Source: an optimization exercise on an open RTL-to-GDS flow (aim: small area). Production flows keep margins and buffers that such runs may drop. RTL that was checked went through simulation tests only; none was proved equivalent to the original. The series may have gaps, and a smaller design here may also do less where the tests do not look. Function not checked in runs 3 and 4: the RTL went through the layout flow alone.

[flow/design.v]
module keypress(input logic Clk, input logic Reset, input logic [7:0] keyCode, input logic press, output logic [13:0]keys);
logic [13:0] key ; 
always_ff @ (posedge Clk)
begin
	if (Reset)
		key <= 14'd0;
	else
	case (keyCode)
	8'h1d:  
	begin
		if(press == 1'b1)
		begin
			key[13] <= 1'b1;
		end
		else if(press == 1'b0)
		begin
			key[13] <= 1'b0;
		end
	end
	8'h1c:  
	begin
		if(press == 1'b1)
		begin
			key[12] <= 1'b1;
		end
		else if(press == 1'b0)
		begin
			key[12] <= 1'b0;
		end
	end
	8'h1b:  
	begin
		if(press == 1'b1)
		begin
			key[11] <= 1'b1;
		end
		else if(press == 1'b0)
		begin
			key[11] <= 1'b0;
		end
	end
	8'h23:  
	begin
		if(press == 1'b1)
		begin
			key[10] <= 1'b1;
		end
		else if(press == 1'b0)
		begin
			key[10] <= 1'b0;
		end
	end
	8'h2c:  
	begin
		if(press == 1'b1)
		begin
			key[9] <= 1'b1;
		end
		else if(press == 1'b0)
		begin
			key[9] <= 1'b0;
		end
	end
	8'h35:  
	begin
		if(press == 1'b1)
		begin
			key[8] <= 1'b1;
		end
		else if(press == 1'b0)
		begin
			key[8] <= 1'b0;
		end
	end
	8'h3c:  
	begin
		if(press == 1'b1)
		begin
			key[7] <= 1'b1;
		end
		else if(press == 1'b0)
		begin
			key[7] <= 1'b0;
		end
	end
	8'h41:  
	begin
		if(press == 1'b1)
		begin
			key[2] <= 1'b1;
		end
		else if(press == 1'b0)
		begin
			key[2] <= 1'b0;
		end
	end
	8'h49:  
	begin
		if(press == 1'b1)
		begin
			key[1] <= 1'b1;
		end
		else if(press == 1'b0)
		begin
			key[1] <= 1'b0;
		end
	end
	8'h4a:  
	begin
		if(press == 1'b1)
		begin
			key[0] <= 1'b1;
		end
		else if(press == 1'b0)
		begin
			key[0] <= 1'b0;
		end
	end
	8'h75:  
	begin
		if(press == 1'b1)
		begin
			key[6] <= 1'b1;
		end
		else if(press == 1'b0)
		begin
			key[6] <= 1'b0;
		end
	end
	8'h6b:  
	begin
		if(press == 1'b1)
		begin
			key[4] <= 1'b1;
		end
		else if(press == 1'b0)
		begin
			key[4] <= 1'b0;
		end
	end
	8'h72:  
	begin
		if(press == 1'b1)
		begin
			key[5] <= 1'b1;
		end
		else if(press == 1'b0)
		begin
			key[5] <= 1'b0;
		end
	end
	8'h74:  
	begin
		if(press == 1'b1)
		begin
			key[3] <= 1'b1;
		end
		else if(press == 1'b0)
		begin
			key[3] <= 1'b0;
		end
	end
	endcase
end
assign keys = key;
endmodule
module gamestate(input logic Clk, input frame_clk, input logic Reset, input logic [13:0] keys, input logic ko, output logic st, output logic gamescreen, output logic dis, output logic [3:0] gamestate);
enum logic [3:0] {start, startgame, three, two, one, fight, game, KO} state, next_state;
logic [9:0] gameC;
assign gamestate = state;
logic frame_clk_delayed, frame_clk_rising_edge;
always_ff @ (posedge Clk)
begin
	if(Reset)
	begin
		state <= start;
		gameC <= 10'd0;
		frame_clk_delayed <= 1'b0;
		frame_clk_rising_edge <= 1'b0;
		st <= 1'b0;
		dis <= 1'b0;
	end
	else begin
	frame_clk_delayed <= frame_clk;
   frame_clk_rising_edge <= (frame_clk == 1'b1) && (frame_clk_delayed == 1'b0);
	if(frame_clk_rising_edge)
	begin
		state <= next_state;
		if(state == startgame)
			st <= 1'b1;
		else
			st <= 1'b0;
		if(state == startgame)
			gameC <= 10'd0;
		if(state == three || state == two || state == one || state == fight || state == KO)
		begin
			gameC <= gameC + 1;
			dis <= 1'b1;
		end
		else
			dis <= 1'b0;
	end
end
end
always_comb
begin
	case(state)
	start:
	begin
		gamescreen = 1'b1;
		if(keys[0] == 1)
			next_state = startgame;
		else
			next_state = start;
	end
	startgame:
	begin
		gamescreen = 1'b0;
		next_state = three;
	end
	three:
	begin
		gamescreen = 1'b0;
		if(gameC == 10'd90)
			next_state = two;
		else
			next_state = three;
	end
	two:
	begin
		gamescreen = 1'b0;
		if(gameC == 10'd180)
			next_state = one;
		else
			next_state = two;
	end
	one:
	begin
		gamescreen = 1'b0;
		if(gameC == 10'd270)
			next_state = fight;
		else
			next_state = one;
	end
	fight:
	begin
		gamescreen = 1'b0;
		if(gameC == 10'd360)
			next_state = game;
		else
			next_state = fight;
	end
	game:
	begin
		gamescreen = 1'b0;
		if(ko)
			next_state = KO;
		else 
			next_state = game;
	end
	KO:
	begin
		gamescreen = 1'b0;
		if(gameC == 10'd500)
			next_state = start;
		else
			next_state = KO;
	end
	default:
	begin
		gamescreen = 1'b0;
		next_state = start;
	end
	endcase
end
endmodule
module Ken(input logic Clk, input logic Reset, input logic frame_clk, input logic [13:0] key,input isdead, output logic [5:0] out, 
           output logic [7:0] jc, output logic hit, input logic [9:0] KS, output logic gen);
enum logic [5:0]{StartI, Idle1, Idle2, Idle3, StartW, Walk1, Walk2, Walk3,
			        StartP, Punch1, Punch2, Punch3, StartPu, Punish1, Punish2, Punish3,
					  StartK, Kick1, Kick2, Kick3, Crouch, StartCP, CrouchP, CrouchPunish,
					  StartJ, Jump1, Jump2, Jump3, Jump4, StartSpesh, Spesh1,Spesh2, Spesh3, startKO, KO1,KO2} state, next_state;
logic [7:0] IdleC;
logic [7:0] WalkC;
logic [7:0] PunchC;
logic [7:0] PunishC;
logic [7:0] KickC;
logic [7:0] CPunchC;
logic [7:0] JumpC;
logic [7:0] SpeshC;
logic [7:0] KOC;
logic [7:0] IdleC_n, WalkC_n, PunchC_n, PunishC_n, KickC_n, CPunchC_n, JumpC_n, SpeshC_n, KOC_n;
logic hit_n, gen_n;
	 logic frame_clk_delayed, frame_clk_rising_edge;
    always_comb begin
        IdleC_n = IdleC;
        WalkC_n = WalkC;
        PunchC_n = PunchC;
        PunishC_n = PunishC;
        KickC_n = KickC;
        CPunchC_n = CPunchC;
        JumpC_n = JumpC;
        SpeshC_n = SpeshC;
        KOC_n = KOC;
        hit_n = hit;
        gen_n = gen;
			if(state == StartI)
				IdleC_n = 8'd0;
			if(state == StartW)
				WalkC_n = 8'd0;
			if(state == StartP)
				PunchC_n = 8'd0;
			if(state == StartPu)
				PunishC_n = 8'd0;
			if(state == StartK)
				KickC_n = 8'd0;
			if(state == StartCP)
				CPunchC_n = 8'd0;
			if(state == StartJ)
				JumpC_n = 8'd0;
			if(state==StartSpesh)
				SpeshC_n = 8'D0;
			if(state == startKO)
				KOC_n = 8'd0;
			if(state == KO1)
				KOC_n = KOC_n + 1;
			if(SpeshC_n == 10'd44)
				gen_n = 1'b1;
			else
				gen_n = 1'b0;
			if(state == Jump1 || state == Jump2 || state == Jump3 || state == Jump4)
				JumpC_n = JumpC_n + 1;
			if(state == Kick1 || state == Kick2 || state == Kick3)
				KickC_n = KickC_n + 1;
			if(state == CrouchP)
				CPunchC_n = CPunchC_n + 1;
			if(state == Punish1 || state == Punish2 || state == Punish3)
				PunishC_n = PunishC_n + 1;
			if(state == Idle1 || state == Idle2 || state == Idle3)
				IdleC_n = IdleC_n + 1;
			if(state == Walk1 || state == Walk2 || state == Walk3)
				WalkC_n = WalkC_n + 1;
			if(state == Punch1 || state == Punch2 || state == Punch3)
				PunchC_n = PunchC_n + 1;
			if(state == Spesh1 || state==Spesh2 || state==Spesh3)
				SpeshC_n = SpeshC_n+1;
			if(PunchC_n == 8'd4 || KickC_n == 8'd4 || CPunchC_n == 8'd1)
				hit_n = 1'b1;
			else
				hit_n = 1'b0;
    end
    always_ff @ (posedge Clk) begin
      if (Reset) begin
        frame_clk_delayed <= 1'b0;
        frame_clk_rising_edge <= 1'b0;
        state <= StartI;
        IdleC <= 8'd0;
        WalkC <= 8'd0;
        PunchC <= 8'd0;
        PunishC <= 8'd0;
        KickC <= 8'd0;
        CPunchC <= 8'd0;
        JumpC <= 8'd0;
        SpeshC <= 8'd0;
        KOC <= 8'd0;
        hit <= 1'b0;
        gen <= 1'b0;
      end else begin
        frame_clk_delayed <= frame_clk;
        frame_clk_rising_edge <= (frame_clk == 1'b1) && (frame_clk_delayed == 1'b0);
        if (frame_clk_rising_edge) begin
          state <= next_state;
          IdleC <= IdleC_n;
          WalkC <= WalkC_n;
          PunchC <= PunchC_n;
          PunishC <= PunishC_n;
          KickC <= KickC_n;
          CPunchC <= CPunchC_n;
          JumpC <= JumpC_n;
          SpeshC <= SpeshC_n;
          KOC <= KOC_n;
          hit <= hit_n;
          gen <= gen_n;
        end
      end
    end
	always_comb
	begin 
		unique case(state)
		StartI:
		begin
			next_state = Idle1;
		end
		Idle1:
		begin
			if(key[13] == 1)
				next_state = StartJ;
			else if(key[11] == 1)
				next_state = Crouch;
			else if(key[8] == 1)
				next_state = StartK;
			else if(key[9] == 1)
				next_state = StartP;
			else if(key[12] == 1'b1 || key[10] == 1'b1)
				next_state = StartW;
			else if(key[7] == 1'b1 && KS == 10'd200)
				next_state = StartSpesh;
			else if(IdleC == 8'd8)
				next_state = Idle2;
         else if(isdead)
				next_state = startKO;
			else
				next_state = Idle1;
		end
		Idle2:
		begin
			if(key[13] == 1)
				next_state = StartJ;
			else if(key[11] == 1)
				next_state = Crouch;
			else if(key[8] == 1)
				next_state = StartK;
			else if(key[9] == 1)
				next_state = StartP;
			else if(key[12] == 1'b1 || key[10] == 1'b1)
				next_state = StartW;
			else if(key[7] == 1'b1 && KS == 10'd200)
				next_state = StartSpesh;
			else if(IdleC == 8'd16)
				next_state = Idle3;
			else if(isdead)
				next_state = startKO;
			else
				next_state = Idle2;
		end
		Idle3:
		begin
			if(key[13] == 1)
				next_state = StartJ;
			else if(key[11] == 1)
				next_state = Crouch;
			else if(key[8] == 1)
				next_state = StartK;
			else if(key[9] == 1)
				next_state = StartP;
			else if(key[12] == 1'b1 || key[10] == 1'b1)
				next_state = StartW;
			else if(key[7] == 1'b1 && KS == 10'd200)
				next_state = StartSpesh;
			else if(IdleC == 8'd24)
				next_state = StartI;
			else if(isdead)
				next_state = startKO;
			else
				next_state = Idle3;
		end
		StartW:
		begin
			next_state = Walk1;
		end
		Walk1:
		begin
			if(key[13] == 1)
				next_state = StartJ;
			else if(key[11] == 1)
				next_state = Crouch;
			else if(key[8] == 1)
				next_state = StartK;
			else if(key[9] == 1)
				next_state = StartP;
			else if(!(key[12] == 1'b1 || key[10] == 1'b1))
				next_state = StartI;
			else if(key[7] == 1'b1 && KS == 10'd200)
				next_state = StartSpesh;
			else if(WalkC == 8'd8)
				next_state = Walk2;
			else if(isdead)
				next_state = startKO;
			else
				next_state = Walk1;
		end
		Walk2:
		begin
			if(key[13] == 1)
				next_state = StartJ;
			else if(key[11] == 1)
				next_state = Crouch;
			else if(key[8] == 1)
				next_state = StartK;
			else if(key[9] == 1)
				next_state = StartP;
			else if(!(key[12] == 1'b1 || key[10] == 1'b1))
				next_state = StartI;
			else if(key[7] == 1'b1 && KS == 10'd200)
				next_state = StartSpesh;
			else if(WalkC == 8'd16)
				next_state = Walk3;
			else if(isdead)
				next_state = startKO;
			else
				next_state = Walk2;
		end
		Walk3:
		begin
			if(key[13] == 1)
				next_state = StartJ;
			else if(key[11] == 1)
				next_state = Crouch;
			else if(key[8] == 1)
				next_state = StartK;
			else if(key[9] == 1)
				next_state = StartP;
			else if(!(key[12] == 1'b1 || key[10] == 1'b1))
				next_state = StartI;
			else if(key[7] == 1'b1 && KS == 10'd200)
				next_state = StartSpesh;
			else if(WalkC == 8'd24)
				next_state = StartW;
			else if(isdead)
				next_state = startKO;
			else
				next_state = Walk3;
		end
		StartP:
		begin
			next_state = Punch1;
		end
		Punch1:
		begin
			if(PunchC == 8'd3)
				next_state = Punch2;
			else
				next_state = Punch1;
		end
		Punch2:
		begin
			if(PunchC == 8'd10)
				next_state = Punch3;
			else
				next_state = Punch2;
		end
		Punch3:
		begin
			if(PunchC == 8'd15)
				next_state = StartPu;
			else
				next_state = Punch3;
		end
		StartPu:
		begin
			next_state = Punish1;
		end
		Punish1:
		begin
			if(key[9] == 1 || key[8] == 1)
			begin
				if(PunishC == 8'd8)
					next_state = Punish2;
				else
					next_state = Punish1;
			end
			else
				next_state = StartI;
		end
		Punish2:
		begin
			if(key[9] == 1 || key[8] == 1)
			begin
				if(PunishC == 8'd16)
					next_state = Punish2;
				else
					next_state = Punish3;
			end
			else
				next_state = StartI;
		end
		Punish3:
		begin
			if(key[9] == 1 || key[8] == 1)
			begin
				if(PunishC == 8'd24)
					next_state = StartPu;
				else
					next_state = Punish3;
			end
			else
				next_state = StartI;
		end
		StartK:
		begin
			next_state = Kick1;
		end
		Kick1:
		begin
			if(KickC == 8'd3)
				next_state = Kick2;
			else
				next_state = Kick1;
		end
		Kick2:
		begin
			if(KickC == 8'd10)
				next_state = Kick3;
			else
				next_state = Kick2;
		end
		Kick3:
		begin
			if(KickC == 8'd15)
				next_state = StartPu;
			else
				next_state = Kick3;
		end
		Crouch:
		begin
			if(key[11] == 1)
			begin
				if(key[9] == 1)
					next_state = StartCP;
				else
					next_state = Crouch;
			end
		   else if(isdead)
				next_state = startKO;
			else
				next_state = StartI;
		end
		StartCP:
			next_state = CrouchP;
		CrouchP:
		begin
			if(CPunchC == 8'd5)
				next_state = CrouchPunish;
			else
				next_state = CrouchP;
		end
		CrouchPunish:
		begin
			if(key[9] == 1)
				next_state = CrouchPunish;
			else
				next_state = Crouch;
		end
		StartJ:
		begin
			next_state = Jump1;
		end
		Jump1:
		begin
			if(JumpC == 8'd5)
				next_state = Jump2;
			else
				next_state = Jump1;
		end
		Jump2:
		begin
			if(JumpC == 8'd15)
				next_state = Jump3;
			else
				next_state = Jump2;
		end
		Jump3:
		begin
			if(JumpC == 8'd35)
				next_state = Jump4;
			else
				next_state = Jump3;
		end
		Jump4:
		begin
			if(JumpC == 8'd45)
				next_state = StartI;
			else
				next_state = Jump4;
		end
		StartSpesh:
		begin
			next_state=Spesh1;
		end
		Spesh1:
		begin
			if(SpeshC==8'd15)
				next_state = Spesh2;
			else
				next_state = Spesh1;
		end
		Spesh2:
		begin
			if(SpeshC==8'd30)
				next_state = Spesh3;
			else
				next_state = Spesh2;
		end
		Spesh3:
		begin
			if(SpeshC==8'd45)
				next_state = StartI;
			else
				next_state = Spesh3;
		end
		startKO:
		begin
			next_state = KO1;
		end
		KO1:
		begin
			if(KOC == 8'd10)
			next_state=KO2;
			else
			next_state=KO1;
		end
		KO2:
		begin
			if(isdead)
			next_state=KO2;
			else
			next_state=StartI;
		end
		default:
		begin
			next_state = StartI;
		end
		endcase
	end
assign out = state;
assign jc = JumpC;
endmodule
module Bat(input logic Clk, input logic Reset, input logic frame_clk, input logic [13:0] key,input logic isdead, output logic [5:0] out, output logic [7:0] jc,
            output logic hit, input logic [9:0] BS, output logic gen);
enum logic [5:0]{StartI, Idle1, Idle2, Idle3, StartW, Walk1, Walk2, Walk3,
			        StartP, Punch1, Punch2, Punch3, StartPu, Punish1, Punish2, Punish3,
					  StartK, Kick1, Kick2, Kick3, Crouch, StartCP, CrouchP, CrouchPunish,
					  StartJ, Jump1, Jump2, Jump3, Jump4, StartSpesh ,Spesh1, Spesh2, Spesh3, startKO, KO1, KO2} state, next_state;
logic [7:0] IdleC;
logic [7:0] WalkC;
logic [7:0] PunchC;
logic [7:0] PunishC;
logic [7:0] KickC;
logic [7:0] CPunchC;
logic [7:0] JumpC;
logic [7:0] SpeshC;
logic [7:0] KOC;
logic [7:0] IdleC_n, WalkC_n, PunchC_n, PunishC_n, KickC_n, CPunchC_n, JumpC_n, SpeshC_n, KOC_n;
logic hit_n, gen_n;
	 logic frame_clk_delayed, frame_clk_rising_edge;
    always_comb begin
        IdleC_n = IdleC;
        WalkC_n = WalkC;
        PunchC_n = PunchC;
        PunishC_n = PunishC;
        KickC_n = KickC;
        CPunchC_n = CPunchC;
        JumpC_n = JumpC;
        SpeshC_n = SpeshC;
        KOC_n = KOC;
        hit_n = hit;
        gen_n = gen;
			if(state == StartI)
				IdleC_n = 8'd0;
			if(state == StartW)
				WalkC_n = 8'd0;
			if(state == StartP)
				PunchC_n = 8'd0;
			if(state == StartPu)
				PunishC_n = 8'd0;
			if(state == StartK)
				KickC_n = 8'd0;
			if(state == StartCP)
				CPunchC_n = 8'd0;
			if(state == StartJ)
				JumpC_n = 8'd0;
			if(state == StartSpesh)
				SpeshC_n = 8'd0;
			if(state == startKO)
				KOC_n = 8'd0;
			if(state == KO1)
				KOC_n = KOC_n + 1;
			if(SpeshC_n == 10'd44)
				gen_n = 1'b1;
			else
				gen_n = 1'b0;
			if(state == Jump1 || state == Jump2 || state == Jump3 || state == Jump4)
				JumpC_n = JumpC_n + 1;
			if(state == Kick1 || state == Kick2 || state == Kick3)
				KickC_n = KickC_n + 1;
			if(state == CrouchP)
				CPunchC_n = CPunchC_n + 1;
			if(state == Punish1 || state == Punish2 || state == Punish3)
				PunishC_n = PunishC_n + 1;
			if(state == Idle1 || state == Idle2 || state == Idle3)
				IdleC_n = IdleC_n + 1;
			if(state == Walk1 || state == Walk2 || state == Walk3)
				WalkC_n = WalkC_n + 1;
			if(state == Punch1 || state == Punch2 || state == Punch3)
				PunchC_n = PunchC_n + 1;
			if(state == Spesh1 || state == Spesh2 || state == Spesh3)
				SpeshC_n = SpeshC_n + 1;
			if(PunchC_n == 8'd4 || KickC_n == 8'd4 || CPunchC_n == 8'd1)
				hit_n = 1'b1;
			else
				hit_n = 1'b0;
    end
    always_ff @ (posedge Clk) begin
      if (Reset) begin
        frame_clk_delayed <= 1'b0;
        frame_clk_rising_edge <= 1'b0;
        state <= StartI;
        IdleC <= 8'd0;
        WalkC <= 8'd0;
        PunchC <= 8'd0;
        PunishC <= 8'd0;
        KickC <= 8'd0;
        CPunchC <= 8'd0;
        JumpC <= 8'd0;
        SpeshC <= 8'd0;
        KOC <= 8'd0;
        hit <= 1'b0;
        gen <= 1'b0;
      end else begin
        frame_clk_delayed <= frame_clk;
        frame_clk_rising_edge <= (frame_clk == 1'b1) && (frame_clk_delayed == 1'b0);
        if (frame_clk_rising_edge) begin
          state <= next_state;
          IdleC <= IdleC_n;
          WalkC <= WalkC_n;
          PunchC <= PunchC_n;
          PunishC <= PunishC_n;
          KickC <= KickC_n;
          CPunchC <= CPunchC_n;
          JumpC <= JumpC_n;
          SpeshC <= SpeshC_n;
          KOC <= KOC_n;
          hit <= hit_n;
          gen <= gen_n;
        end
      end
    end
	always_comb
	begin 
		unique case(state)
		StartI:
		begin
			next_state = Idle1;
		end
		Idle1:
		begin
			if(key[6] == 1)
				next_state = StartJ;
			else if(key[5] == 1)
				next_state = Crouch;
			else if(key[1] == 1)
				next_state = StartK;
			else if(key[2] == 1)
				next_state = StartP;
			else if(key[4] == 1'b1 || key[3] == 1'b1)
				next_state = StartW;
			else if(key[0] == 1'b1 && BS == 10'd200)
				next_state = StartSpesh;
			else if(IdleC == 8'd8)
				next_state = Idle2;
			else if(isdead)
				next_state = startKO;
			else
				next_state = Idle1;
		end
		Idle2:
		begin
			if(key[6] == 1)
				next_state = StartJ;
			else if(key[5] == 1)
				next_state = Crouch;
			else if(key[1] == 1)
				next_state = StartK;
			else if(key[2] == 1)
				next_state = StartP;
			else if(key[4] == 1'b1 || key[3] == 1'b1)
				next_state = StartW;
			else if(key[0] == 1'b1 && BS == 10'd200)
				next_state = StartSpesh;
			else if(IdleC == 8'd16)
				next_state = Idle3;
			else if(isdead)
				next_state = startKO;
			else
				next_state = Idle2;
		end
		Idle3:
		begin
			if(key[6] == 1)
				next_state = StartJ;
			else if(key[5] == 1)
				next_state = Crouch;
			else if(key[1] == 1)
				next_state = StartK;
			else if(key[2] == 1)
				next_state = StartP;
			else if(key[4] == 1'b1 || key[3] == 1'b1)
				next_state = StartW;
			else if(key[0] == 1'b1 && BS == 10'd200)
				next_state = StartSpesh;
			else if(IdleC == 8'd24)
				next_state = StartI;
			else if(isdead)
				next_state = startKO;
			else
				next_state = Idle3;
		end
		StartW:
		begin
			next_state = Walk1;
		end
		Walk1:
		begin
			if(key[6] == 1)
				next_state = StartJ;
			else if(key[5] == 1)
				next_state = Crouch;
			else if(key[1] == 1)
				next_state = StartK;
			else if(key[2] == 1)
				next_state = StartP;
			else if(!(key[4] == 1'b1 || key[3] == 1'b1))
				next_state = StartI;
			else if(key[0] == 1'b1 && BS == 10'd200)
				next_state = StartSpesh;
			else if(WalkC == 8'd8)
				next_state = Walk2;
			else if(isdead)
				next_state = startKO;
			else
				next_state = Walk1;
		end
		Walk2:
		begin
			if(key[6] == 1)
				next_state = StartJ;
			else if(key[5] == 1)
				next_state = Crouch;
			else if(key[1] == 1)
				next_state = StartK;
			else if(key[2] == 1)
				next_state = StartP;
			else if(!(key[4] == 1'b1 || key[3] == 1'b1))
				next_state = StartI;
			else if(key[0] == 1'b1 && BS == 10'd200)
				next_state = StartSpesh;
			else if(WalkC == 8'd16)
				next_state = Walk3;
			else if(isdead)
				next_state = startKO;
			else
				next_state = Walk2;
		end
		Walk3:
		begin
			if(key[6] == 1)
				next_state = StartJ;
			else if(key[5] == 1)
				next_state = Crouch;
			else if(key[1] == 1)
				next_state = StartK;
			else if(key[2] == 1)
				next_state = StartP;
			else if(!(key[4] == 1'b1 || key[3] == 1'b1))
				next_state = StartI;
			else if(key[0] == 1'b1 && BS == 10'd200)
				next_state = StartSpesh;
			else if(WalkC == 8'd24)
				next_state = StartW;
			else if(isdead)
				next_state = startKO;
			else
				next_state = Walk3;
		end
		StartP:
		begin
			next_state = Punch1;
		end
		Punch1:
		begin
			if(PunchC == 8'd3)
				next_state = Punch2;
			else
				next_state = Punch1;
		end
		Punch2:
		begin
			if(PunchC == 8'd10)
				next_state = Punch3;
			else
				next_state = Punch2;
		end
		Punch3:
		begin
			if(PunchC == 8'd15)
				next_state = StartPu;
			else
				next_state = Punch3;
		end
		StartPu:
		begin
			next_state = Punish1;
		end
		Punish1:
		begin
			if(key[2] == 1 || key[1] == 1)
			begin
				if(PunishC == 8'd8)
					next_state = Punish2;
				else
					next_state = Punish1;
			end
			else
				next_state = StartI;
		end
		Punish2:
		begin
			if(key[2] == 1 || key[1] == 1)
			begin
				if(PunishC == 8'd16)
					next_state = Punish2;
				else
					next_state = Punish3;
			end
			else
				next_state = StartI;
		end
		Punish3:
		begin
			if(key[2] == 1 || key[1] == 1)
			begin
				if(PunishC == 8'd24)
					next_state = StartPu;
				else
					next_state = Punish3;
			end
			else
				next_state = StartI;
		end
		StartK:
		begin
			next_state = Kick1;
		end
		Kick1:
		begin
			if(KickC == 8'd3)
				next_state = Kick2;
			else
				next_state = Kick1;
		end
		Kick2:
		begin
			if(KickC == 8'd10)
				next_state = Kick3;
			else
				next_state = Kick2;
		end
		Kick3:
		begin
			if(KickC == 8'd15)
				next_state = StartPu;
			else
				next_state = Kick3;
		end
		Crouch:
		begin
			if(key[5] == 1)
			begin
				if(key[2] == 1)
					next_state = StartCP;
				else
					next_state = Crouch;
			end
			else if(isdead)
				next_state = startKO;
			else
				next_state = StartI;
		end
		StartCP:
			next_state = CrouchP;
		CrouchP:
		begin
			if(CPunchC == 8'd5)
				next_state = CrouchPunish;
			else
				next_state = CrouchP;
		end
		CrouchPunish:
		begin
			if(key[2] == 1)
				next_state = CrouchPunish;
			else
				next_state = Crouch;
		end
		StartJ:
		begin
			next_state = Jump1;
		end
		Jump1:
		begin
			if(JumpC == 8'd5)
				next_state = Jump2;
			else
				next_state = Jump1;
		end
		Jump2:
		begin
			if(JumpC == 8'd15)
				next_state = Jump3;
			else
				next_state = Jump2;
		end
		Jump3:
		begin
			if(JumpC == 8'd55)
				next_state = Jump4;
			else
				next_state = Jump3;
		end
		Jump4:
		begin
			if(JumpC == 8'd75)
				next_state = StartI;
			else
				next_state = Jump4;
		end
		StartSpesh:
		begin
			next_state=Spesh1;
		end
		Spesh1:
		begin
			if(SpeshC == 8'd15)
				next_state=Spesh2;
			else
				next_state=Spesh1;
		end
		Spesh2:
		begin
			if(SpeshC==8'd30)
				next_state = Spesh3;
			else
				next_state = Spesh2;
		end
		Spesh3:
		begin
			if(SpeshC==8'd45)
				next_state = StartI;
			else 
				next_state = Spesh3;
		end
		startKO:
		begin
			next_state = KO1;
		end
		KO1:
		begin
			if(KOC == 8'd10)
			next_state=KO2;
			else
			next_state=KO1;
		end
		KO2:
		begin
			if(isdead)
			next_state=KO2;
			else
			next_state=StartI;
		end
		default:
		begin
			next_state = StartI;
		end
		endcase
	end
assign out = state;
assign jc = JumpC;
endmodule
module  ball ( input         Clk,                 
                             Reset,               
                             frame_clk,           
               input [9:0]   DrawX, DrawY,        
					input [13:0]   keycode,
					input [5:0] ken,
					input [5:0] bat,
					input [13:0] key,
					input [7:0] jc,
					input [7:0] jc2,
               output logic  is_ryu,
					output logic  is_bat,
					output logic  [9:0]Ryu_X,
					output logic  [9:0]Ryu_Y, 
					output logic  [9:0]Bat_X,
					output logic  [9:0]Bat_Y,
					output logic bato,
					output logic keno,
					output logic ishealth,
					output logic isLetter,
					input logic bhit,
					input logic khit,
					input logic Kengen,
					input logic Batgen,
					output logic isoutline,
					output logic isSp,
					output logic batdead,
					output logic kendead,
					output logic [9:0] KS,
					output logic [9:0] BS,
					output logic isKenSpecial,
					output logic isBatSpecial,
					input logic [3:0] gamestate,
					output logic [9:0] KSP,
					output logic [9:0] BSP,
					output logic [9:0] bX 
              );
    parameter [9:0] Ryu_X_Center = 10'd150;   
    parameter [9:0] Ryu_Y_Center = 10'd279;   
    parameter [9:0] Ryu_X_Min = 10'd0;        
    parameter [9:0] Ryu_X_Max = 10'd639;      
    parameter [9:0] Ryu_Y_Min = 10'd0;        
    parameter [9:0] Ryu_Y_Max = 10'd479;      
    parameter [9:0] Ryu_X_Step = 10'd5;       
    parameter [9:0] Ryu_Y_Step = 10'd5;       
	 logic [9:0] Ryu_X_Size ; 
	 logic [9:0] Ryu_Y_Size ; 
	 logic [9:0] BatSpecial;
	 logic [9:0] KenSpecial;
	 logic [9:0] BatSpecialin;
	 logic [9:0] KenSpecialin;
	 logic bsp;
	 logic ksp;
	 parameter [9:0] Bat_X_Min = 10'd0;        
    parameter [9:0] Bat_X_Max = 10'd639;      
    parameter [9:0] Bat_Y_Min = 10'd0;        
    parameter [9:0] Bat_Y_Max = 10'd479;      
    parameter [9:0] Bat_X_Step = 10'd5;       
    parameter [9:0] Bat_Y_Step = 10'd5;       
	 parameter [9:0] Bat_X_Center = 10'd330;   
    parameter [9:0] Bat_Y_Center = 10'd279;   
	 logic [9:0] Bat_X_Size ; 
	 logic [9:0] Bat_Y_Size ; 
	 logic [9:0] Bat_Sp;
	 logic [9:0] Ken_Sp;
	 assign KS = Ken_Sp;
	 assign BS = Bat_Sp;
	 logic isSpesh;
	 logic backl;
	 logic backr;
	 assign bX = backX;
    logic [9:0] Ryu_X_Pos, Ryu_X_Motion, Ryu_Y_Pos, Ryu_Y_Motion;
    logic [9:0] Ryu_X_Pos_in, Ryu_X_Motion_in, Ryu_Y_Pos_in, Ryu_Y_Motion_in;
	 logic [9:0] Bat_X_Pos, Bat_X_Motion, Bat_Y_Pos, Bat_Y_Motion;
    logic [9:0] Bat_X_Pos_in, Bat_X_Motion_in, Bat_Y_Pos_in, Bat_Y_Motion_in;
	 logic bathit;
	 logic kenhit;
	 logic batleftmove;
	 logic kenleftmove;
	 logic [9:0] kenhealth;
	 logic [9:0] bathealth;
	 logic [9:0] backX;
	 logic batspecialhit;
	 logic kenspecialhit;
	 always_comb
	 begin
		keno = 1'b1;
		bato = 1'b0;
		if(bathealth == 10'd0)
			batdead=1'b1;
		else
			batdead=1'b0;
		if(kenhealth == 10'd0)
			kendead=1'b1;
		else
			kendead=1'b0;
	 end
	 always_comb
	 begin
		case(ken)
		6'b00000:
		begin
			Ryu_X_Size = 10'd100;
			Ryu_Y_Size = 10'd200; 
			Ryu_Y_Pos_in = 10'd479 - 10'd200 - 10'd25;
		end
		6'b00001:
		begin
			Ryu_X_Size = 10'd100;
			Ryu_Y_Size = 10'd200;
			Ryu_Y_Pos_in = 10'd479 - 10'd200 - 10'd25;
		end
		6'b000010:
		begin
			Ryu_X_Size = 10'd100;
			Ryu_Y_Size = 10'd205;
			Ryu_Y_Pos_in = 10'd479 - 10'd205 - 10'd25;
		end
		6'b000011:
		begin
			Ryu_X_Size = 10'd100;
			Ryu_Y_Size = 10'd210;
			Ryu_Y_Pos_in = 10'd479 - 10'd210 - 10'd25;
		end
		6'b000100:
		begin
			Ryu_X_Size = 10'd100;
			Ryu_Y_Size = 10'd200;
			Ryu_Y_Pos_in = 10'd479 - 10'd200 - 10'd25;
		end
		6'b000101:
		begin
			Ryu_X_Size = 10'd100;
			Ryu_Y_Size = 10'd200;
			Ryu_Y_Pos_in = 10'd479 - 10'd200 - 10'd25;
		end
		6'b000110:
		begin
			Ryu_X_Size = 10'd100;
			Ryu_Y_Size = 10'd200;
			Ryu_Y_Pos_in = 10'd479 - 10'd200 - 10'd25;
		end
		6'b000111:
		begin
			Ryu_X_Size = 10'd100;
			Ryu_Y_Size = 10'd200;
			Ryu_Y_Pos_in = 10'd479 - 10'd200 - 10'd25;
		end
		6'b001000:
		begin
			Ryu_X_Size = 10'd100;
			Ryu_Y_Size = 10'd200;
			Ryu_Y_Pos_in = 10'd479 - 10'd200 - 10'd25;
		end
		6'b001001:
		begin
			Ryu_X_Size = 10'd100;
			Ryu_Y_Size = 10'd200;
			Ryu_Y_Pos_in = 10'd479 - 10'd200 - 10'd25;
		end
		6'b001010:
		begin
			Ryu_X_Size = 10'd150;
			Ryu_Y_Size = 10'd200;
			Ryu_Y_Pos_in = 10'd479 - 10'd200 - 10'd25;
		end
		6'b001011:
		begin
			Ryu_X_Size = 10'd100;
			Ryu_Y_Size = 10'd200;
			Ryu_Y_Pos_in = 10'd479 - 10'd200 - 10'd25;
		end
		6'b001100:
		begin
			Ryu_X_Size = 10'd100;
			Ryu_Y_Size = 10'd200;
			Ryu_Y_Pos_in = 10'd479 - 10'd200 - 10'd25;
		end
		6'b001101:
		begin
			Ryu_X_Size = 10'd100;
			Ryu_Y_Size = 10'd200;
			Ryu_Y_Pos_in = 10'd479 - 10'd200 - 10'd25;
		end
		6'b001110:
		begin
			Ryu_X_Size = 10'd100;
			Ryu_Y_Size = 10'd205;
			Ryu_Y_Pos_in = 10'd479 - 10'd205 - 10'd25;
		end
		6'b001111:
		begin
			Ryu_X_Size = 10'd100;
			Ryu_Y_Size = 10'd210;
			Ryu_Y_Pos_in = 10'd479 - 10'd210 - 10'd25;
		end
		6'b010000:
		begin
			Ryu_X_Size = 10'd100;
			Ryu_Y_Size = 10'd200;
			Ryu_Y_Pos_in = 10'd479 - 10'd200 - 10'd25;
		end
		6'b010001:
		begin
			Ryu_X_Size = 10'd100;
			Ryu_Y_Size = 10'd200;
			Ryu_Y_Pos_in = 10'd479 - 10'd200 - 10'd25;
		end
		6'b010010:
		begin
			Ryu_X_Size = 10'd150;
			Ryu_Y_Size = 10'd200;
			Ryu_Y_Pos_in = 10'd479 - 10'd200 - 10'd25;
		end
		6'b010011:
		begin
			Ryu_X_Size = 10'd100;
			Ryu_Y_Size = 10'd200;
			Ryu_Y_Pos_in = 10'd479 - 10'd200 - 10'd25;
		end
		6'b010100:  
		begin
			Ryu_X_Size = 10'd100;
			Ryu_Y_Size = 10'd150;
			Ryu_Y_Pos_in = 10'd479 - 10'd150 - 10'd25;
		end
		6'b010101:  
		begin
			Ryu_X_Size = 10'd100;
			Ryu_Y_Size = 10'd150;
			Ryu_Y_Pos_in = 10'd479 - 10'd150 - 10'd25;
		end
		6'b010110:  
		begin
			Ryu_X_Size = 10'd150;
			Ryu_Y_Size = 10'd150;
			Ryu_Y_Pos_in = 10'd479 - 10'd150 - 10'd25;
		end
		6'b010111:  
		begin
			Ryu_X_Size = 10'd100;
			Ryu_Y_Size = 10'd150;
			Ryu_Y_Pos_in = 10'd479 - 10'd150 - 10'd25;
		end
		6'b011000:  
		begin
			Ryu_X_Size = 10'd100;
			Ryu_Y_Size = 10'd250;
			Ryu_Y_Pos_in = 10'd479 - 10'd250 - 10'd25;
		end
		6'b011001:  
		begin
			Ryu_X_Size = 10'd100;
			Ryu_Y_Size = 10'd250;
			Ryu_Y_Pos_in = 10'd479 - 10'd250 - 10'd6*jc - 10'd25;
		end
		6'b011010:  
		begin
			Ryu_X_Size = 10'd100;
			Ryu_Y_Size = 10'd150;
			Ryu_Y_Pos_in = 10'd479 - 10'd250 - 10'd6*jc - 10'd25;
		end
		6'b011011:  
		begin
			Ryu_X_Size = 10'd100;
			Ryu_Y_Size = 10'd150;
			Ryu_Y_Pos_in = 10'd479 - 10'd250 - 10'd6*10'd30 + 10'd3*(jc-8'd15) - 10'd25;
		end
		6'b011100:  
		begin
			Ryu_X_Size = 10'd100;
			Ryu_Y_Size = 10'd250;
			Ryu_Y_Pos_in = 10'd479 - 10'd250 - 10'd6*10'd30 + 10'd3*(jc-8'd15) - 10'd25;
		end
		6'b011101:
		begin
			Ryu_X_Size = 10'd150;
			Ryu_Y_Size = 10'd200;
			Ryu_Y_Pos_in = 10'd479 - 10'd200 - 10'd25;
		end
		6'b011110:
		begin
			Ryu_X_Size = 10'd150;
			Ryu_Y_Size = 10'd200;
			Ryu_Y_Pos_in = 10'd479 - 10'd200 - 10'd25;
		end
		6'b011111:
		begin
			Ryu_X_Size = 10'd150;
			Ryu_Y_Size = 10'd200;
			Ryu_Y_Pos_in = 10'd479 - 10'd200 - 10'd25;
		end
		6'b100000:
		begin
			Ryu_X_Size = 10'd150;
			Ryu_Y_Size = 10'd200;
			Ryu_Y_Pos_in = 10'd479 - 10'd200 - 10'd25;
		end
		6'b100001:
		begin
		   Ryu_X_Size = 10'd150;
			Ryu_Y_Size = 10'd100;
			Ryu_Y_Pos_in = 10'd479 - 10'd100 - 10'd25;
		end
		6'b100010:
		begin
		   Ryu_X_Size = 10'd150;
			Ryu_Y_Size = 10'd100;
			Ryu_Y_Pos_in = 10'd479 - 10'd100 - 10'd25;
		end
		6'b100011:
		begin
		   Ryu_X_Size = 10'd200;
			Ryu_Y_Size = 10'd50;
			Ryu_Y_Pos_in = 10'd479 - 10'd50 - 10'd25;
		end
		default:
		begin
			Ryu_X_Size = 10'd100;
			Ryu_Y_Size = 10'd200;
			Ryu_Y_Pos_in = 10'd479 - 10'd200 - 10'd25;
		end
		endcase
	 end
	 always_comb
	 begin
		case(bat)
		6'b000000:
		begin
			Bat_X_Size = 10'd100;
			Bat_Y_Size = 10'd200;
			Bat_Y_Pos_in = 10'd479 - 10'd200 - 10'd25;
		end
		6'b000001:
		begin
			Bat_X_Size = 10'd100;
			Bat_Y_Size = 10'd200;
			Bat_Y_Pos_in = 10'd479 - 10'd200 - 10'd25;
		end
		6'b000010:
		begin
			Bat_X_Size = 10'd100;
			Bat_Y_Size = 10'd205;
			Bat_Y_Pos_in = 10'd479 - 10'd205 - 10'd25;
		end
		6'b000011:
		begin
			Bat_X_Size = 10'd100;
			Bat_Y_Size = 10'd210;
			Bat_Y_Pos_in = 10'd479 - 10'd210 - 10'd25;
		end
		6'b00100:
		begin
			Bat_X_Size = 10'd100;
			Bat_Y_Size = 10'd200;
			Bat_Y_Pos_in = 10'd479 - 10'd200 - 10'd25;
		end
		6'b000101:
		begin
			Bat_X_Size = 10'd100;
			Bat_Y_Size = 10'd200;
			Bat_Y_Pos_in = 10'd479 - 10'd200 - 10'd25;
		end
		6'b000110:
		begin
			Bat_X_Size = 10'd100;
			Bat_Y_Size = 10'd200;
			Bat_Y_Pos_in = 10'd479 - 10'd200 - 10'd25;
		end
		6'b000111:
		begin
			Bat_X_Size = 10'd100;
			Bat_Y_Size = 10'd200;
			Bat_Y_Pos_in = 10'd479 - 10'd200 - 10'd25;
		end
		6'b001000:
		begin
			Bat_X_Size = 10'd100;
			Bat_Y_Size = 10'd200;
			Bat_Y_Pos_in = 10'd479 - 10'd200 - 10'd25;
		end
		6'b001001:
		begin
			Bat_X_Size = 10'd100;
			Bat_Y_Size = 10'd200;
			Bat_Y_Pos_in = 10'd479 - 10'd200 - 10'd25;
		end
		6'b001010:
		begin
			Bat_X_Size = 10'd150;
			Bat_Y_Size = 10'd200;
			Bat_Y_Pos_in = 10'd479 - 10'd200 - 10'd25;
		end
		6'b001011:
		begin
			Bat_X_Size = 10'd100;
			Bat_Y_Size = 10'd200;
			Bat_Y_Pos_in = 10'd479 - 10'd200 - 10'd25;
		end
		6'b001100:
		begin
			Bat_X_Size = 10'd100;
			Bat_Y_Size = 10'd200;
			Bat_Y_Pos_in = 10'd479 - 10'd200 - 10'd25;
		end
		6'b001101:
		begin
			Bat_X_Size = 10'd100;
			Bat_Y_Size = 10'd200;
			Bat_Y_Pos_in = 10'd479 - 10'd200 - 10'd25;
		end
		6'b001110:
		begin
			Bat_X_Size = 10'd100;
			Bat_Y_Size = 10'd205;
			Bat_Y_Pos_in = 10'd479 - 10'd205 - 10'd25;
		end
		6'b001111:
		begin
			Bat_X_Size = 10'd100;
			Bat_Y_Size = 10'd210;
			Bat_Y_Pos_in = 10'd479 - 10'd210 - 10'd25;
		end 
		6'b010000:
		begin
			Bat_X_Size = 10'd100;
			Bat_Y_Size = 10'd200;
			Bat_Y_Pos_in = 10'd479 - 10'd200 - 10'd25;
		end
		6'b010001:
		begin
			Bat_X_Size = 10'd100;
			Bat_Y_Size = 10'd200;
			Bat_Y_Pos_in = 10'd479 - 10'd200 - 10'd25;
		end
		6'b010010:
		begin
			Bat_X_Size = 10'd150;
			Bat_Y_Size = 10'd200;
			Bat_Y_Pos_in = 10'd479 - 10'd200 - 10'd25;
		end
		6'b010011:
		begin
			Bat_X_Size = 10'd100;
			Bat_Y_Size = 10'd200;
			Bat_Y_Pos_in = 10'd479 - 10'd200 - 10'd25;
		end
		6'b010100:  
		begin
			Bat_X_Size = 10'd100;
			Bat_Y_Size = 10'd150;
			Bat_Y_Pos_in = 10'd479 - 10'd150 - 10'd25;
		end
		6'b010101:  
		begin
			Bat_X_Size = 10'd100;
			Bat_Y_Size = 10'd150;
			Bat_Y_Pos_in = 10'd479 - 10'd150 - 10'd25;
		end
		6'b010110:  
		begin
			Bat_X_Size = 10'd150;
			Bat_Y_Size = 10'd150;
			Bat_Y_Pos_in = 10'd479 - 10'd150 - 10'd25;
		end
		6'b010111:  
		begin
			Bat_X_Size = 10'd100;
			Bat_Y_Size = 10'd150;
			Bat_Y_Pos_in = 10'd479 - 10'd150 - 10'd25;
		end
		6'b011000:  
		begin
			Bat_X_Size = 10'd100;
			Bat_Y_Size = 10'd250;
			Bat_Y_Pos_in = 10'd479 - 10'd250 - 10'd25;
		end
		6'b011001:  
		begin
			Bat_X_Size = 10'd100;
			Bat_Y_Size = 10'd200;
			Bat_Y_Pos_in = 10'd479 - 10'd200 - 10'd15*jc2 - 10'd25;
		end
		6'b011010:  
		begin
			Bat_X_Size = 10'd100;
			Bat_Y_Size = 10'd200;
			Bat_Y_Pos_in = 10'd479 - 10'd200 - 10'd15*jc2 - 10'd25;
		end
		6'b011011:  
		begin
			Bat_X_Size = 10'd100;
			Bat_Y_Size = 10'd250;
			Bat_Y_Pos_in = 10'd479 - 10'd250 - 10'd175 + 10'd3*(jc2-8'd15) - 10'd25;
		end
		6'b011100:  
		begin
			Bat_X_Size = 10'd100;
			Bat_Y_Size = 10'd250;
			Bat_Y_Pos_in = 10'd479 - 10'd250 - 10'd175 + 10'd3*(jc2-8'd15) - 10'd25;
		end
		6'b011101:
		begin
			Bat_X_Size = 10'd100;
			Bat_Y_Size = 10'd200;
			Bat_Y_Pos_in = 10'd479 - 10'd200 - 10'd25;
		end
		6'b011110:
		begin
			Bat_X_Size = 10'd100;
			Bat_Y_Size = 10'd200;
			Bat_Y_Pos_in = 10'd479 - 10'd200 - 10'd25;
		end
		6'b011111:
		begin
			Bat_X_Size = 10'd150;
			Bat_Y_Size = 10'd200;
			Bat_Y_Pos_in = 10'd479 - 10'd200 - 10'd25;
		end
		6'b100000:
		begin
			Bat_X_Size = 10'd100;
			Bat_Y_Size = 10'd200;
			Bat_Y_Pos_in = 10'd479 - 10'd200 - 10'd25;
		end
		6'b100001:
		begin
			Bat_X_Size = 10'd150;
			Bat_Y_Size = 10'd100;
			Bat_Y_Pos_in = 10'd479 - 10'd100 - 10'd25;
		end
		6'b100010:
		begin
			Bat_X_Size = 10'd150;
			Bat_Y_Size = 10'd100;
			Bat_Y_Pos_in = 10'd479 - 10'd100 - 10'd25;
		end
		6'b100011:
		begin
			Bat_X_Size = 10'd200;
			Bat_Y_Size = 10'd50;
			Bat_Y_Pos_in = 10'd479 - 10'd50 - 10'd25;
		end
		default:
		begin
			Bat_X_Size = 10'd100;
			Bat_Y_Size = 10'd200;
			Bat_Y_Pos_in = 10'd479 - 10'd200 - 10'd25;
		end 
		endcase
	 end
	 assign Ryu_X = Ryu_X_Pos;
	 assign Ryu_Y = Ryu_Y_Pos;
	 assign Bat_X = Bat_X_Pos;
	 assign Bat_Y = Bat_Y_Pos;
    logic frame_clk_delayed, frame_clk_rising_edge;
    always_ff @ (posedge Clk) begin
        if (Reset) begin
            frame_clk_delayed <= 1'b0;
            frame_clk_rising_edge <= 1'b0;
        end else begin
            frame_clk_delayed <= frame_clk;
            frame_clk_rising_edge <= (frame_clk == 1'b1) && (frame_clk_delayed == 1'b0);
        end
    end
    logic [9:0] kenhealth_n, bathealth_n, backX_n;
    logic ksp_n, bsp_n;
    always_comb
    begin
        kenhealth_n = kenhealth;
        bathealth_n = bathealth;
        backX_n = backX;
        ksp_n = ksp;
        bsp_n = bsp;
		   if(bhit && kenhit && kenhealth_n >= 10'd5)
			begin
				kenhealth_n = kenhealth_n - 10'd5;
			end
			if(khit && bathit && bathealth_n >= 10'd5)
			begin
				bathealth_n = bathealth_n - 10'd5;
			end
			if(batspecialhit == 1'b1)
			begin
				if(bathealth_n >= 10'd20)
				bathealth_n = bathealth_n - 10'd20;
				else if(bathealth_n < 10'd20 && bathealth_n > 10'd0)
				bathealth_n = 10'd0;
				ksp_n = 1'b0;
			end
			if(kenspecialhit == 1'b1)
			begin
				if(kenhealth_n >= 10'd20)
				kenhealth_n = kenhealth_n - 10'd20;
				else if(kenhealth_n < 10'd20 && kenhealth_n > 10'd0)
				kenhealth_n = 10'd0;
				bsp_n = 1'b0;
			end
			if(backl == 1'b1)
				backX_n = backX_n - 10'd5;
			if(backr == 1'b1)
				backX_n = backX_n + 10'd5;
			if(Kengen)
				ksp_n = 1'b1;
			if(Batgen)
				bsp_n = 1'b1;
    end
    always_ff @ (posedge Clk)
    begin
        if (Reset)
        begin
            Ryu_X_Pos <= Ryu_X_Center;
            Ryu_Y_Pos <= 10'd10;
            Ryu_X_Motion <= 10'd0;
            Ryu_Y_Motion <= 10'd0;
				Bat_X_Pos <= 10'd550;
            Bat_Y_Pos <= 10'd10;
            Bat_X_Motion <= 10'd0;
            Bat_Y_Motion <= 10'd0;
				kenhealth <= 10'd200;
				bathealth <= 10'd200;
				Ken_Sp <= 10'd0;
				Bat_Sp <= 10'd0;
				ksp <= 1'b0;
				bsp <= 1'b0;
				KenSpecial <= 10'd0;
				BatSpecial <= 10'd0;
				backX <= 10'd106;
        end
        else
        begin
            Ryu_X_Pos <= Ryu_X_Pos_in;
				Ryu_Y_Pos <= Ryu_Y_Pos_in;
            Ryu_X_Motion <= Ryu_X_Motion_in;
            Ryu_Y_Motion <= Ryu_Y_Motion_in;
            Bat_X_Pos <= Bat_X_Pos_in;
				Bat_Y_Pos <= Bat_Y_Pos_in;
            Bat_X_Motion <= Bat_X_Motion_in;
            Bat_Y_Motion <= Bat_Y_Motion_in;
				KenSpecial <= KenSpecialin;
				BatSpecial <= BatSpecialin;
		  if(frame_clk_rising_edge)
		  begin
				kenhealth <= kenhealth_n;
				bathealth <= bathealth_n;
				backX <= backX_n;
				ksp <= ksp_n;
				bsp <= bsp_n;
			if(bhit && kenhit && Bat_Sp < 200)
			begin
				Bat_Sp <= Bat_Sp + 10'd20;
			end
			if(khit && bathit && Ken_Sp < 200)
			begin
				Ken_Sp <= Ken_Sp + 10'd20;
			end
			if(Kengen)
			begin
				Ken_Sp <= 10'd0;
			end
			if(Batgen)
			begin
				Bat_Sp <= 10'd0;
			end
		  end
        end
    end
	 always_comb
	 begin
			KenSpecialin = KenSpecial;
			BatSpecialin = BatSpecial;
		if(frame_clk_rising_edge)
		begin
		if(ksp == 1'b0)
			KenSpecialin = Ryu_X_Pos + Ryu_X_Size + 10'd5;
		else
			KenSpecialin = KenSpecial + 10'd5;
		if(bsp == 1'b0)
			BatSpecialin = Bat_X_Pos - Bat_X_Size - 10'd5;
		else
			BatSpecialin = BatSpecial - 10'd5;
		end
	 end
    always_comb
    begin
		  batspecialhit = 1'b0;
		  kenspecialhit = 1'b0;
		  bathit = 1'b0;
		  kenhit = 1'b0;
		  backl = 1'b0;
		  backr = 1'b0;
		  batleftmove = 1'b0;
		  kenleftmove = 1'b0;
		  Ryu_X_Pos_in = Ryu_X_Pos;
		  Ryu_X_Motion_in = Ryu_X_Motion;
		  Ryu_Y_Motion_in = Ryu_Y_Motion;
		  Bat_X_Pos_in = Bat_X_Pos;
		  Bat_X_Motion_in = Bat_X_Motion;
		  Bat_Y_Motion_in = Bat_Y_Motion;
        if (frame_clk_rising_edge)
        begin
			if(keno == 1'b1)
			begin
				if(Bat_X_Pos - Bat_X_Size <= KenSpecial && ksp == 1)
				begin
					batspecialhit = 1'b1;
					Bat_X_Motion_in = Bat_X_Step;
				end
				else if(Ryu_X_Pos + Ryu_X_Size >= BatSpecial && bsp == 1)
				begin
					kenspecialhit = 1'b1;
					Ryu_X_Motion_in = ~(Ryu_X_Step) + 1'b1;
				end
				else if(Ryu_X_Pos + Ryu_X_Size >= Bat_X_Pos - Bat_X_Size) 
				begin
					if((ken == 6'd18 && bat != 6'd20)|| ken == 6'd10 || ken == 6'd22)
					begin
						bathit = 1'b1;
						Bat_X_Pos_in = Ryu_X_Pos + Ryu_X_Size + Bat_X_Size + 1'b1;
					end
					else if((bat == 6'd18&& ken != 6'd20) || bat == 6'd22 || bat == 6'd10)
					begin
						kenhit = 1'b1;
						Ryu_X_Pos_in = Bat_X_Pos - Bat_X_Size - Ryu_X_Size - 1'b1;
						if(Ryu_X_Pos_in + 10'd50 < 10'd55)
						begin
							Ryu_X_Pos_in = 10'd5;
							Bat_X_Pos_in = 10'd5 + Ryu_X_Size+Bat_X_Size;
						end
					end
					else
					begin
						Bat_X_Motion_in = Bat_X_Step;
						Ryu_X_Motion_in = (~(Ryu_X_Step) + 1'b1);
					end
				end
				else
				begin  
					if ( Ryu_X_Pos + Ryu_X_Size >= Ryu_X_Max)
					begin  
						Ryu_X_Motion_in = (~(Ryu_X_Step) + 1'b1);
					end  
					else if ( Ryu_X_Pos + 10'd50<= Ryu_X_Min + 10'd6 + 10'd50)
					begin 
						if(Bat_X_Pos + 10'd5 <= Bat_X_Max && backX >= 10'd5)
						begin
							Ryu_X_Pos_in = Ryu_X_Pos + 10'd5;
							Bat_X_Pos_in = Bat_X_Pos + 10'd5;
							backl = 1'b1;
						end
						else
						Ryu_X_Motion_in = Ryu_X_Step;
					end  
					else
					begin  
						if(ken == 6'b001001 || ken == 6'b001010 || ken == 6'b001011 || ken == 6'b001000 ||
							ken == 6'b010000 || ken == 6'b010001 || ken == 6'b010010 || ken == 6'b010011 ||
							ken == 6'b010100 || ken == 6'b010101 || ken == 6'b010110 || ken == 6'b010111 ||
							ken == 6'b011101 || ken == 6'b011110 || ken == 6'b011111 || ken == 6'b100000)
							Ryu_X_Motion_in = 10'd0;
						else if(key[12] == 1'b1)
							Ryu_X_Motion_in = (~(Ryu_X_Step) + 1'b1);
						else if(key[10] == 1'b1) 
							Ryu_X_Motion_in = Ryu_X_Step;
						else
							Ryu_X_Motion_in = 10'd0;
					end  
					if ( Bat_X_Pos >= Bat_X_Max)
					begin  
						if(Ryu_X_Pos > Ryu_X_Min + 10'd10 && backX <= 10'd208)
						begin
							Ryu_X_Pos_in = Ryu_X_Pos - 10'd5;
							Bat_X_Pos_in = Bat_X_Pos - 10'd5;
							backr = 1'b1;
						end
						else
						Bat_X_Motion_in = (~(Bat_X_Step) + 1'b1);
					end  
					else if (Bat_X_Pos - Bat_X_Size <= Bat_X_Min + 3'd5)
					begin 
						Bat_X_Motion_in = Bat_X_Step;
					end 
					else
					begin 
						if(bat == 6'b001001 || bat == 6'b001010 || bat == 6'b001011 || bat == 6'b001000 ||
							bat == 6'b010000 || bat == 6'b010001 || bat == 6'b010010 || bat == 6'b010011 ||
							bat == 6'b010100 || bat == 6'b010101 || bat == 6'b010110 || bat == 6'b010111 ||
							bat == 6'b011101 || bat == 6'b011110 || bat == 6'b011111 || bat == 6'b100000)
							Bat_X_Motion_in = 10'd0;
						else if(key[4] == 1'b1)
							Bat_X_Motion_in = (~(Bat_X_Step) + 1'b1);
						else if(key[3] == 1'b1) 
							Bat_X_Motion_in = Bat_X_Step;
						else
							Bat_X_Motion_in = 10'd0;
					end 
				end 
		   end 
			 if(bathit == 1'b0 && kenhit == 1'b0 && backr == 1'b0 && backl == 1'b0)
			 begin
			 Ryu_X_Pos_in = Ryu_X_Pos + Ryu_X_Motion;
			 Bat_X_Pos_in = Bat_X_Pos + Bat_X_Motion;
		    end
	 end  
	end  
	always_comb
	begin
		isSpesh = 1'b0;
		if((DrawX > 10'd5 && DrawX < Ken_Sp + 10'd5 && DrawY > 10'd25 && DrawY < 10'd35) || 
		(DrawX + Bat_Sp > 10'd434 + 10'd200 && DrawX < 10'd634 && DrawY > 10'd25 && DrawY < 10'd35))
		begin
			isSpesh = 1'b1;
		end
	end
	 always_comb
	 begin
		ishealth = 1'b0;
		isoutline = 1'b0;
		if(
		(
		(DrawY == 10'd5 || DrawY == 10'd25)&&
		((DrawX >= 10'd5 && DrawX <= 10'd205) || (DrawX >= 10'd434 && DrawX <= 10'd634))
		)|| 
		(
		(DrawX == 10'd5 || DrawX == 10'd205 || DrawX == 10'd434 || DrawX == 10'd634) 
		&& 
		(DrawY >= 10'd5 && DrawY <= 10'd25))
		)
		begin
			isoutline = 1'b1;
		end
		else if((DrawX > 10'd5 && DrawX < kenhealth + 10'd5 && DrawY > 10'd5 && DrawY < 10'd25) || 
		(DrawX + bathealth > 10'd434 + 10'd200 && DrawX < 10'd634 && DrawY > 10'd5 && DrawY < 10'd25))
		begin
			ishealth = 1'b1;
		end
	 end
    always_comb begin
		if(keno == 1'b1) 
		begin
			if(DrawX >= 10'd283 && DrawX < 10'd358 && DrawY >= 10'd150 && DrawY < 10'd225 && (gamestate == 4'b0010 || gamestate == 4'b0011 || gamestate == 4'b0100))
				isLetter = 1'b1;
			else if(DrawX >= 10'd270 && DrawX < 10'd370 && DrawY >= 10'd150 && DrawY < 10'd225 && (gamestate == 4'b0111))
				isLetter = 1'b1;
			else if(DrawX >= 10'd220 && DrawX < 10'd420 && DrawY >= 10'd150 && DrawY < 10'd225 && (gamestate == 4'b0101))
				isLetter = 1'b1;
			else
				isLetter = 1'b0;
        if (DrawX >= Ryu_X_Pos && DrawX < (Ryu_X_Pos + Ryu_X_Size) && DrawY >= Ryu_Y_Pos && DrawY < (Ryu_Y_Pos + Ryu_Y_Size)) 
            is_ryu = 1'b1;
        else
            is_ryu = 1'b0;
        if (DrawX >= (Bat_X_Pos - Bat_X_Size) && DrawX < Bat_X_Pos && DrawY >= Bat_Y_Pos && DrawY < (Bat_Y_Pos + Bat_Y_Size)) 
            is_bat = 1'b1;
        else
            is_bat = 1'b0;
		  if (DrawX >= KenSpecial && DrawX < KenSpecial + 10'd50 && DrawY >= (10'd479 - 10'd200) && DrawY < (10'd479 - 10'd150) && ksp == 1'b1)
				isKenSpecial = 1'b1;
			else
				isKenSpecial = 1'b0;
		  if (DrawX + 10'd50 >= BatSpecial&& DrawX < BatSpecial && DrawY >= (10'd479 - 10'd200) && DrawY < (10'd479 - 10'd150) && bsp == 1'b1)
				isBatSpecial = 1'b1;
			else
				isBatSpecial = 1'b0;	
		end
		else
		begin
			isLetter =1'b0;
			isBatSpecial = 1'b0;
			isKenSpecial = 1'b0;
		  if (DrawX >= (Ryu_X_Pos - Ryu_X_Size) && DrawX < Ryu_X_Pos && DrawY >= Ryu_Y_Pos && DrawY < (Ryu_Y_Pos + Ryu_Y_Size)) 
            is_ryu = 1'b1;
        else
            is_ryu = 1'b0;
        if (DrawX >= Bat_X_Pos && DrawX < (Bat_X_Pos + Bat_X_Size) && DrawY >= Bat_Y_Pos && DrawY < (Bat_Y_Pos + Bat_Y_Size)) 
            is_bat = 1'b1;
        else
            is_bat = 1'b0;
		end
    end
	 	 assign isSp = isSpesh;
		 assign KSP = KenSpecial;
		 assign BSP = BatSpecial;
endmodule
module sf2_game (
    input  logic       clk,
    input  logic       reset,         
    input  logic       frame_clk,     
    input  logic [7:0] key_code,      
    input  logic       key_press,     
    input  logic [9:0] draw_x,        
    input  logic [9:0] draw_y,
    output logic [9:0] ken_x,
    output logic [9:0] ken_y,
    output logic [9:0] bat_x,
    output logic [9:0] bat_y,
    output logic [5:0] ken_sprite,
    output logic [5:0] bat_sprite,
    output logic [9:0] ken_special_meter,
    output logic [9:0] bat_special_meter,
    output logic [9:0] background_x,
    output logic       ken_dead,
    output logic       bat_dead,
    output logic [3:0] game_state,
    output logic       game_screen,
    output logic       is_ken,
    output logic       is_bat,
    output logic       is_health,
    output logic       is_outline,
    output logic       is_special_bar,
    output logic       is_ken_projectile,
    output logic       is_bat_projectile,
    output logic       is_letter
);
    logic [13:0] keys;
    logic [5:0]  ken, bat;
    logic [7:0]  jc, jc2;
    logic        khit, bhit, kengen, batgen;
    logic        kenot, batot, st, dis;
    logic [9:0]  KSP, BSP;
    keypress key (.Clk(clk), .Reset(reset), .keyCode(key_code), .press(key_press), .keys(keys));
    gamestate gms (.Clk(clk), .Reset(reset), .frame_clk(frame_clk), .keys(keys),
                   .ko(ken_dead | bat_dead), .st(st), .gamescreen(game_screen), .dis(dis),
                   .gamestate(game_state));
    Ken k (.Clk(clk), .Reset(reset), .frame_clk(frame_clk), .key(keys), .isdead(ken_dead),
           .out(ken), .jc(jc), .hit(khit), .KS(ken_special_meter), .gen(kengen));
    Bat b (.Clk(clk), .Reset(reset), .frame_clk(frame_clk), .key(keys), .isdead(bat_dead),
           .out(bat), .jc(jc2), .hit(bhit), .BS(bat_special_meter), .gen(batgen));
    ball ball_instance (.Clk(clk), .Reset(reset), .frame_clk(frame_clk),
        .DrawX(draw_x), .DrawY(draw_y), .keycode(14'd0), .ken(ken), .bat(bat), .key(keys),
        .jc(jc), .jc2(jc2), .is_ryu(is_ken), .is_bat(is_bat),
        .Ryu_X(ken_x), .Ryu_Y(ken_y), .Bat_X(bat_x), .Bat_Y(bat_y),
        .bato(batot), .keno(kenot), .ishealth(is_health), .isLetter(is_letter),
        .bhit(bhit), .khit(khit), .Kengen(kengen), .Batgen(batgen),
        .isoutline(is_outline), .isSp(is_special_bar), .batdead(bat_dead), .kendead(ken_dead),
        .KS(ken_special_meter), .BS(bat_special_meter),
        .isKenSpecial(is_ken_projectile), .isBatSpecial(is_bat_projectile),
        .gamestate(game_state), .KSP(KSP), .BSP(BSP), .bX(background_x));
    assign ken_sprite = ken;
    assign bat_sprite = bat;
endmodule
[flow/run.sh]
#!/bin/bash
# synth_recipe.tcl (not shown) runs the flow's synth.tcl, then flattens the netlist and writes it again
# the make line also repeats each setting of config.mk as NAME=value (left out here)
make -C /OpenROAD-flow-scripts/flow DESIGN_CONFIG=/design/flow/config.mk WORK_HOME=/design/flow/orfs CLKGATE_MAP_FILE= SYNTH_SCRIPT=/design/flow/synth_recipe.tcl finish
[flow/config.mk]
export PLATFORM = sky130hd
export DESIGN_NAME = sf2_game
export DESIGN_NICKNAME = sf2_game
export VERILOG_FILES = /design/flow/design.v
export SDC_FILE = /design/flow/constraint.sdc
export NUM_CORES = 4
export LEC_CHECK = 0
export CAP_MARGIN = 20
export CORE_MARGIN = 2
export CORE_UTILIZATION = 40
export SLEW_MARGIN = 20
[flow/constraint.sdc]
create_clock -name core_clock -period 12.0 [get_ports {clk}]
set_input_delay 2.4000 -clock core_clock [delete_from_list [all_inputs] [get_ports {clk}]]
set_output_delay 2.4000 -clock core_clock [all_outputs]
set_load 0.01 [all_outputs]
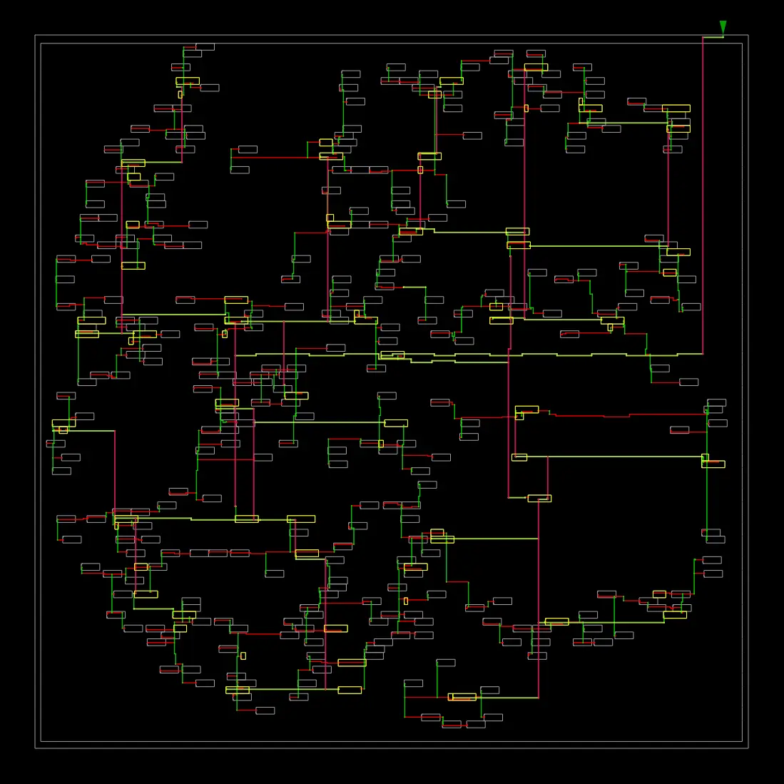
Run 1: clock nets
clock buf count: 57
clk sink count: 303
Num CTS Buffers: 41
Clock Latency Late Sink: 0.59 ns

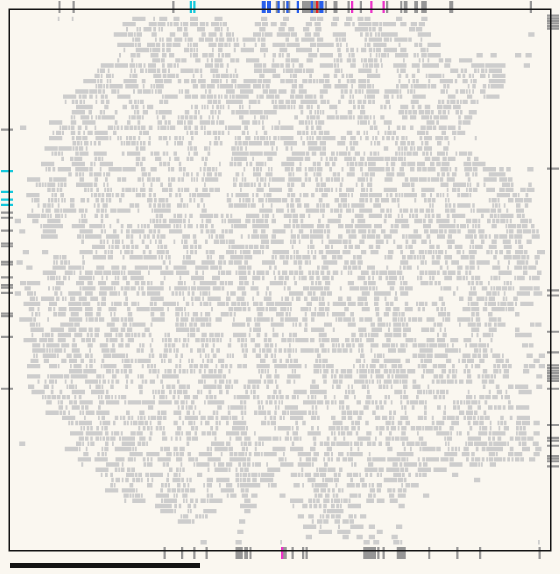
Run 1: I/O pins on the die edge
The bar under the picture is 100 um long. Pins as bars across the die edge, other pins in gray.
- red: is_health (pins 1; direction output; edge top)
- magenta: game_state (pins 4; direction output; edge 3 top, 1 bottom)
- cyan: ken_sprite (pins 6; direction output; edge 4 left, 2 top)
- blue: ken_y (pins 10; direction output; edge top)
- all pins by edge: 47 top, 35 bottom, 27 right, 20 left
Die H: 283.5 um
input/output buffers: 123
Chip Width: 283.5 um

==> out/qor.csv, run 1 <==
metric,value,unit
status,"complete, no violations",
Signal buf overhead,4.744,%
Max-area cell class,multi-input combinational cells,
Via density,5.827,
All-Layer GR Usage,25.29,%
# Max-Cap Violations,0,
post-layout instance area,34900,um2
multi-input combinational area share,67.52,%
total die area,80370,um2
ratio of cells with drive above 1 in the final layout,4.343,%
post-place setup slack,2.421,ns
Final Skew,0.02526,ns
routed wire length per instance,19.71,um
fillers,8056,
first-pass GRT wire length,165400,um
Top Usage Layer GRT,met2,
Mapped Area,31250,um2
worst path required time,9.60,ns
Ports,129,
Worst Hold Launch,k.frame_clk_delayed,
Worst Hold Margin,0.3721,ns
most frequent cells in the layout,"nor2_1 (492), nand2_1 (398), ha_1 (380)",
crit path kind,reg -> out,
#FFs+latches synth,303,
Buffers excl. clock,179,
post-route ant nets,0,
Worst-Margin Slew,1.186,ns
final estimated routing congestion in global placement,0.9484,
Syn. warnings,5,
"Core Util, Final",45.12,%
multi-input combinational gate total,3512,
Detailed Route Iter0 Violations,2916,
DRC Markers,0,
WL met2,48130,um
final period utilization,85.60,%
flop2flop setup slack,3.12,ns
"Worst Setup Slack, final",1.728,ns
CP Data Arrival Time,7.87,ns
met1 usage,33.97,%
uppermost layer routed,met5,
worst hold path type,reg -> reg,
CP max FO,19,
Hold EP,k.frame_clk_rising_edge,
Clock Tree Buf Depth,3,
Critical Path Most Common Cell,inv_1,
max reg flops,14,
Seq. cell area,6070,um2
Worst R2R End,ball_instance.Ryu_X_Motion[8],
critical path's top delay family,buffers and inverters,
simple-gate share of the synthesized area,25.63,%
setup tns final,0,ns
1st-pass router iterations,6,
GRT overflow,0,
largest family of logic cells by synthesized area,simple AND/OR/NAND/NOR gates,
Max Freq,97.35,MHz
"Most flops, register",key.key,
Max-slew headroom,20.92,%
Non-clk invs,238,
cell taking the most area after synthesis,dfxtp_1,
Synth top cells by count,"nor2_1 (494), nand2_1 (398), ha_1 (380), a21oi_1 (319), dfxtp_1 (303)",
placed cells,5272,
vias in the first global route,28920,
pin count of the biggest net entering global routing,73,
post-cts resize count,0,
async set-reset flop share out of synthesis,0,%
dpl hpwl,79530,um
Tapcell Cnt,1040,
final hold violation count,0,
top_reg_cell synth,dfxtp_1,
Area after DPL,33470,um2
Final Setup Violations,0,
worst reg2reg path depth,26,
Worst Setup EP,is_ken,
hold depth,1,
WL met1,47820,um
Crit. path cell count,25,
crit path launch,k.state[1],
Finished Layout Cells,5346,
largest cells by area after synthesis,"dfxtp_1 (19%), ha_1 (15%), nor2_1 (5.9%)",
met3 GRT Util,3.746,%
CTS Hold Bufs,0,
met2 usage,42.10,%
top-area cell type share of the netlist area,19.41,%
"Slew Viols, Final",0,
clock-pin slew on the worst setup and hold paths,0.06,ns
crit end category,primary output,
slowest cell delay on critical path,0.71,ns
P&R area growth vs syn,11.68,%
RR Startpoint,k.state[1],
Initial Util,40.40,%
post-synthesis mux area share,1.329,%
postcts setup bufs,0,
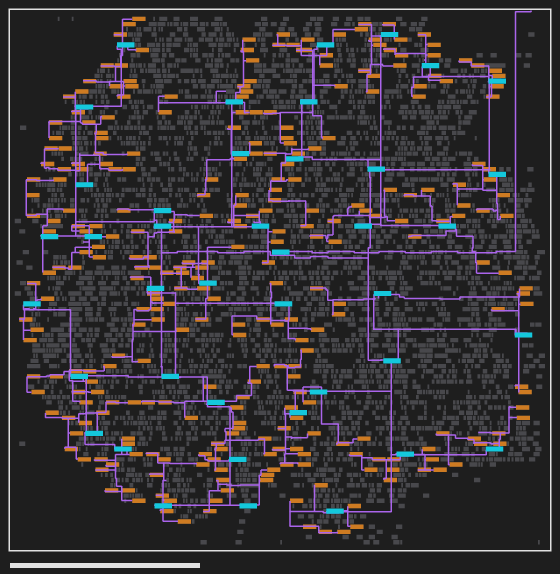
Run 1: clock wires, drivers and flops
The bar under the picture is 100 um long.
- cyan: cells driving clock nets (count 41)
- orange: flip-flops (count 303)
- purple: clock wires (length 5610 um)
- flops lie: widely spread
- routed clock nets: 42

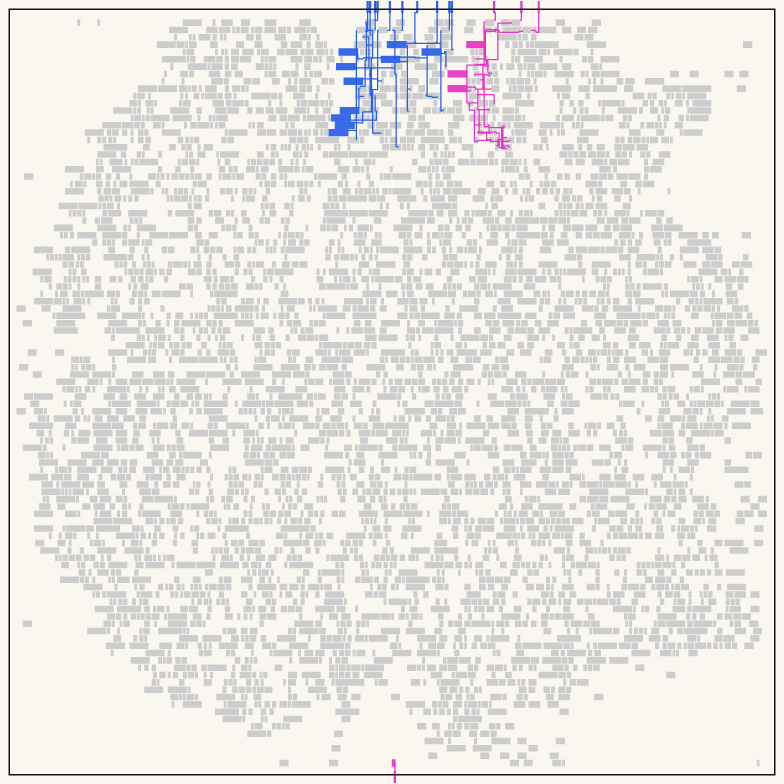
Run 1: I/O nets highlighted
- blue: ken_y (direction output; edge top; end cells 10; buffers 10; wire 509 um)
- magenta: game_state (direction output; edge 3 top, 1 bottom; end cells 4; buffers 3; wire 314 um)

Run 1, supply network:
The bar under the picture is 100 um long. Pins as bars on the die edge.
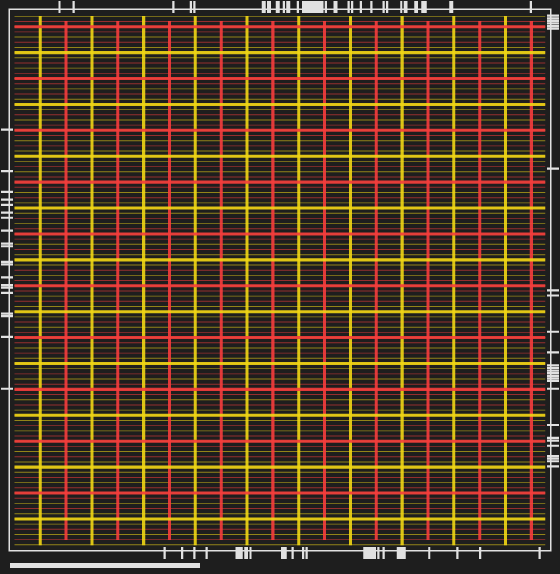

--- run 2 (changed files replaced; the others as in run 1) ---
==> flow/design.v <==
module keypress (
    input  logic        Clk,
    input  logic        Reset,
    input  logic [7:0]  keyCode,
    input  logic        press,
    output logic [13:0] keys
);
    always_ff @(posedge Clk) begin
        if (Reset)
            keys <= 14'd0;
        else
            case (keyCode)
                8'h1d: keys[13] <= press;   
                8'h1c: keys[12] <= press;   
                8'h1b: keys[11] <= press;   
                8'h23: keys[10] <= press;   
                8'h2c: keys[9]  <= press;   
                8'h35: keys[8]  <= press;   
                8'h3c: keys[7]  <= press;   
                8'h75: keys[6]  <= press;   
                8'h72: keys[5]  <= press;   
                8'h6b: keys[4]  <= press;   
                8'h74: keys[3]  <= press;   
                8'h41: keys[2]  <= press;   
                8'h49: keys[1]  <= press;   
                8'h4a: keys[0]  <= press;   
                default: ;
            endcase
    end
endmodule
module gamestate (
    input  logic       Clk,
    input  logic       Reset,
    input  logic       fre,         
    input  logic       start_key,   
    input  logic       ko,
    output logic       gamescreen,
    output logic [3:0] gamestate
);
    localparam logic [2:0] START = 3'd0, STARTGAME = 3'd1, THREE = 3'd2, TWO = 3'd3,
                           ONE = 3'd4, FIGHT = 3'd5, GAME = 3'd6, KO = 3'd7;
    logic [2:0] state, next_state;
    logic [8:0] gameC;
    assign gamestate  = {1'b0, state};
    assign gamescreen = (state == START);
    always_comb begin
        next_state = state;
        case (state)
            START:     if (start_key) next_state = STARTGAME;
            STARTGAME: next_state = THREE;
            THREE:     if (gameC == 9'd90)  next_state = TWO;
            TWO:       if (gameC == 9'd180) next_state = ONE;
            ONE:       if (gameC == 9'd270) next_state = FIGHT;
            FIGHT:     if (gameC == 9'd360) next_state = GAME;
            GAME:      if (ko) next_state = KO;
            KO:        if (gameC == 9'd500) next_state = START;
        endcase
    end
    always_ff @(posedge Clk) begin
        if (Reset) begin
            state <= START;
            gameC <= 9'd0;
        end else if (fre) begin
            state <= next_state;
            if (state == STARTGAME)
                gameC <= 9'd0;
            else if (state != START && state != GAME)
                gameC <= gameC + 9'd1;
        end
    end
endmodule
module fighter #(
    parameter int CW = 6,             
    parameter int J3 = 35,            
    parameter int J4 = 45             
) (
    input  logic          Clk,
    input  logic          Reset,
    input  logic          fre,
    input  logic          kj,         
    input  logic          kc,         
    input  logic          kk,         
    input  logic          kp,         
    input  logic          kw,         
    input  logic          ks,         
    input  logic          full,       
    input  logic          isdead,
    output logic [5:0]    state,
    output logic [CW-1:0] cnt,
    output logic          hit,
    output logic          gen
);
    localparam logic [5:0]
        StartI = 6'd0, Idle1 = 6'd1, Idle2 = 6'd2, Idle3 = 6'd3,
        StartW = 6'd4, Walk1 = 6'd5, Walk2 = 6'd6, Walk3 = 6'd7,
        StartP = 6'd8, Punch1 = 6'd9, Punch2 = 6'd10, Punch3 = 6'd11,
        StartPu = 6'd12, Punish1 = 6'd13, Punish2 = 6'd14, Punish3 = 6'd15,
        StartK = 6'd16, Kick1 = 6'd17, Kick2 = 6'd18, Kick3 = 6'd19,
        Crouch = 6'd20, StartCP = 6'd21, CrouchP = 6'd22, CrouchPunish = 6'd23,
        StartJ = 6'd24, Jump1 = 6'd25, Jump2 = 6'd26, Jump3 = 6'd27, Jump4 = 6'd28,
        StartSpesh = 6'd29, Spesh1 = 6'd30, Spesh2 = 6'd31, Spesh3 = 6'd32,
        StartKO = 6'd33, KO1 = 6'd34, KO2 = 6'd35;
    logic [5:0] next_state;
    logic       is_start;
    always_comb begin
        next_state = StartI;
        case (state)
            StartI:  next_state = Idle1;
            Idle1, Idle2, Idle3: begin
                if (kj) next_state = StartJ;
                else if (kc) next_state = Crouch;
                else if (kk) next_state = StartK;
                else if (kp) next_state = StartP;
                else if (kw) next_state = StartW;
                else if (ks && full) next_state = StartSpesh;
                else if (state == Idle1 && (cnt == 8))  next_state = Idle2;
                else if (state == Idle2 && (cnt == 16)) next_state = Idle3;
                else if (state == Idle3 && (cnt == 24)) next_state = StartI;
                else if (isdead) next_state = StartKO;
                else next_state = state;
            end
            StartW:  next_state = Walk1;
            Walk1, Walk2, Walk3: begin
                if (kj) next_state = StartJ;
                else if (kc) next_state = Crouch;
                else if (kk) next_state = StartK;
                else if (kp) next_state = StartP;
                else if (!kw) next_state = StartI;
                else if (ks && full) next_state = StartSpesh;
                else if (state == Walk1 && (cnt == 8))  next_state = Walk2;
                else if (state == Walk2 && (cnt == 16)) next_state = Walk3;
                else if (state == Walk3 && (cnt == 24)) next_state = StartW;
                else if (isdead) next_state = StartKO;
                else next_state = state;
            end
            StartP:  next_state = Punch1;
            Punch1:  next_state = (cnt == 3)  ? Punch2  : Punch1;
            Punch2:  next_state = (cnt == 10) ? Punch3  : Punch2;
            Punch3:  next_state = (cnt == 15) ? StartPu : Punch3;
            StartPu: next_state = Punish1;
            Punish1: next_state = !(kp || kk) ? StartI : (cnt == 8)  ? Punish2 : Punish1;
            Punish2: next_state = !(kp || kk) ? StartI : (cnt == 16) ? Punish2 : Punish3;
            Punish3: next_state = !(kp || kk) ? StartI : (cnt == 24) ? StartPu : Punish3;
            StartK:  next_state = Kick1;
            Kick1:   next_state = (cnt == 3)  ? Kick2   : Kick1;
            Kick2:   next_state = (cnt == 10) ? Kick3   : Kick2;
            Kick3:   next_state = (cnt == 15) ? StartPu : Kick3;
            Crouch:  next_state = kc ? (kp ? StartCP : Crouch) : isdead ? StartKO : StartI;
            StartCP: next_state = CrouchP;
            CrouchP: next_state = (cnt == 5) ? CrouchPunish : CrouchP;
            CrouchPunish: next_state = kp ? CrouchPunish : Crouch;
            StartJ:  next_state = Jump1;
            Jump1:   next_state = (cnt == 5)  ? Jump2 : Jump1;
            Jump2:   next_state = (cnt == 15) ? Jump3 : Jump2;
            Jump3:   next_state = (cnt == J3) ? Jump4 : Jump3;
            Jump4:   next_state = (cnt == J4) ? StartI : Jump4;
            StartSpesh: next_state = Spesh1;
            Spesh1:  next_state = (cnt == 15) ? Spesh2 : Spesh1;
            Spesh2:  next_state = (cnt == 30) ? Spesh3 : Spesh2;
            Spesh3:  next_state = (cnt == 45) ? StartI : Spesh3;
            StartKO: next_state = KO1;
            KO1:     next_state = (cnt == 10) ? KO2 : KO1;
            KO2:     next_state = isdead ? KO2 : StartI;
            default: next_state = StartI;
        endcase
    end
    assign is_start = (state == StartI) || (state == StartW) || (state == StartP) ||
                      (state == StartPu) || (state == StartK) || (state == StartCP) ||
                      (state == StartJ) || (state == StartSpesh) || (state == StartKO);
    always_ff @(posedge Clk) begin
        if (Reset) begin
            state <= StartI;
            cnt   <= '0;
            hit   <= 1'b0;
            gen   <= 1'b0;
        end else if (fre) begin
            state <= next_state;
            cnt   <= is_start ? '0 : cnt + 1'b1;
            hit   <= ((state == Punch1 || state == Kick1) && (cnt == 3)) ||
                     (state == CrouchP && (cnt == 0));
            gen   <= (state == Spesh3) && (cnt == 44);
        end
    end
endmodule
module ball (
    input  logic       Clk,
    input  logic       Reset,
    input  logic       fre,
    input  logic [9:0] DrawX,
    input  logic [9:0] DrawY,
    input  logic [5:0] ken,
    input  logic [5:0] bat,
    input  logic [5:0] jc,           
    input  logic [6:0] jc2,          
    input  logic       k_left, k_right, b_left, b_right,
    input  logic       khit, bhit, Kengen, Batgen,
    input  logic [3:0] gamestate,
    output logic [9:0] Ryu_X, Ryu_Y, Bat_X, Bat_Y,
    output logic [9:0] KS, BS,
    output logic       ks_full, bs_full,
    output logic [9:0] bX,
    output logic       kendead, batdead,
    output logic       is_ryu, is_bat, ishealth, isoutline, isSp,
    output logic       isKenSpecial, isBatSpecial, isLetter
);
    logic [9:0] RX, BX, RY, BY;
    logic       rpos, rneg, bpos, bneg;       
    logic [7:0] kh, bh;                       
    logic [3:0] kk, bk;                       
    logic       ksp, bsp;                     
    logic [9:0] KSpec, BSpec;                 
    logic [7:0] backX;
    logic [9:0] RS, BSz, RYS, BYS, RY_in, BY_in;
    always_comb begin
        case (ken)
            6'd10, 6'd18, 6'd22, 6'd29, 6'd30, 6'd31, 6'd32, 6'd33, 6'd34: RS = 10'd150;
            6'd35: RS = 10'd200;
            default: RS = 10'd100;
        endcase
        case (bat)
            6'd10, 6'd18, 6'd22, 6'd31, 6'd33, 6'd34: BSz = 10'd150;
            6'd35: BSz = 10'd200;
            default: BSz = 10'd100;
        endcase
    end
    always_comb begin
        case (ken)
            6'd2, 6'd14:  begin RYS = 10'd205; RY_in = 10'd249; end
            6'd3, 6'd15:  begin RYS = 10'd210; RY_in = 10'd244; end
            6'd20, 6'd21, 6'd22, 6'd23: begin RYS = 10'd150; RY_in = 10'd304; end
            6'd24: begin RYS = 10'd250; RY_in = 10'd204; end
            6'd25: begin RYS = 10'd250; RY_in = 10'd204 - 10'd6 * {6'd0, jc[3:0]}; end
            6'd26: begin RYS = 10'd150; RY_in = 10'd204 - 10'd6 * {6'd0, jc[3:0]}; end
            6'd27: begin RYS = 10'd150; RY_in = 10'd3 * {4'd0, jc} - 10'd21; end
            6'd28: begin RYS = 10'd250; RY_in = 10'd3 * {4'd0, jc} - 10'd21; end
            6'd33, 6'd34: begin RYS = 10'd100; RY_in = 10'd354; end
            6'd35: begin RYS = 10'd50;  RY_in = 10'd404; end
            default: begin RYS = 10'd200; RY_in = 10'd254; end
        endcase
        case (bat)
            6'd2, 6'd14:  begin BYS = 10'd205; BY_in = 10'd249; end
            6'd3, 6'd15:  begin BYS = 10'd210; BY_in = 10'd244; end
            6'd20, 6'd21, 6'd22, 6'd23: begin BYS = 10'd150; BY_in = 10'd304; end
            6'd24: begin BYS = 10'd250; BY_in = 10'd204; end
            6'd25, 6'd26: begin BYS = 10'd200; BY_in = 10'd254 - 10'd15 * {6'd0, jc2[3:0]}; end
            6'd27, 6'd28: begin BYS = 10'd250; BY_in = 10'd3 * {3'd0, jc2} - 10'd16; end
            6'd33, 6'd34: begin BYS = 10'd100; BY_in = 10'd354; end
            6'd35: begin BYS = 10'd50;  BY_in = 10'd404; end
            default: begin BYS = 10'd200; BY_in = 10'd254; end
        endcase
    end
    logic [9:0] RE, BL;
    assign RE = RX + RS;       
    assign BL = BX - BSz;      
    logic c_bsp, c_ksp, coll, katk, batk, bathit, kenhit, bump, free;
    logic kwall, kleft, backl, bwall, bleftw, backr, kstill, bstill;
    logic [9:0] kt, RX_n, BX_n;
    logic rpos_n, rneg_n, bpos_n, bneg_n;
    always_comb begin
        c_bsp  = ksp && (BL <= KSpec);
        c_ksp  = !c_bsp && bsp && (RE >= BSpec);
        coll   = !c_bsp && !c_ksp && (RE >= BL);
        katk   = (ken == 6'd18 && bat != 6'd20) || ken == 6'd10 || ken == 6'd22;
        batk   = (bat == 6'd18 && ken != 6'd20) || bat == 6'd22 || bat == 6'd10;
        bathit = coll && katk;
        kenhit = coll && !katk && batk;
        bump   = coll && !katk && !batk;
        free   = !c_bsp && !c_ksp && !coll;
        kwall  = RE >= 10'd639;
        kleft  = !kwall && (RX + 10'd50 <= 10'd56);
        backl  = free && kleft && (BX + 10'd5 <= 10'd639) && (backX >= 8'd5);
        bwall  = BX >= 10'd639;
        backr  = free && bwall && (RX > 10'd10) && (backX <= 8'd208);
        bleftw = !bwall && (BL <= 10'd5);
        kstill = (ken >= 6'd8 && ken <= 6'd11) || (ken >= 6'd16 && ken <= 6'd23) || (ken >= 6'd29 && ken <= 6'd32);
        bstill = (bat >= 6'd8 && bat <= 6'd11) || (bat >= 6'd16 && bat <= 6'd23) || (bat >= 6'd29 && bat <= 6'd32);
        rpos_n = rpos;
        rneg_n = rneg;
        if (c_ksp || bump || (free && kwall)) begin
            rpos_n = 1'b0; rneg_n = 1'b1;
        end else if (free && kleft) begin
            if (!backl) begin rpos_n = 1'b1; rneg_n = 1'b0; end
        end else if (free) begin
            rpos_n = !kstill && !k_left && k_right;
            rneg_n = !kstill && k_left;
        end
        bpos_n = bpos;
        bneg_n = bneg;
        if (c_bsp || bump || (free && bleftw)) begin
            bpos_n = 1'b1; bneg_n = 1'b0;
        end else if (free && bwall) begin
            if (!backr) begin bpos_n = 1'b0; bneg_n = 1'b1; end
        end else if (free) begin
            bpos_n = !bstill && !b_left && b_right;
            bneg_n = !bstill && b_left;
        end
        kt = BL - RS - 10'd1;
        if (bathit) begin
            RX_n = RX;
            BX_n = RE + BSz + 10'd1;
        end else if (kenhit) begin
            if (kt + 10'd50 < 10'd55) begin
                RX_n = 10'd5;
                BX_n = 10'd5 + RS + BSz;
            end else begin
                RX_n = kt;
                BX_n = BX;
            end
        end else if (backr) begin
            RX_n = RX - 10'd5;
            BX_n = BX - 10'd5;
        end else if (backl) begin
            RX_n = RX + 10'd5;
            BX_n = BX + 10'd5;
        end else begin
            RX_n = rpos ? RX + 10'd5 : rneg ? RX - 10'd5 : RX;
            BX_n = bpos ? BX + 10'd5 : bneg ? BX - 10'd5 : BX;
        end
    end
    logic [7:0] kh_n, bh_n, backX_n;
    logic [3:0] kk_n, bk_n;
    logic       ksp_n, bsp_n;
    always_comb begin
        kh_n = kh;
        if (bhit && kenhit && kh >= 8'd5) kh_n = kh - 8'd5;
        if (c_ksp) kh_n = (kh >= 8'd20) ? kh - 8'd20 : 8'd0;
        bh_n = bh;
        if (khit && bathit && bh >= 8'd5) bh_n = bh - 8'd5;
        if (c_bsp) bh_n = (bh >= 8'd20) ? bh - 8'd20 : 8'd0;
        backX_n = backX;
        if (backl && !backr) backX_n = backX - 8'd5;
        if (backr && !backl) backX_n = backX + 8'd5;
        ksp_n = Kengen ? 1'b1 : c_bsp ? 1'b0 : ksp;
        bsp_n = Batgen ? 1'b1 : c_ksp ? 1'b0 : bsp;
        kk_n = kk;
        if (khit && bathit && kk != 4'd10) kk_n = kk + 4'd1;
        if (Kengen) kk_n = 4'd0;
        bk_n = bk;
        if (bhit && kenhit && bk != 4'd10) bk_n = bk + 4'd1;
        if (Batgen) bk_n = 4'd0;
    end
    always_ff @(posedge Clk) begin
        if (Reset) begin
            RX <= 10'd150;
            BX <= 10'd550;
            RY <= 10'd10;
            BY <= 10'd10;
            rpos <= 1'b0; rneg <= 1'b0;
            bpos <= 1'b0; bneg <= 1'b0;
            kh <= 8'd200;
            bh <= 8'd200;
            kk <= 4'd0;
            bk <= 4'd0;
            ksp <= 1'b0;
            bsp <= 1'b0;
            KSpec <= 10'd0;
            BSpec <= 10'd0;
            backX <= 8'd106;
        end else begin
            RY <= RY_in;
            BY <= BY_in;
            if (fre) begin
                RX <= RX_n;
                BX <= BX_n;
                rpos <= rpos_n; rneg <= rneg_n;
                bpos <= bpos_n; bneg <= bneg_n;
                kh <= kh_n;
                bh <= bh_n;
                kk <= kk_n;
                bk <= bk_n;
                ksp <= ksp_n;
                bsp <= bsp_n;
                backX <= backX_n;
                KSpec <= ksp ? KSpec + 10'd5 : RE + 10'd5;
                BSpec <= bsp ? BSpec - 10'd5 : BL - 10'd5;
            end
        end
    end
    logic [9:0] KSv, BSv;
    assign KSv = {kk, 4'd0} + {2'd0, kk, 2'd0};
    assign BSv = {bk, 4'd0} + {2'd0, bk, 2'd0};
    assign KS = KSv;
    assign BS = BSv;
    assign ks_full = (kk == 4'd10);
    assign bs_full = (bk == 4'd10);
    assign Ryu_X = RX;
    assign Ryu_Y = RY;
    assign Bat_X = BX;
    assign Bat_Y = BY;
    assign bX = {2'd0, backX};
    assign kendead = (kh == 8'd0);
    assign batdead = (bh == 8'd0);
    logic y_sp, y_hp;
    always_comb begin
        y_sp = DrawY > 10'd25 && DrawY < 10'd35;
        isSp = y_sp && ((DrawX > 10'd5 && DrawX < KSv + 10'd5) ||
                        (DrawX < 10'd634 && DrawX + BSv > 10'd634));
        isoutline = ((DrawY == 10'd5 || DrawY == 10'd25) &&
                     ((DrawX >= 10'd5 && DrawX <= 10'd205) || (DrawX >= 10'd434 && DrawX <= 10'd634))) ||
                    ((DrawX == 10'd5 || DrawX == 10'd205 || DrawX == 10'd434 || DrawX == 10'd634) &&
                     (DrawY >= 10'd5 && DrawY <= 10'd25));
        y_hp = DrawY > 10'd5 && DrawY < 10'd25;
        ishealth = !isoutline && y_hp &&
                   ((DrawX > 10'd5 && DrawX < {2'd0, kh} + 10'd5) ||
                    (DrawX < 10'd634 && DrawX + {2'd0, bh} > 10'd634));
        isLetter = DrawY >= 10'd150 && DrawY < 10'd225 &&
                   ((DrawX >= 10'd283 && DrawX < 10'd358 &&
                     (gamestate == 4'd2 || gamestate == 4'd3 || gamestate == 4'd4)) ||
                    (DrawX >= 10'd270 && DrawX < 10'd370 && gamestate == 4'd7) ||
                    (DrawX >= 10'd220 && DrawX < 10'd420 && gamestate == 4'd5));
        is_ryu = DrawX >= RX && DrawX < RE && DrawY >= RY && DrawY < RY + RYS;
        is_bat = DrawX >= BL && DrawX < BX && DrawY >= BY && DrawY < BY + BYS;
        isKenSpecial = ksp && DrawX >= KSpec && DrawX < KSpec + 10'd50 &&
                       DrawY >= 10'd279 && DrawY < 10'd329;
        isBatSpecial = bsp && DrawX + 10'd50 >= BSpec && DrawX < BSpec &&
                       DrawY >= 10'd279 && DrawY < 10'd329;
    end
endmodule
module sf2_game (
    input  logic       clk,
    input  logic       reset,         
    input  logic       frame_clk,     
    input  logic [7:0] key_code,      
    input  logic       key_press,     
    input  logic [9:0] draw_x,        
    input  logic [9:0] draw_y,
    output logic [9:0] ken_x,
    output logic [9:0] ken_y,
    output logic [9:0] bat_x,
    output logic [9:0] bat_y,
    output logic [5:0] ken_sprite,
    output logic [5:0] bat_sprite,
    output logic [9:0] ken_special_meter,
    output logic [9:0] bat_special_meter,
    output logic [9:0] background_x,
    output logic       ken_dead,
    output logic       bat_dead,
    output logic [3:0] game_state,
    output logic       game_screen,
    output logic       is_ken,
    output logic       is_bat,
    output logic       is_health,
    output logic       is_outline,
    output logic       is_special_bar,
    output logic       is_ken_projectile,
    output logic       is_bat_projectile,
    output logic       is_letter
);
    logic [13:0] keys;
    logic [5:0]  kcnt;
    logic [6:0]  bcnt;
    logic        khit, bhit, kengen, batgen, kfull, bfull;
    logic frame_clk_delayed, fre;
    always_ff @(posedge clk) begin
        if (reset) begin
            frame_clk_delayed <= 1'b0;
            fre <= 1'b0;
        end else begin
            frame_clk_delayed <= frame_clk;
            fre <= frame_clk && !frame_clk_delayed;
        end
    end
    keypress key (.Clk(clk), .Reset(reset), .keyCode(key_code), .press(key_press), .keys(keys));
    gamestate gms (.Clk(clk), .Reset(reset), .fre(fre), .start_key(keys[0]),
                   .ko(ken_dead | bat_dead), .gamescreen(game_screen), .gamestate(game_state));
    fighter #(.CW(6), .J3(35), .J4(45)) k (
        .Clk(clk), .Reset(reset), .fre(fre),
        .kj(keys[13]), .kc(keys[11]), .kk(keys[8]), .kp(keys[9]),
        .kw(keys[12] | keys[10]), .ks(keys[7]), .full(kfull), .isdead(ken_dead),
        .state(ken_sprite), .cnt(kcnt), .hit(khit), .gen(kengen));
    fighter #(.CW(7), .J3(55), .J4(75)) b (
        .Clk(clk), .Reset(reset), .fre(fre),
        .kj(keys[6]), .kc(keys[5]), .kk(keys[1]), .kp(keys[2]),
        .kw(keys[4] | keys[3]), .ks(keys[0]), .full(bfull), .isdead(bat_dead),
        .state(bat_sprite), .cnt(bcnt), .hit(bhit), .gen(batgen));
    ball ball_instance (
        .Clk(clk), .Reset(reset), .fre(fre), .DrawX(draw_x), .DrawY(draw_y),
        .ken(ken_sprite), .bat(bat_sprite), .jc(kcnt), .jc2(bcnt),
        .k_left(keys[12]), .k_right(keys[10]), .b_left(keys[4]), .b_right(keys[3]),
        .khit(khit), .bhit(bhit), .Kengen(kengen), .Batgen(batgen),
        .gamestate(game_state),
        .Ryu_X(ken_x), .Ryu_Y(ken_y), .Bat_X(bat_x), .Bat_Y(bat_y),
        .KS(ken_special_meter), .BS(bat_special_meter),
        .ks_full(kfull), .bs_full(bfull), .bX(background_x),
        .kendead(ken_dead), .batdead(bat_dead),
        .is_ryu(is_ken), .is_bat(is_bat), .ishealth(is_health), .isoutline(is_outline),
        .isSp(is_special_bar), .isKenSpecial(is_ken_projectile),
        .isBatSpecial(is_bat_projectile), .isLetter(is_letter));
endmodule
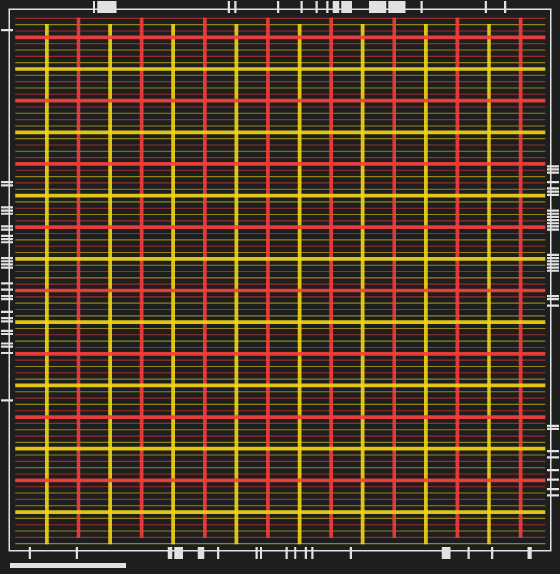
Run 2: supply network
The bar under the picture is 50 um long. Pins as bars on the die edge.
- red: VDD
- yellow: VSS
- signal pins: 129
- met5 straps: 16
- rows: 83
Chip Width: 232.1 um
Core Area: 51410 um2
Die H: 232.1 um

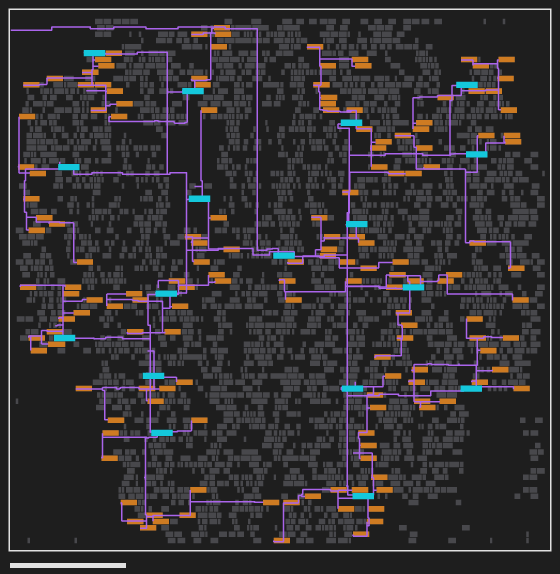
Run 2: clock wires, drivers and flops
The bar under the picture is 50 um long.
- orange: flip-flops (count 155)
- purple: clock wires (length 2930 um)
- cyan: cells driving clock nets (count 17)
- flops lie: widely spread
- routed clock nets: 18

==> run 2 against run 1 <==
  * Still clean on timing, DRC and antenna
  * Critical path depth shrank 1
  * Cell count shrank 33%
  * Worst hold slack gained 0.0038 ns
  * Non-clock buffer count shrank 17
  * Fmax grew 3.5%
  * Cell area shrank 34%
  * Count of clock-buffer cells in the layout shrank 36
==> out/qor.csv, run 2 <==
metric,value,unit,change
status,"complete, no violations",,unchanged
crit end category,primary output,,unchanged
Worst-Margin Slew,1.043,ns,was 1.186 ns
# Max-Cap Violations,0,,unchanged
Signal buf overhead,6.531,%,was 4.744%
Buffers excl. clock,162,,was 179
Compound-Gate Fraction of Synth Area,26.58,%,was 22.92%
Non-clk invs,191,,was 238
met3 GRT Util,4.629,%,was 3.746%
GRT overflow,0,,unchanged
WL met2,33470,um,was 48130 um
Clock Latency Late Sink,0.50,ns,was 0.59 ns
Crit. path cell count,24,,was 25
final estimated routing congestion in global placement,0.9638,,was 0.9484
Syn. warnings,6,,was 5
vias in the first global route,20540,,was 28920
worst hold path type,reg -> reg,,unchanged
Ports,129,,unchanged
async set-reset flop share out of synthesis,0,%,unchanged
Final Skew,0.01810,ns,was 0.02526 ns
input/output buffers,119,,was 123
Clock Tree Buf Depth,2,,was 3
most frequent cells in the layout,"ha_1 (320), nor2_1 (275), nand2_1 (233)",,"was nor2_1 (492), nand2_1 (398), ha_1 (380)"
Worst Hold Margin,0.3760,ns,was 0.3721 ns
diode count,1,,was 0
Worst Setup EP,is_ken,,unchanged
worst reg2reg path depth,29,,was 26
"Worst Setup Slack, final",2.076,ns,was 1.728 ns
final hold violation count,0,,unchanged
"Slew Viols, Final",0,,unchanged
critical path's top delay family,buffers and inverters,,unchanged
total die area,53860,um2,was 80370 um2
top-area cell type share of the netlist area,19.24,%,was 19.41%
#FFs+latches synth,155,,was 303
most frequent cell after synthesis,ha_1,,was nor2_1
"Most flops, register",key.keys,,was key.key
met1 usage,37.40,%,was 33.97%
minimum clock period,9.924,ns,was 10.27 ns
clock-pin slew on the worst setup and hold paths,0.06,ns,about the same
slowest CP cell,dfxtp_1,,unchanged
Hold EP,fre,,was k.frame_clk_rising_edge
post-cts resize count,0,,unchanged
Final clock-cell share,2.314,%,was 4.059%
Max-area cell class,multi-input combinational cells,,unchanged
Initial Util,40.47,%,was 40.40%
Max-slew headroom,29.86,%,was 20.92%
post-synthesis mux area share,1.744,%,was 1.329%
fraction of area in registers,13.41,%,was 17.39%
Num CTS Buffers,17,,was 41
post-layout instance area,23140,um2,was 34900 um2
Mapped Area,20810,um2,was 31250 um2
first-pass GRT wire length,116900,um,was 165400 um
crit path launch,k.state[3],,was k.state[1]
"Core Util, Final",45.02,%,was 45.12%
clock buf count,21,,was 57
simple-gate share of the synthesized area,22.72,%,was 25.63%
largest cells by area after synthesis,"ha_1 (19%), dfxtp_1 (15%), a21oi_1 (5.4%)",,"was dfxtp_1 (19%), ha_1 (15%), nor2_1 (5.9%)"
flop2flop setup slack,2.97,ns,was 3.12 ns
Finished Layout Cells,3580,,was 5346
Area after DPL,22600,um2,was 33470 um2
Final Setup Violations,0,,unchanged
synthesized-area fraction occupied by adder cells,21.02,%,was 16.98%
CTS Root Cell,clkbuf_16,,unchanged
CTS Hold Bufs,0,,unchanged
hold depth,1,,unchanged
worst path required time,9.60,ns,about the same
multi-input combinational area share,70.96,%,was 67.52%
Worst R2R End,ball_instance.BX[9],,was ball_instance.Ryu_X_Motion[8]
largest family of logic cells by synthesized area,compound AO/OA/AOI/OAI gates,,was simple AND/OR/NAND/NOR gates
"commonest non-fill, non-tap cell in the layout",ha_1,,was nor2_1
Post-synth EDFFs,0,,unchanged
"Cell Chain, Critical Path","nor2b_1, a22oi_1, o32ai_1, buf_4, inv_1, ha_1, inv_1, nand2_1, inv_1, ha_1, inv_1, fa_1, nor2b_1, o21ai_0, xnor2_1, inv_1, ha_1, o21a_1, o21ai_0, nand2b_1, a21oi_1, o21ai_0, nor4_1, clkdlybuf4s50_1",,
Detailed Route Iter0 Violations,2057,,was 2916
clk sink count,155,,was 303
syn avg cell area,7.316,um2,was 7.350 um2
setup tns final,0,ns,unchanged
met2 usage,43.74,%,was 42.10%
uppermost layer routed,met5,,unchanged
fillers,5181,,was 8056
pin count of the biggest net entering global routing,72,,was 73
Tapcell Cnt,680,,was 1040
max reg flops,14,,unchanged
unrepaired setup endpoints after global routing,no,,unchanged
Seq. cell area,3104,um2,was 6070 um2
crit path kind,reg -> out,,unchanged
1st-pass router iterations,6,,unchanged
CP max FO,22,,was 19
H-tree depth,4,,was 2
Top Usage Layer GRT,met2,,unchanged
cells after synthesis,2844,,was 4251
sequential area share after synthesis,14.91,%,was 19.41%
via count,21920,,was 31150
dpl hpwl,57260,um,was 79530 um
RR Startpoint,k.state[3],,was k.state[1]
Synth top cells by count,"ha_1 (320), nor2_1 (275), nand2_1 (233), a21oi_1 (226), inv_1 (185)",,"was nor2_1 (494), nand2_1 (398), ha_1 (380), a21oi_1 (319), dfxtp_1 (303)"
Seq Cell Count,155,,was 303
DRC Markers,0,,unchanged
row count,83,,was 102
CP Data Arrival Time,7.52,ns,was 7.87 ns
overall routed net length,75450,um,was 105400 um
slowest cell delay on critical path,0.78,ns,was 0.71 ns
final period utilization,82.70,%,was 85.60%
cell taking the most area after synthesis,ha_1,,was dfxtp_1
nets,3257,,was 4714
type of origin of the critical path,flop,,unchanged
WL met1,33560,um,was 47820 um
P&R area growth vs syn,11.23,%,was 11.68%
CTS tree,done,,unchanged
Critical Path Most Common Cell,inv_1,,unchanged
post-route ant nets,0,,unchanged
postcts setup bufs,0,,unchanged
Worst Hold Launch,frame_clk_delayed,,was k.frame_clk_delayed
ratio of cells with drive above 1 in the final layout,3.932,%,was 4.343%
Via density,6.122,,was 5.827
DR WL met3,5914,um,was 6600 um
multi-input logic area,16420,um2,was 23560 um2
All-Layer GR Usage,27.68,%,was 25.29%
routed wire length per instance,21.07,um,was 19.71 um
placed cells,3549,,was 5272
multi-input combinational gate total,2361,,was 3512
Max Freq,100.8,MHz,was 97.35 MHz
antenna violations before repair,2,,was 3
Crit path buffers/inverters,7,,was 8
xor and xnor area share after synthesis,6.567,%,was 8.317%
Yosys cell types,101,,was 97
top_reg_cell synth,dfxtp_1,,unchanged
post-place setup slack,2.730,ns,was 2.421 ns
Run 2, I/O nets highlighted:
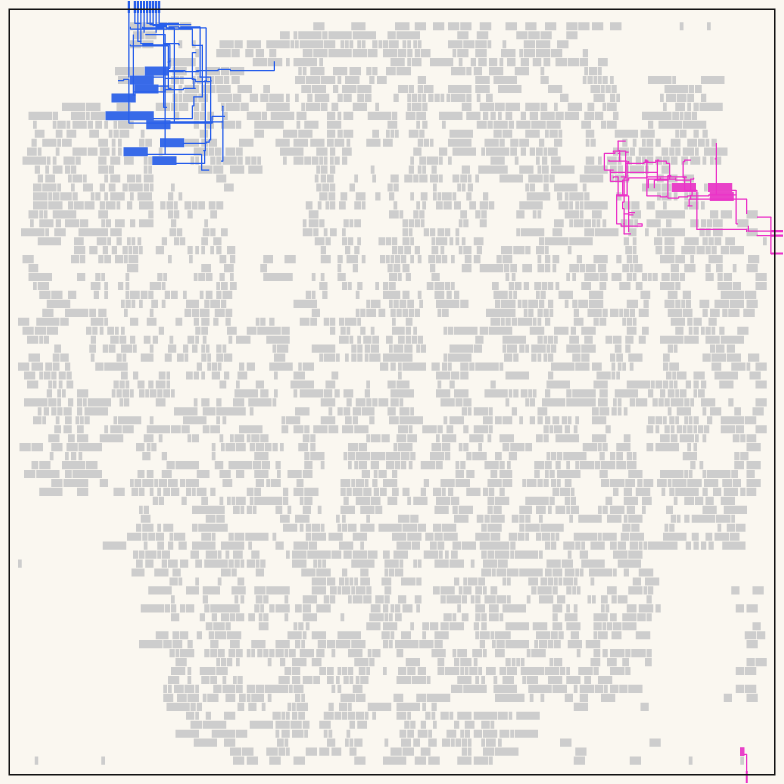

## Run 3: files that changed since run 2, shown whole
==> flow/design.v <==
module keypress (
    input  logic        Clk,
    input  logic        Reset,
    input  logic [7:0]  keyCode,
    input  logic        press,
    output logic [13:0] keys
);
    always_ff @(posedge Clk) begin
        if (Reset)
            keys <= 14'd0;
        else
            case (keyCode)
                8'h1d: keys[13] <= press;   
                8'h1c: keys[12] <= press;   
                8'h1b: keys[11] <= press;   
                8'h23: keys[10] <= press;   
                8'h2c: keys[9]  <= press;   
                8'h35: keys[8]  <= press;   
                8'h3c: keys[7]  <= press;   
                8'h75: keys[6]  <= press;   
                8'h72: keys[5]  <= press;   
                8'h6b: keys[4]  <= press;   
                8'h74: keys[3]  <= press;   
                8'h41: keys[2]  <= press;   
                8'h49: keys[1]  <= press;   
                8'h4a: keys[0]  <= press;   
                default: ;
            endcase
    end
endmodule
module gamestate (
    input  logic       Clk,
    input  logic       Reset,
    input  logic       fre,         
    input  logic       start_key,   
    input  logic       ko,
    output logic       gamescreen,
    output logic [3:0] gamestate
);
    localparam logic [2:0] START = 3'd0, STARTGAME = 3'd1, THREE = 3'd2, TWO = 3'd3,
                           ONE = 3'd4, FIGHT = 3'd5, GAME = 3'd6, KO = 3'd7;
    logic [2:0] state, next_state;
    logic [8:0] gameC;
    function automatic logic [8:0] inc9(input logic [8:0] a);
        logic c;
        c = 1'b1;
        for (int i = 0; i < 9; i++) begin
            inc9[i] = a[i] ^ c;
            c = c & a[i];
        end
    endfunction
    assign gamestate  = {1'b0, state};
    assign gamescreen = (state == START);
    always_comb begin
        next_state = state;
        case (state)
            START:     if (start_key) next_state = STARTGAME;
            STARTGAME: next_state = THREE;
            THREE:     if (gameC == 9'd90)  next_state = TWO;
            TWO:       if (gameC == 9'd180) next_state = ONE;
            ONE:       if (gameC == 9'd270) next_state = FIGHT;
            FIGHT:     if (gameC == 9'd360) next_state = GAME;
            GAME:      if (ko) next_state = KO;
            KO:        if (gameC == 9'd500) next_state = START;
        endcase
    end
    always_ff @(posedge Clk) begin
        if (Reset) begin
            state <= START;
            gameC <= 9'd0;
        end else if (fre) begin
            state <= next_state;
            if (state == STARTGAME)
                gameC <= 9'd0;
            else if (state != START && state != GAME)
                gameC <= inc9(gameC);
        end
    end
endmodule
module fighter #(
    parameter int CW = 6,             
    parameter int J3 = 35,            
    parameter int J4 = 45             
) (
    input  logic          Clk,
    input  logic          Reset,
    input  logic          fre,
    input  logic          kj,         
    input  logic          kc,         
    input  logic          kk,         
    input  logic          kp,         
    input  logic          kw,         
    input  logic          ks,         
    input  logic          full,       
    input  logic          isdead,
    output logic [5:0]    state,
    output logic [CW-1:0] cnt,
    output logic          hit,
    output logic          gen
);
    localparam logic [5:0]
        StartI = 6'd0, Idle1 = 6'd1, Idle2 = 6'd2, Idle3 = 6'd3,
        StartW = 6'd4, Walk1 = 6'd5, Walk2 = 6'd6, Walk3 = 6'd7,
        StartP = 6'd8, Punch1 = 6'd9, Punch2 = 6'd10, Punch3 = 6'd11,
        StartPu = 6'd12, Punish1 = 6'd13, Punish2 = 6'd14, Punish3 = 6'd15,
        StartK = 6'd16, Kick1 = 6'd17, Kick2 = 6'd18, Kick3 = 6'd19,
        Crouch = 6'd20, StartCP = 6'd21, CrouchP = 6'd22, CrouchPunish = 6'd23,
        StartJ = 6'd24, Jump1 = 6'd25, Jump2 = 6'd26, Jump3 = 6'd27, Jump4 = 6'd28,
        StartSpesh = 6'd29, Spesh1 = 6'd30, Spesh2 = 6'd31, Spesh3 = 6'd32,
        StartKO = 6'd33, KO1 = 6'd34, KO2 = 6'd35;
    logic [5:0] next_state;
    function automatic logic [CW-1:0] inc(input logic [CW-1:0] a);
        logic c;
        c = 1'b1;
        for (int i = 0; i < CW; i++) begin
            inc[i] = a[i] ^ c;
            c = c & a[i];
        end
    endfunction
    logic       is_start;
    always_comb begin
        next_state = StartI;
        case (state)
            StartI:  next_state = Idle1;
            Idle1, Idle2, Idle3: begin
                if (kj) next_state = StartJ;
                else if (kc) next_state = Crouch;
                else if (kk) next_state = StartK;
                else if (kp) next_state = StartP;
                else if (kw) next_state = StartW;
                else if (ks && full) next_state = StartSpesh;
                else if (state == Idle1 && (cnt == 8))  next_state = Idle2;
                else if (state == Idle2 && (cnt == 16)) next_state = Idle3;
                else if (state == Idle3 && (cnt == 24)) next_state = StartI;
                else if (isdead) next_state = StartKO;
                else next_state = state;
            end
            StartW:  next_state = Walk1;
            Walk1, Walk2, Walk3: begin
                if (kj) next_state = StartJ;
                else if (kc) next_state = Crouch;
                else if (kk) next_state = StartK;
                else if (kp) next_state = StartP;
                else if (!kw) next_state = StartI;
                else if (ks && full) next_state = StartSpesh;
                else if (state == Walk1 && (cnt == 8))  next_state = Walk2;
                else if (state == Walk2 && (cnt == 16)) next_state = Walk3;
                else if (state == Walk3 && (cnt == 24)) next_state = StartW;
                else if (isdead) next_state = StartKO;
                else next_state = state;
            end
            StartP:  next_state = Punch1;
            Punch1:  next_state = (cnt == 3)  ? Punch2  : Punch1;
            Punch2:  next_state = (cnt == 10) ? Punch3  : Punch2;
            Punch3:  next_state = (cnt == 15) ? StartPu : Punch3;
            StartPu: next_state = Punish1;
            Punish1: next_state = !(kp || kk) ? StartI : (cnt == 8)  ? Punish2 : Punish1;
            Punish2: next_state = !(kp || kk) ? StartI : (cnt == 16) ? Punish2 : Punish3;
            Punish3: next_state = !(kp || kk) ? StartI : (cnt == 24) ? StartPu : Punish3;
            StartK:  next_state = Kick1;
            Kick1:   next_state = (cnt == 3)  ? Kick2   : Kick1;
            Kick2:   next_state = (cnt == 10) ? Kick3   : Kick2;
            Kick3:   next_state = (cnt == 15) ? StartPu : Kick3;
            Crouch:  next_state = kc ? (kp ? StartCP : Crouch) : isdead ? StartKO : StartI;
            StartCP: next_state = CrouchP;
            CrouchP: next_state = (cnt == 5) ? CrouchPunish : CrouchP;
            CrouchPunish: next_state = kp ? CrouchPunish : Crouch;
            StartJ:  next_state = Jump1;
            Jump1:   next_state = (cnt == 5)  ? Jump2 : Jump1;
            Jump2:   next_state = (cnt == 15) ? Jump3 : Jump2;
            Jump3:   next_state = (cnt == J3) ? Jump4 : Jump3;
            Jump4:   next_state = (cnt == J4) ? StartI : Jump4;
            StartSpesh: next_state = Spesh1;
            Spesh1:  next_state = (cnt == 15) ? Spesh2 : Spesh1;
            Spesh2:  next_state = (cnt == 30) ? Spesh3 : Spesh2;
            Spesh3:  next_state = (cnt == 45) ? StartI : Spesh3;
            StartKO: next_state = KO1;
            KO1:     next_state = (cnt == 10) ? KO2 : KO1;
            KO2:     next_state = isdead ? KO2 : StartI;
            default: next_state = StartI;
        endcase
    end
    assign is_start = (state == StartI) || (state == StartW) || (state == StartP) ||
                      (state == StartPu) || (state == StartK) || (state == StartCP) ||
                      (state == StartJ) || (state == StartSpesh) || (state == StartKO);
    always_ff @(posedge Clk) begin
        if (Reset) begin
            state <= StartI;
            cnt   <= '0;
            hit   <= 1'b0;
            gen   <= 1'b0;
        end else if (fre) begin
            state <= next_state;
            cnt   <= is_start ? '0 : inc(cnt);
            hit   <= ((state == Punch1 || state == Kick1) && (cnt == 3)) ||
                     (state == CrouchP && (cnt == 0));
            gen   <= (state == Spesh3) && (cnt == 44);
        end
    end
endmodule
module ball (
    input  logic       Clk,
    input  logic       Reset,
    input  logic       fre,
    input  logic       fd,           
    input  logic [9:0] DrawX,
    input  logic [9:0] DrawY,
    input  logic [5:0] ken,
    input  logic [5:0] bat,
    input  logic [5:0] jc,           
    input  logic [6:0] jc2,          
    input  logic       k_left, k_right, b_left, b_right,
    input  logic       khit, bhit, Kengen, Batgen,
    input  logic [3:0] gamestate,
    output logic [9:0] Ryu_X, Ryu_Y, Bat_X, Bat_Y,
    output logic [9:0] KS, BS,
    output logic       ks_full, bs_full,
    output logic [9:0] bX,
    output logic       kendead, batdead,
    output logic       is_ryu, is_bat, ishealth, isoutline, isSp,
    output logic       isKenSpecial, isBatSpecial, isLetter
);
    function automatic logic [9:0] add(input logic [9:0] a, input logic [9:0] b, input logic ci);
        logic c;
        c = ci;
        for (int i = 0; i < 10; i++) begin
            add[i] = a[i] ^ b[i] ^ c;
            c = (a[i] & b[i]) | (a[i] & c) | (b[i] & c);
        end
    endfunction
    function automatic logic lt(input logic [9:0] a, input logic [9:0] b);
        logic c;
        c = 1'b1;                        
        for (int i = 0; i < 10; i++)
            c = (a[i] & ~b[i]) | (a[i] & c) | (~b[i] & c);
        lt = ~c;
    endfunction
    logic [9:0] RX, BX, RY, BY;
    logic       rpos, rneg, bpos, bneg;       
    logic [7:0] kh, bh;                       
    logic [3:0] kk, bk;                       
    logic       ksp, bsp;                     
    logic [9:0] KSpec, BSpec;                 
    logic [7:0] backX;
    logic [9:0] RS, BSz, RYS, BYS, RY_in, BY_in;
    logic [1:0] rsel, bsel;                   
    always_comb begin
        case (ken)
            6'd10, 6'd18, 6'd22, 6'd29, 6'd30, 6'd31, 6'd32, 6'd33, 6'd34: rsel = 2'd1;
            6'd35: rsel = 2'd2;
            default: rsel = 2'd0;
        endcase
        case (bat)
            6'd10, 6'd18, 6'd22, 6'd31, 6'd33, 6'd34: bsel = 2'd1;
            6'd35: bsel = 2'd2;
            default: bsel = 2'd0;
        endcase
        RS  = rsel[1] ? 10'd200 : rsel[0] ? 10'd150 : 10'd100;
        BSz = bsel[1] ? 10'd200 : bsel[0] ? 10'd150 : 10'd100;
    end
    logic       rjump, bjump, rset, bset;
    logic [9:0] RYc, BYc, rdy, bdy;
    always_comb begin
        rjump = (ken >= 6'd25 && ken <= 6'd28);
        rset  = 1'b0;
        rdy   = 10'd0;
        case (ken)
            6'd2, 6'd14:  begin RYS = 10'd205; RYc = 10'd249; end
            6'd3, 6'd15:  begin RYS = 10'd210; RYc = 10'd244; end
            6'd20, 6'd21, 6'd22, 6'd23: begin RYS = 10'd150; RYc = 10'd304; end
            6'd24: begin RYS = 10'd250; RYc = 10'd204; end
            6'd25: begin RYS = 10'd250; RYc = 10'd204; rdy = (jc == 6'd0) ? 10'd0 : 10'h3fa; end
            6'd26: begin RYS = 10'd150; RYc = 10'd204; rdy = 10'h3fa; end
            6'd27: begin RYS = 10'd150; RYc = 10'd27; rset = (jc == 6'd16); rdy = 10'd3; end
            6'd28: begin RYS = 10'd250; RYc = 10'd27; rdy = 10'd3; end
            6'd33, 6'd34: begin RYS = 10'd100; RYc = 10'd354; end
            6'd35: begin RYS = 10'd50;  RYc = 10'd404; end
            default: begin RYS = 10'd200; RYc = 10'd254; end
        endcase
        bjump = (bat >= 6'd25 && bat <= 6'd28);
        bset  = 1'b0;
        bdy   = 10'd0;
        case (bat)
            6'd2, 6'd14:  begin BYS = 10'd205; BYc = 10'd249; end
            6'd3, 6'd15:  begin BYS = 10'd210; BYc = 10'd244; end
            6'd20, 6'd21, 6'd22, 6'd23: begin BYS = 10'd150; BYc = 10'd304; end
            6'd24: begin BYS = 10'd250; BYc = 10'd204; end
            6'd25: begin BYS = 10'd200; BYc = 10'd254; bset = (jc2 == 7'd0); bdy = 10'h3f1; end
            6'd26: begin BYS = 10'd200; BYc = 10'd254; bdy = 10'h3f1; end
            6'd27, 6'd28: begin BYS = 10'd250; BYc = 10'd254; bdy = 10'd3; end
            6'd33, 6'd34: begin BYS = 10'd100; BYc = 10'd354; end
            6'd35: begin BYS = 10'd50;  BYc = 10'd404; end
            default: begin BYS = 10'd200; BYc = 10'd254; end
        endcase
        if (!rjump || rset) RY_in = RYc;
        else if (fd)        RY_in = add(RY, rdy, 1'b0);
        else                RY_in = RY;
        if (!bjump || bset) BY_in = BYc;
        else if (fd)        BY_in = add(BY, bdy, 1'b0);
        else                BY_in = BY;
    end
    logic [9:0] RE, BL, T;
    assign RE = add(RX, RS, 1'b0);        
    assign BL = add(BX, ~BSz, 1'b1);      
    assign T  = RS + BSz;                 
    logic c_bsp, c_ksp, coll, katk, batk, bathit, kenhit, bump, free;
    logic kwall, kleft, backl, bwall, bleftw, backr, kstill, bstill;
    logic [9:0] rd, bd, ra, rb, ba, bb, rsum, bsum, RX_n, BX_n;
    logic rc, bc, ktsmall;
    logic rpos_n, rneg_n, bpos_n, bneg_n;
    always_comb begin
        c_bsp  = ksp && !lt(KSpec, BL);
        c_ksp  = !c_bsp && bsp && !lt(RE, BSpec);
        coll   = !c_bsp && !c_ksp && !lt(RE, BL);
        katk   = (ken == 6'd18 && bat != 6'd20) || ken == 6'd10 || ken == 6'd22;
        batk   = (bat == 6'd18 && ken != 6'd20) || bat == 6'd22 || bat == 6'd10;
        bathit = coll && katk;
        kenhit = coll && !katk && batk;
        bump   = coll && !katk && !batk;
        free   = !c_bsp && !c_ksp && !coll;
        kwall  = !lt(RE, 10'd639);
        kleft  = !kwall && (!lt(RX, 10'd974) || lt(RX, 10'd7));           
        backl  = free && kleft && (lt(BX, 10'd635) || !lt(BX, 10'd1019))  
                 && (backX >= 8'd5);
        bwall  = !lt(BX, 10'd639);
        backr  = free && bwall && lt(10'd10, RX) && (backX <= 8'd208);
        bleftw = !bwall && lt(BL, 10'd6);
        kstill = (ken >= 6'd8 && ken <= 6'd11) || (ken >= 6'd16 && ken <= 6'd23) || (ken >= 6'd29 && ken <= 6'd32);
        bstill = (bat >= 6'd8 && bat <= 6'd11) || (bat >= 6'd16 && bat <= 6'd23) || (bat >= 6'd29 && bat <= 6'd32);
        rpos_n = rpos;
        rneg_n = rneg;
        if (c_ksp || bump || (free && kwall)) begin
            rpos_n = 1'b0; rneg_n = 1'b1;
        end else if (free && kleft) begin
            if (!backl) begin rpos_n = 1'b1; rneg_n = 1'b0; end
        end else if (free) begin
            rpos_n = !kstill && !k_left && k_right;
            rneg_n = !kstill && k_left;
        end
        bpos_n = bpos;
        bneg_n = bneg;
        if (c_bsp || bump || (free && bleftw)) begin
            bpos_n = 1'b1; bneg_n = 1'b0;
        end else if (free && bwall) begin
            if (!backr) begin bpos_n = 1'b0; bneg_n = 1'b1; end
        end else if (free) begin
            bpos_n = !bstill && !b_left && b_right;
            bneg_n = !bstill && b_left;
        end
        if (backr)      rd = 10'h3fb;
        else if (backl) rd = 10'd5;
        else if (bathit || !(rpos || rneg)) rd = 10'd0;
        else            rd = rpos ? 10'd5 : 10'h3fb;
        if (backr)      bd = 10'h3fb;
        else if (backl) bd = 10'd5;
        else if (kenhit || !(bpos || bneg)) bd = 10'd0;
        else            bd = bpos ? 10'd5 : 10'h3fb;
        ra = kenhit ? BX : RX;
        rb = kenhit ? ~T : rd;
        rsum = add(ra, rb, 1'b0);
        ktsmall = !lt(rsum, 10'd974) || lt(rsum, 10'd5);                
        RX_n = (kenhit && ktsmall) ? 10'd5 : rsum;
        ba = bathit ? RX : BX;
        bb = bathit ? T : bd;
        bsum = add(ba, bb, bathit);
        BX_n = (kenhit && ktsmall) ? T + 10'd5 : bsum;
    end
    logic [7:0] kh_n, bh_n, backX_n;
    logic [3:0] kk_n, bk_n;
    logic       ksp_n, bsp_n;
    always_comb begin
        kh_n = kh;
        if (bhit && kenhit && kh >= 8'd5) kh_n = kh - 8'd5;
        if (c_ksp) kh_n = (kh >= 8'd20) ? kh - 8'd20 : 8'd0;
        bh_n = bh;
        if (khit && bathit && bh >= 8'd5) bh_n = bh - 8'd5;
        if (c_bsp) bh_n = (bh >= 8'd20) ? bh - 8'd20 : 8'd0;
        backX_n = backX;
        if (backl && !backr) backX_n = backX - 8'd5;
        if (backr && !backl) backX_n = backX + 8'd5;
        ksp_n = Kengen ? 1'b1 : c_bsp ? 1'b0 : ksp;
        bsp_n = Batgen ? 1'b1 : c_ksp ? 1'b0 : bsp;
        kk_n = kk;
        if (khit && bathit && kk != 4'd10) kk_n = kk + 4'd1;
        if (Kengen) kk_n = 4'd0;
        bk_n = bk;
        if (bhit && kenhit && bk != 4'd10) bk_n = bk + 4'd1;
        if (Batgen) bk_n = 4'd0;
    end
    always_ff @(posedge Clk) begin
        if (Reset) begin
            RX <= 10'd150;
            BX <= 10'd550;
            RY <= 10'd10;
            BY <= 10'd10;
            rpos <= 1'b0; rneg <= 1'b0;
            bpos <= 1'b0; bneg <= 1'b0;
            kh <= 8'd200;
            bh <= 8'd200;
            kk <= 4'd0;
            bk <= 4'd0;
            ksp <= 1'b0;
            bsp <= 1'b0;
            KSpec <= 10'd0;
            BSpec <= 10'd0;
            backX <= 8'd106;
        end else begin
            RY <= RY_in;
            BY <= BY_in;
            if (fre) begin
                RX <= RX_n;
                BX <= BX_n;
                rpos <= rpos_n; rneg <= rneg_n;
                bpos <= bpos_n; bneg <= bneg_n;
                kh <= kh_n;
                bh <= bh_n;
                kk <= kk_n;
                bk <= bk_n;
                ksp <= ksp_n;
                bsp <= bsp_n;
                backX <= backX_n;
                KSpec <= add(ksp ? KSpec : RE, 10'd5, 1'b0);
                BSpec <= add(bsp ? BSpec : BL, 10'h3fb, 1'b0);
            end
        end
    end
    logic [7:0] k20, b20;
    assign k20 = {kk, 4'd0} + {2'd0, kk, 2'd0};
    assign b20 = {bk, 4'd0} + {2'd0, bk, 2'd0};
    assign KS = {2'd0, k20};
    assign BS = {2'd0, b20};
    assign ks_full = (kk == 4'd10);
    assign bs_full = (bk == 4'd10);
    assign Ryu_X = RX;
    assign Ryu_Y = RY;
    assign Bat_X = BX;
    assign Bat_Y = BY;
    assign bX = {2'd0, backX};
    assign kendead = (kh == 8'd0);
    assign batdead = (bh == 8'd0);
    logic [9:0] xm5, xr, dyr, dyb, dxk, dxb;
    logic xl, xrr;
    always_comb begin
        xm5 = add(DrawX, 10'h3fb, 1'b0);
        xr  = add(10'd634, ~DrawX, 1'b1);
        xl  = lt(10'd5, DrawX);
        xrr = lt(DrawX, 10'd634);
        isSp = (DrawY > 10'd25 && DrawY < 10'd35) &&
               ((xl && lt(xm5, {2'd0, k20})) || (xrr && lt(xr, {2'd0, b20})));
        isoutline = ((DrawY == 10'd5 || DrawY == 10'd25) &&
                     ((DrawX >= 10'd5 && DrawX <= 10'd205) || (DrawX >= 10'd434 && DrawX <= 10'd634))) ||
                    ((DrawX == 10'd5 || DrawX == 10'd205 || DrawX == 10'd434 || DrawX == 10'd634) &&
                     (DrawY >= 10'd5 && DrawY <= 10'd25));
        ishealth = !isoutline && (DrawY > 10'd5 && DrawY < 10'd25) &&
                   ((xl && lt(xm5, {2'd0, kh})) || (xrr && lt(xr, {2'd0, bh})));
        isLetter = DrawY >= 10'd150 && DrawY < 10'd225 &&
                   ((DrawX >= 10'd283 && DrawX < 10'd358 &&
                     (gamestate == 4'd2 || gamestate == 4'd3 || gamestate == 4'd4)) ||
                    (DrawX >= 10'd270 && DrawX < 10'd370 && gamestate == 4'd7) ||
                    (DrawX >= 10'd220 && DrawX < 10'd420 && gamestate == 4'd5));
        dyr = add(DrawY, ~RY, 1'b1);
        dyb = add(DrawY, ~BY, 1'b1);
        is_ryu = !lt(DrawX, RX) && lt(DrawX, RE) && lt(dyr, RYS);
        is_bat = !lt(DrawX, BL) && lt(DrawX, BX) && lt(dyb, BYS);
        dxk = add(DrawX, ~KSpec, 1'b1);
        isKenSpecial = ksp && lt(dxk, 10'd50) && lt(KSpec, 10'd974) &&
                       DrawY >= 10'd279 && DrawY < 10'd329;
        dxb = add(BSpec, ~DrawX, 1'b0);   
        isBatSpecial = bsp && lt(dxb, 10'd50) && lt(DrawX, 10'd974) &&
                       DrawY >= 10'd279 && DrawY < 10'd329;
    end
endmodule
module sf2_game (
    input  logic       clk,
    input  logic       reset,         
    input  logic       frame_clk,     
    input  logic [7:0] key_code,      
    input  logic       key_press,     
    input  logic [9:0] draw_x,        
    input  logic [9:0] draw_y,
    output logic [9:0] ken_x,
    output logic [9:0] ken_y,
    output logic [9:0] bat_x,
    output logic [9:0] bat_y,
    output logic [5:0] ken_sprite,
    output logic [5:0] bat_sprite,
    output logic [9:0] ken_special_meter,
    output logic [9:0] bat_special_meter,
    output logic [9:0] background_x,
    output logic       ken_dead,
    output logic       bat_dead,
    output logic [3:0] game_state,
    output logic       game_screen,
    output logic       is_ken,
    output logic       is_bat,
    output logic       is_health,
    output logic       is_outline,
    output logic       is_special_bar,
    output logic       is_ken_projectile,
    output logic       is_bat_projectile,
    output logic       is_letter
);
    logic [13:0] keys;
    logic [5:0]  kcnt;
    logic [6:0]  bcnt;
    logic        khit, bhit, kengen, batgen, kfull, bfull;
    logic frame_clk_delayed, fre, fd;
    always_ff @(posedge clk) begin
        if (reset) begin
            frame_clk_delayed <= 1'b0;
            fre <= 1'b0;
            fd <= 1'b0;
        end else begin
            frame_clk_delayed <= frame_clk;
            fre <= frame_clk && !frame_clk_delayed;
            fd <= fre;
        end
    end
    keypress key (.Clk(clk), .Reset(reset), .keyCode(key_code), .press(key_press), .keys(keys));
    gamestate gms (.Clk(clk), .Reset(reset), .fre(fre), .start_key(keys[0]),
                   .ko(ken_dead | bat_dead), .gamescreen(game_screen), .gamestate(game_state));
    fighter #(.CW(6), .J3(35), .J4(45)) k (
        .Clk(clk), .Reset(reset), .fre(fre),
        .kj(keys[13]), .kc(keys[11]), .kk(keys[8]), .kp(keys[9]),
        .kw(keys[12] | keys[10]), .ks(keys[7]), .full(kfull), .isdead(ken_dead),
        .state(ken_sprite), .cnt(kcnt), .hit(khit), .gen(kengen));
    fighter #(.CW(7), .J3(55), .J4(75)) b (
        .Clk(clk), .Reset(reset), .fre(fre),
        .kj(keys[6]), .kc(keys[5]), .kk(keys[1]), .kp(keys[2]),
        .kw(keys[4] | keys[3]), .ks(keys[0]), .full(bfull), .isdead(bat_dead),
        .state(bat_sprite), .cnt(bcnt), .hit(bhit), .gen(batgen));
    ball ball_instance (
        .Clk(clk), .Reset(reset), .fre(fre), .fd(fd), .DrawX(draw_x), .DrawY(draw_y),
        .ken(ken_sprite), .bat(bat_sprite), .jc(kcnt), .jc2(bcnt),
        .k_left(keys[12]), .k_right(keys[10]), .b_left(keys[4]), .b_right(keys[3]),
        .khit(khit), .bhit(bhit), .Kengen(kengen), .Batgen(batgen),
        .gamestate(game_state),
        .Ryu_X(ken_x), .Ryu_Y(ken_y), .Bat_X(bat_x), .Bat_Y(bat_y),
        .KS(ken_special_meter), .BS(bat_special_meter),
        .ks_full(kfull), .bs_full(bfull), .bX(background_x),
        .kendead(ken_dead), .batdead(bat_dead),
        .is_ryu(is_ken), .is_bat(is_bat), .ishealth(is_health), .isoutline(is_outline),
        .isSp(is_special_bar), .isKenSpecial(is_ken_projectile),
        .isBatSpecial(is_bat_projectile), .isLetter(is_letter));
endmodule
==> flow/config.mk <==
export PLATFORM = sky130hd
export DESIGN_NAME = sf2_game
export DESIGN_NICKNAME = sf2_game
export VERILOG_FILES = /design/flow/design.v
export SDC_FILE = /design/flow/constraint.sdc
export NUM_CORES = 4
export LEC_CHECK = 0
export ABC_AREA = 1
export CAP_MARGIN = 20
export CORE_MARGIN = 2
export CORE_UTILIZATION = 40
export SLEW_MARGIN = 20
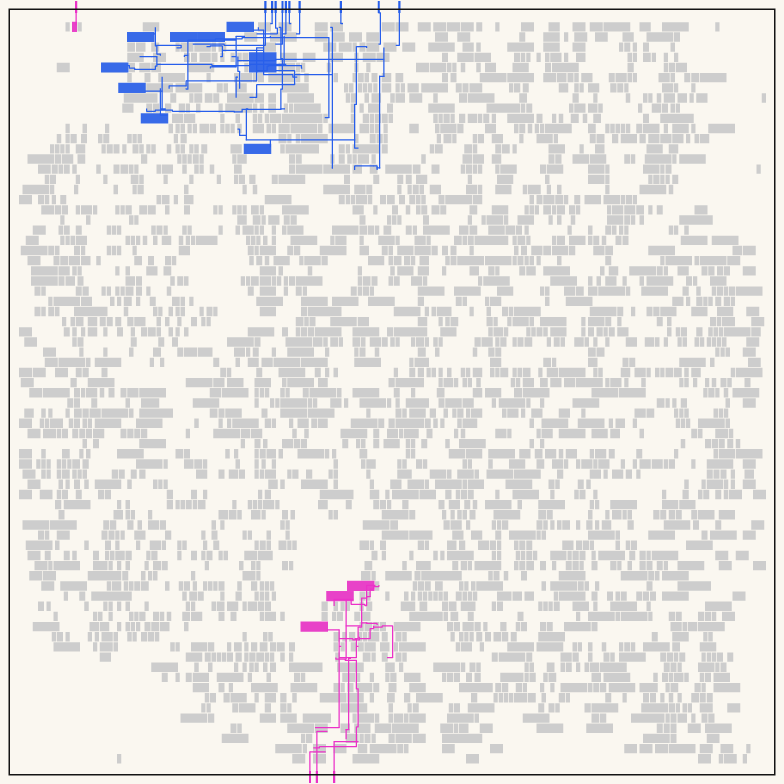
Run 3: I/O nets highlighted
- blue: ken_y (direction output; edge top; end cells 10; buffers 10; wire 698 um)
- magenta: game_state (direction output; edge 3 bottom, 1 top; end cells 4; buffers 3; wire 248 um)

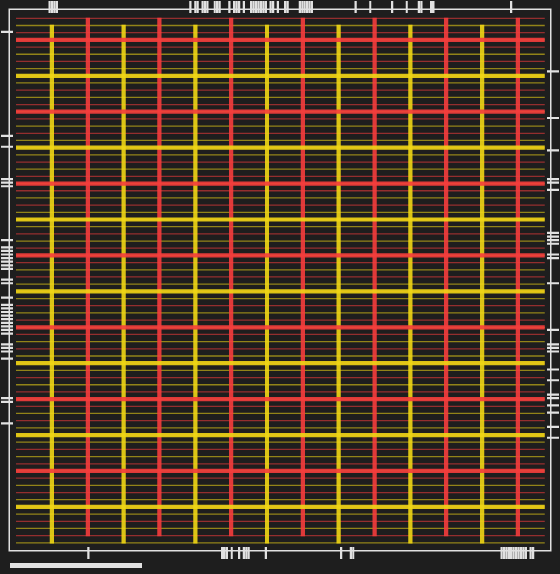
Run 3: supply network
The bar under the picture is 50 um long. Pins as bars on the die edge.
- yellow: VSS
- red: VDD
- met1 rails: 74
- met4 straps: 14

==> run 3 against run 2 <==
  * Core utilization up 1.0 points
  * Sequential share of layout area grew 3.7 points
  * Worst hold slack better by 0.0068 ns
  * Setup slack worse by 0.94 ns
  * First-iteration DRC count decreased by 18%
  * Count of clock-buffer cells in the layout decreased by 2
  * Via count shrank 21%
  * Cell count down 15%
  * Cell area is 21% lower
  * Sequential cell count grew 1
  * Critical path type is now reg -> reg
  * Highest routed layer is now met4
==> out/qor.csv, run 3 <==
metric,value,unit,change
largest cells by area after synthesis,"dfxtp_1 (19%), nand2_1 (9.9%), fa_1 (9.6%)",,"was ha_1 (19%), dfxtp_1 (15%), a21oi_1 (5.4%)"
slowest CP cell,nor2_4,,was dfxtp_1
xor and xnor area share after synthesis,2.126,%,was 6.567%
CP Data Arrival Time,11.20,ns,was 7.52 ns
met3 GRT Util,4.608,%,was 4.629%
Final Setup Violations,0,,unchanged
DR WL met3,3737,um,was 5914 um
Worst Hold Margin,0.3828,ns,was 0.3760 ns
row count,73,,was 83
fillers,4123,,was 5181
"Most flops, register",key.keys,,unchanged
GRT overflow,0,,unchanged
clk sink count,156,,was 155
critical path's top delay family,adder cells,,was buffers and inverters
fraction of area in registers,17.09,%,was 13.41%
"commonest non-fill, non-tap cell in the layout",nand2_1,,was ha_1
crit path kind,reg -> reg,,was reg -> out
syn avg cell area,6.651,um2,was 7.316 um2
Signal buf overhead,6.884,%,was 6.531%
status,"complete, no violations",,unchanged
CP max FO,33,,was 22
Max-slew headroom,38.02,%,was 29.86%
met2 usage,46.49,%,was 43.74%
pin count of the biggest net entering global routing,70,,was 72
Synth top cells by count,"nand2_1 (423), inv_1 (370), nor2_1 (256), o21ai_0 (181), a21oi_1 (174)",,"was ha_1 (320), nor2_1 (275), nand2_1 (233), a21oi_1 (226), inv_1 (185)"
Worst Setup EP,ball_instance.RX[1],,was is_ken
multi-input logic area,11120,um2,was 16420 um2
worst path required time,12.34,ns,was 9.60 ns
uppermost layer routed,met4,,was met5
Crit. path cell count,48,,was 24
max reg flops,14,,unchanged
Clock Latency Late Sink,0.50,ns,about the same
Finished Layout Cells,3031,,was 3580
Final Skew,0.01775,ns,was 0.01810 ns
Max Freq,92.08,MHz,was 100.8 MHz
"Core Util, Final",46.02,%,was 45.02%
unrepaired setup endpoints after global routing,no,,unchanged
Detailed Route Iter0 Violations,1690,,was 2057
setup tns final,0,ns,unchanged
clock buf count,19,,was 21
# Max-Cap Violations,0,,unchanged
ratio of cells with drive above 1 in the final layout,4.509,%,was 3.932%
most frequent cell after synthesis,nand2_1,,was ha_1
CTS tree,done,,unchanged
simple-gate share of the synthesized area,27.23,%,was 22.72%
vias in the first global route,16490,,was 20540
flop2flop setup slack,1.14,ns,was 2.97 ns
"Worst Setup Slack, final",1.140,ns,was 2.076 ns
first-pass GRT wire length,93510,um,was 116900 um
Yosys cell types,72,,was 101
WL met1,26440,um,was 33560 um
nets,2702,,was 3257
post-cts resize count,0,,unchanged
postcts setup bufs,0,,unchanged
Critical Path Most Common Cell,fa_1,,was inv_1
worst reg2reg path depth,48,,was 29
synthesized-area fraction occupied by adder cells,17.38,%,was 21.02%
antenna violations before repair,0,,was 2
diode count,0,,was 1
Post-synth EDFFs,0,,unchanged
Tapcell Cnt,525,,was 680
worst hold path type,reg -> reg,,unchanged
Seq. cell area,3124,um2,was 3104 um2
sequential area share after synthesis,19.43,%,was 14.91%
Mapped Area,16070,um2,was 20810 um2
Top Usage Layer GRT,met2,,unchanged
Core Area,39730,um2,was 51410 um2
crit end category,flop,,was primary output
top-area cell type share of the netlist area,19.43,%,was 19.24%
clock-pin slew on the worst setup and hold paths,0.06,ns,about the same
Final clock-cell share,3.511,%,was 2.314%
Clock Tree Buf Depth,2,,unchanged
slowest cell delay on critical path,0.59,ns,was 0.78 ns
async set-reset flop share out of synthesis,0,%,unchanged
crit path launch,k.state[5],,was k.state[3]
most frequent cells in the layout,"nand2_1 (423), inv_1 (369), nor2_1 (256)",,"was ha_1 (320), nor2_1 (275), nand2_1 (233)"
WL met2,26970,um,was 33470 um
minimum clock period,10.86,ns,was 9.924 ns
routed wire length per instance,19.52,um,was 21.07 um
input/output buffers,117,,was 119
"Slew Viols, Final",0,,unchanged
Syn. warnings,6,,unchanged
Initial Util,40.44,%,was 40.47%
Worst Hold Launch,frame_clk_delayed,,unchanged
Ports,129,,unchanged
multi-input combinational gate total,1795,,was 2361
cell taking the most area after synthesis,dfxtp_1,,was ha_1
Max-area cell class,multi-input combinational cells,,unchanged
type of origin of the critical path,flop,,unchanged
hold depth,1,,unchanged
placed cells,2999,,was 3549
CTS Root Cell,clkbuf_16,,unchanged
post-route ant nets,0,,unchanged
total die area,41790,um2,was 53860 um2
CTS Hold Bufs,0,,unchanged
post-place setup slack,1.313,ns,was 2.730 ns
RR Startpoint,k.state[5],,was k.state[3]
Hold EP,fre,,unchanged
overall routed net length,59150,um,was 75450 um
Num CTS Buffers,17,,unchanged
largest family of logic cells by synthesized area,simple AND/OR/NAND/NOR gates,,was compound AO/OA/AOI/OAI gates
post-synthesis mux area share,0.06229,%,was 1.744%
Run 3, I/O pins on the die edge:
The bar under the picture is 50 um long. Pins as bars across the die edge, other pins in gray.
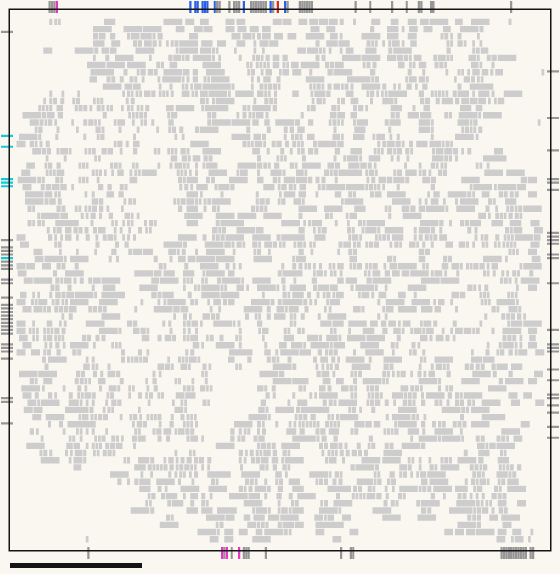

## Run 4: what changed since run 3
--- a/flow/design.v
+++ b/flow/design.v
@@ -57,10 +57,10 @@
             START:     if (start_key) next_state = STARTGAME;
             STARTGAME: next_state = THREE;
-            THREE:     if (gameC == 9'd90)  next_state = TWO;
-            TWO:       if (gameC == 9'd180) next_state = ONE;
-            ONE:       if (gameC == 9'd270) next_state = FIGHT;
-            FIGHT:     if (gameC == 9'd360) next_state = GAME;
+            THREE:     if (gameC[6] & gameC[4] & gameC[3] & gameC[1])  next_state = TWO;
+            TWO:       if (gameC[7] & gameC[5] & gameC[4] & gameC[2]) next_state = ONE;
+            ONE:       if (gameC[8] & gameC[3] & gameC[2] & gameC[1]) next_state = FIGHT;
+            FIGHT:     if (gameC[8] & gameC[6] & gameC[5] & gameC[3]) next_state = GAME;
             GAME:      if (ko) next_state = KO;
-            KO:        if (gameC == 9'd500) next_state = START;
+            KO:        if (gameC[8] & gameC[7] & gameC[6] & gameC[5] & gameC[4] & gameC[2]) next_state = START;
         endcase
     end
@@ -110,4 +110,14 @@
         StartKO = 6'd33, KO1 = 6'd34, KO2 = 6'd35;
     logic [5:0] next_state;
+    logic       j3end, j4end;
+    generate
+        if (J3 == 35) begin : g_ken
+            assign j3end = cnt[5] & cnt[1] & cnt[0];             
+            assign j4end = cnt[3] & cnt[2] & cnt[0];             
+        end else begin : g_bat
+            assign j3end = cnt[5] & cnt[4] & cnt[2] & cnt[1] & cnt[0];   
+            assign j4end = cnt[6] & cnt[3] & cnt[1] & cnt[0];            
+        end
+    endgenerate
     function automatic logic [CW-1:0] inc(input logic [CW-1:0] a);
         logic c;
@@ -130,7 +140,7 @@
                 else if (kw) next_state = StartW;
                 else if (ks && full) next_state = StartSpesh;
-                else if (state == Idle1 && (cnt == 8))  next_state = Idle2;
-                else if (state == Idle2 && (cnt == 16)) next_state = Idle3;
-                else if (state == Idle3 && (cnt == 24)) next_state = StartI;
+                else if (state == Idle1 && cnt[3])  next_state = Idle2;
+                else if (state == Idle2 && cnt[4]) next_state = Idle3;
+                else if (state == Idle3 && cnt[3]) next_state = StartI;
                 else if (isdead) next_state = StartKO;
                 else next_state = state;
@@ -144,37 +154,37 @@
                 else if (!kw) next_state = StartI;
                 else if (ks && full) next_state = StartSpesh;
-                else if (state == Walk1 && (cnt == 8))  next_state = Walk2;
-                else if (state == Walk2 && (cnt == 16)) next_state = Walk3;
-                else if (state == Walk3 && (cnt == 24)) next_state = StartW;
+                else if (state == Walk1 && cnt[3])  next_state = Walk2;
+                else if (state == Walk2 && cnt[4]) next_state = Walk3;
+                else if (state == Walk3 && cnt[3]) next_state = StartW;
                 else if (isdead) next_state = StartKO;
                 else next_state = state;
             end
             StartP:  next_state = Punch1;
-            Punch1:  next_state = (cnt == 3)  ? Punch2  : Punch1;
-            Punch2:  next_state = (cnt == 10) ? Punch3  : Punch2;
-            Punch3:  next_state = (cnt == 15) ? StartPu : Punch3;
+            Punch1:  next_state = (cnt[1] & cnt[0])  ? Punch2  : Punch1;
+            Punch2:  next_state = (cnt[3] & cnt[1]) ? Punch3  : Punch2;
+            Punch3:  next_state = (cnt[2] & cnt[1] & cnt[0]) ? StartPu : Punch3;
             StartPu: next_state = Punish1;
-            Punish1: next_state = !(kp || kk) ? StartI : (cnt == 8)  ? Punish2 : Punish1;
-            Punish2: next_state = !(kp || kk) ? StartI : (cnt == 16) ? Punish2 : Punish3;
-            Punish3: next_state = !(kp || kk) ? StartI : (cnt == 24) ? StartPu : Punish3;
+            Punish1: next_state = !(kp || kk) ? StartI : cnt[3] ? Punish2 : Punish1;
+            Punish2: next_state = !(kp || kk) ? StartI : Punish3;
+            Punish3: next_state = !(kp || kk) ? StartI : (cnt[4] & cnt[3]) ? StartPu : Punish3;
             StartK:  next_state = Kick1;
-            Kick1:   next_state = (cnt == 3)  ? Kick2   : Kick1;
-            Kick2:   next_state = (cnt == 10) ? Kick3   : Kick2;
-            Kick3:   next_state = (cnt == 15) ? StartPu : Kick3;
+            Kick1:   next_state = (cnt[1] & cnt[0])  ? Kick2   : Kick1;
+            Kick2:   next_state = (cnt[3] & cnt[1]) ? Kick3   : Kick2;
+            Kick3:   next_state = (cnt[2] & cnt[1] & cnt[0]) ? StartPu : Kick3;
             Crouch:  next_state = kc ? (kp ? StartCP : Crouch) : isdead ? StartKO : StartI;
             StartCP: next_state = CrouchP;
-            CrouchP: next_state = (cnt == 5) ? CrouchPunish : CrouchP;
+            CrouchP: next_state = (cnt[2] & cnt[0]) ? CrouchPunish : CrouchP;
             CrouchPunish: next_state = kp ? CrouchPunish : Crouch;
             StartJ:  next_state = Jump1;
-            Jump1:   next_state = (cnt == 5)  ? Jump2 : Jump1;
-            Jump2:   next_state = (cnt == 15) ? Jump3 : Jump2;
-            Jump3:   next_state = (cnt == J3) ? Jump4 : Jump3;
-            Jump4:   next_state = (cnt == J4) ? StartI : Jump4;
+            Jump1:   next_state = (cnt[2] & cnt[0])  ? Jump2 : Jump1;
+            Jump2:   next_state = (cnt[3] & cnt[2] & cnt[1] & cnt[0]) ? Jump3 : Jump2;
+            Jump3:   next_state = j3end ? Jump4 : Jump3;
+            Jump4:   next_state = j4end ? StartI : Jump4;
             StartSpesh: next_state = Spesh1;
-            Spesh1:  next_state = (cnt == 15) ? Spesh2 : Spesh1;
-            Spesh2:  next_state = (cnt == 30) ? Spesh3 : Spesh2;
-            Spesh3:  next_state = (cnt == 45) ? StartI : Spesh3;
+            Spesh1:  next_state = (cnt[3] & cnt[2] & cnt[1] & cnt[0]) ? Spesh2 : Spesh1;
+            Spesh2:  next_state = (cnt[4] & cnt[3] & cnt[2] & cnt[1]) ? Spesh3 : Spesh2;
+            Spesh3:  next_state = (cnt[5] & cnt[3] & cnt[2] & cnt[0]) ? StartI : Spesh3;
             StartKO: next_state = KO1;
-            KO1:     next_state = (cnt == 10) ? KO2 : KO1;
+            KO1:     next_state = (cnt[3] & cnt[1]) ? KO2 : KO1;
             KO2:     next_state = isdead ? KO2 : StartI;
             default: next_state = StartI;
@@ -193,7 +203,7 @@
             state <= next_state;
             cnt   <= is_start ? '0 : inc(cnt);
-            hit   <= ((state == Punch1 || state == Kick1) && (cnt == 3)) ||
-                     (state == CrouchP && (cnt == 0));
-            gen   <= (state == Spesh3) && (cnt == 44);
+            hit   <= ((state == Punch1 || state == Kick1) && cnt[1] && cnt[0]) ||
+                     (state == CrouchP && !cnt[2] && !cnt[1] && !cnt[0]);
+            gen   <= (state == Spesh3) && cnt[5] && cnt[3] && cnt[2] && !cnt[0];
         end
     end
@@ -270,7 +280,7 @@
             6'd20, 6'd21, 6'd22, 6'd23: begin RYS = 10'd150; RYc = 10'd304; end
             6'd24: begin RYS = 10'd250; RYc = 10'd204; end
-            6'd25: begin RYS = 10'd250; RYc = 10'd204; rdy = (jc == 6'd0) ? 10'd0 : 10'h3fa; end
+            6'd25: begin RYS = 10'd250; RYc = 10'd204; rdy = (jc[2:0] == 3'd0) ? 10'd0 : 10'h3fa; end
             6'd26: begin RYS = 10'd150; RYc = 10'd204; rdy = 10'h3fa; end
-            6'd27: begin RYS = 10'd150; RYc = 10'd27; rset = (jc == 6'd16); rdy = 10'd3; end
+            6'd27: begin RYS = 10'd150; RYc = 10'd27; rset = (jc[5] == 1'b0 && jc[3:0] == 4'd0); rdy = 10'd3; end
             6'd28: begin RYS = 10'd250; RYc = 10'd27; rdy = 10'd3; end
             6'd33, 6'd34: begin RYS = 10'd100; RYc = 10'd354; end
@@ -286,5 +296,5 @@
             6'd20, 6'd21, 6'd22, 6'd23: begin BYS = 10'd150; BYc = 10'd304; end
             6'd24: begin BYS = 10'd250; BYc = 10'd204; end
-            6'd25: begin BYS = 10'd200; BYc = 10'd254; bset = (jc2 == 7'd0); bdy = 10'h3f1; end
+            6'd25: begin BYS = 10'd200; BYc = 10'd254; bset = (jc2[2:0] == 3'd0); bdy = 10'h3f1; end
             6'd26: begin BYS = 10'd200; BYc = 10'd254; bdy = 10'h3f1; end
             6'd27, 6'd28: begin BYS = 10'd250; BYc = 10'd254; bdy = 10'd3; end
--- a/flow/config.mk
+++ b/flow/config.mk
@@ -7,6 +7,7 @@
 export LEC_CHECK = 0
 export ABC_AREA = 1
-export CAP_MARGIN = 20
+export CAP_MARGIN = 0
 export CORE_MARGIN = 2
 export CORE_UTILIZATION = 40
-export SLEW_MARGIN = 20
+export CTS_BUF_LIST = sky130_fd_sc_hd__clkbuf_8
+export SLEW_MARGIN = 0
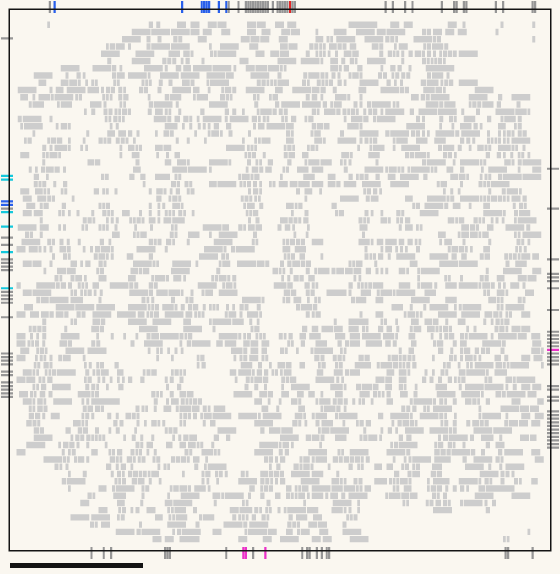
Run 4: I/O pins on the die edge
The bar under the picture is 50 um long. Pins as bars across the die edge, other pins in gray.
- blue: ken_y (pins 10; direction output; edge 8 top, 2 left)
- cyan: ken_sprite (pins 6; direction output; edge left)
- magenta: game_state (pins 4; direction output; edge 3 bottom, 1 right)
- red: is_health (pins 1; direction output; edge top)

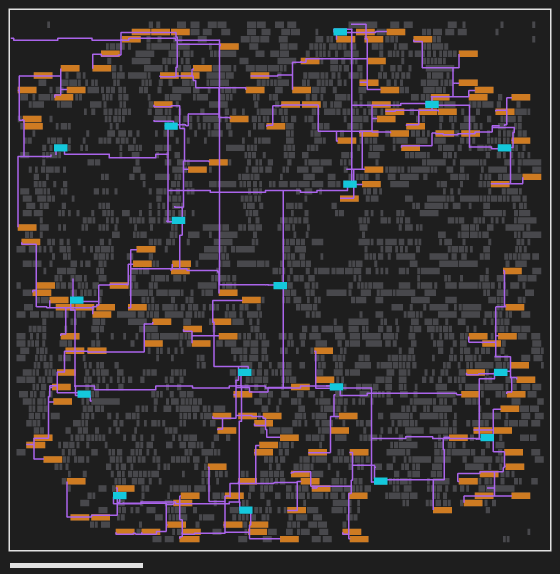
Run 4: clock wires, drivers and flops
The bar under the picture is 50 um long.
- orange: flip-flops (count 156)
- cyan: cells driving clock nets (count 17)
- purple: clock wires (length 2950 um)
- flops lie: widely spread
- routed clock nets: 18

==> run 4 against run 3 <==
  * Highest routed layer unchanged
  * Cell area decreased by 2.8%
  * Clock skew rose by 0.0017 ns
  * Synthesized cell count fell by 3.3%
  * Core utilization shrank 0.25 points
  * Critical path depth grew 2
  * Largest cell class unchanged
==> out/qor.csv, run 4 <==
metric,value,unit,change
fillers,4063,,was 4123
crit path kind,reg -> reg,,unchanged
multi-input combinational area share,61.02,%,was 60.84%
sequential area share after synthesis,19.77,%,was 19.43%
via count,17030,,was 17260
unrepaired setup endpoints after global routing,no,,unchanged
placed cells,2909,,was 2999
Seq Cell Count,156,,unchanged
post-place setup slack,1.017,ns,was 1.313 ns
Detailed Route Iter0 Violations,1317,,was 1690
#FFs+latches synth,156,,unchanged
DR WL met3,3743,um,was 3737 um
"Core Util, Final",45.77,%,was 46.02%
nets,2611,,was 2702
CTS tree,done,,unchanged
top_reg_cell synth,dfxtp_1,,unchanged
first-pass GRT wire length,95590,um,was 93510 um
Hold EP,fre,,unchanged
Core Area,38830,um2,was 39730 um2
final estimated routing congestion in global placement,0.9824,,was 0.9784
final period utilization,93.63,%,was 90.50%
flop2flop setup slack,0.76,ns,was 1.14 ns
type of origin of the critical path,flop,,unchanged
most frequent cells in the layout,"nand2_1 (372), inv_1 (368), nor2_1 (235)",,"was nand2_1 (423), inv_1 (369), nor2_1 (256)"
overall routed net length,61340,um,was 59150 um
post-synthesis mux area share,0.06336,%,was 0.06229%
Finished Layout Cells,2941,,was 3031
multi-input combinational gate total,1716,,was 1795
P&R area growth vs syn,12.49,%,was 13.78%
Top Usage Layer GRT,met2,,unchanged
Max-area cell class,multi-input combinational cells,,unchanged
1st-pass router iterations,5,,was 6
Worst Hold Launch,frame_clk_delayed,,unchanged
Final Setup Violations,0,,unchanged
CTS Root Cell,clkbuf_8,,was clkbuf_16
Signal buf overhead,6.984,%,was 6.884%
largest cells by area after synthesis,"dfxtp_1 (20%), fa_1 (9.6%), nand2_1 (8.8%)",,"was dfxtp_1 (19%), nand2_1 (9.9%), fa_1 (9.6%)"
Final Skew,0.01942,ns,was 0.01775 ns
async set-reset flop share out of synthesis,0,%,unchanged
postcts setup bufs,0,,unchanged
ratio of cells with drive above 1 in the final layout,4.664,%,was 4.509%
DRC Markers,0,,unchanged
Worst Setup EP,ball_instance.BX[4],,was ball_instance.RX[1]
cell taking the most area after synthesis,dfxtp_1,,unchanged
dpl hpwl,47370,um,was 46080 um
RR Startpoint,k.state[1],,was k.state[5]
"commonest non-fill, non-tap cell in the layout",nand2_1,,unchanged
top-area cell type share of the netlist area,19.77,%,was 19.43%
Critical Path Most Common Cell,fa_1,,unchanged
largest family of logic cells by synthesized area,simple AND/OR/NAND/NOR gates,,unchanged
Ports,129,,unchanged
post-cts resize count,0,,unchanged
diode count,0,,unchanged
total die area,41100,um2,was 41790 um2
clock buf count,18,,was 19
critical path's top delay family,adder cells,,unchanged
Final clock-cell share,2.485,%,was 3.511%
worst hold path type,reg -> reg,,unchanged
slowest cell delay on critical path,0.63,ns,was 0.59 ns
CTS Hold Bufs,0,,unchanged
Num CTS Buffers,17,,unchanged
met1 usage,37.23,%,was 38.36%
Worst R2R End,ball_instance.BX[4],,was ball_instance.RX[1]
slowest CP cell,dfxtp_1,,was nor2_4
Crit. path cell count,50,,was 48
hold depth,1,,unchanged
All-Layer GR Usage,30.14,%,was 28.75%
Yosys cell types,70,,was 72
# Max-Cap Violations,0,,unchanged
Post-synth EDFFs,0,,unchanged
row count,72,,was 73
Non-clk invs,392,,was 394
Die H,202.7,um,was 204.4 um
routed wire length per instance,20.86,um,was 19.52 um
post-route ant nets,0,,unchanged
Worst Hold Margin,0.3749,ns,was 0.3828 ns
fraction of area in registers,17.58,%,was 17.09%
synthesized-area fraction occupied by adder cells,17.00,%,was 17.38%
Compound-Gate Fraction of Synth Area,23.35,%,was 22.17%
clk sink count,156,,unchanged
max reg flops,14,,unchanged
Crit path buffers/inverters,10,,was 11
met2 usage,51.19,%,was 46.49%
Chip Width,202.7,um,was 204.4 um
Seq. cell area,3124,um2,unchanged
Max Freq,89.00,MHz,was 92.08 MHz
CP Data Arrival Time,11.72,ns,was 11.20 ns
Synth top cells by count,"nand2_1 (372), inv_1 (368), nor2_1 (235), o21ai_0 (175), dfxtp_1 (156)",,"was nand2_1 (423), inv_1 (370), nor2_1 (256), o21ai_0 (181), a21oi_1 (174)"
Worst-Margin Slew,1.082,ns,was 0.9063 ns
uppermost layer routed,met4,,unchanged
"Most flops, register",key.keys,,unchanged
Tapcell Cnt,518,,was 525
Via density,5.791,,was 5.695
Syn. warnings,6,,unchanged
clock-pin slew on the worst setup and hold paths,0.10,ns,was 0.06 ns
cells after synthesis,2336,,was 2416
WL met1,25750,um,was 26440 um
final hold violation count,0,,unchanged
worst path required time,12.48,ns,was 12.34 ns
xor and xnor area share after synthesis,2.162,%,was 2.126%
Initial Util,40.69,%,was 40.44%
status,"complete, no violations",,unchanged
crit end category,flop,,unchanged
GRT overflow,0,,unchanged
Clock Latency Late Sink,0.58,ns,was 0.50 ns
simple-gate share of the synthesized area,25.81,%,was 27.23%
antenna violations before repair,0,,unchanged
Area after DPL,17330,um2,was 17640 um2
WL met2,29380,um,was 26970 um
pin count of the biggest net entering global routing,71,,was 70
met3 GRT Util,5.457,%,was 4.608%
Clock Tree Buf Depth,2,,unchanged
most frequent cell after synthesis,nand2_1,,unchanged
minimum clock period,11.24,ns,was 10.86 ns
syn avg cell area,6.763,um2,was 6.651 um2
post-layout instance area,17770,um2,was 18280 um2
H-tree depth,4,,unchanged
"Worst Setup Slack, final",0.7639,ns,was 1.140 ns
worst reg2reg path depth,50,,was 48
crit path launch,k.state[1],,was k.state[5]
Mapped Area,15800,um2,was 16070 um2
input/output buffers,117,,unchanged
multi-input logic area,10840,um2,was 11120 um2
CP max FO,24,,was 33
"Slew Viols, Final",0,,unchanged
setup tns final,0,ns,unchanged
Max-slew headroom,27.31,%,was 38.02%
vias in the first global route,16700,,was 16490
Buffers excl. clock,127,,was 129
Run 4, supply network:
The bar under the picture is 50 um long. Pins as bars on the die edge.
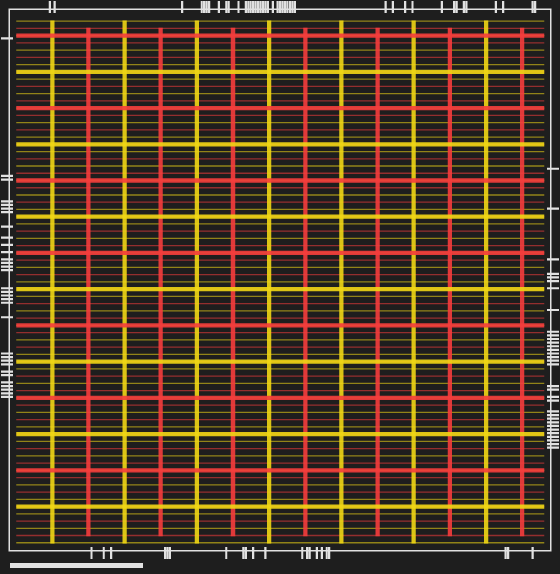

## Run 5: what changed since run 4
--- a/flow/design.v
+++ b/flow/design.v
@@ -239,4 +239,19 @@
         end
     endfunction
+    function automatic logic [7:0] add8(input logic [7:0] a, input logic [7:0] b);
+        logic c;
+        c = 1'b0;
+        for (int i = 0; i < 8; i++) begin
+            add8[i] = a[i] ^ b[i] ^ c;
+            c = (a[i] & b[i]) | (a[i] & c) | (b[i] & c);
+        end
+    endfunction
+    function automatic logic lt8(input logic [7:0] a, input logic [7:0] b);
+        logic c;
+        c = 1'b1;
+        for (int i = 0; i < 8; i++)
+            c = (a[i] & ~b[i]) | (a[i] & c) | (~b[i] & c);
+        lt8 = ~c;
+    endfunction
     function automatic logic lt(input logic [9:0] a, input logic [9:0] b);
         logic c;
@@ -313,5 +328,14 @@
     assign RE = add(RX, RS, 1'b0);        
     assign BL = add(BX, ~BSz, 1'b1);      
-    assign T  = RS + BSz;                 
+    logic [9:0] T5;
+    always_comb begin                     
+        case ({rsel, bsel})
+            4'b0000: begin T = 10'd200; T5 = 10'd205; end
+            4'b0001, 4'b0100: begin T = 10'd250; T5 = 10'd255; end
+            4'b0101, 4'b0010, 4'b1000: begin T = 10'd300; T5 = 10'd305; end
+            4'b0110, 4'b1001: begin T = 10'd350; T5 = 10'd355; end
+            default: begin T = 10'd400; T5 = 10'd405; end
+        endcase
+    end
     logic c_bsp, c_ksp, coll, katk, batk, bathit, kenhit, bump, free;
     logic kwall, kleft, backl, bwall, bleftw, backr, kstill, bstill;
@@ -332,7 +356,7 @@
         kleft  = !kwall && (!lt(RX, 10'd974) || lt(RX, 10'd7));           
         backl  = free && kleft && (lt(BX, 10'd635) || !lt(BX, 10'd1019))  
-                 && (backX >= 8'd5);
+                 && !lt8(backX, 8'd5);
         bwall  = !lt(BX, 10'd639);
-        backr  = free && bwall && lt(10'd10, RX) && (backX <= 8'd208);
+        backr  = free && bwall && lt(10'd10, RX) && lt8(backX, 8'd209);
         bleftw = !bwall && lt(BL, 10'd6);
         kstill = (ken >= 6'd8 && ken <= 6'd11) || (ken >= 6'd16 && ken <= 6'd23) || (ken >= 6'd29 && ken <= 6'd32);
@@ -374,5 +398,5 @@
         bb = bathit ? T : bd;
         bsum = add(ba, bb, bathit);
-        BX_n = (kenhit && ktsmall) ? T + 10'd5 : bsum;
+        BX_n = (kenhit && ktsmall) ? T5 : bsum;
     end
     logic [7:0] kh_n, bh_n, backX_n;
@@ -381,19 +405,19 @@
     always_comb begin
         kh_n = kh;
-        if (bhit && kenhit && kh >= 8'd5) kh_n = kh - 8'd5;
-        if (c_ksp) kh_n = (kh >= 8'd20) ? kh - 8'd20 : 8'd0;
+        if (bhit && kenhit && !lt8(kh, 8'd5)) kh_n = add8(kh, 8'hfb);
+        if (c_ksp) kh_n = !lt8(kh, 8'd20) ? add8(kh, 8'hec) : 8'd0;
         bh_n = bh;
-        if (khit && bathit && bh >= 8'd5) bh_n = bh - 8'd5;
-        if (c_bsp) bh_n = (bh >= 8'd20) ? bh - 8'd20 : 8'd0;
+        if (khit && bathit && !lt8(bh, 8'd5)) bh_n = add8(bh, 8'hfb);
+        if (c_bsp) bh_n = !lt8(bh, 8'd20) ? add8(bh, 8'hec) : 8'd0;
         backX_n = backX;
-        if (backl && !backr) backX_n = backX - 8'd5;
-        if (backr && !backl) backX_n = backX + 8'd5;
+        if (backl && !backr) backX_n = add8(backX, 8'hfb);
+        if (backr && !backl) backX_n = add8(backX, 8'd5);
         ksp_n = Kengen ? 1'b1 : c_bsp ? 1'b0 : ksp;
         bsp_n = Batgen ? 1'b1 : c_ksp ? 1'b0 : bsp;
         kk_n = kk;
-        if (khit && bathit && kk != 4'd10) kk_n = kk + 4'd1;
+        if (khit && bathit && kk != 4'd10) kk_n = {kk[3] ^ (kk[2] & kk[1] & kk[0]), kk[2] ^ (kk[1] & kk[0]), kk[1] ^ kk[0], ~kk[0]};
         if (Kengen) kk_n = 4'd0;
         bk_n = bk;
-        if (bhit && kenhit && bk != 4'd10) bk_n = bk + 4'd1;
+        if (bhit && kenhit && bk != 4'd10) bk_n = {bk[3] ^ (bk[2] & bk[1] & bk[0]), bk[2] ^ (bk[1] & bk[0]), bk[1] ^ bk[0], ~bk[0]};
         if (Batgen) bk_n = 4'd0;
     end
@@ -436,6 +460,9 @@
     end
     logic [7:0] k20, b20;
-    assign k20 = {kk, 4'd0} + {2'd0, kk, 2'd0};
-    assign b20 = {bk, 4'd0} + {2'd0, bk, 2'd0};
+    function automatic logic [7:0] x20(input logic [3:0] k);
+        x20 = add8({k, 4'd0}, {2'd0, k, 2'd0});
+    endfunction
+    assign k20 = x20(kk);
+    assign b20 = x20(bk);
     assign KS = {2'd0, k20};
     assign BS = {2'd0, b20};
@@ -456,17 +483,17 @@
         xl  = lt(10'd5, DrawX);
         xrr = lt(DrawX, 10'd634);
-        isSp = (DrawY > 10'd25 && DrawY < 10'd35) &&
+        isSp = (lt(10'd25, DrawY) && lt(DrawY, 10'd35)) &&
                ((xl && lt(xm5, {2'd0, k20})) || (xrr && lt(xr, {2'd0, b20})));
         isoutline = ((DrawY == 10'd5 || DrawY == 10'd25) &&
-                     ((DrawX >= 10'd5 && DrawX <= 10'd205) || (DrawX >= 10'd434 && DrawX <= 10'd634))) ||
+                     ((!lt(DrawX, 10'd5) && lt(DrawX, 10'd206)) || (!lt(DrawX, 10'd434) && lt(DrawX, 10'd635)))) ||
                     ((DrawX == 10'd5 || DrawX == 10'd205 || DrawX == 10'd434 || DrawX == 10'd634) &&
-                     (DrawY >= 10'd5 && DrawY <= 10'd25));
-        ishealth = !isoutline && (DrawY > 10'd5 && DrawY < 10'd25) &&
+                     (!lt(DrawY, 10'd5) && lt(DrawY, 10'd26)));
+        ishealth = !isoutline && (lt(10'd5, DrawY) && lt(DrawY, 10'd25)) &&
                    ((xl && lt(xm5, {2'd0, kh})) || (xrr && lt(xr, {2'd0, bh})));
-        isLetter = DrawY >= 10'd150 && DrawY < 10'd225 &&
-                   ((DrawX >= 10'd283 && DrawX < 10'd358 &&
+        isLetter = !lt(DrawY, 10'd150) && lt(DrawY, 10'd225) &&
+                   ((!lt(DrawX, 10'd283) && lt(DrawX, 10'd358) &&
                      (gamestate == 4'd2 || gamestate == 4'd3 || gamestate == 4'd4)) ||
-                    (DrawX >= 10'd270 && DrawX < 10'd370 && gamestate == 4'd7) ||
-                    (DrawX >= 10'd220 && DrawX < 10'd420 && gamestate == 4'd5));
+                    (!lt(DrawX, 10'd270) && lt(DrawX, 10'd370) && gamestate == 4'd7) ||
+                    (!lt(DrawX, 10'd220) && lt(DrawX, 10'd420) && gamestate == 4'd5));
         dyr = add(DrawY, ~RY, 1'b1);
         dyb = add(DrawY, ~BY, 1'b1);
@@ -475,8 +502,8 @@
         dxk = add(DrawX, ~KSpec, 1'b1);
         isKenSpecial = ksp && lt(dxk, 10'd50) && lt(KSpec, 10'd974) &&
-                       DrawY >= 10'd279 && DrawY < 10'd329;
+                       !lt(DrawY, 10'd279) && lt(DrawY, 10'd329);
         dxb = add(BSpec, ~DrawX, 1'b0);   
         isBatSpecial = bsp && lt(dxb, 10'd50) && lt(DrawX, 10'd974) &&
-                       DrawY >= 10'd279 && DrawY < 10'd329;
+                       !lt(DrawY, 10'd279) && lt(DrawY, 10'd329);
     end
 endmodule
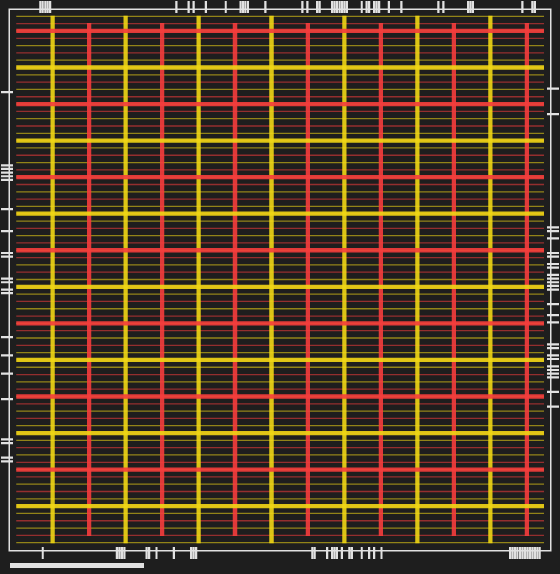
Run 5: supply network
The bar under the picture is 50 um long. Pins as bars on the die edge.
Chip Width: 200.9 um
Core Area: 38470 um2
Die H: 200.9 um

==> run 5 against run 4 <==
  * Worst hold slack improved by 0.012 ns
  * Register-to-register slack improved by 0.07 ns
  * Critical path depth rose by 2
  * Synthesized cell count fell by 2.1%
  * Clock skew rose by 0.0079 ns
  * Sequential cell count did not move
  * Synthesized area fell by 1.8%
  * Highest routed layer unchanged
==> out/qor.csv, run 5 <==
metric,value,unit,change
final period utilization,93.07,%,was 93.63%
ratio of cells with drive above 1 in the final layout,5.029,%,was 4.664%
Hold EP,fre,,unchanged
dpl hpwl,47660,um,was 47370 um
flop2flop setup slack,0.83,ns,was 0.76 ns
All-Layer GR Usage,29.82,%,was 30.14%
largest cells by area after synthesis,"dfxtp_1 (20%), fa_1 (9.8%), nand2_1 (9.4%)",,"was dfxtp_1 (20%), fa_1 (9.6%), nand2_1 (8.8%)"
first-pass GRT wire length,93950,um,was 95590 um
multi-input combinational area share,60.86,%,was 61.02%
1st-pass router iterations,8,,was 5
post-synthesis mux area share,0.06453,%,was 0.06336%
unrepaired setup endpoints after global routing,no,,unchanged
"commonest non-fill, non-tap cell in the layout",nand2_1,,unchanged
Initial Util,40.32,%,was 40.69%
post-layout instance area,17500,um2,was 17770 um2
overall routed net length,60560,um,was 61340 um
Worst Hold Margin,0.3867,ns,was 0.3749 ns
minimum clock period,11.17,ns,was 11.24 ns
slowest CP cell,fa_1,,was dfxtp_1
#FFs+latches synth,156,,unchanged
status,"complete, no violations",,unchanged
Worst Setup EP,ball_instance.BX[7],,was ball_instance.BX[4]
Mapped Area,15510,um2,was 15800 um2
clock buf count,19,,was 18
Post-synth EDFFs,0,,unchanged
fillers,4047,,was 4063
met1 usage,42.99,%,was 37.23%
multi-input logic area,10650,um2,was 10840 um2
via count,16780,,was 17030
total die area,40370,um2,was 41100 um2
Worst Hold Launch,frame_clk_delayed,,unchanged
WL met1,28110,um,was 25750 um
Max Freq,89.54,MHz,was 89.00 MHz
"Worst Setup Slack, final",0.8314,ns,was 0.7639 ns
worst path required time,12.44,ns,was 12.48 ns
Seq Cell Count,156,,unchanged
DRC Markers,0,,unchanged
largest family of logic cells by synthesized area,simple AND/OR/NAND/NOR gates,,unchanged
"Core Util, Final",45.50,%,was 45.77%
hold depth,1,,unchanged
worst hold path type,reg -> reg,,unchanged
setup tns final,0,ns,unchanged
most frequent cells in the layout,"nand2_1 (387), inv_1 (352), nor2_1 (209)",,"was nand2_1 (372), inv_1 (368), nor2_1 (235)"
Num CTS Buffers,17,,unchanged
final estimated routing congestion in global placement,0.9538,,was 0.9824
post-place setup slack,0.7000,ns,was 1.017 ns
synthesized-area fraction occupied by adder cells,19.29,%,was 17.00%
Via density,5.780,,was 5.791
postcts setup bufs,0,,unchanged
uppermost layer routed,met4,,unchanged
Critical Path Most Common Cell,fa_1,,unchanged
clk sink count,156,,unchanged
H-tree depth,4,,unchanged
Max-area cell class,multi-input combinational cells,,unchanged
xor and xnor area share after synthesis,1.073,%,was 2.162%
final hold violation count,0,,unchanged
clock-pin slew on the worst setup and hold paths,0.11,ns,was 0.10 ns
Seq. cell area,3124,um2,unchanged
Syn. warnings,6,,unchanged
Signal buf overhead,7.406,%,was 6.984%
Detailed Route Iter0 Violations,1634,,was 1317
cell taking the most area after synthesis,dfxtp_1,,unchanged
Final clock-cell share,2.159,%,was 2.485%
antenna violations before repair,0,,unchanged
Compound-Gate Fraction of Synth Area,22.47,%,was 23.35%
Tapcell Cnt,518,,unchanged
Buffers excl. clock,134,,was 127
max reg flops,14,,unchanged
Yosys cell types,67,,was 70
syn avg cell area,6.779,um2,was 6.763 um2
critical path's top delay family,adder cells,,unchanged
fraction of area in registers,17.85,%,was 17.58%
Crit. path cell count,52,,was 50
Area after DPL,17120,um2,was 17330 um2
CTS Root Cell,clkbuf_8,,unchanged
Final Skew,0.02735,ns,was 0.01942 ns
diode count,0,,unchanged
Ports,129,,unchanged
worst reg2reg path depth,52,,was 50
Synth top cells by count,"nand2_1 (387), inv_1 (350), nor2_1 (210), o21ai_0 (189), a21oi_1 (162)",,"was nand2_1 (372), inv_1 (368), nor2_1 (235), o21ai_0 (175), dfxtp_1 (156)"
Crit path buffers/inverters,11,,was 10
Top Usage Layer GRT,met2,,unchanged
CTS Hold Bufs,0,,unchanged
met2 usage,46.42,%,was 51.19%
DR WL met3,3998,um,was 3743 um
crit path launch,b.state[5],,was k.state[1]
CP Data Arrival Time,11.60,ns,was 11.72 ns
RR Startpoint,b.state[5],,was k.state[1]
Clock Latency Late Sink,0.52,ns,was 0.58 ns
Worst R2R End,ball_instance.BX[7],,was ball_instance.BX[4]
vias in the first global route,15830,,was 16700
row count,72,,unchanged
"Slew Viols, Final",0,,unchanged
nets,2597,,was 2611
met3 GRT Util,3.718,%,was 5.457%
CTS tree,done,,unchanged
WL met2,26830,um,was 29380 um
pin count of the biggest net entering global routing,61,,was 71
slowest cell delay on critical path,0.54,ns,was 0.63 ns
multi-input combinational gate total,1690,,was 1716
Final Setup Violations,0,,unchanged
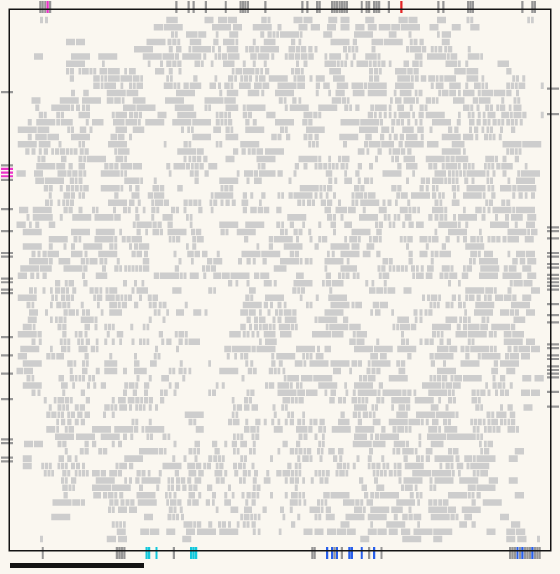
Run 5: I/O pins on the die edge
The bar under the picture is 50 um long. Pins as bars across the die edge, other pins in gray.
- blue: ken_y (pins 10; direction output; edge bottom)
- magenta: game_state (pins 4; direction output; edge 3 left, 1 top)
- cyan: ken_sprite (pins 6; direction output; edge bottom)
- red: is_health (pins 1; direction output; edge top)
- all pins by edge: 42 top, 38 bottom, 27 right, 22 left
input/output buffers: 117

Run 5, I/O nets highlighted:
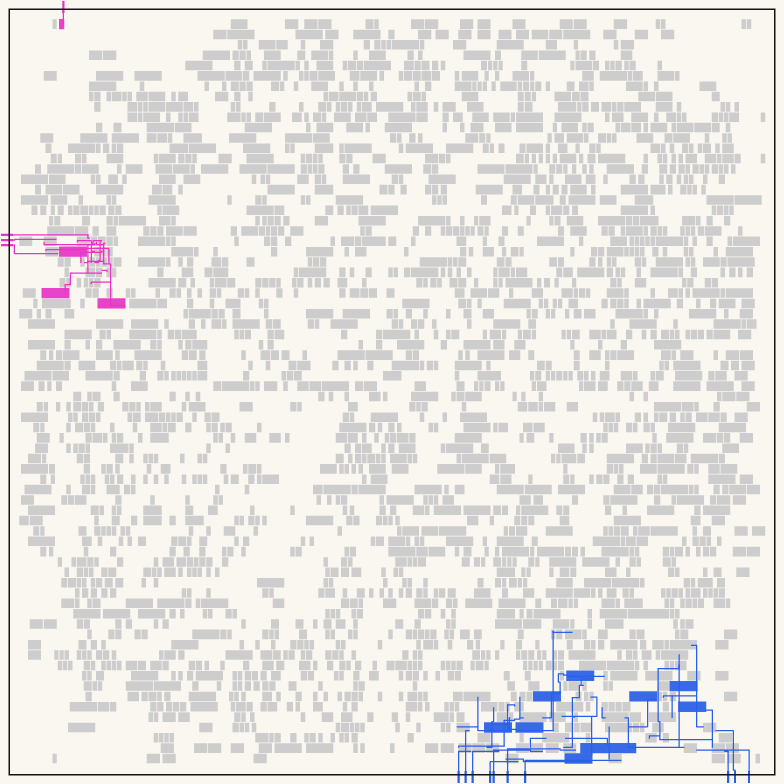

## Run 6: what changed since run 5
--- a/flow/design.v
+++ b/flow/design.v
@@ -66,9 +66,11 @@
     end
     always_ff @(posedge Clk) begin
-        if (Reset) begin
+        if (Reset)
             state <= START;
-            gameC <= 9'd0;
-        end else if (fre) begin
+        else if (fre)
             state <= next_state;
+    end
+    always_ff @(posedge Clk) begin
+        if (fre) begin
             if (state == STARTGAME)
                 gameC <= 9'd0;
@@ -120,4 +122,12 @@
         end
     endgenerate
+    function automatic logic [5:0] inc6(input logic [5:0] a);
+        logic c;
+        c = 1'b1;
+        for (int i = 0; i < 6; i++) begin
+            inc6[i] = a[i] ^ c;
+            c = c & a[i];
+        end
+    endfunction
     function automatic logic [CW-1:0] inc(input logic [CW-1:0] a);
         logic c;
@@ -129,82 +139,84 @@
     endfunction
     logic       is_start;
+    logic       adv, hold, endc;
+    logic [5:0] tgt;
     always_comb begin
-        next_state = StartI;
         case (state)
-            StartI:  next_state = Idle1;
-            Idle1, Idle2, Idle3: begin
-                if (kj) next_state = StartJ;
-                else if (kc) next_state = Crouch;
-                else if (kk) next_state = StartK;
-                else if (kp) next_state = StartP;
-                else if (kw) next_state = StartW;
-                else if (ks && full) next_state = StartSpesh;
-                else if (state == Idle1 && cnt[3])  next_state = Idle2;
-                else if (state == Idle2 && cnt[4]) next_state = Idle3;
-                else if (state == Idle3 && cnt[3]) next_state = StartI;
-                else if (isdead) next_state = StartKO;
-                else next_state = state;
+            Idle1, Walk1, Punish1: endc = cnt[3];                       
+            Idle2, Walk2:     endc = cnt[4];                            
+            Idle3, Walk3:     endc = cnt[3];                            
+            Punch1, Kick1:    endc = cnt[1] & cnt[0];                   
+            Punch2, Kick2, KO1: endc = cnt[3] & cnt[1];                 
+            Punch3, Kick3:    endc = cnt[2] & cnt[1] & cnt[0];          
+            Punish3:          endc = cnt[4] & cnt[3];                   
+            CrouchP, Jump1:   endc = cnt[2] & cnt[0];                   
+            Jump2, Spesh1:    endc = cnt[3] & cnt[2] & cnt[1] & cnt[0];  
+            Jump3:            endc = j3end;
+            Jump4:            endc = j4end;
+            Spesh2:           endc = cnt[4] & cnt[3] & cnt[2] & cnt[1];  
+            Spesh3:           endc = cnt[5] & cnt[3] & cnt[2] & cnt[0];  
+            default:          endc = 1'b1;
+        endcase
+        adv  = 1'b0;
+        hold = 1'b0;
+        tgt  = StartI;
+        case (state)
+            Idle1, Idle2, Idle3, Walk1, Walk2, Walk3: begin
+                if (kj) tgt = StartJ;
+                else if (kc) tgt = Crouch;
+                else if (kk) tgt = StartK;
+                else if (kp) tgt = StartP;
+                else if (state[2] ? !kw : kw) tgt = state[2] ? StartI : StartW;
+                else if (ks && full) tgt = StartSpesh;
+                else if (endc) begin
+                    if (state == Idle3) tgt = StartI;
+                    else if (state == Walk3) tgt = StartW;
+                    else adv = 1'b1;
+                end
+                else if (isdead) tgt = StartKO;
+                else hold = 1'b1;
+            end
+            Punish1, Punish2, Punish3: begin
+                if (!(kp || kk)) tgt = StartI;
+                else if (state == Punish3) begin
+                    if (endc) tgt = StartPu; else hold = 1'b1;
+                end
+                else if (endc || state == Punish2) adv = 1'b1;
+                else hold = 1'b1;
             end
-            StartW:  next_state = Walk1;
-            Walk1, Walk2, Walk3: begin
-                if (kj) next_state = StartJ;
-                else if (kc) next_state = Crouch;
-                else if (kk) next_state = StartK;
-                else if (kp) next_state = StartP;
-                else if (!kw) next_state = StartI;
-                else if (ks && full) next_state = StartSpesh;
-                else if (state == Walk1 && cnt[3])  next_state = Walk2;
-                else if (state == Walk2 && cnt[4]) next_state = Walk3;
-                else if (state == Walk3 && cnt[3]) next_state = StartW;
-                else if (isdead) next_state = StartKO;
-                else next_state = state;
+            Kick3: if (endc) tgt = StartPu; else hold = 1'b1;
+            Jump4, Spesh3: if (endc) tgt = StartI; else hold = 1'b1;
+            Crouch: begin
+                if (kc) begin
+                    if (kp) adv = 1'b1; else hold = 1'b1;
+                end
+                else if (isdead) tgt = StartKO;
+                else tgt = StartI;
             end
-            StartP:  next_state = Punch1;
-            Punch1:  next_state = (cnt[1] & cnt[0])  ? Punch2  : Punch1;
-            Punch2:  next_state = (cnt[3] & cnt[1]) ? Punch3  : Punch2;
-            Punch3:  next_state = (cnt[2] & cnt[1] & cnt[0]) ? StartPu : Punch3;
-            StartPu: next_state = Punish1;
-            Punish1: next_state = !(kp || kk) ? StartI : cnt[3] ? Punish2 : Punish1;
-            Punish2: next_state = !(kp || kk) ? StartI : Punish3;
-            Punish3: next_state = !(kp || kk) ? StartI : (cnt[4] & cnt[3]) ? StartPu : Punish3;
-            StartK:  next_state = Kick1;
-            Kick1:   next_state = (cnt[1] & cnt[0])  ? Kick2   : Kick1;
-            Kick2:   next_state = (cnt[3] & cnt[1]) ? Kick3   : Kick2;
-            Kick3:   next_state = (cnt[2] & cnt[1] & cnt[0]) ? StartPu : Kick3;
-            Crouch:  next_state = kc ? (kp ? StartCP : Crouch) : isdead ? StartKO : StartI;
-            StartCP: next_state = CrouchP;
-            CrouchP: next_state = (cnt[2] & cnt[0]) ? CrouchPunish : CrouchP;
-            CrouchPunish: next_state = kp ? CrouchPunish : Crouch;
-            StartJ:  next_state = Jump1;
-            Jump1:   next_state = (cnt[2] & cnt[0])  ? Jump2 : Jump1;
-            Jump2:   next_state = (cnt[3] & cnt[2] & cnt[1] & cnt[0]) ? Jump3 : Jump2;
-            Jump3:   next_state = j3end ? Jump4 : Jump3;
-            Jump4:   next_state = j4end ? StartI : Jump4;
-            StartSpesh: next_state = Spesh1;
-            Spesh1:  next_state = (cnt[3] & cnt[2] & cnt[1] & cnt[0]) ? Spesh2 : Spesh1;
-            Spesh2:  next_state = (cnt[4] & cnt[3] & cnt[2] & cnt[1]) ? Spesh3 : Spesh2;
-            Spesh3:  next_state = (cnt[5] & cnt[3] & cnt[2] & cnt[0]) ? StartI : Spesh3;
-            StartKO: next_state = KO1;
-            KO1:     next_state = (cnt[3] & cnt[1]) ? KO2 : KO1;
-            KO2:     next_state = isdead ? KO2 : StartI;
-            default: next_state = StartI;
+            CrouchPunish: if (kp) hold = 1'b1; else tgt = Crouch;
+            KO2: if (isdead) hold = 1'b1; else tgt = StartI;
+            Punch1, Punch2, Punch3, Kick1, Kick2, CrouchP, Jump1, Jump2, Jump3,
+            Spesh1, Spesh2, KO1: if (endc) adv = 1'b1; else hold = 1'b1;
+            StartI, StartW, StartP, StartPu, StartK, StartCP, StartJ, StartSpesh, StartKO:
+                adv = 1'b1;
+            default: tgt = StartI;
         endcase
+        next_state = adv ? inc6(state) : hold ? state : tgt;
     end
+    assign hit = ((state == Punch2 || state == Kick2) && !cnt[3] && !cnt[1] && !cnt[0]) ||
+                 (state == CrouchP && !cnt[2] && !cnt[1] && cnt[0]);
+    assign gen = (state == Spesh3) && cnt[5] && cnt[3] && cnt[2] && cnt[0];
     assign is_start = (state == StartI) || (state == StartW) || (state == StartP) ||
                       (state == StartPu) || (state == StartK) || (state == StartCP) ||
                       (state == StartJ) || (state == StartSpesh) || (state == StartKO);
     always_ff @(posedge Clk) begin
-        if (Reset) begin
+        if (Reset)
             state <= StartI;
-            cnt   <= '0;
-            hit   <= 1'b0;
-            gen   <= 1'b0;
-        end else if (fre) begin
+        else if (fre)
             state <= next_state;
-            cnt   <= is_start ? '0 : inc(cnt);
-            hit   <= ((state == Punch1 || state == Kick1) && cnt[1] && cnt[0]) ||
-                     (state == CrouchP && !cnt[2] && !cnt[1] && !cnt[0]);
-            gen   <= (state == Spesh3) && cnt[5] && cnt[3] && cnt[2] && !cnt[0];
-        end
+    end
+    always_ff @(posedge Clk) begin
+        if (fre)
+            cnt <= is_start ? '0 : inc(cnt);
     end
 endmodule
@@ -436,6 +448,4 @@
             ksp <= 1'b0;
             bsp <= 1'b0;
-            KSpec <= 10'd0;
-            BSpec <= 10'd0;
             backX <= 8'd106;
         end else begin
@@ -454,9 +464,13 @@
                 bsp <= bsp_n;
                 backX <= backX_n;
-                KSpec <= add(ksp ? KSpec : RE, 10'd5, 1'b0);
-                BSpec <= add(bsp ? BSpec : BL, 10'h3fb, 1'b0);
             end
         end
     end
+    always_ff @(posedge Clk) begin
+        if (fre) begin
+            KSpec <= add(ksp ? KSpec : RE, 10'd5, 1'b0);
+            BSpec <= add(bsp ? BSpec : BL, 10'h3fb, 1'b0);
+        end
+    end
     logic [7:0] k20, b20;
     function automatic logic [7:0] x20(input logic [3:0] k);
@@ -547,11 +561,11 @@
             frame_clk_delayed <= 1'b0;
             fre <= 1'b0;
-            fd <= 1'b0;
         end else begin
             frame_clk_delayed <= frame_clk;
             fre <= frame_clk && !frame_clk_delayed;
-            fd <= fre;
         end
     end
+    always_ff @(posedge clk)
+        fd <= fre;
     keypress key (.Clk(clk), .Reset(reset), .keyCode(key_code), .press(key_press), .keys(keys));
     gamestate gms (.Clk(clk), .Reset(reset), .fre(fre), .start_key(keys[0]),
==> flow/flow/run.sh (new file) <==
#!/bin/bash
# The standard layout with three changes to how the layout is made:
#  1. after the standard synthesis (standard.sh synth, unchanged), the logic
#     between the registers is re-mapped with a stronger ABC script
#     (flow/remap.sh): the registers stay exactly as the standard synthesis
#     made them, and ABC's cec must prove the new logic equal to the old, else
#     the standard netlist is kept;
#  2. the ports are buffered with buf_1 cells (every port still gets its own
#     buffer);
#  3. CTS builds its tree from clkbuf_8 with clusters of at most 12 sinks.
# Logs: synth.log, remap_*.log and standard.log here, ORFS's own under orfs/logs/.
set -euo pipefail
W=$(pwd)
RES=$W/orfs/results/$FLOW_PLATFORM/sf2_game/base
LOGS=$W/orfs/logs/$FLOW_PLATFORM/sf2_game/base

bash standard.sh synth > synth.log 2>&1

export DONT_USE_ARGS=$(grep -o -- "-dont_use [^ ]*" "$LOGS/1_2_yosys.log" | sort -u | tr '\n' ' ')
export FLOW_HOME FLOW_PLATFORM FLOW_TOP
cp "$RES/1_2_yosys.v" "$W/std.v"
mkdir -p "$W/remap"
for s in 1 2 3; do
  bash flow/remap.sh "$W/std.v" "$W/remap/r$s.v" $s "$W/remap_$s.log" || true &
done
wait
best=""; best_area=""
for s in 1 2 3; do
  if grep -q "Networks are equivalent" "$W/remap_$s.log" && [[ -s $W/remap/r$s.stat && -s $W/remap/r$s.v ]]; then
    a=$(grep "Chip area" "$W/remap/r$s.stat" | awk '{print $NF}')
    if [[ -z $best_area ]] || awk "BEGIN{exit !($a < $best_area)}"; then best=$s; best_area=$a; fi
  fi
done
echo "remap: best=${best:-none} area=${best_area:-}" > remap.log
if [[ -n $best ]]; then
  cp "$W/remap/r$best.v" "$RES/1_2_yosys.v"
  rm -f "$RES/1_synth.odb" "$RES/1_synth.sdc"
fi

bash standard.sh \
  BUFFER_PORTS_ARGS="-buffer_cell sky130_fd_sc_hd__buf_1" \
  CTS_ARGS="-sink_clustering_enable -repair_clock_nets -buf_list sky130_fd_sc_hd__clkbuf_8 -sink_clustering_size 12" \
  finish > standard.log 2>&1
==> flow/flow/remap.sh (new file) <==
#!/bin/bash
# usage: remap.sh in.v out.v seed log
# Re-maps the combinational logic of the standard synthesis's netlist with a
# stronger ABC script.  Every sequential cell is read as a black box, so each
# register keeps its instance name, cell type and connections; ABC only sees
# the logic between them.  ABC's cec then checks the new logic against the old,
# and the log says whether it passed.
set -euo pipefail
IN=$1; OUT=$2; SEED=$3; LOG=$4
HERE=$(cd "$(dirname "$0")" && pwd)
W=$(dirname "$OUT")
LIB=$FLOW_HOME/platforms/$FLOW_PLATFORM/lib/sky130_fd_sc_hd__tt_025C_1v80.lib
YOSYS=$FLOW_HOME/../tools/install/yosys/bin/yosys
[[ -x $YOSYS ]] || YOSYS=yosys
STUBS=${OUT%.v}.stubs.v
REF=${OUT%.v}.ref.blif
SCRIPT=${OUT%.v}.abc
python3 "$HERE/seqstubs.py" "$LIB" "$STUBS"
cat > "$SCRIPT" <<EOT
strash
write_blif $REF
&get -n
&deepsyn -T 45 -S $SEED
&dch -f
&nf -R 1000 -p
&put
topo
cec $REF
EOT
"$YOSYS" -p "
read_verilog $STUBS
read_liberty -ignore_miss_func -nooverwrite $LIB
read_verilog $IN
hierarchy -top $FLOW_TOP
flatten
attrmap -remove capacitance -remove hdlname
rename -hide w:_*_.*
opt_clean -purge
abc -liberty $LIB $DONT_USE_ARGS -script $SCRIPT
read_liberty -lib -overwrite $LIB
opt_clean -purge
hilomap -hicell sky130_fd_sc_hd__conb_1 HI -locell sky130_fd_sc_hd__conb_1 LO
insbuf -buf sky130_fd_sc_hd__buf_1 A X
opt_clean -purge
check -assert -mapped
tee -o ${OUT%.v}.stat stat -liberty $LIB
select $FLOW_TOP
write_verilog -noattr -nohex -nodec -selected $OUT
" > "$LOG" 2>&1
==> flow/flow/seqstubs.py (new file) <==
# Writes black-box Verilog stubs for the liberty file's sequential cells.
import re, sys
s = open(sys.argv[1]).read()
heads = list(re.finditer(r'\n\s*cell\s*\(\s*"?(\w+)"?\s*\)\s*\{', s))
out = []
for i, m in enumerate(heads):
    body = s[m.end(): heads[i + 1].start() if i + 1 < len(heads) else len(s)]
    if not re.search(r'\b(ff|latch|statetable)\s*\(', body):
        continue
    pins = []
    for p in re.finditer(r'\bpin\s*\(\s*"?(\w+)"?\s*\)\s*\{', body):
        d = re.search(r'direction\s*:\s*"?(\w+)"?', body[p.end():p.end() + 3000])
        pins.append((p.group(1), d.group(1) if d else 'input'))
    ports = ', '.join(('output ' if d == 'output' else 'input ') + n for n, d in pins)
    out.append(f'(* blackbox *)\nmodule {m.group(1)}({ports});\nendmodule\n')
open(sys.argv[2], 'w').write(''.join(out))
==> flow/standard.sh (new file) <==
#!/bin/bash
# synth_recipe.tcl (not shown) runs the flow's synth.tcl, then flattens the netlist and writes it again
# the make line also repeats each setting of config.mk as NAME=value (left out here)
make -C /OpenROAD-flow-scripts/flow DESIGN_CONFIG=/design/flow/config.mk WORK_HOME=/design/flow/orfs CLKGATE_MAP_FILE= SYNTH_SCRIPT=/design/flow/synth_recipe.tcl "${@:-finish}"
removed: flow/run.sh
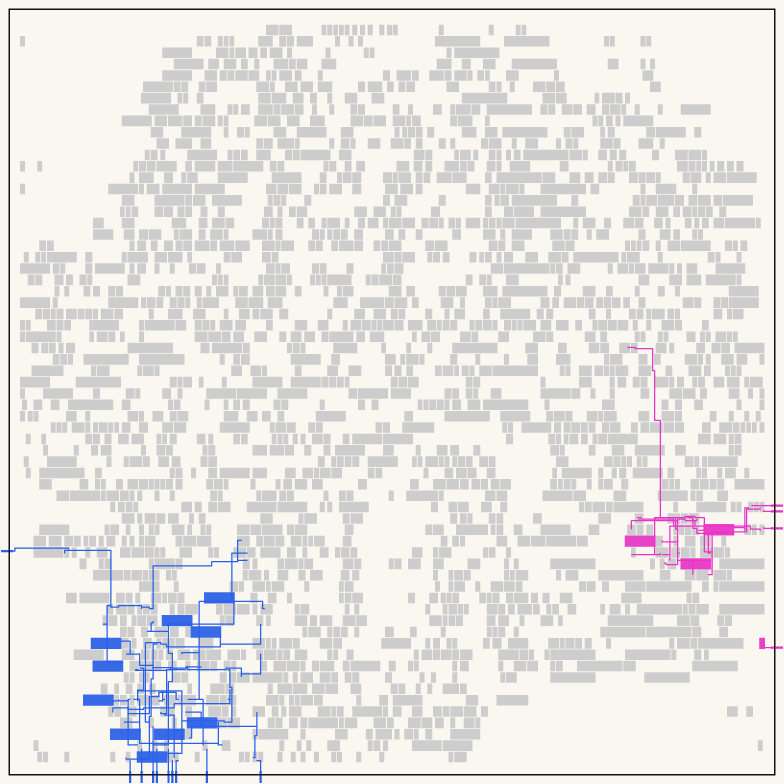
Run 6: I/O nets highlighted
- blue: ken_y (direction output; edge 9 bottom, 1 left; end cells 10; buffers 10; wire 700 um)
- magenta: game_state (direction output; edge right; end cells 4; buffers 3; wire 256 um)

==> run 6 against run 5 <==
  * Cell count decreased by 19%
  * Largest cell class unchanged
  * Via count decreased by 13%
  * Sequential share of layout area up 6.2 points
  * Critical path type unchanged
  * Still clean on timing, DRC and antenna
  * Highest routed layer unchanged
  * Critical path depth fell by 1
  * Sequential cell count is 4 lower
==> out/qor.csv, run 6 <==
metric,value,unit,change
Crit. path cell count,51,,was 52
first-pass GRT wire length,74660,um,was 93950 um
Worst R2R End,ball_instance.BX[6],,was ball_instance.BX[7]
Worst-Margin Slew,1.206,ns,was 1.034 ns
met3 GRT Util,3.932,%,was 3.718%
crit path kind,reg -> reg,,unchanged
Seq Cell Count,152,,was 156
routed wire length per instance,20.31,um,was 20.85 um
Worst Hold Launch,frame_clk_delayed,,unchanged
slowest CP cell,dfxtp_2,,was fa_1
CTS tree,done,,unchanged
Via density,6.199,,was 5.780
post-layout instance area,14410,um2,was 17500 um2
Top Usage Layer GRT,met2,,unchanged
clk sink count,152,,was 156
Non-clk invs,63,,was 374
type of origin of the critical path,flop,,unchanged
Initial Util,40.59,%,was 40.32%
1st-pass router iterations,8,,unchanged
input/output buffers,117,,unchanged
worst reg2reg path depth,51,,was 52
Ports,129,,unchanged
nets,1977,,was 2597
fillers,3321,,was 4047
hold depth,1,,unchanged
multi-input combinational gate total,1558,,was 1690
vias in the first global route,13210,,was 15830
WL met1,21240,um,was 28110 um
Max-area cell class,multi-input combinational cells,,unchanged
critical path's top delay family,compound AO/OA/AOI/OAI gates,,was adder cells
multi-input logic area,9100,um2,was 10650 um2
syn avg cell area,7.152,um2,was 6.779 um2
All-Layer GR Usage,28.34,%,was 29.82%
DRC Markers,0,,unchanged
RR Startpoint,b.state[4],,was b.state[5]
"commonest non-fill, non-tap cell in the layout",nand2_1,,unchanged
placed cells,2328,,was 2872
post-cts resize count,0,,unchanged
Num CTS Buffers,17,,unchanged
Max Freq,89.75,MHz,was 89.54 MHz
Clock Latency Late Sink,0.52,ns,about the same
Core Area,31560,um2,was 38470 um2
"Worst Setup Slack, final",0.8581,ns,was 0.8314 ns
clock buf count,18,,was 19
dpl hpwl,36240,um,was 47660 um
Worst Setup EP,ball_instance.BX[6],,was ball_instance.BX[7]
Buffers excl. clock,153,,was 134
H-tree depth,4,,unchanged
Syn. warnings,6,,unchanged
most frequent cells in the layout,"nand2_1 (211), nor2_1 (209), a21oi_1 (180)",,"was nand2_1 (387), inv_1 (352), nor2_1 (209)"
postcts setup bufs,0,,unchanged
final estimated routing congestion in global placement,0.9597,,was 0.9538
DR WL met3,3422,um,was 3998 um
worst hold path type,reg -> reg,,unchanged
CP max FO,15,,was 16
row count,65,,was 72
flop2flop setup slack,0.86,ns,was 0.83 ns
# Max-Cap Violations,0,,unchanged
total die area,33470,um2,was 40370 um2
Hold EP,fre,,unchanged
status,"complete, no violations",,unchanged
antenna violations before repair,1,,was 0
overall routed net length,47960,um,was 60560 um
clock-pin slew on the worst setup and hold paths,0.10,ns,was 0.11 ns
Clock Tree Buf Depth,2,,unchanged
minimum clock period,11.14,ns,was 11.17 ns
GRT overflow,0,,unchanged
ratio of cells with drive above 1 in the final layout,4.392,%,was 5.029%
Signal buf overhead,4.931,%,was 7.406%
Area after DPL,13960,um2,was 17120 um2
CTS Hold Bufs,0,,unchanged
diode count,1,,was 0
multi-input combinational area share,63.14,%,was 60.86%
worst path required time,12.42,ns,was 12.44 ns
"Core Util, Final",45.67,%,was 45.50%
CTS Root Cell,clkbuf_8,,unchanged
final hold violation count,0,,unchanged
Final Skew,0.02314,ns,was 0.02735 ns
WL met2,21950,um,was 26830 um
"Slew Viols, Final",0,,unchanged
Worst Hold Margin,0.3924,ns,was 0.3867 ns
Detailed Route Iter0 Violations,1590,,was 1634
Critical Path Most Common Cell,a21oi_1,,was fa_1
slowest cell delay on critical path,0.52,ns,was 0.54 ns
cells after synthesis,1791,,was 2288
Finished Layout Cells,2361,,was 2904
via count,14640,,was 16780
met1 usage,38.85,%,was 42.99%
fraction of area in registers,24.08,%,was 17.85%
Max-slew headroom,17.53,%,was 30.34%
"Most flops, register",key.keys,,unchanged
unrepaired setup endpoints after global routing,no,,unchanged
pin count of the biggest net entering global routing,34,,was 61
post-place setup slack,0.4249,ns,was 0.7000 ns
setup tns final,0,ns,unchanged
met2 usage,45.14,%,was 46.42%
P&R area growth vs syn,12.51,%,was 12.84%
crit end category,flop,,unchanged
uppermost layer routed,met4,,unchanged
Final clock-cell share,2.700,%,was 2.159%
Final Setup Violations,0,,unchanged
crit path launch,b.state[4],,was b.state[5]
post-route ant nets,0,,unchanged
Tapcell Cnt,402,,was 518
Mapped Area,12810,um2,was 15510 um2
Crit path buffers/inverters,5,,was 11
max reg flops,14,,unchanged
final period utilization,92.85,%,was 93.07%
Seq. cell area,3470,um2,was 3124 um2
CP Data Arrival Time,11.56,ns,was 11.60 ns
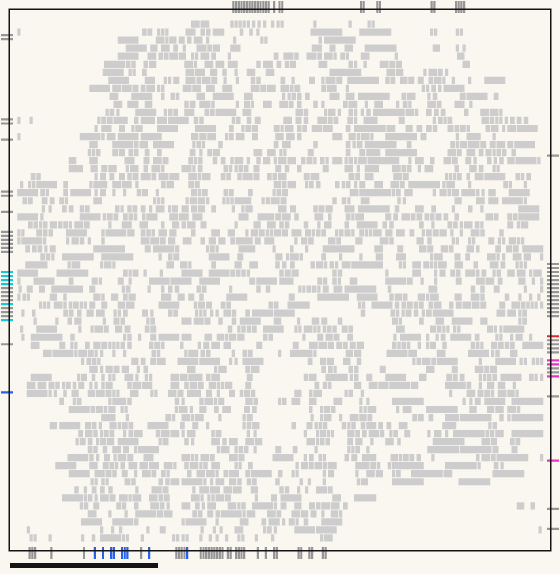
Run 6: I/O pins on the die edge
The bar under the picture is 50 um long. Pins as bars across the die edge, other pins in gray.
- magenta: game_state (pins 4; direction output; edge right)
- blue: ken_y (pins 10; direction output; edge 9 bottom, 1 left)
- red: is_health (pins 1; direction output; edge right)
- cyan: ken_sprite (pins 6; direction output; edge left)
Die H: 182.9 um
Chip Width: 182.9 um

Run 6, clock wires, drivers and flops:
The bar under the picture is 50 um long.
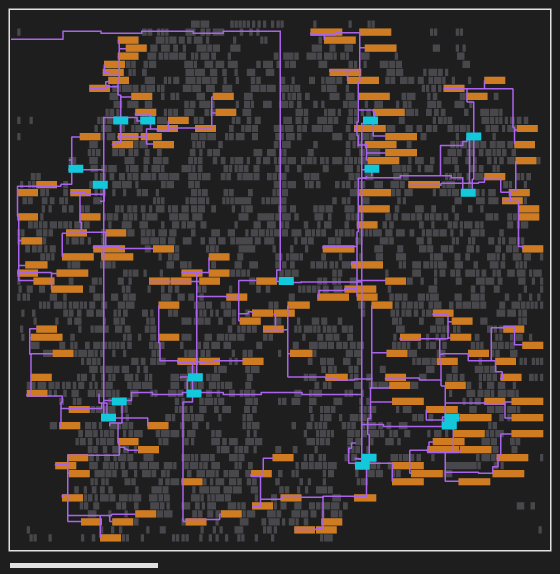

## Run 7: what changed since run 6
--- a/flow/flow/run.sh
+++ b/flow/flow/run.sh
@@ -8,5 +8,8 @@
 #  2. the ports are buffered with buf_1 cells (every port still gets its own
 #     buffer);
-#  3. CTS builds its tree from clkbuf_8 with clusters of at most 12 sinks.
+#  3. CTS builds its tree from clkbuf_8 with clusters of at most 12 sinks and
+#     inserts no dummy loads;
+#  4. after synthesis, the resizer may not use buffers larger than buf_2 or
+#     delay cells (the platform's don't-use cells stay don't-use).
 # Logs: synth.log, remap_*.log and standard.log here, ORFS's own under orfs/logs/.
 set -euo pipefail
@@ -38,6 +41,14 @@
 fi
 
+DONT_USE_LAYOUT="$(grep -o -- "-dont_use [^ ]*" "$LOGS/1_2_yosys.log" | awk '{print $2}' | sort -u | tr '\n' ' ')"
+DONT_USE_LAYOUT="$DONT_USE_LAYOUT sky130_fd_sc_hd__buf_4 sky130_fd_sc_hd__buf_6 sky130_fd_sc_hd__buf_8 sky130_fd_sc_hd__buf_12 sky130_fd_sc_hd__buf_16"
+DONT_USE_LAYOUT="$DONT_USE_LAYOUT sky130_fd_sc_hd__bufbuf_8 sky130_fd_sc_hd__bufbuf_16 sky130_fd_sc_hd__dlygate4sd1_1 sky130_fd_sc_hd__dlygate4sd2_1 sky130_fd_sc_hd__dlygate4sd3_1"
+DONT_USE_LAYOUT="$DONT_USE_LAYOUT sky130_fd_sc_hd__dlymetal6s2s_1 sky130_fd_sc_hd__dlymetal6s4s_1 sky130_fd_sc_hd__dlymetal6s6s_1"
+DONT_USE_LAYOUT="$DONT_USE_LAYOUT sky130_fd_sc_hd__clkdlybuf4s15_1 sky130_fd_sc_hd__clkdlybuf4s15_2 sky130_fd_sc_hd__clkdlybuf4s18_1 sky130_fd_sc_hd__clkdlybuf4s18_2"
+DONT_USE_LAYOUT="$DONT_USE_LAYOUT sky130_fd_sc_hd__clkdlybuf4s25_1 sky130_fd_sc_hd__clkdlybuf4s25_2 sky130_fd_sc_hd__clkdlybuf4s50_1 sky130_fd_sc_hd__clkdlybuf4s50_2"
+
 bash standard.sh \
+  DONT_USE_CELLS="$DONT_USE_LAYOUT" \
   BUFFER_PORTS_ARGS="-buffer_cell sky130_fd_sc_hd__buf_1" \
-  CTS_ARGS="-sink_clustering_enable -repair_clock_nets -buf_list sky130_fd_sc_hd__clkbuf_8 -sink_clustering_size 12" \
+  CTS_ARGS="-sink_clustering_enable -repair_clock_nets -buf_list sky130_fd_sc_hd__clkbuf_8 -sink_clustering_size 12 -dont_use_dummy_load" \
   finish > standard.log 2>&1
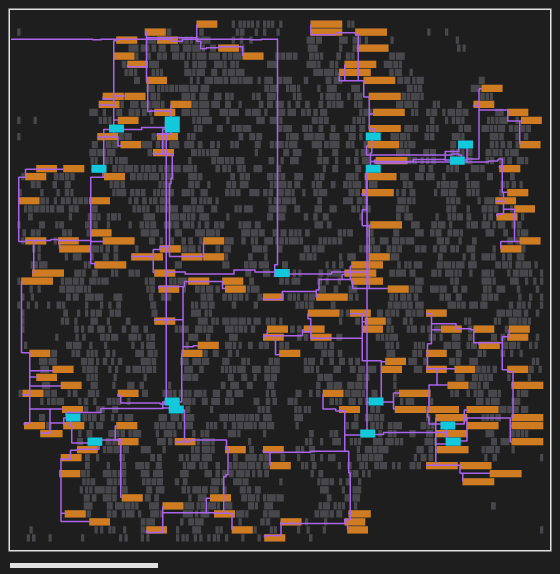
Run 7: clock wires, drivers and flops
The bar under the picture is 50 um long.
- cyan: cells driving clock nets (count 17)
- purple: clock wires (length 2300 um)
- orange: flip-flops (count 152)
- routed clock nets: 18
- flops lie: widely spread

==> run 7 against run 6 <==
  * Via count rose by 0.51%
  * Count of clock-buffer cells in the layout down 1
  * Wire length fell by 0.47%
  * Synthesized cell count unchanged
  * Synthesized area did not move
  * Die area unchanged
  * Cell area fell by 2.3%
==> out/qor.csv, run 7 <==
metric,value,unit,change
final estimated routing congestion in global placement,0.9789,,was 0.9597
nets,1976,,was 1977
Signal buf overhead,4.095,%,was 4.931%
CP Data Arrival Time,11.36,ns,was 11.56 ns
Worst R2R End,ball_instance.BX[6],,unchanged
P&R area growth vs syn,9.964,%,was 12.51%
Clock Latency Late Sink,0.50,ns,was 0.52 ns
fraction of area in registers,24.61,%,was 24.08%
CTS Hold Bufs,0,,unchanged
Area after DPL,13830,um2,was 13960 um2
"Worst Setup Slack, final",1.048,ns,was 0.8581 ns
WL met1,20830,um,was 21240 um
status,"complete, no violations",,unchanged
Detailed Route Iter0 Violations,1510,,was 1590
placed cells,2327,,was 2328
Max Freq,91.30,MHz,was 89.75 MHz
worst reg2reg path depth,46,,was 51
critical path's top delay family,compound AO/OA/AOI/OAI gates,,unchanged
uppermost layer routed,met4,,unchanged
Non-clk invs,63,,unchanged
"commonest non-fill, non-tap cell in the layout",nand2_1,,unchanged
clock buf count,17,,was 18
via count,14710,,was 14640
Max-slew headroom,15.55,%,was 17.53%
Hold EP,fre,,unchanged
WL met2,21950,um,about the same
ratio of cells with drive above 1 in the final layout,1.545,%,was 4.392%
Chip Width,182.9,um,unchanged
routed wire length per instance,20.33,um,was 20.31 um
Core Area,31560,um2,unchanged
most frequent cells in the layout,"nand2_1 (211), nor2_1 (210), a21oi_1 (180)",,"was nand2_1 (211), nor2_1 (209), a21oi_1 (180)"
CTS Root Cell,clkbuf_8,,unchanged
diode count,4,,was 1
multi-input combinational area share,64.32,%,was 63.14%
cells after synthesis,1791,,unchanged
post-layout instance area,14080,um2,was 14410 um2
met1 usage,37.55,%,was 38.85%
H-tree depth,4,,unchanged
crit end category,flop,,unchanged
Crit. path cell count,46,,was 51
Worst Hold Margin,0.3772,ns,was 0.3924 ns
worst hold path type,reg -> reg,,unchanged
Finished Layout Cells,2348,,was 2361
Max-area cell class,multi-input combinational cells,,unchanged
All-Layer GR Usage,28.03,%,was 28.34%
crit path launch,b.state[5],,was b.state[4]
minimum clock period,10.95,ns,was 11.14 ns
post-place setup slack,0.6909,ns,was 0.4249 ns
Initial Util,40.59,%,unchanged
1st-pass router iterations,8,,unchanged
row count,65,,unchanged
vias in the first global route,13140,,was 13210
dpl hpwl,36800,um,was 36240 um
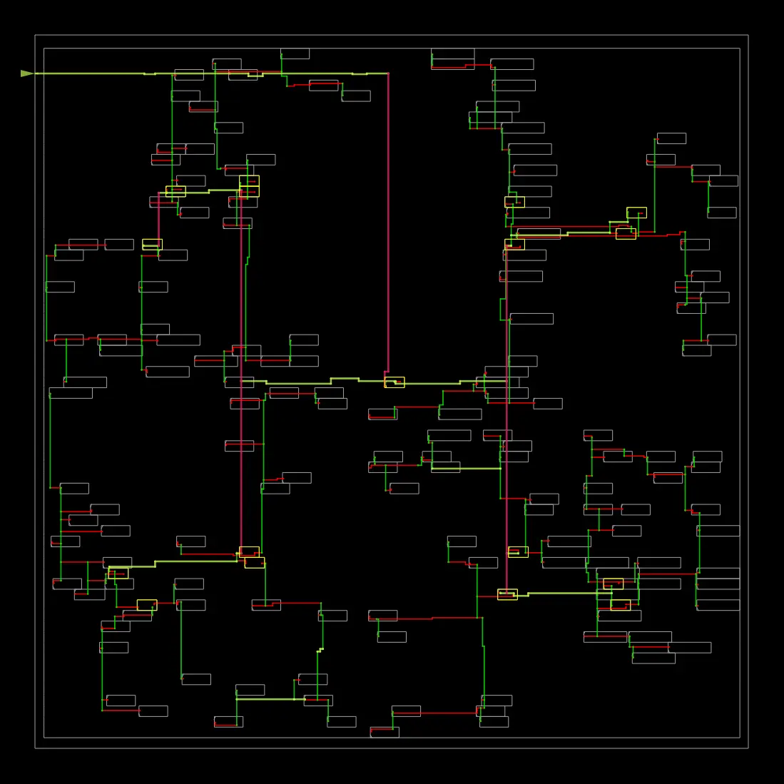
Run 7: clock nets
Num CTS Buffers: 17
clk sink count: 152
Seq Cell Count: 152

Run 7, I/O nets highlighted:
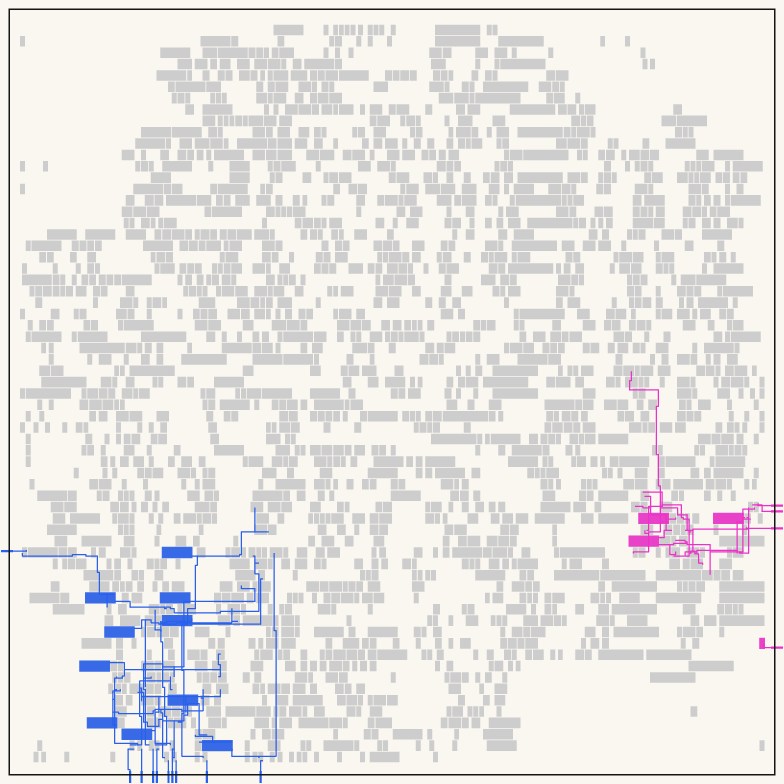

## Run 8: what changed since run 7
--- a/flow/design.v
+++ b/flow/design.v
@@ -66,11 +66,9 @@
     end
     always_ff @(posedge Clk) begin
-        if (Reset)
+        if (Reset) begin
             state <= START;
-        else if (fre)
+            gameC <= 9'd0;
+        end else if (fre) begin
             state <= next_state;
-    end
-    always_ff @(posedge Clk) begin
-        if (fre) begin
             if (state == STARTGAME)
                 gameC <= 9'd0;
@@ -211,12 +209,11 @@
                       (state == StartJ) || (state == StartSpesh) || (state == StartKO);
     always_ff @(posedge Clk) begin
-        if (Reset)
+        if (Reset) begin
             state <= StartI;
-        else if (fre)
+            cnt   <= '0;
+        end else if (fre) begin
             state <= next_state;
-    end
-    always_ff @(posedge Clk) begin
-        if (fre)
-            cnt <= is_start ? '0 : inc(cnt);
+            cnt   <= is_start ? '0 : inc(cnt);
+        end
     end
 endmodule
@@ -448,4 +445,6 @@
             ksp <= 1'b0;
             bsp <= 1'b0;
+            KSpec <= 10'd0;
+            BSpec <= 10'd0;
             backX <= 8'd106;
         end else begin
@@ -464,13 +463,9 @@
                 bsp <= bsp_n;
                 backX <= backX_n;
+                KSpec <= add(ksp ? KSpec : RE, 10'd5, 1'b0);
+                BSpec <= add(bsp ? BSpec : BL, 10'h3fb, 1'b0);
             end
         end
     end
-    always_ff @(posedge Clk) begin
-        if (fre) begin
-            KSpec <= add(ksp ? KSpec : RE, 10'd5, 1'b0);
-            BSpec <= add(bsp ? BSpec : BL, 10'h3fb, 1'b0);
-        end
-    end
     logic [7:0] k20, b20;
     function automatic logic [7:0] x20(input logic [3:0] k);
@@ -561,11 +556,11 @@
             frame_clk_delayed <= 1'b0;
             fre <= 1'b0;
+            fd <= 1'b0;
         end else begin
             frame_clk_delayed <= frame_clk;
             fre <= frame_clk && !frame_clk_delayed;
+            fd <= fre;
         end
     end
-    always_ff @(posedge clk)
-        fd <= fre;
     keypress key (.Clk(clk), .Reset(reset), .keyCode(key_code), .press(key_press), .keys(keys));
     gamestate gms (.Clk(clk), .Reset(reset), .fre(fre), .start_key(keys[0]),
--- a/flow/flow/run.sh
+++ b/flow/flow/run.sh
@@ -24,10 +24,10 @@
 cp "$RES/1_2_yosys.v" "$W/std.v"
 mkdir -p "$W/remap"
-for s in 1 2 3; do
+for s in 1 2 3 4; do
   bash flow/remap.sh "$W/std.v" "$W/remap/r$s.v" $s "$W/remap_$s.log" || true &
 done
 wait
 best=""; best_area=""
-for s in 1 2 3; do
+for s in 1 2 3 4; do
   if grep -q "Networks are equivalent" "$W/remap_$s.log" && [[ -s $W/remap/r$s.stat && -s $W/remap/r$s.v ]]; then
     a=$(grep "Chip area" "$W/remap/r$s.stat" | awk '{print $NF}')
--- a/flow/flow/remap.sh
+++ b/flow/flow/remap.sh
@@ -21,7 +21,7 @@
 write_blif $REF
 &get -n
-&deepsyn -T 45 -S $SEED
+&deepsyn -T 150 -S $SEED
 &dch -f
-&nf -R 1000 -p
+&nf -R 1000 -p -C 32 -F 8 -A 4
 &put
 topo
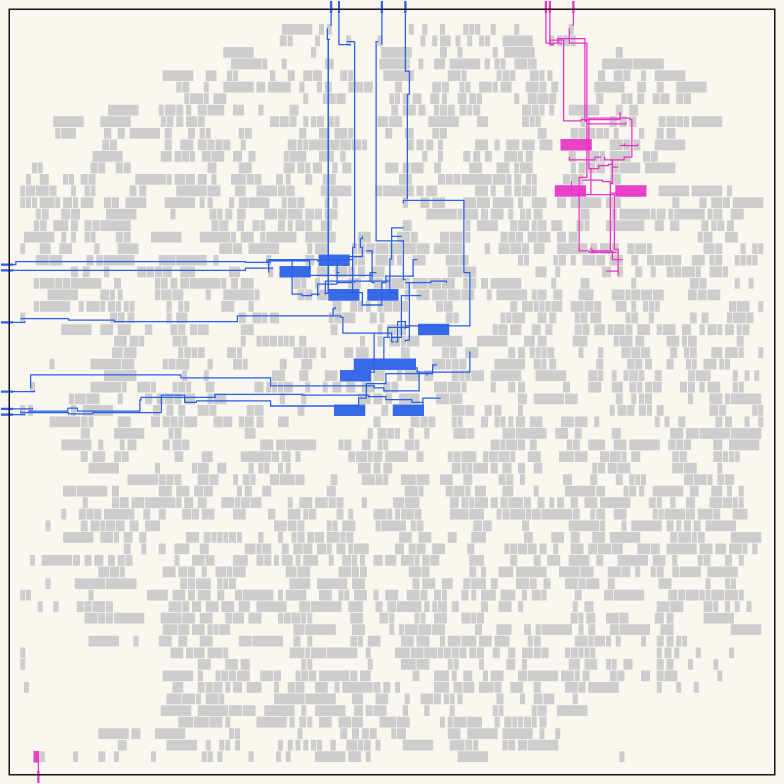
Run 8: I/O nets highlighted
Ports: 129

==> run 8 against run 7 <==
  * Core utilization grew 0.26 points
  * Cell area down 2.7%
  * Sequential share of layout area down 2.4 points
  * Setup slack worse by 0.13 ns
  * Cell count decreased by 1.2%
  * Global-route usage up 0.65 points
  * Sequential cell count did not move
  * Largest cell class unchanged
==> out/qor.csv, run 8 <==
metric,value,unit,change
cells after synthesis,1768,,was 1791
total die area,32400,um2,was 33470 um2
Syn. warnings,6,,unchanged
via count,14470,,was 14710
worst hold path type,reg -> reg,,unchanged
multi-input combinational area share,66.01,%,was 64.32%
hold depth,1,,unchanged
CTS Hold Bufs,0,,unchanged
1st-pass router iterations,7,,was 8
Worst R2R End,ball_instance.BX[2],,was ball_instance.BX[6]
setup tns final,0,ns,unchanged
final period utilization,92.39,%,was 91.27%
"Worst Setup Slack, final",0.9134,ns,was 1.048 ns
Worst-Margin Slew,1.335,ns,was 1.235 ns
WL met2,21030,um,was 21950 um
diode count,0,,was 4
vias in the first global route,12950,,was 13140
RR Startpoint,k.state[2],,was b.state[5]
Seq. cell area,3044,um2,was 3466 um2
Non-clk invs,78,,was 63
Final clock-cell share,1.708,%,was 1.661%
Chip Width,180,um,was 182.9 um
All-Layer GR Usage,28.68,%,was 28.03%
P&R area growth vs syn,10.55,%,was 9.964%
WL met1,21260,um,was 20830 um
pin count of the biggest net entering global routing,22,,was 25
dpl hpwl,36920,um,was 36800 um
Crit path buffers/inverters,0,,was 1
first-pass GRT wire length,73730,um,was 73670 um
uppermost layer routed,met4,,unchanged
critical path's top delay family,compound AO/OA/AOI/OAI gates,,unchanged
H-tree depth,4,,unchanged
Tapcell Cnt,396,,was 402
nets,1958,,was 1976
Final Setup Violations,0,,unchanged
Signal buf overhead,4.302,%,was 4.095%
Core Area,30510,um2,was 31560 um2
DRC Markers,0,,unchanged
Die H,180,um,was 182.9 um
flop2flop setup slack,0.91,ns,was 1.05 ns
Detailed Route Iter0 Violations,1205,,was 1510
placed cells,2303,,was 2327
Finished Layout Cells,2320,,was 2348
clock-pin slew on the worst setup and hold paths,0.09,ns,was 0.08 ns
ratio of cells with drive above 1 in the final layout,1.715,%,was 1.545%
final estimated routing congestion in global placement,0.9671,,was 0.9789
most frequent cells in the layout,"nor2_1 (191), nand2_1 (181), a21oi_1 (178)",,"was nand2_1 (211), nor2_1 (210), a21oi_1 (180)"
postcts setup bufs,0,,unchanged
Seq Cell Count,152,,unchanged
post-route ant nets,0,,unchanged
worst path required time,12.35,ns,was 12.41 ns
met2 usage,44.44,%,was 45.45%
status,"complete, no violations",,unchanged
Max Freq,90.20,MHz,was 91.30 MHz
Buffers excl. clock,155,,was 152
met1 usage,38.77,%,was 37.55%
slowest CP cell,nor2_1,,was dfxtp_1
Num CTS Buffers,17,,unchanged
unrepaired setup endpoints after global routing,no,,unchanged
Max-slew headroom,9.833,%,was 15.55%
crit path kind,reg -> reg,,unchanged
CTS tree,done,,unchanged
CP max FO,12,,was 17
Mapped Area,12390,um2,was 12810 um2
fraction of area in registers,22.22,%,was 24.61%
Worst Hold Margin,0.3843,ns,was 0.3772 ns
met3 GRT Util,5.065,%,was 4.071%
Hold EP,fre,,unchanged
final hold violation count,0,,unchanged
Clock Tree Buf Depth,2,,unchanged
GRT overflow,0,,unchanged
crit path launch,k.state[2],,was b.state[5]
crit end category,flop,,unchanged
Top Usage Layer GRT,met2,,unchanged
routed wire length per instance,20.84,um,was 20.33 um
"Slew Viols, Final",0,,unchanged
max reg flops,14,,unchanged
"Most flops, register",key.keys,,unchanged
Clock Latency Late Sink,0.49,ns,was 0.50 ns
syn avg cell area,7.008,um2,was 7.152 um2
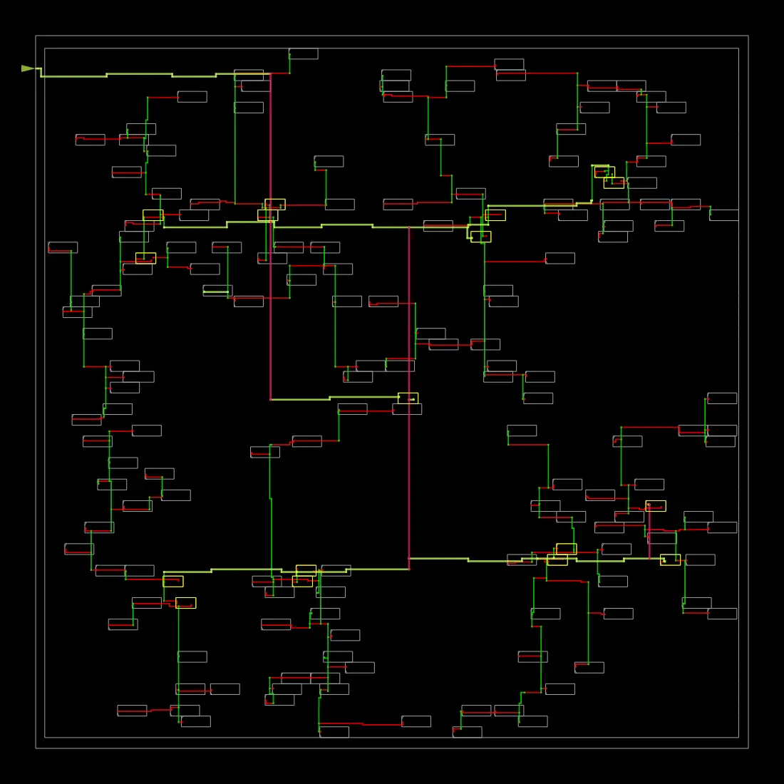
Run 8: clock nets
Final Skew: 0.03395 ns
clock buf count: 17

Run 8, supply network:
The bar under the picture is 50 um long. Pins as bars on the die edge.
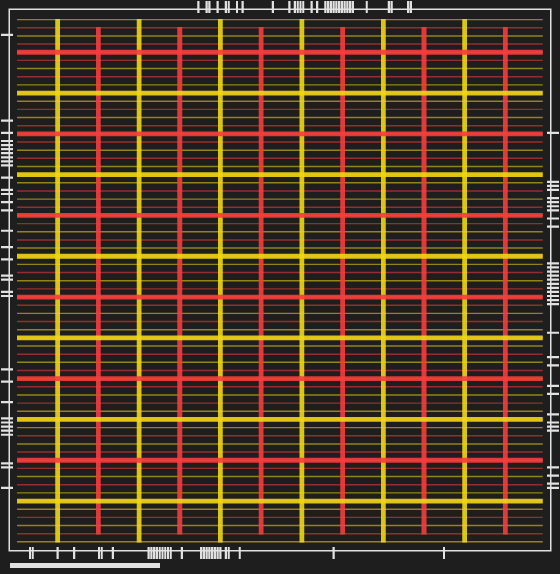

## Run 9: what changed since run 8
--- a/flow/design.v
+++ b/flow/design.v
@@ -270,5 +270,6 @@
         lt = ~c;
     endfunction
-    logic [9:0] RX, BX, RY, BY;
+    logic [9:0] RX, BX;
+    logic [8:0] RY, BY;                       
     logic       rpos, rneg, bpos, bneg;       
     logic [7:0] kh, bh;                       
@@ -328,9 +329,9 @@
         endcase
         if (!rjump || rset) RY_in = RYc;
-        else if (fd)        RY_in = add(RY, rdy, 1'b0);
-        else                RY_in = RY;
+        else if (fd)        RY_in = add({1'b0, RY}, rdy, 1'b0);
+        else                RY_in = {1'b0, RY};
         if (!bjump || bset) BY_in = BYc;
-        else if (fd)        BY_in = add(BY, bdy, 1'b0);
-        else                BY_in = BY;
+        else if (fd)        BY_in = add({1'b0, BY}, bdy, 1'b0);
+        else                BY_in = {1'b0, BY};
     end
     logic [9:0] RE, BL, T;
@@ -435,6 +436,6 @@
             RX <= 10'd150;
             BX <= 10'd550;
-            RY <= 10'd10;
-            BY <= 10'd10;
+            RY <= 9'd10;
+            BY <= 9'd10;
             rpos <= 1'b0; rneg <= 1'b0;
             bpos <= 1'b0; bneg <= 1'b0;
@@ -449,6 +450,6 @@
             backX <= 8'd106;
         end else begin
-            RY <= RY_in;
-            BY <= BY_in;
+            RY <= RY_in[8:0];
+            BY <= BY_in[8:0];
             if (fre) begin
                 RX <= RX_n;
@@ -479,7 +480,7 @@
     assign bs_full = (bk == 4'd10);
     assign Ryu_X = RX;
-    assign Ryu_Y = RY;
+    assign Ryu_Y = {1'b0, RY};
     assign Bat_X = BX;
-    assign Bat_Y = BY;
+    assign Bat_Y = {1'b0, BY};
     assign bX = {2'd0, backX};
     assign kendead = (kh == 8'd0);
@@ -505,6 +506,6 @@
                     (!lt(DrawX, 10'd270) && lt(DrawX, 10'd370) && gamestate == 4'd7) ||
                     (!lt(DrawX, 10'd220) && lt(DrawX, 10'd420) && gamestate == 4'd5));
-        dyr = add(DrawY, ~RY, 1'b1);
-        dyb = add(DrawY, ~BY, 1'b1);
+        dyr = add(DrawY, ~{1'b0, RY}, 1'b1);
+        dyb = add(DrawY, ~{1'b0, BY}, 1'b1);
         is_ryu = !lt(DrawX, RX) && lt(DrawX, RE) && lt(dyr, RYS);
         is_bat = !lt(DrawX, BL) && lt(DrawX, BX) && lt(dyb, BYS);
--- a/flow/flow/remap.sh
+++ b/flow/flow/remap.sh
@@ -21,5 +21,5 @@
 write_blif $REF
 &get -n
-&deepsyn -T 150 -S $SEED
+&deepsyn -T 300 -S $SEED
 &dch -f
 &nf -R 1000 -p -C 32 -F 8 -A 4
@@ -41,4 +41,5 @@
 opt_clean -purge
 hilomap -hicell sky130_fd_sc_hd__conb_1 HI -locell sky130_fd_sc_hd__conb_1 LO
+opt_clean -purge
 insbuf -buf sky130_fd_sc_hd__buf_1 A X
 opt_clean -purge
--- a/flow/config.mk
+++ b/flow/config.mk
@@ -7,7 +7,7 @@
 export LEC_CHECK = 0
 export ABC_AREA = 1
-export CAP_MARGIN = 0
+export CAP_MARGIN = 15
 export CORE_MARGIN = 2
 export CORE_UTILIZATION = 40
 export CTS_BUF_LIST = sky130_fd_sc_hd__clkbuf_8
-export SLEW_MARGIN = 0
+export SLEW_MARGIN = 15
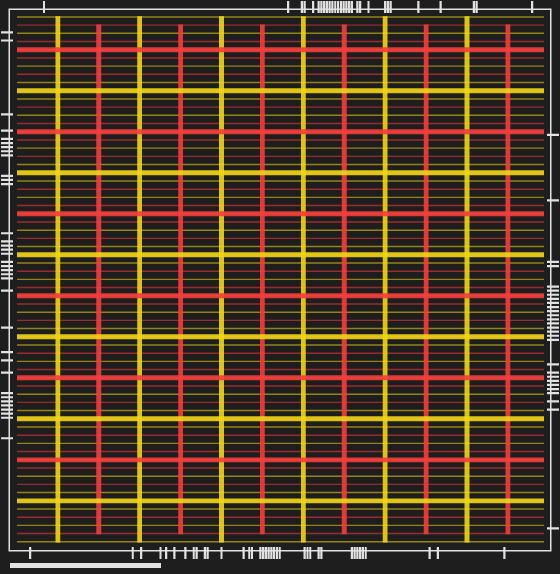
Run 9: supply network
The bar under the picture is 50 um long. Pins as bars on the die edge.
- yellow: VSS
- red: VDD
- met1 rails: 65
- rows: 64
- met5 straps: 12
Core Area: 30430 um2
Chip Width: 179.1 um
Die H: 179.1 um

==> run 9 against run 8 <==
  * Critical path depth down 2
  * Non-clock buffer count up 3
  * Still clean on timing, DRC and antenna
  * Synthesized cell count up 1.2%
  * Global-route usage up 1.5 points
==> out/qor.csv, run 9 <==
metric,value,unit,change
clock-pin slew on the worst setup and hold paths,0.08,ns,was 0.09 ns
met1 usage,41.09,%,was 38.77%
post-place setup slack,0.5811,ns,was 0.5026 ns
worst path required time,12.40,ns,was 12.35 ns
Finished Layout Cells,2356,,was 2320
antenna violations before repair,1,,was 0
minimum clock period,11.03,ns,was 11.09 ns
WL met1,21500,um,was 21260 um
Worst Setup EP,ball_instance.RX[5],,was ball_instance.BX[2]
DR WL met3,4454,um,was 4109 um
Final Setup Violations,0,,unchanged
slowest CP cell,dfxtp_1,,was nor2_1
vias in the first global route,13120,,was 12950
Area after DPL,13340,um2,was 13420 um2
slowest cell delay on critical path,0.48,ns,about the same
dpl hpwl,37090,um,was 36920 um
Via density,6.232,,was 6.238
input/output buffers,115,,was 117
Max-area cell class,multi-input combinational cells,,unchanged
Ports,129,,unchanged
RR Startpoint,k.state[0],,was k.state[2]
CP Data Arrival Time,11.43,ns,was 11.44 ns
Worst R2R End,ball_instance.RX[5],,was ball_instance.BX[2]
first-pass GRT wire length,74810,um,was 73730 um
ratio of cells with drive above 1 in the final layout,1.787,%,was 1.715%
placed cells,2338,,was 2303
CTS Root Cell,clkbuf_8,,unchanged
CTS Hold Bufs,0,,unchanged
Critical Path Most Common Cell,maj3_1,,was o21ai_0
unrepaired setup endpoints after global routing,no,,unchanged
post-layout instance area,13620,um2,was 13700 um2
Clock Latency Late Sink,0.49,ns,about the same
max reg flops,14,,unchanged
Max Freq,90.69,MHz,was 90.20 MHz
"Slew Viols, Final",0,,unchanged
Final clock-cell share,1.718,%,was 1.708%
post-cts resize count,0,,unchanged
critical path's top delay family,compound AO/OA/AOI/OAI gates,,unchanged
Initial Util,40.30,%,was 40.61%
Final Skew,0.02143,ns,was 0.03395 ns
met3 GRT Util,6.764,%,was 5.065%
"Most flops, register",key.keys,,unchanged
clk sink count,150,,was 152
row count,64,,unchanged
Clock Tree Buf Depth,2,,unchanged
Mapped Area,12260,um2,was 12390 um2
flop2flop setup slack,0.97,ns,was 0.91 ns
Worst Hold Launch,frame_clk_delayed,,unchanged
syn avg cell area,6.855,um2,was 7.008 um2
H-tree depth,4,,unchanged
GRT overflow,0,,unchanged
Syn. warnings,6,,unchanged
Crit. path cell count,42,,was 44
total die area,32080,um2,was 32400 um2
All-Layer GR Usage,30.20,%,was 28.68%
"Core Util, Final",44.76,%,was 44.90%
overall routed net length,48860,um,was 48350 um
"commonest non-fill, non-tap cell in the layout",nor2_1,,unchanged
nets,1993,,was 1958
Signal buf overhead,4.428,%,was 4.302%
status,"complete, no violations",,unchanged
type of origin of the critical path,flop,,unchanged
crit end category,flop,,unchanged
worst reg2reg path depth,42,,was 44
Detailed Route Iter0 Violations,1574,,was 1205
Non-clk invs,74,,was 78
setup tns final,0,ns,unchanged
1st-pass router iterations,6,,was 7
Seq Cell Count,150,,was 152
Worst Hold Margin,0.3890,ns,was 0.3843 ns
Worst-Margin Slew,1.187,ns,was 1.335 ns
multi-input combinational area share,66.05,%,was 66.01%
P&R area growth vs syn,11.05,%,was 10.55%
Max-slew headroom,18.84,%,was 9.833%
hold depth,1,,unchanged
via count,14680,,was 14470
"Worst Setup Slack, final",0.9733,ns,was 0.9134 ns
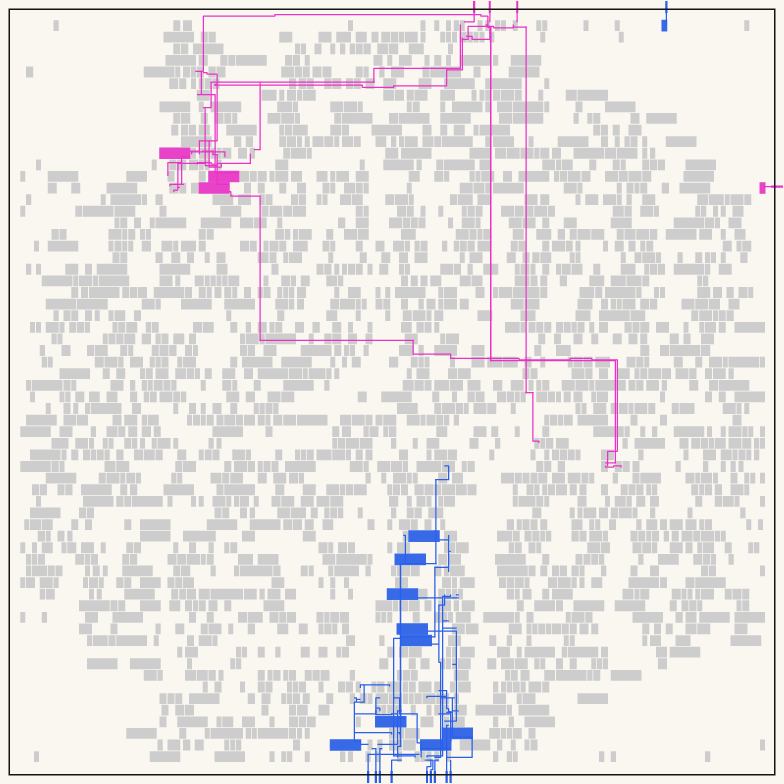
Run 9: I/O nets highlighted
- magenta: game_state (direction output; edge 3 top, 1 right; end cells 4; buffers 4; wire 851 um)
- blue: ken_y (direction output; edge 9 bottom, 1 top; end cells 10; buffers 9; wire 512 um)

Run 9, clock wires, drivers and flops:
The bar under the picture is 50 um long.
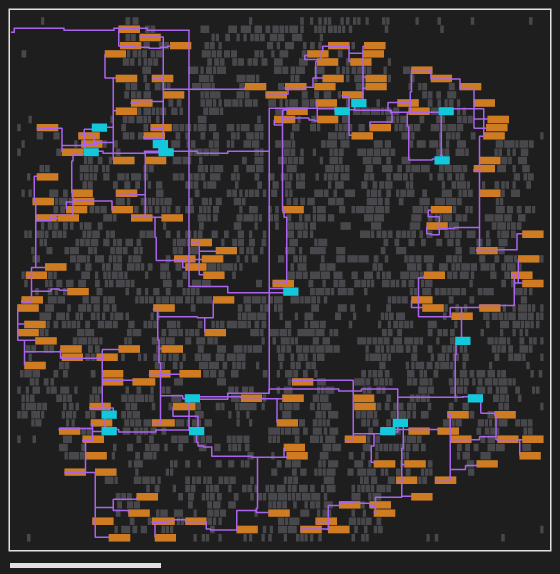

## Run 10: what changed since run 9
--- a/flow/flow/run.sh
+++ b/flow/flow/run.sh
@@ -1,9 +1,9 @@
 #!/bin/bash
-# The standard layout with three changes to how the layout is made:
+# The standard layout with four changes to how the layout is made:
 #  1. after the standard synthesis (standard.sh synth, unchanged), the logic
 #     between the registers is re-mapped with a stronger ABC script
-#     (flow/remap.sh): the registers stay exactly as the standard synthesis
-#     made them, and ABC's cec must prove the new logic equal to the old, else
-#     the standard netlist is kept;
+#     (flow/remap.sh, two passes of four seeds): the registers stay exactly as
+#     the standard synthesis made them, and ABC's cec must prove the new logic
+#     equal to the old, else the standard netlist is kept;
 #  2. the ports are buffered with buf_1 cells (every port still gets its own
 #     buffer);
@@ -24,18 +24,24 @@
 cp "$RES/1_2_yosys.v" "$W/std.v"
 mkdir -p "$W/remap"
-for s in 1 2 3 4; do
-  bash flow/remap.sh "$W/std.v" "$W/remap/r$s.v" $s "$W/remap_$s.log" || true &
+# Two passes of four seeds each; the second starts from the first's best.  Each
+# result counts only if ABC's cec proved it equal to its input.
+cur="$W/std.v"; cur_area=""
+for pass in 1 2; do
+  for k in 1 2 3 4; do
+    s=$(( (pass - 1) * 4 + k ))
+    bash flow/remap.sh "$cur" "$W/remap/r$s.v" $s "$W/remap_$s.log" || true &
+  done
+  wait
+  for k in 1 2 3 4; do
+    s=$(( (pass - 1) * 4 + k ))
+    if grep -q "Networks are equivalent" "$W/remap_$s.log" && [[ -s $W/remap/r$s.stat && -s $W/remap/r$s.v ]]; then
+      a=$(grep "Chip area" "$W/remap/r$s.stat" | awk '{print $NF}')
+      if [[ -z $cur_area ]] || awk "BEGIN{exit !($a < $cur_area)}"; then cur="$W/remap/r$s.v"; cur_area=$a; fi
+    fi
+  done
 done
-wait
-best=""; best_area=""
-for s in 1 2 3 4; do
-  if grep -q "Networks are equivalent" "$W/remap_$s.log" && [[ -s $W/remap/r$s.stat && -s $W/remap/r$s.v ]]; then
-    a=$(grep "Chip area" "$W/remap/r$s.stat" | awk '{print $NF}')
-    if [[ -z $best_area ]] || awk "BEGIN{exit !($a < $best_area)}"; then best=$s; best_area=$a; fi
-  fi
-done
-echo "remap: best=${best:-none} area=${best_area:-}" > remap.log
-if [[ -n $best ]]; then
-  cp "$W/remap/r$best.v" "$RES/1_2_yosys.v"
+echo "remap: best=$cur area=${cur_area:-}" > remap.log
+if [[ -n $cur_area ]]; then
+  cp "$cur" "$RES/1_2_yosys.v"
   rm -f "$RES/1_synth.odb" "$RES/1_synth.sdc"
 fi
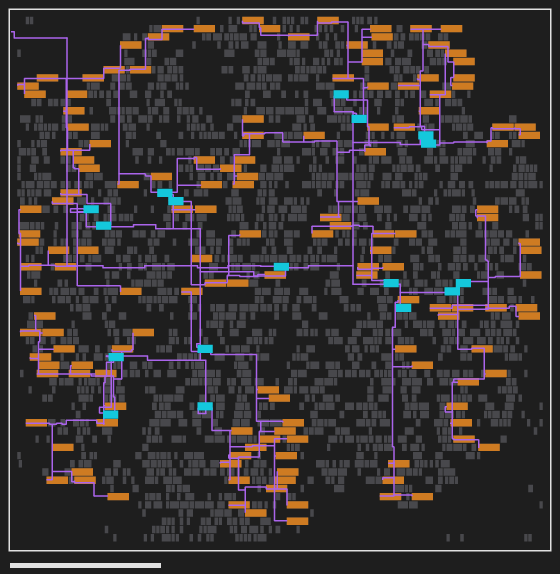
Run 10: clock wires, drivers and flops
The bar under the picture is 50 um long.
- cyan: cells driving clock nets (count 17)
- orange: flip-flops (count 150)
- purple: clock wires (length 2310 um)
- flops lie: widely spread
- routed clock nets: 18

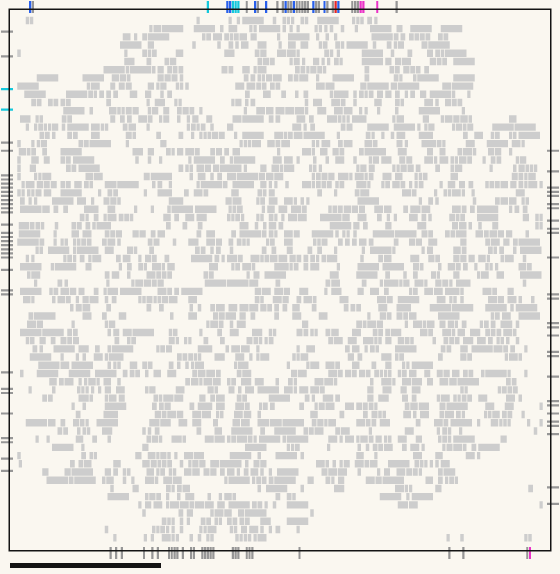
Run 10: I/O pins on the die edge
The bar under the picture is 50 um long. Pins as bars across the die edge, other pins in gray.
- cyan: ken_sprite (pins 6; direction output; edge 4 top, 2 left)
- blue: ken_y (pins 10; direction output; edge top)
- magenta: game_state (pins 4; direction output; edge 3 top, 1 bottom)
- red: is_health (pins 1; direction output; edge top)
- all pins by edge: 38 top, 35 left, 29 bottom, 27 right

==> run 10 against run 9 <==
  * Cell count down 1.1%
  * Via count decreased by 1.7%
  * Sequential share of layout area is 0.10 points higher
  * Sequential cell count unchanged
  * Synthesized cell count down 1.2%
  * Setup slack gained 0.73 ns
  * Clock skew rose by 0.013 ns
  * Largest cell class unchanged
==> out/qor.csv, run 10 <==
metric,value,unit,change
multi-input logic area,8917,um2,was 8995 um2
row count,64,,unchanged
via count,14430,,was 14680
Buffers excl. clock,155,,was 158
clk sink count,150,,unchanged
slowest CP cell,o21ai_0,,was dfxtp_1
Syn. warnings,6,,unchanged
final hold violation count,0,,unchanged
multi-input combinational gate total,1534,,was 1560
"Core Util, Final",44.60,%,was 44.76%
crit end category,flop,,unchanged
post-route ant nets,0,,unchanged
status,"complete, no violations",,unchanged
CP max FO,22,,was 9
antenna violations before repair,0,,was 1
setup tns final,0,ns,unchanged
flop2flop setup slack,1.70,ns,was 0.97 ns
1st-pass router iterations,6,,unchanged
RR Startpoint,b.state[2],,was k.state[0]
worst path required time,12.37,ns,was 12.40 ns
All-Layer GR Usage,30.17,%,was 30.20%
"Slew Viols, Final",0,,unchanged
CP Data Arrival Time,10.67,ns,was 11.43 ns
max reg flops,14,,unchanged
Initial Util,40.32,%,was 40.30%
Crit. path cell count,33,,was 42
clock buf count,17,,unchanged
input/output buffers,115,,unchanged
minimum clock period,10.30,ns,was 11.03 ns
slowest cell delay on critical path,0.82,ns,was 0.48 ns
postcts setup bufs,0,,unchanged
"Worst Setup Slack, final",1.699,ns,was 0.9733 ns
DR WL met3,4480,um,was 4454 um
cells after synthesis,1768,,was 1789
Final Setup Violations,0,,unchanged
clock-pin slew on the worst setup and hold paths,0.10,ns,was 0.08 ns
H-tree depth,4,,unchanged
Area after DPL,13300,um2,was 13340 um2
Num CTS Buffers,17,,unchanged
# Max-Cap Violations,0,,unchanged
Finished Layout Cells,2331,,was 2356
Worst Setup EP,ball_instance.BX[1],,was ball_instance.RX[5]
Seq Cell Count,150,,unchanged
Worst-Margin Slew,1.192,ns,was 1.187 ns
final period utilization,85.85,%,was 91.89%
Worst Hold Margin,0.4008,ns,was 0.3890 ns
dpl hpwl,37230,um,was 37090 um
P&R area growth vs syn,10.61,%,was 11.05%
placed cells,2313,,was 2338
"commonest non-fill, non-tap cell in the layout",nor2_1,,unchanged
Non-clk invs,79,,was 74
Run 10, clock nets:
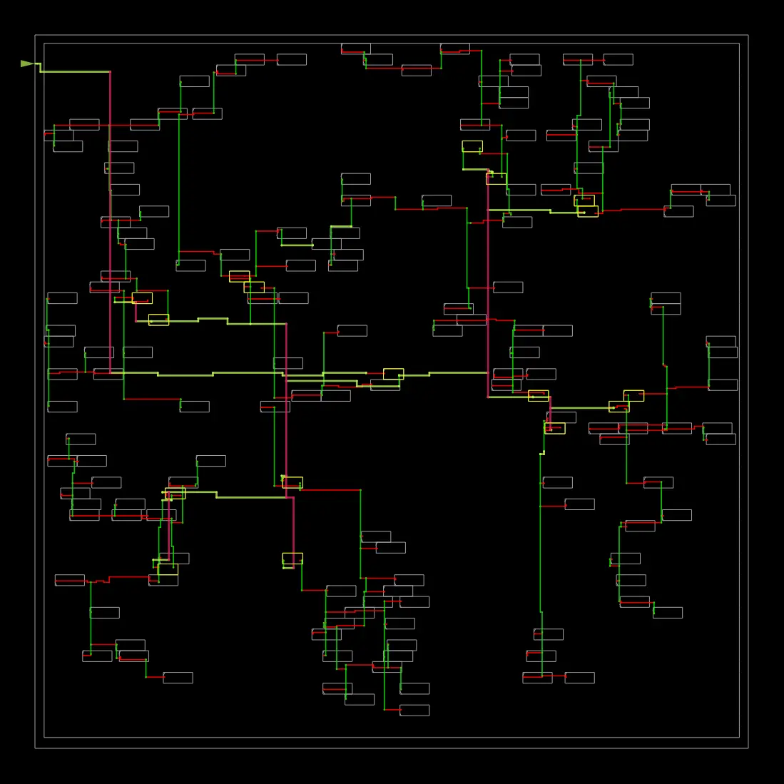

## Run 11: what changed since run 10
--- a/flow/flow/run.sh
+++ b/flow/flow/run.sh
@@ -3,5 +3,5 @@
 #  1. after the standard synthesis (standard.sh synth, unchanged), the logic
 #     between the registers is re-mapped with a stronger ABC script
-#     (flow/remap.sh, two passes of four seeds): the registers stay exactly as
+#     (flow/remap.sh, three passes of four seeds): the registers stay exactly as
 #     the standard synthesis made them, and ABC's cec must prove the new logic
 #     equal to the old, else the standard netlist is kept;
@@ -24,8 +24,6 @@
 cp "$RES/1_2_yosys.v" "$W/std.v"
 mkdir -p "$W/remap"
-# Two passes of four seeds each; the second starts from the first's best.  Each
-# result counts only if ABC's cec proved it equal to its input.
 cur="$W/std.v"; cur_area=""
-for pass in 1 2; do
+for pass in 1 2 3; do
   for k in 1 2 3 4; do
     s=$(( (pass - 1) * 4 + k ))
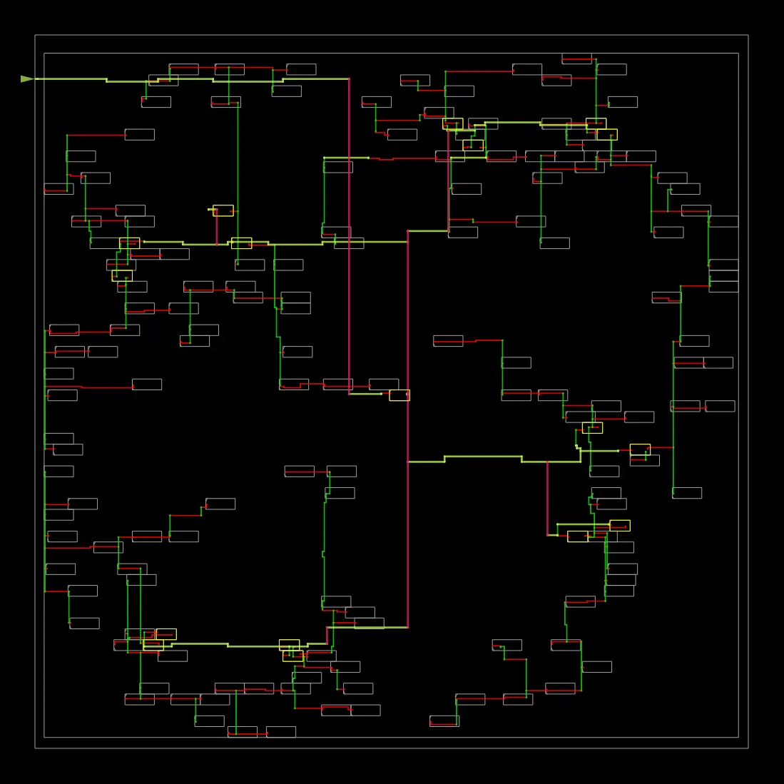
Run 11: clock nets
Final Skew: 0.03410 ns
clk sink count: 150
Clock Latency Late Sink: 0.50 ns
Seq Cell Count: 150

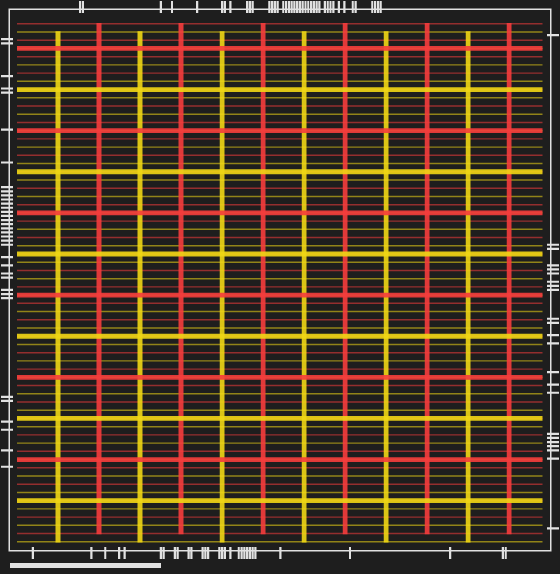
Run 11: supply network
The bar under the picture is 50 um long. Pins as bars on the die edge.
- yellow: VSS
- red: VDD
- signal pins: 129
- met1 rails: 64
- met4 straps: 12
- rows: 63
- met5 straps: 12
Die H: 178.6 um
Chip Width: 178.6 um

==> run 11 against run 10 <==
  * Still clean on timing, DRC and antenna
  * Via count down 0.62%
  * Cell count down 0.82%
  * Critical path depth grew 7
  * Setup slack got worse by 0.80 ns
  * Count of clock-buffer cells in the layout unchanged
  * Cell area shrank 0.35%
  * Critical path type unchanged
  * Critical endpoint is now ball_instance.RX[2]
==> out/qor.csv, run 11 <==
metric,value,unit,change
status,"complete, no violations",,unchanged
P&R area growth vs syn,10.55,%,was 10.61%
Ports,129,,unchanged
Initial Util,40.94,%,was 40.32%
fraction of area in registers,22.27,%,was 22.19%
Area after DPL,13250,um2,was 13300 um2
multi-input combinational gate total,1521,,was 1534
postcts setup bufs,0,,unchanged
met2 usage,46.73,%,was 47.44%
worst reg2reg path depth,40,,was 33
final period utilization,92.50,%,was 85.85%
H-tree depth,4,,unchanged
fillers,3179,,was 3221
DR WL met3,4050,um,was 4480 um
Clock Tree Buf Depth,2,,unchanged
Seq. cell area,3003,um2,unchanged
minimum clock period,11.10,ns,was 10.30 ns
Buffers excl. clock,152,,was 155
RR Startpoint,b.state[3],,was b.state[2]
Finished Layout Cells,2312,,was 2331
Max Freq,90.09,MHz,was 97.07 MHz
vias in the first global route,12970,,was 13240
"Core Util, Final",45.26,%,was 44.60%
multi-input logic area,8876,um2,was 8917 um2
CTS Hold Bufs,0,,unchanged
input/output buffers,115,,unchanged
Final Setup Violations,0,,unchanged
Worst Hold Margin,0.3859,ns,was 0.4008 ns
met3 GRT Util,6.458,%,was 6.976%
Non-clk invs,82,,was 79
Critical Path Most Common Cell,nor2_1,,was o21ai_0
post-place setup slack,1.237,ns,was 1.961 ns
total die area,31910,um2,was 32000 um2
"Slew Viols, Final",0,,unchanged
antenna violations before repair,0,,unchanged
cells after synthesis,1758,,was 1768
Tapcell Cnt,390,,was 396
via count,14340,,was 14430
slowest cell delay on critical path,0.68,ns,was 0.82 ns
Worst-Margin Slew,1.096,ns,was 1.192 ns
flop2flop setup slack,0.90,ns,was 1.70 ns
slowest CP cell,dfxtp_1,,was o21ai_0
post-cts resize count,0,,unchanged
nets,1956,,was 1969
worst path required time,12.37,ns,about the same
# Max-Cap Violations,0,,unchanged
diode count,0,,unchanged
crit path launch,b.state[3],,was b.state[2]
multi-input combinational area share,65.81,%,was 65.89%
final hold violation count,0,,unchanged
GRT overflow,0,,unchanged
post-layout instance area,13490,um2,was 13530 um2
final estimated routing congestion in global placement,0.9673,,was 0.9639
syn avg cell area,6.939,um2,was 6.921 um2
Max-slew headroom,25.07,%,was 20.55%
1st-pass router iterations,7,,was 6
CP max FO,16,,was 22
worst hold path type,reg -> reg,,unchanged
Via density,6.202,,was 6.190
ratio of cells with drive above 1 in the final layout,1.145,%,was 1.137%
overall routed net length,47770,um,was 48600 um
CTS Root Cell,clkbuf_8,,unchanged
unrepaired setup endpoints after global routing,no,,unchanged
placed cells,2295,,was 2313
Core Area,29800,um2,was 30350 um2
Top Usage Layer GRT,met2,,unchanged
WL met2,21290,um,was 21620 um
most frequent cells in the layout,"nor2_1 (230), nand2_1 (176), a21oi_1 (175)",,"was nor2_1 (217), nand2_1 (192), a21oi_1 (172)"
max reg flops,14,,unchanged
routed wire length per instance,20.66,um,was 20.85 um
Final clock-cell share,1.735,%,was 1.729%
"commonest non-fill, non-tap cell in the layout",nor2_1,,unchanged
Signal buf overhead,4.286,%,was 4.345%
Worst R2R End,ball_instance.RX[2],,was ball_instance.BX[1]
clock buf count,17,,unchanged
met1 usage,39.83,%,was 39.48%
clock-pin slew on the worst setup and hold paths,0.08,ns,was 0.10 ns
crit path kind,reg -> reg,,unchanged
critical path's top delay family,simple AND/OR/NAND/NOR gates,,was compound AO/OA/AOI/OAI gates
Num CTS Buffers,17,,unchanged
DRC Markers,0,,unchanged
setup tns final,0,ns,unchanged
Worst Hold Launch,frame_clk_delayed,,unchanged
Crit path buffers/inverters,2,,was 0
Syn. warnings,6,,unchanged
WL met1,21090,um,was 20580 um
uppermost layer routed,met4,,unchanged
hold depth,1,,unchanged
first-pass GRT wire length,73280,um,was 74690 um
crit end category,flop,,unchanged
"Worst Setup Slack, final",0.9003,ns,was 1.699 ns
Detailed Route Iter0 Violations,1521,,was 1508
CTS tree,done,,unchanged
type of origin of the critical path,flop,,unchanged
Worst Setup EP,ball_instance.RX[2],,was ball_instance.BX[1]
Mapped Area,12200,um2,was 12240 um2
Hold EP,fre,,unchanged
"Most flops, register",key.keys,,unchanged
row count,63,,was 64
dpl hpwl,36770,um,was 37230 um
All-Layer GR Usage,29.72,%,was 30.17%
Max-area cell class,multi-input combinational cells,,unchanged
pin count of the biggest net entering global routing,25,,was 30
Crit. path cell count,40,,was 33
post-route ant nets,0,,unchanged
CP Data Arrival Time,11.47,ns,was 10.67 ns
Run 11, I/O nets highlighted:
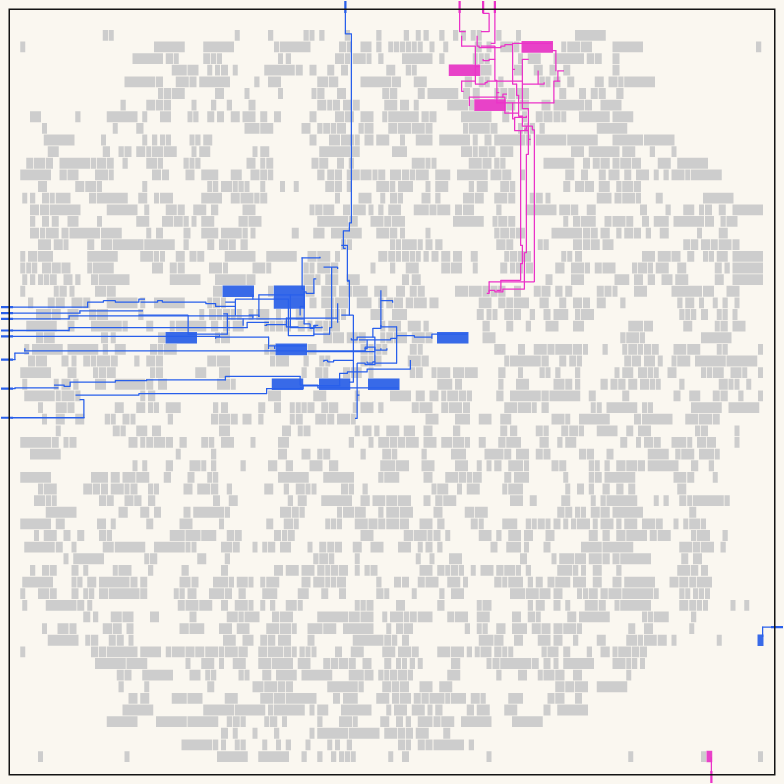

## Run 12: what changed since run 11
--- a/flow/flow/run.sh
+++ b/flow/flow/run.sh
@@ -3,5 +3,5 @@
 #  1. after the standard synthesis (standard.sh synth, unchanged), the logic
 #     between the registers is re-mapped with a stronger ABC script
-#     (flow/remap.sh, three passes of four seeds): the registers stay exactly as
+#     (flow/remap.sh, four passes of four seeds): the registers stay exactly as
 #     the standard synthesis made them, and ABC's cec must prove the new logic
 #     equal to the old, else the standard netlist is kept;
@@ -25,5 +25,5 @@
 mkdir -p "$W/remap"
 cur="$W/std.v"; cur_area=""
-for pass in 1 2 3; do
+for pass in 1 2 3 4; do
   for k in 1 2 3 4; do
     s=$(( (pass - 1) * 4 + k ))
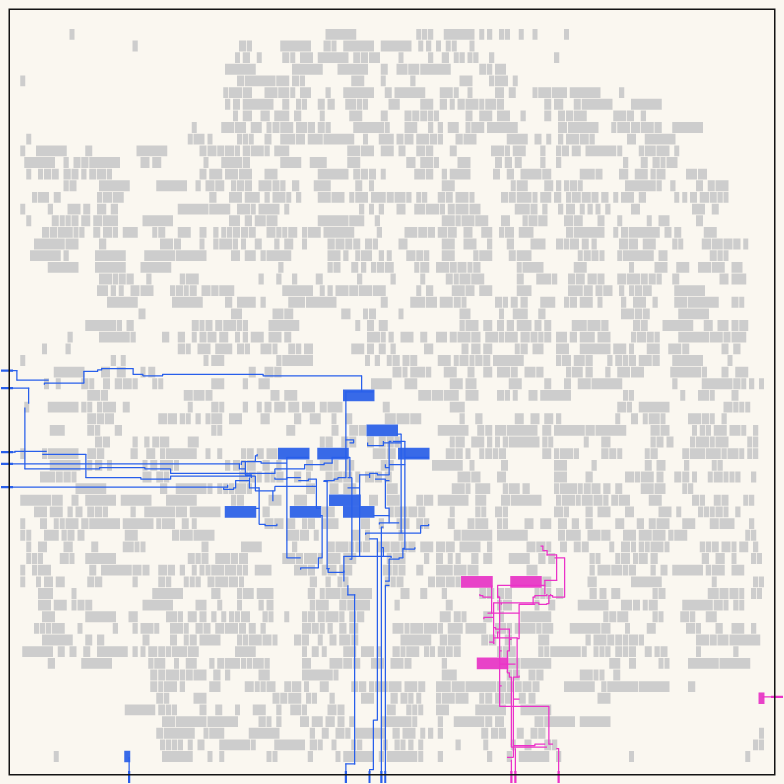
Run 12: I/O nets highlighted
- magenta: game_state (direction output; edge 3 bottom, 1 right; end cells 4; buffers 3; wire 270 um)
- blue: ken_y (direction output; edge 5 left, 5 bottom; end cells 10; buffers 9; wire 989 um)
input/output buffers: 115

==> run 12 against run 11 <==
  * Core utilization shrank 0.11 points
  * Critical path depth grew 2
  * Synthesized cell count grew 0.74%
  * Sequential share of layout area grew 0.054 points
  * Global-route usage shrank 0.29 points
  * First-iteration DRC count grew 25%
  * Die area shrank 0.26%
  * Wire length shrank 1.4%
  * Worst hold slack lost 0.033 ns
  * Fmax grew 0.78%
  * Critical endpoint is now ball_instance.BX[1]
  * Largest cell class unchanged
==> out/qor.csv, run 12 <==
metric,value,unit,change
status,"complete, no violations",,unchanged
Tapcell Cnt,390,,unchanged
setup tns final,0,ns,unchanged
vias in the first global route,12920,,was 12970
flop2flop setup slack,0.99,ns,was 0.90 ns
Final Setup Violations,0,,unchanged
Critical Path Most Common Cell,o21ai_0,,was nor2_1
dpl hpwl,36090,um,was 36770 um
Mapped Area,12170,um2,was 12200 um2
ratio of cells with drive above 1 in the final layout,1.242,%,was 1.145%
row count,63,,unchanged
P&R area growth vs syn,10.58,%,was 10.55%
cells after synthesis,1771,,was 1758
Max Freq,90.79,MHz,was 90.09 MHz
Worst R2R End,ball_instance.BX[1],,was ball_instance.RX[2]
most frequent cells in the layout,"nor2_1 (219), nand2_1 (217), o21ai_0 (180)",,"was nor2_1 (230), nand2_1 (176), a21oi_1 (175)"
minimum clock period,11.01,ns,was 11.10 ns
unrepaired setup endpoints after global routing,no,,unchanged
slowest CP cell,dfxtp_1,,unchanged
"Most flops, register",key.keys,,unchanged
first-pass GRT wire length,73050,um,was 73280 um
crit path launch,k.state[1],,was b.state[3]
post-cts resize count,0,,unchanged
total die area,31830,um2,was 31910 um2
DRC Markers,0,,unchanged
H-tree depth,4,,unchanged
GRT overflow,0,,unchanged
multi-input logic area,8857,um2,was 8876 um2
Via density,6.198,,was 6.202
Final clock-cell share,1.739,%,was 1.735%
# Max-Cap Violations,0,,unchanged
met3 GRT Util,5.051,%,was 6.458%
Max-slew headroom,26.11,%,was 25.07%
"Slew Viols, Final",0,,unchanged
multi-input combinational area share,65.83,%,was 65.81%
placed cells,2305,,was 2295
Buffers excl. clock,150,,was 152
Initial Util,40.83,%,was 40.94%
Clock Tree Buf Depth,2,,unchanged
post-place setup slack,1.168,ns,was 1.237 ns
multi-input combinational gate total,1535,,was 1521
CTS tree,done,,unchanged
postcts setup bufs,0,,unchanged
Seq Cell Count,150,,unchanged
post-layout instance area,13450,um2,was 13490 um2
Worst Hold Margin,0.3526,ns,was 0.3859 ns
final hold violation count,0,,unchanged
met2 usage,46.36,%,was 46.73%
Worst Setup EP,ball_instance.BX[1],,was ball_instance.RX[2]
type of origin of the critical path,flop,,unchanged
clock buf count,17,,unchanged
Max-area cell class,multi-input combinational cells,,unchanged
"commonest non-fill, non-tap cell in the layout",nor2_1,,unchanged
Detailed Route Iter0 Violations,1907,,was 1521
Area after DPL,13210,um2,was 13250 um2
CTS Hold Bufs,0,,unchanged
Worst-Margin Slew,1.104,ns,was 1.096 ns
routed wire length per instance,20.29,um,was 20.66 um
fillers,3182,,was 3179
Core Area,29800,um2,unchanged
WL met1,20820,um,was 21090 um
overall routed net length,47130,um,was 47770 um
Chip Width,178.4,um,was 178.6 um
uppermost layer routed,met5,,was met4
Hold EP,fre,,unchanged
All-Layer GR Usage,29.43,%,was 29.72%
pin count of the biggest net entering global routing,26,,was 25
1st-pass router iterations,6,,was 7
Crit path buffers/inverters,1,,was 2
final estimated routing congestion in global placement,0.9662,,was 0.9673
Seq. cell area,3003,um2,unchanged
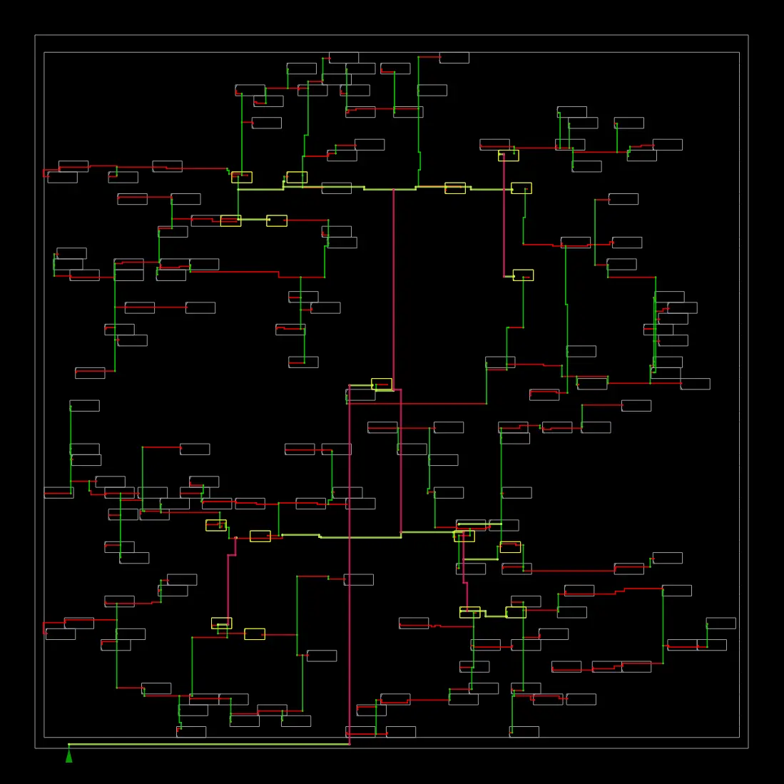
Run 12: clock nets
Final Skew: 0.03992 ns
Clock Latency Late Sink: 0.49 ns

-- port drivers added, routing unchanged --
The flow's constraints put no driver on any port. The routed layouts listed below were extracted and timed again, unchanged, in two steps.
Step 1 sets driving cells, clkbuf_16 on the clock port and buf_2 on the other inputs (assumed; they add their load-dependent delay and slew).
Step 2 adds t to the input delays and takes it off the output delays; t is the mean of the earliest and latest rising clock arrival at the registers after step 1. Input paths then give back, and output paths get back, about the clock's delay inside the block.
a / b / c = ideal ports / drivers / drivers and shift; a / b = the first two.
| run | t, ns | slack for setup (ns) | cell pins on the clock port's net |
|---|---|---|---|
| run 1 | 0.643 | 1.728 / 1.660 / 2.303 | 1 |
| run 2 | 0.550 | 2.076 / 2.018 / 2.568 | 1 |
| run 3 | 0.542 | 1.140 / 1.140 / 1.140 | 1 |
| run 4 | 0.623 | 0.764 / 0.764 / 0.764 | 1 |
| run 5 | 0.561 | 0.831 / 0.831 / 0.831 | 1 |
| run 6 | 0.558 | 0.858 / 0.858 / 0.858 | 1 |
| run 7 | 0.530 | 1.048 / 1.048 / 1.048 | 1 |
| run 8 | 0.521 | 0.913 / 0.913 / 0.913 | 1 |
| run 9 | 0.530 | 0.973 / 0.973 / 0.973 | 1 |
| run 10 | 0.526 | 1.699 / 1.699 / 1.699 | 1 |
| run 11 | 0.531 | 0.900 / 0.900 / 0.900 | 1 |
| run 12 | 0.513 | 0.986 / 0.986 / 0.986 | 1 |
After both steps setup and hold are still met in every run listed.
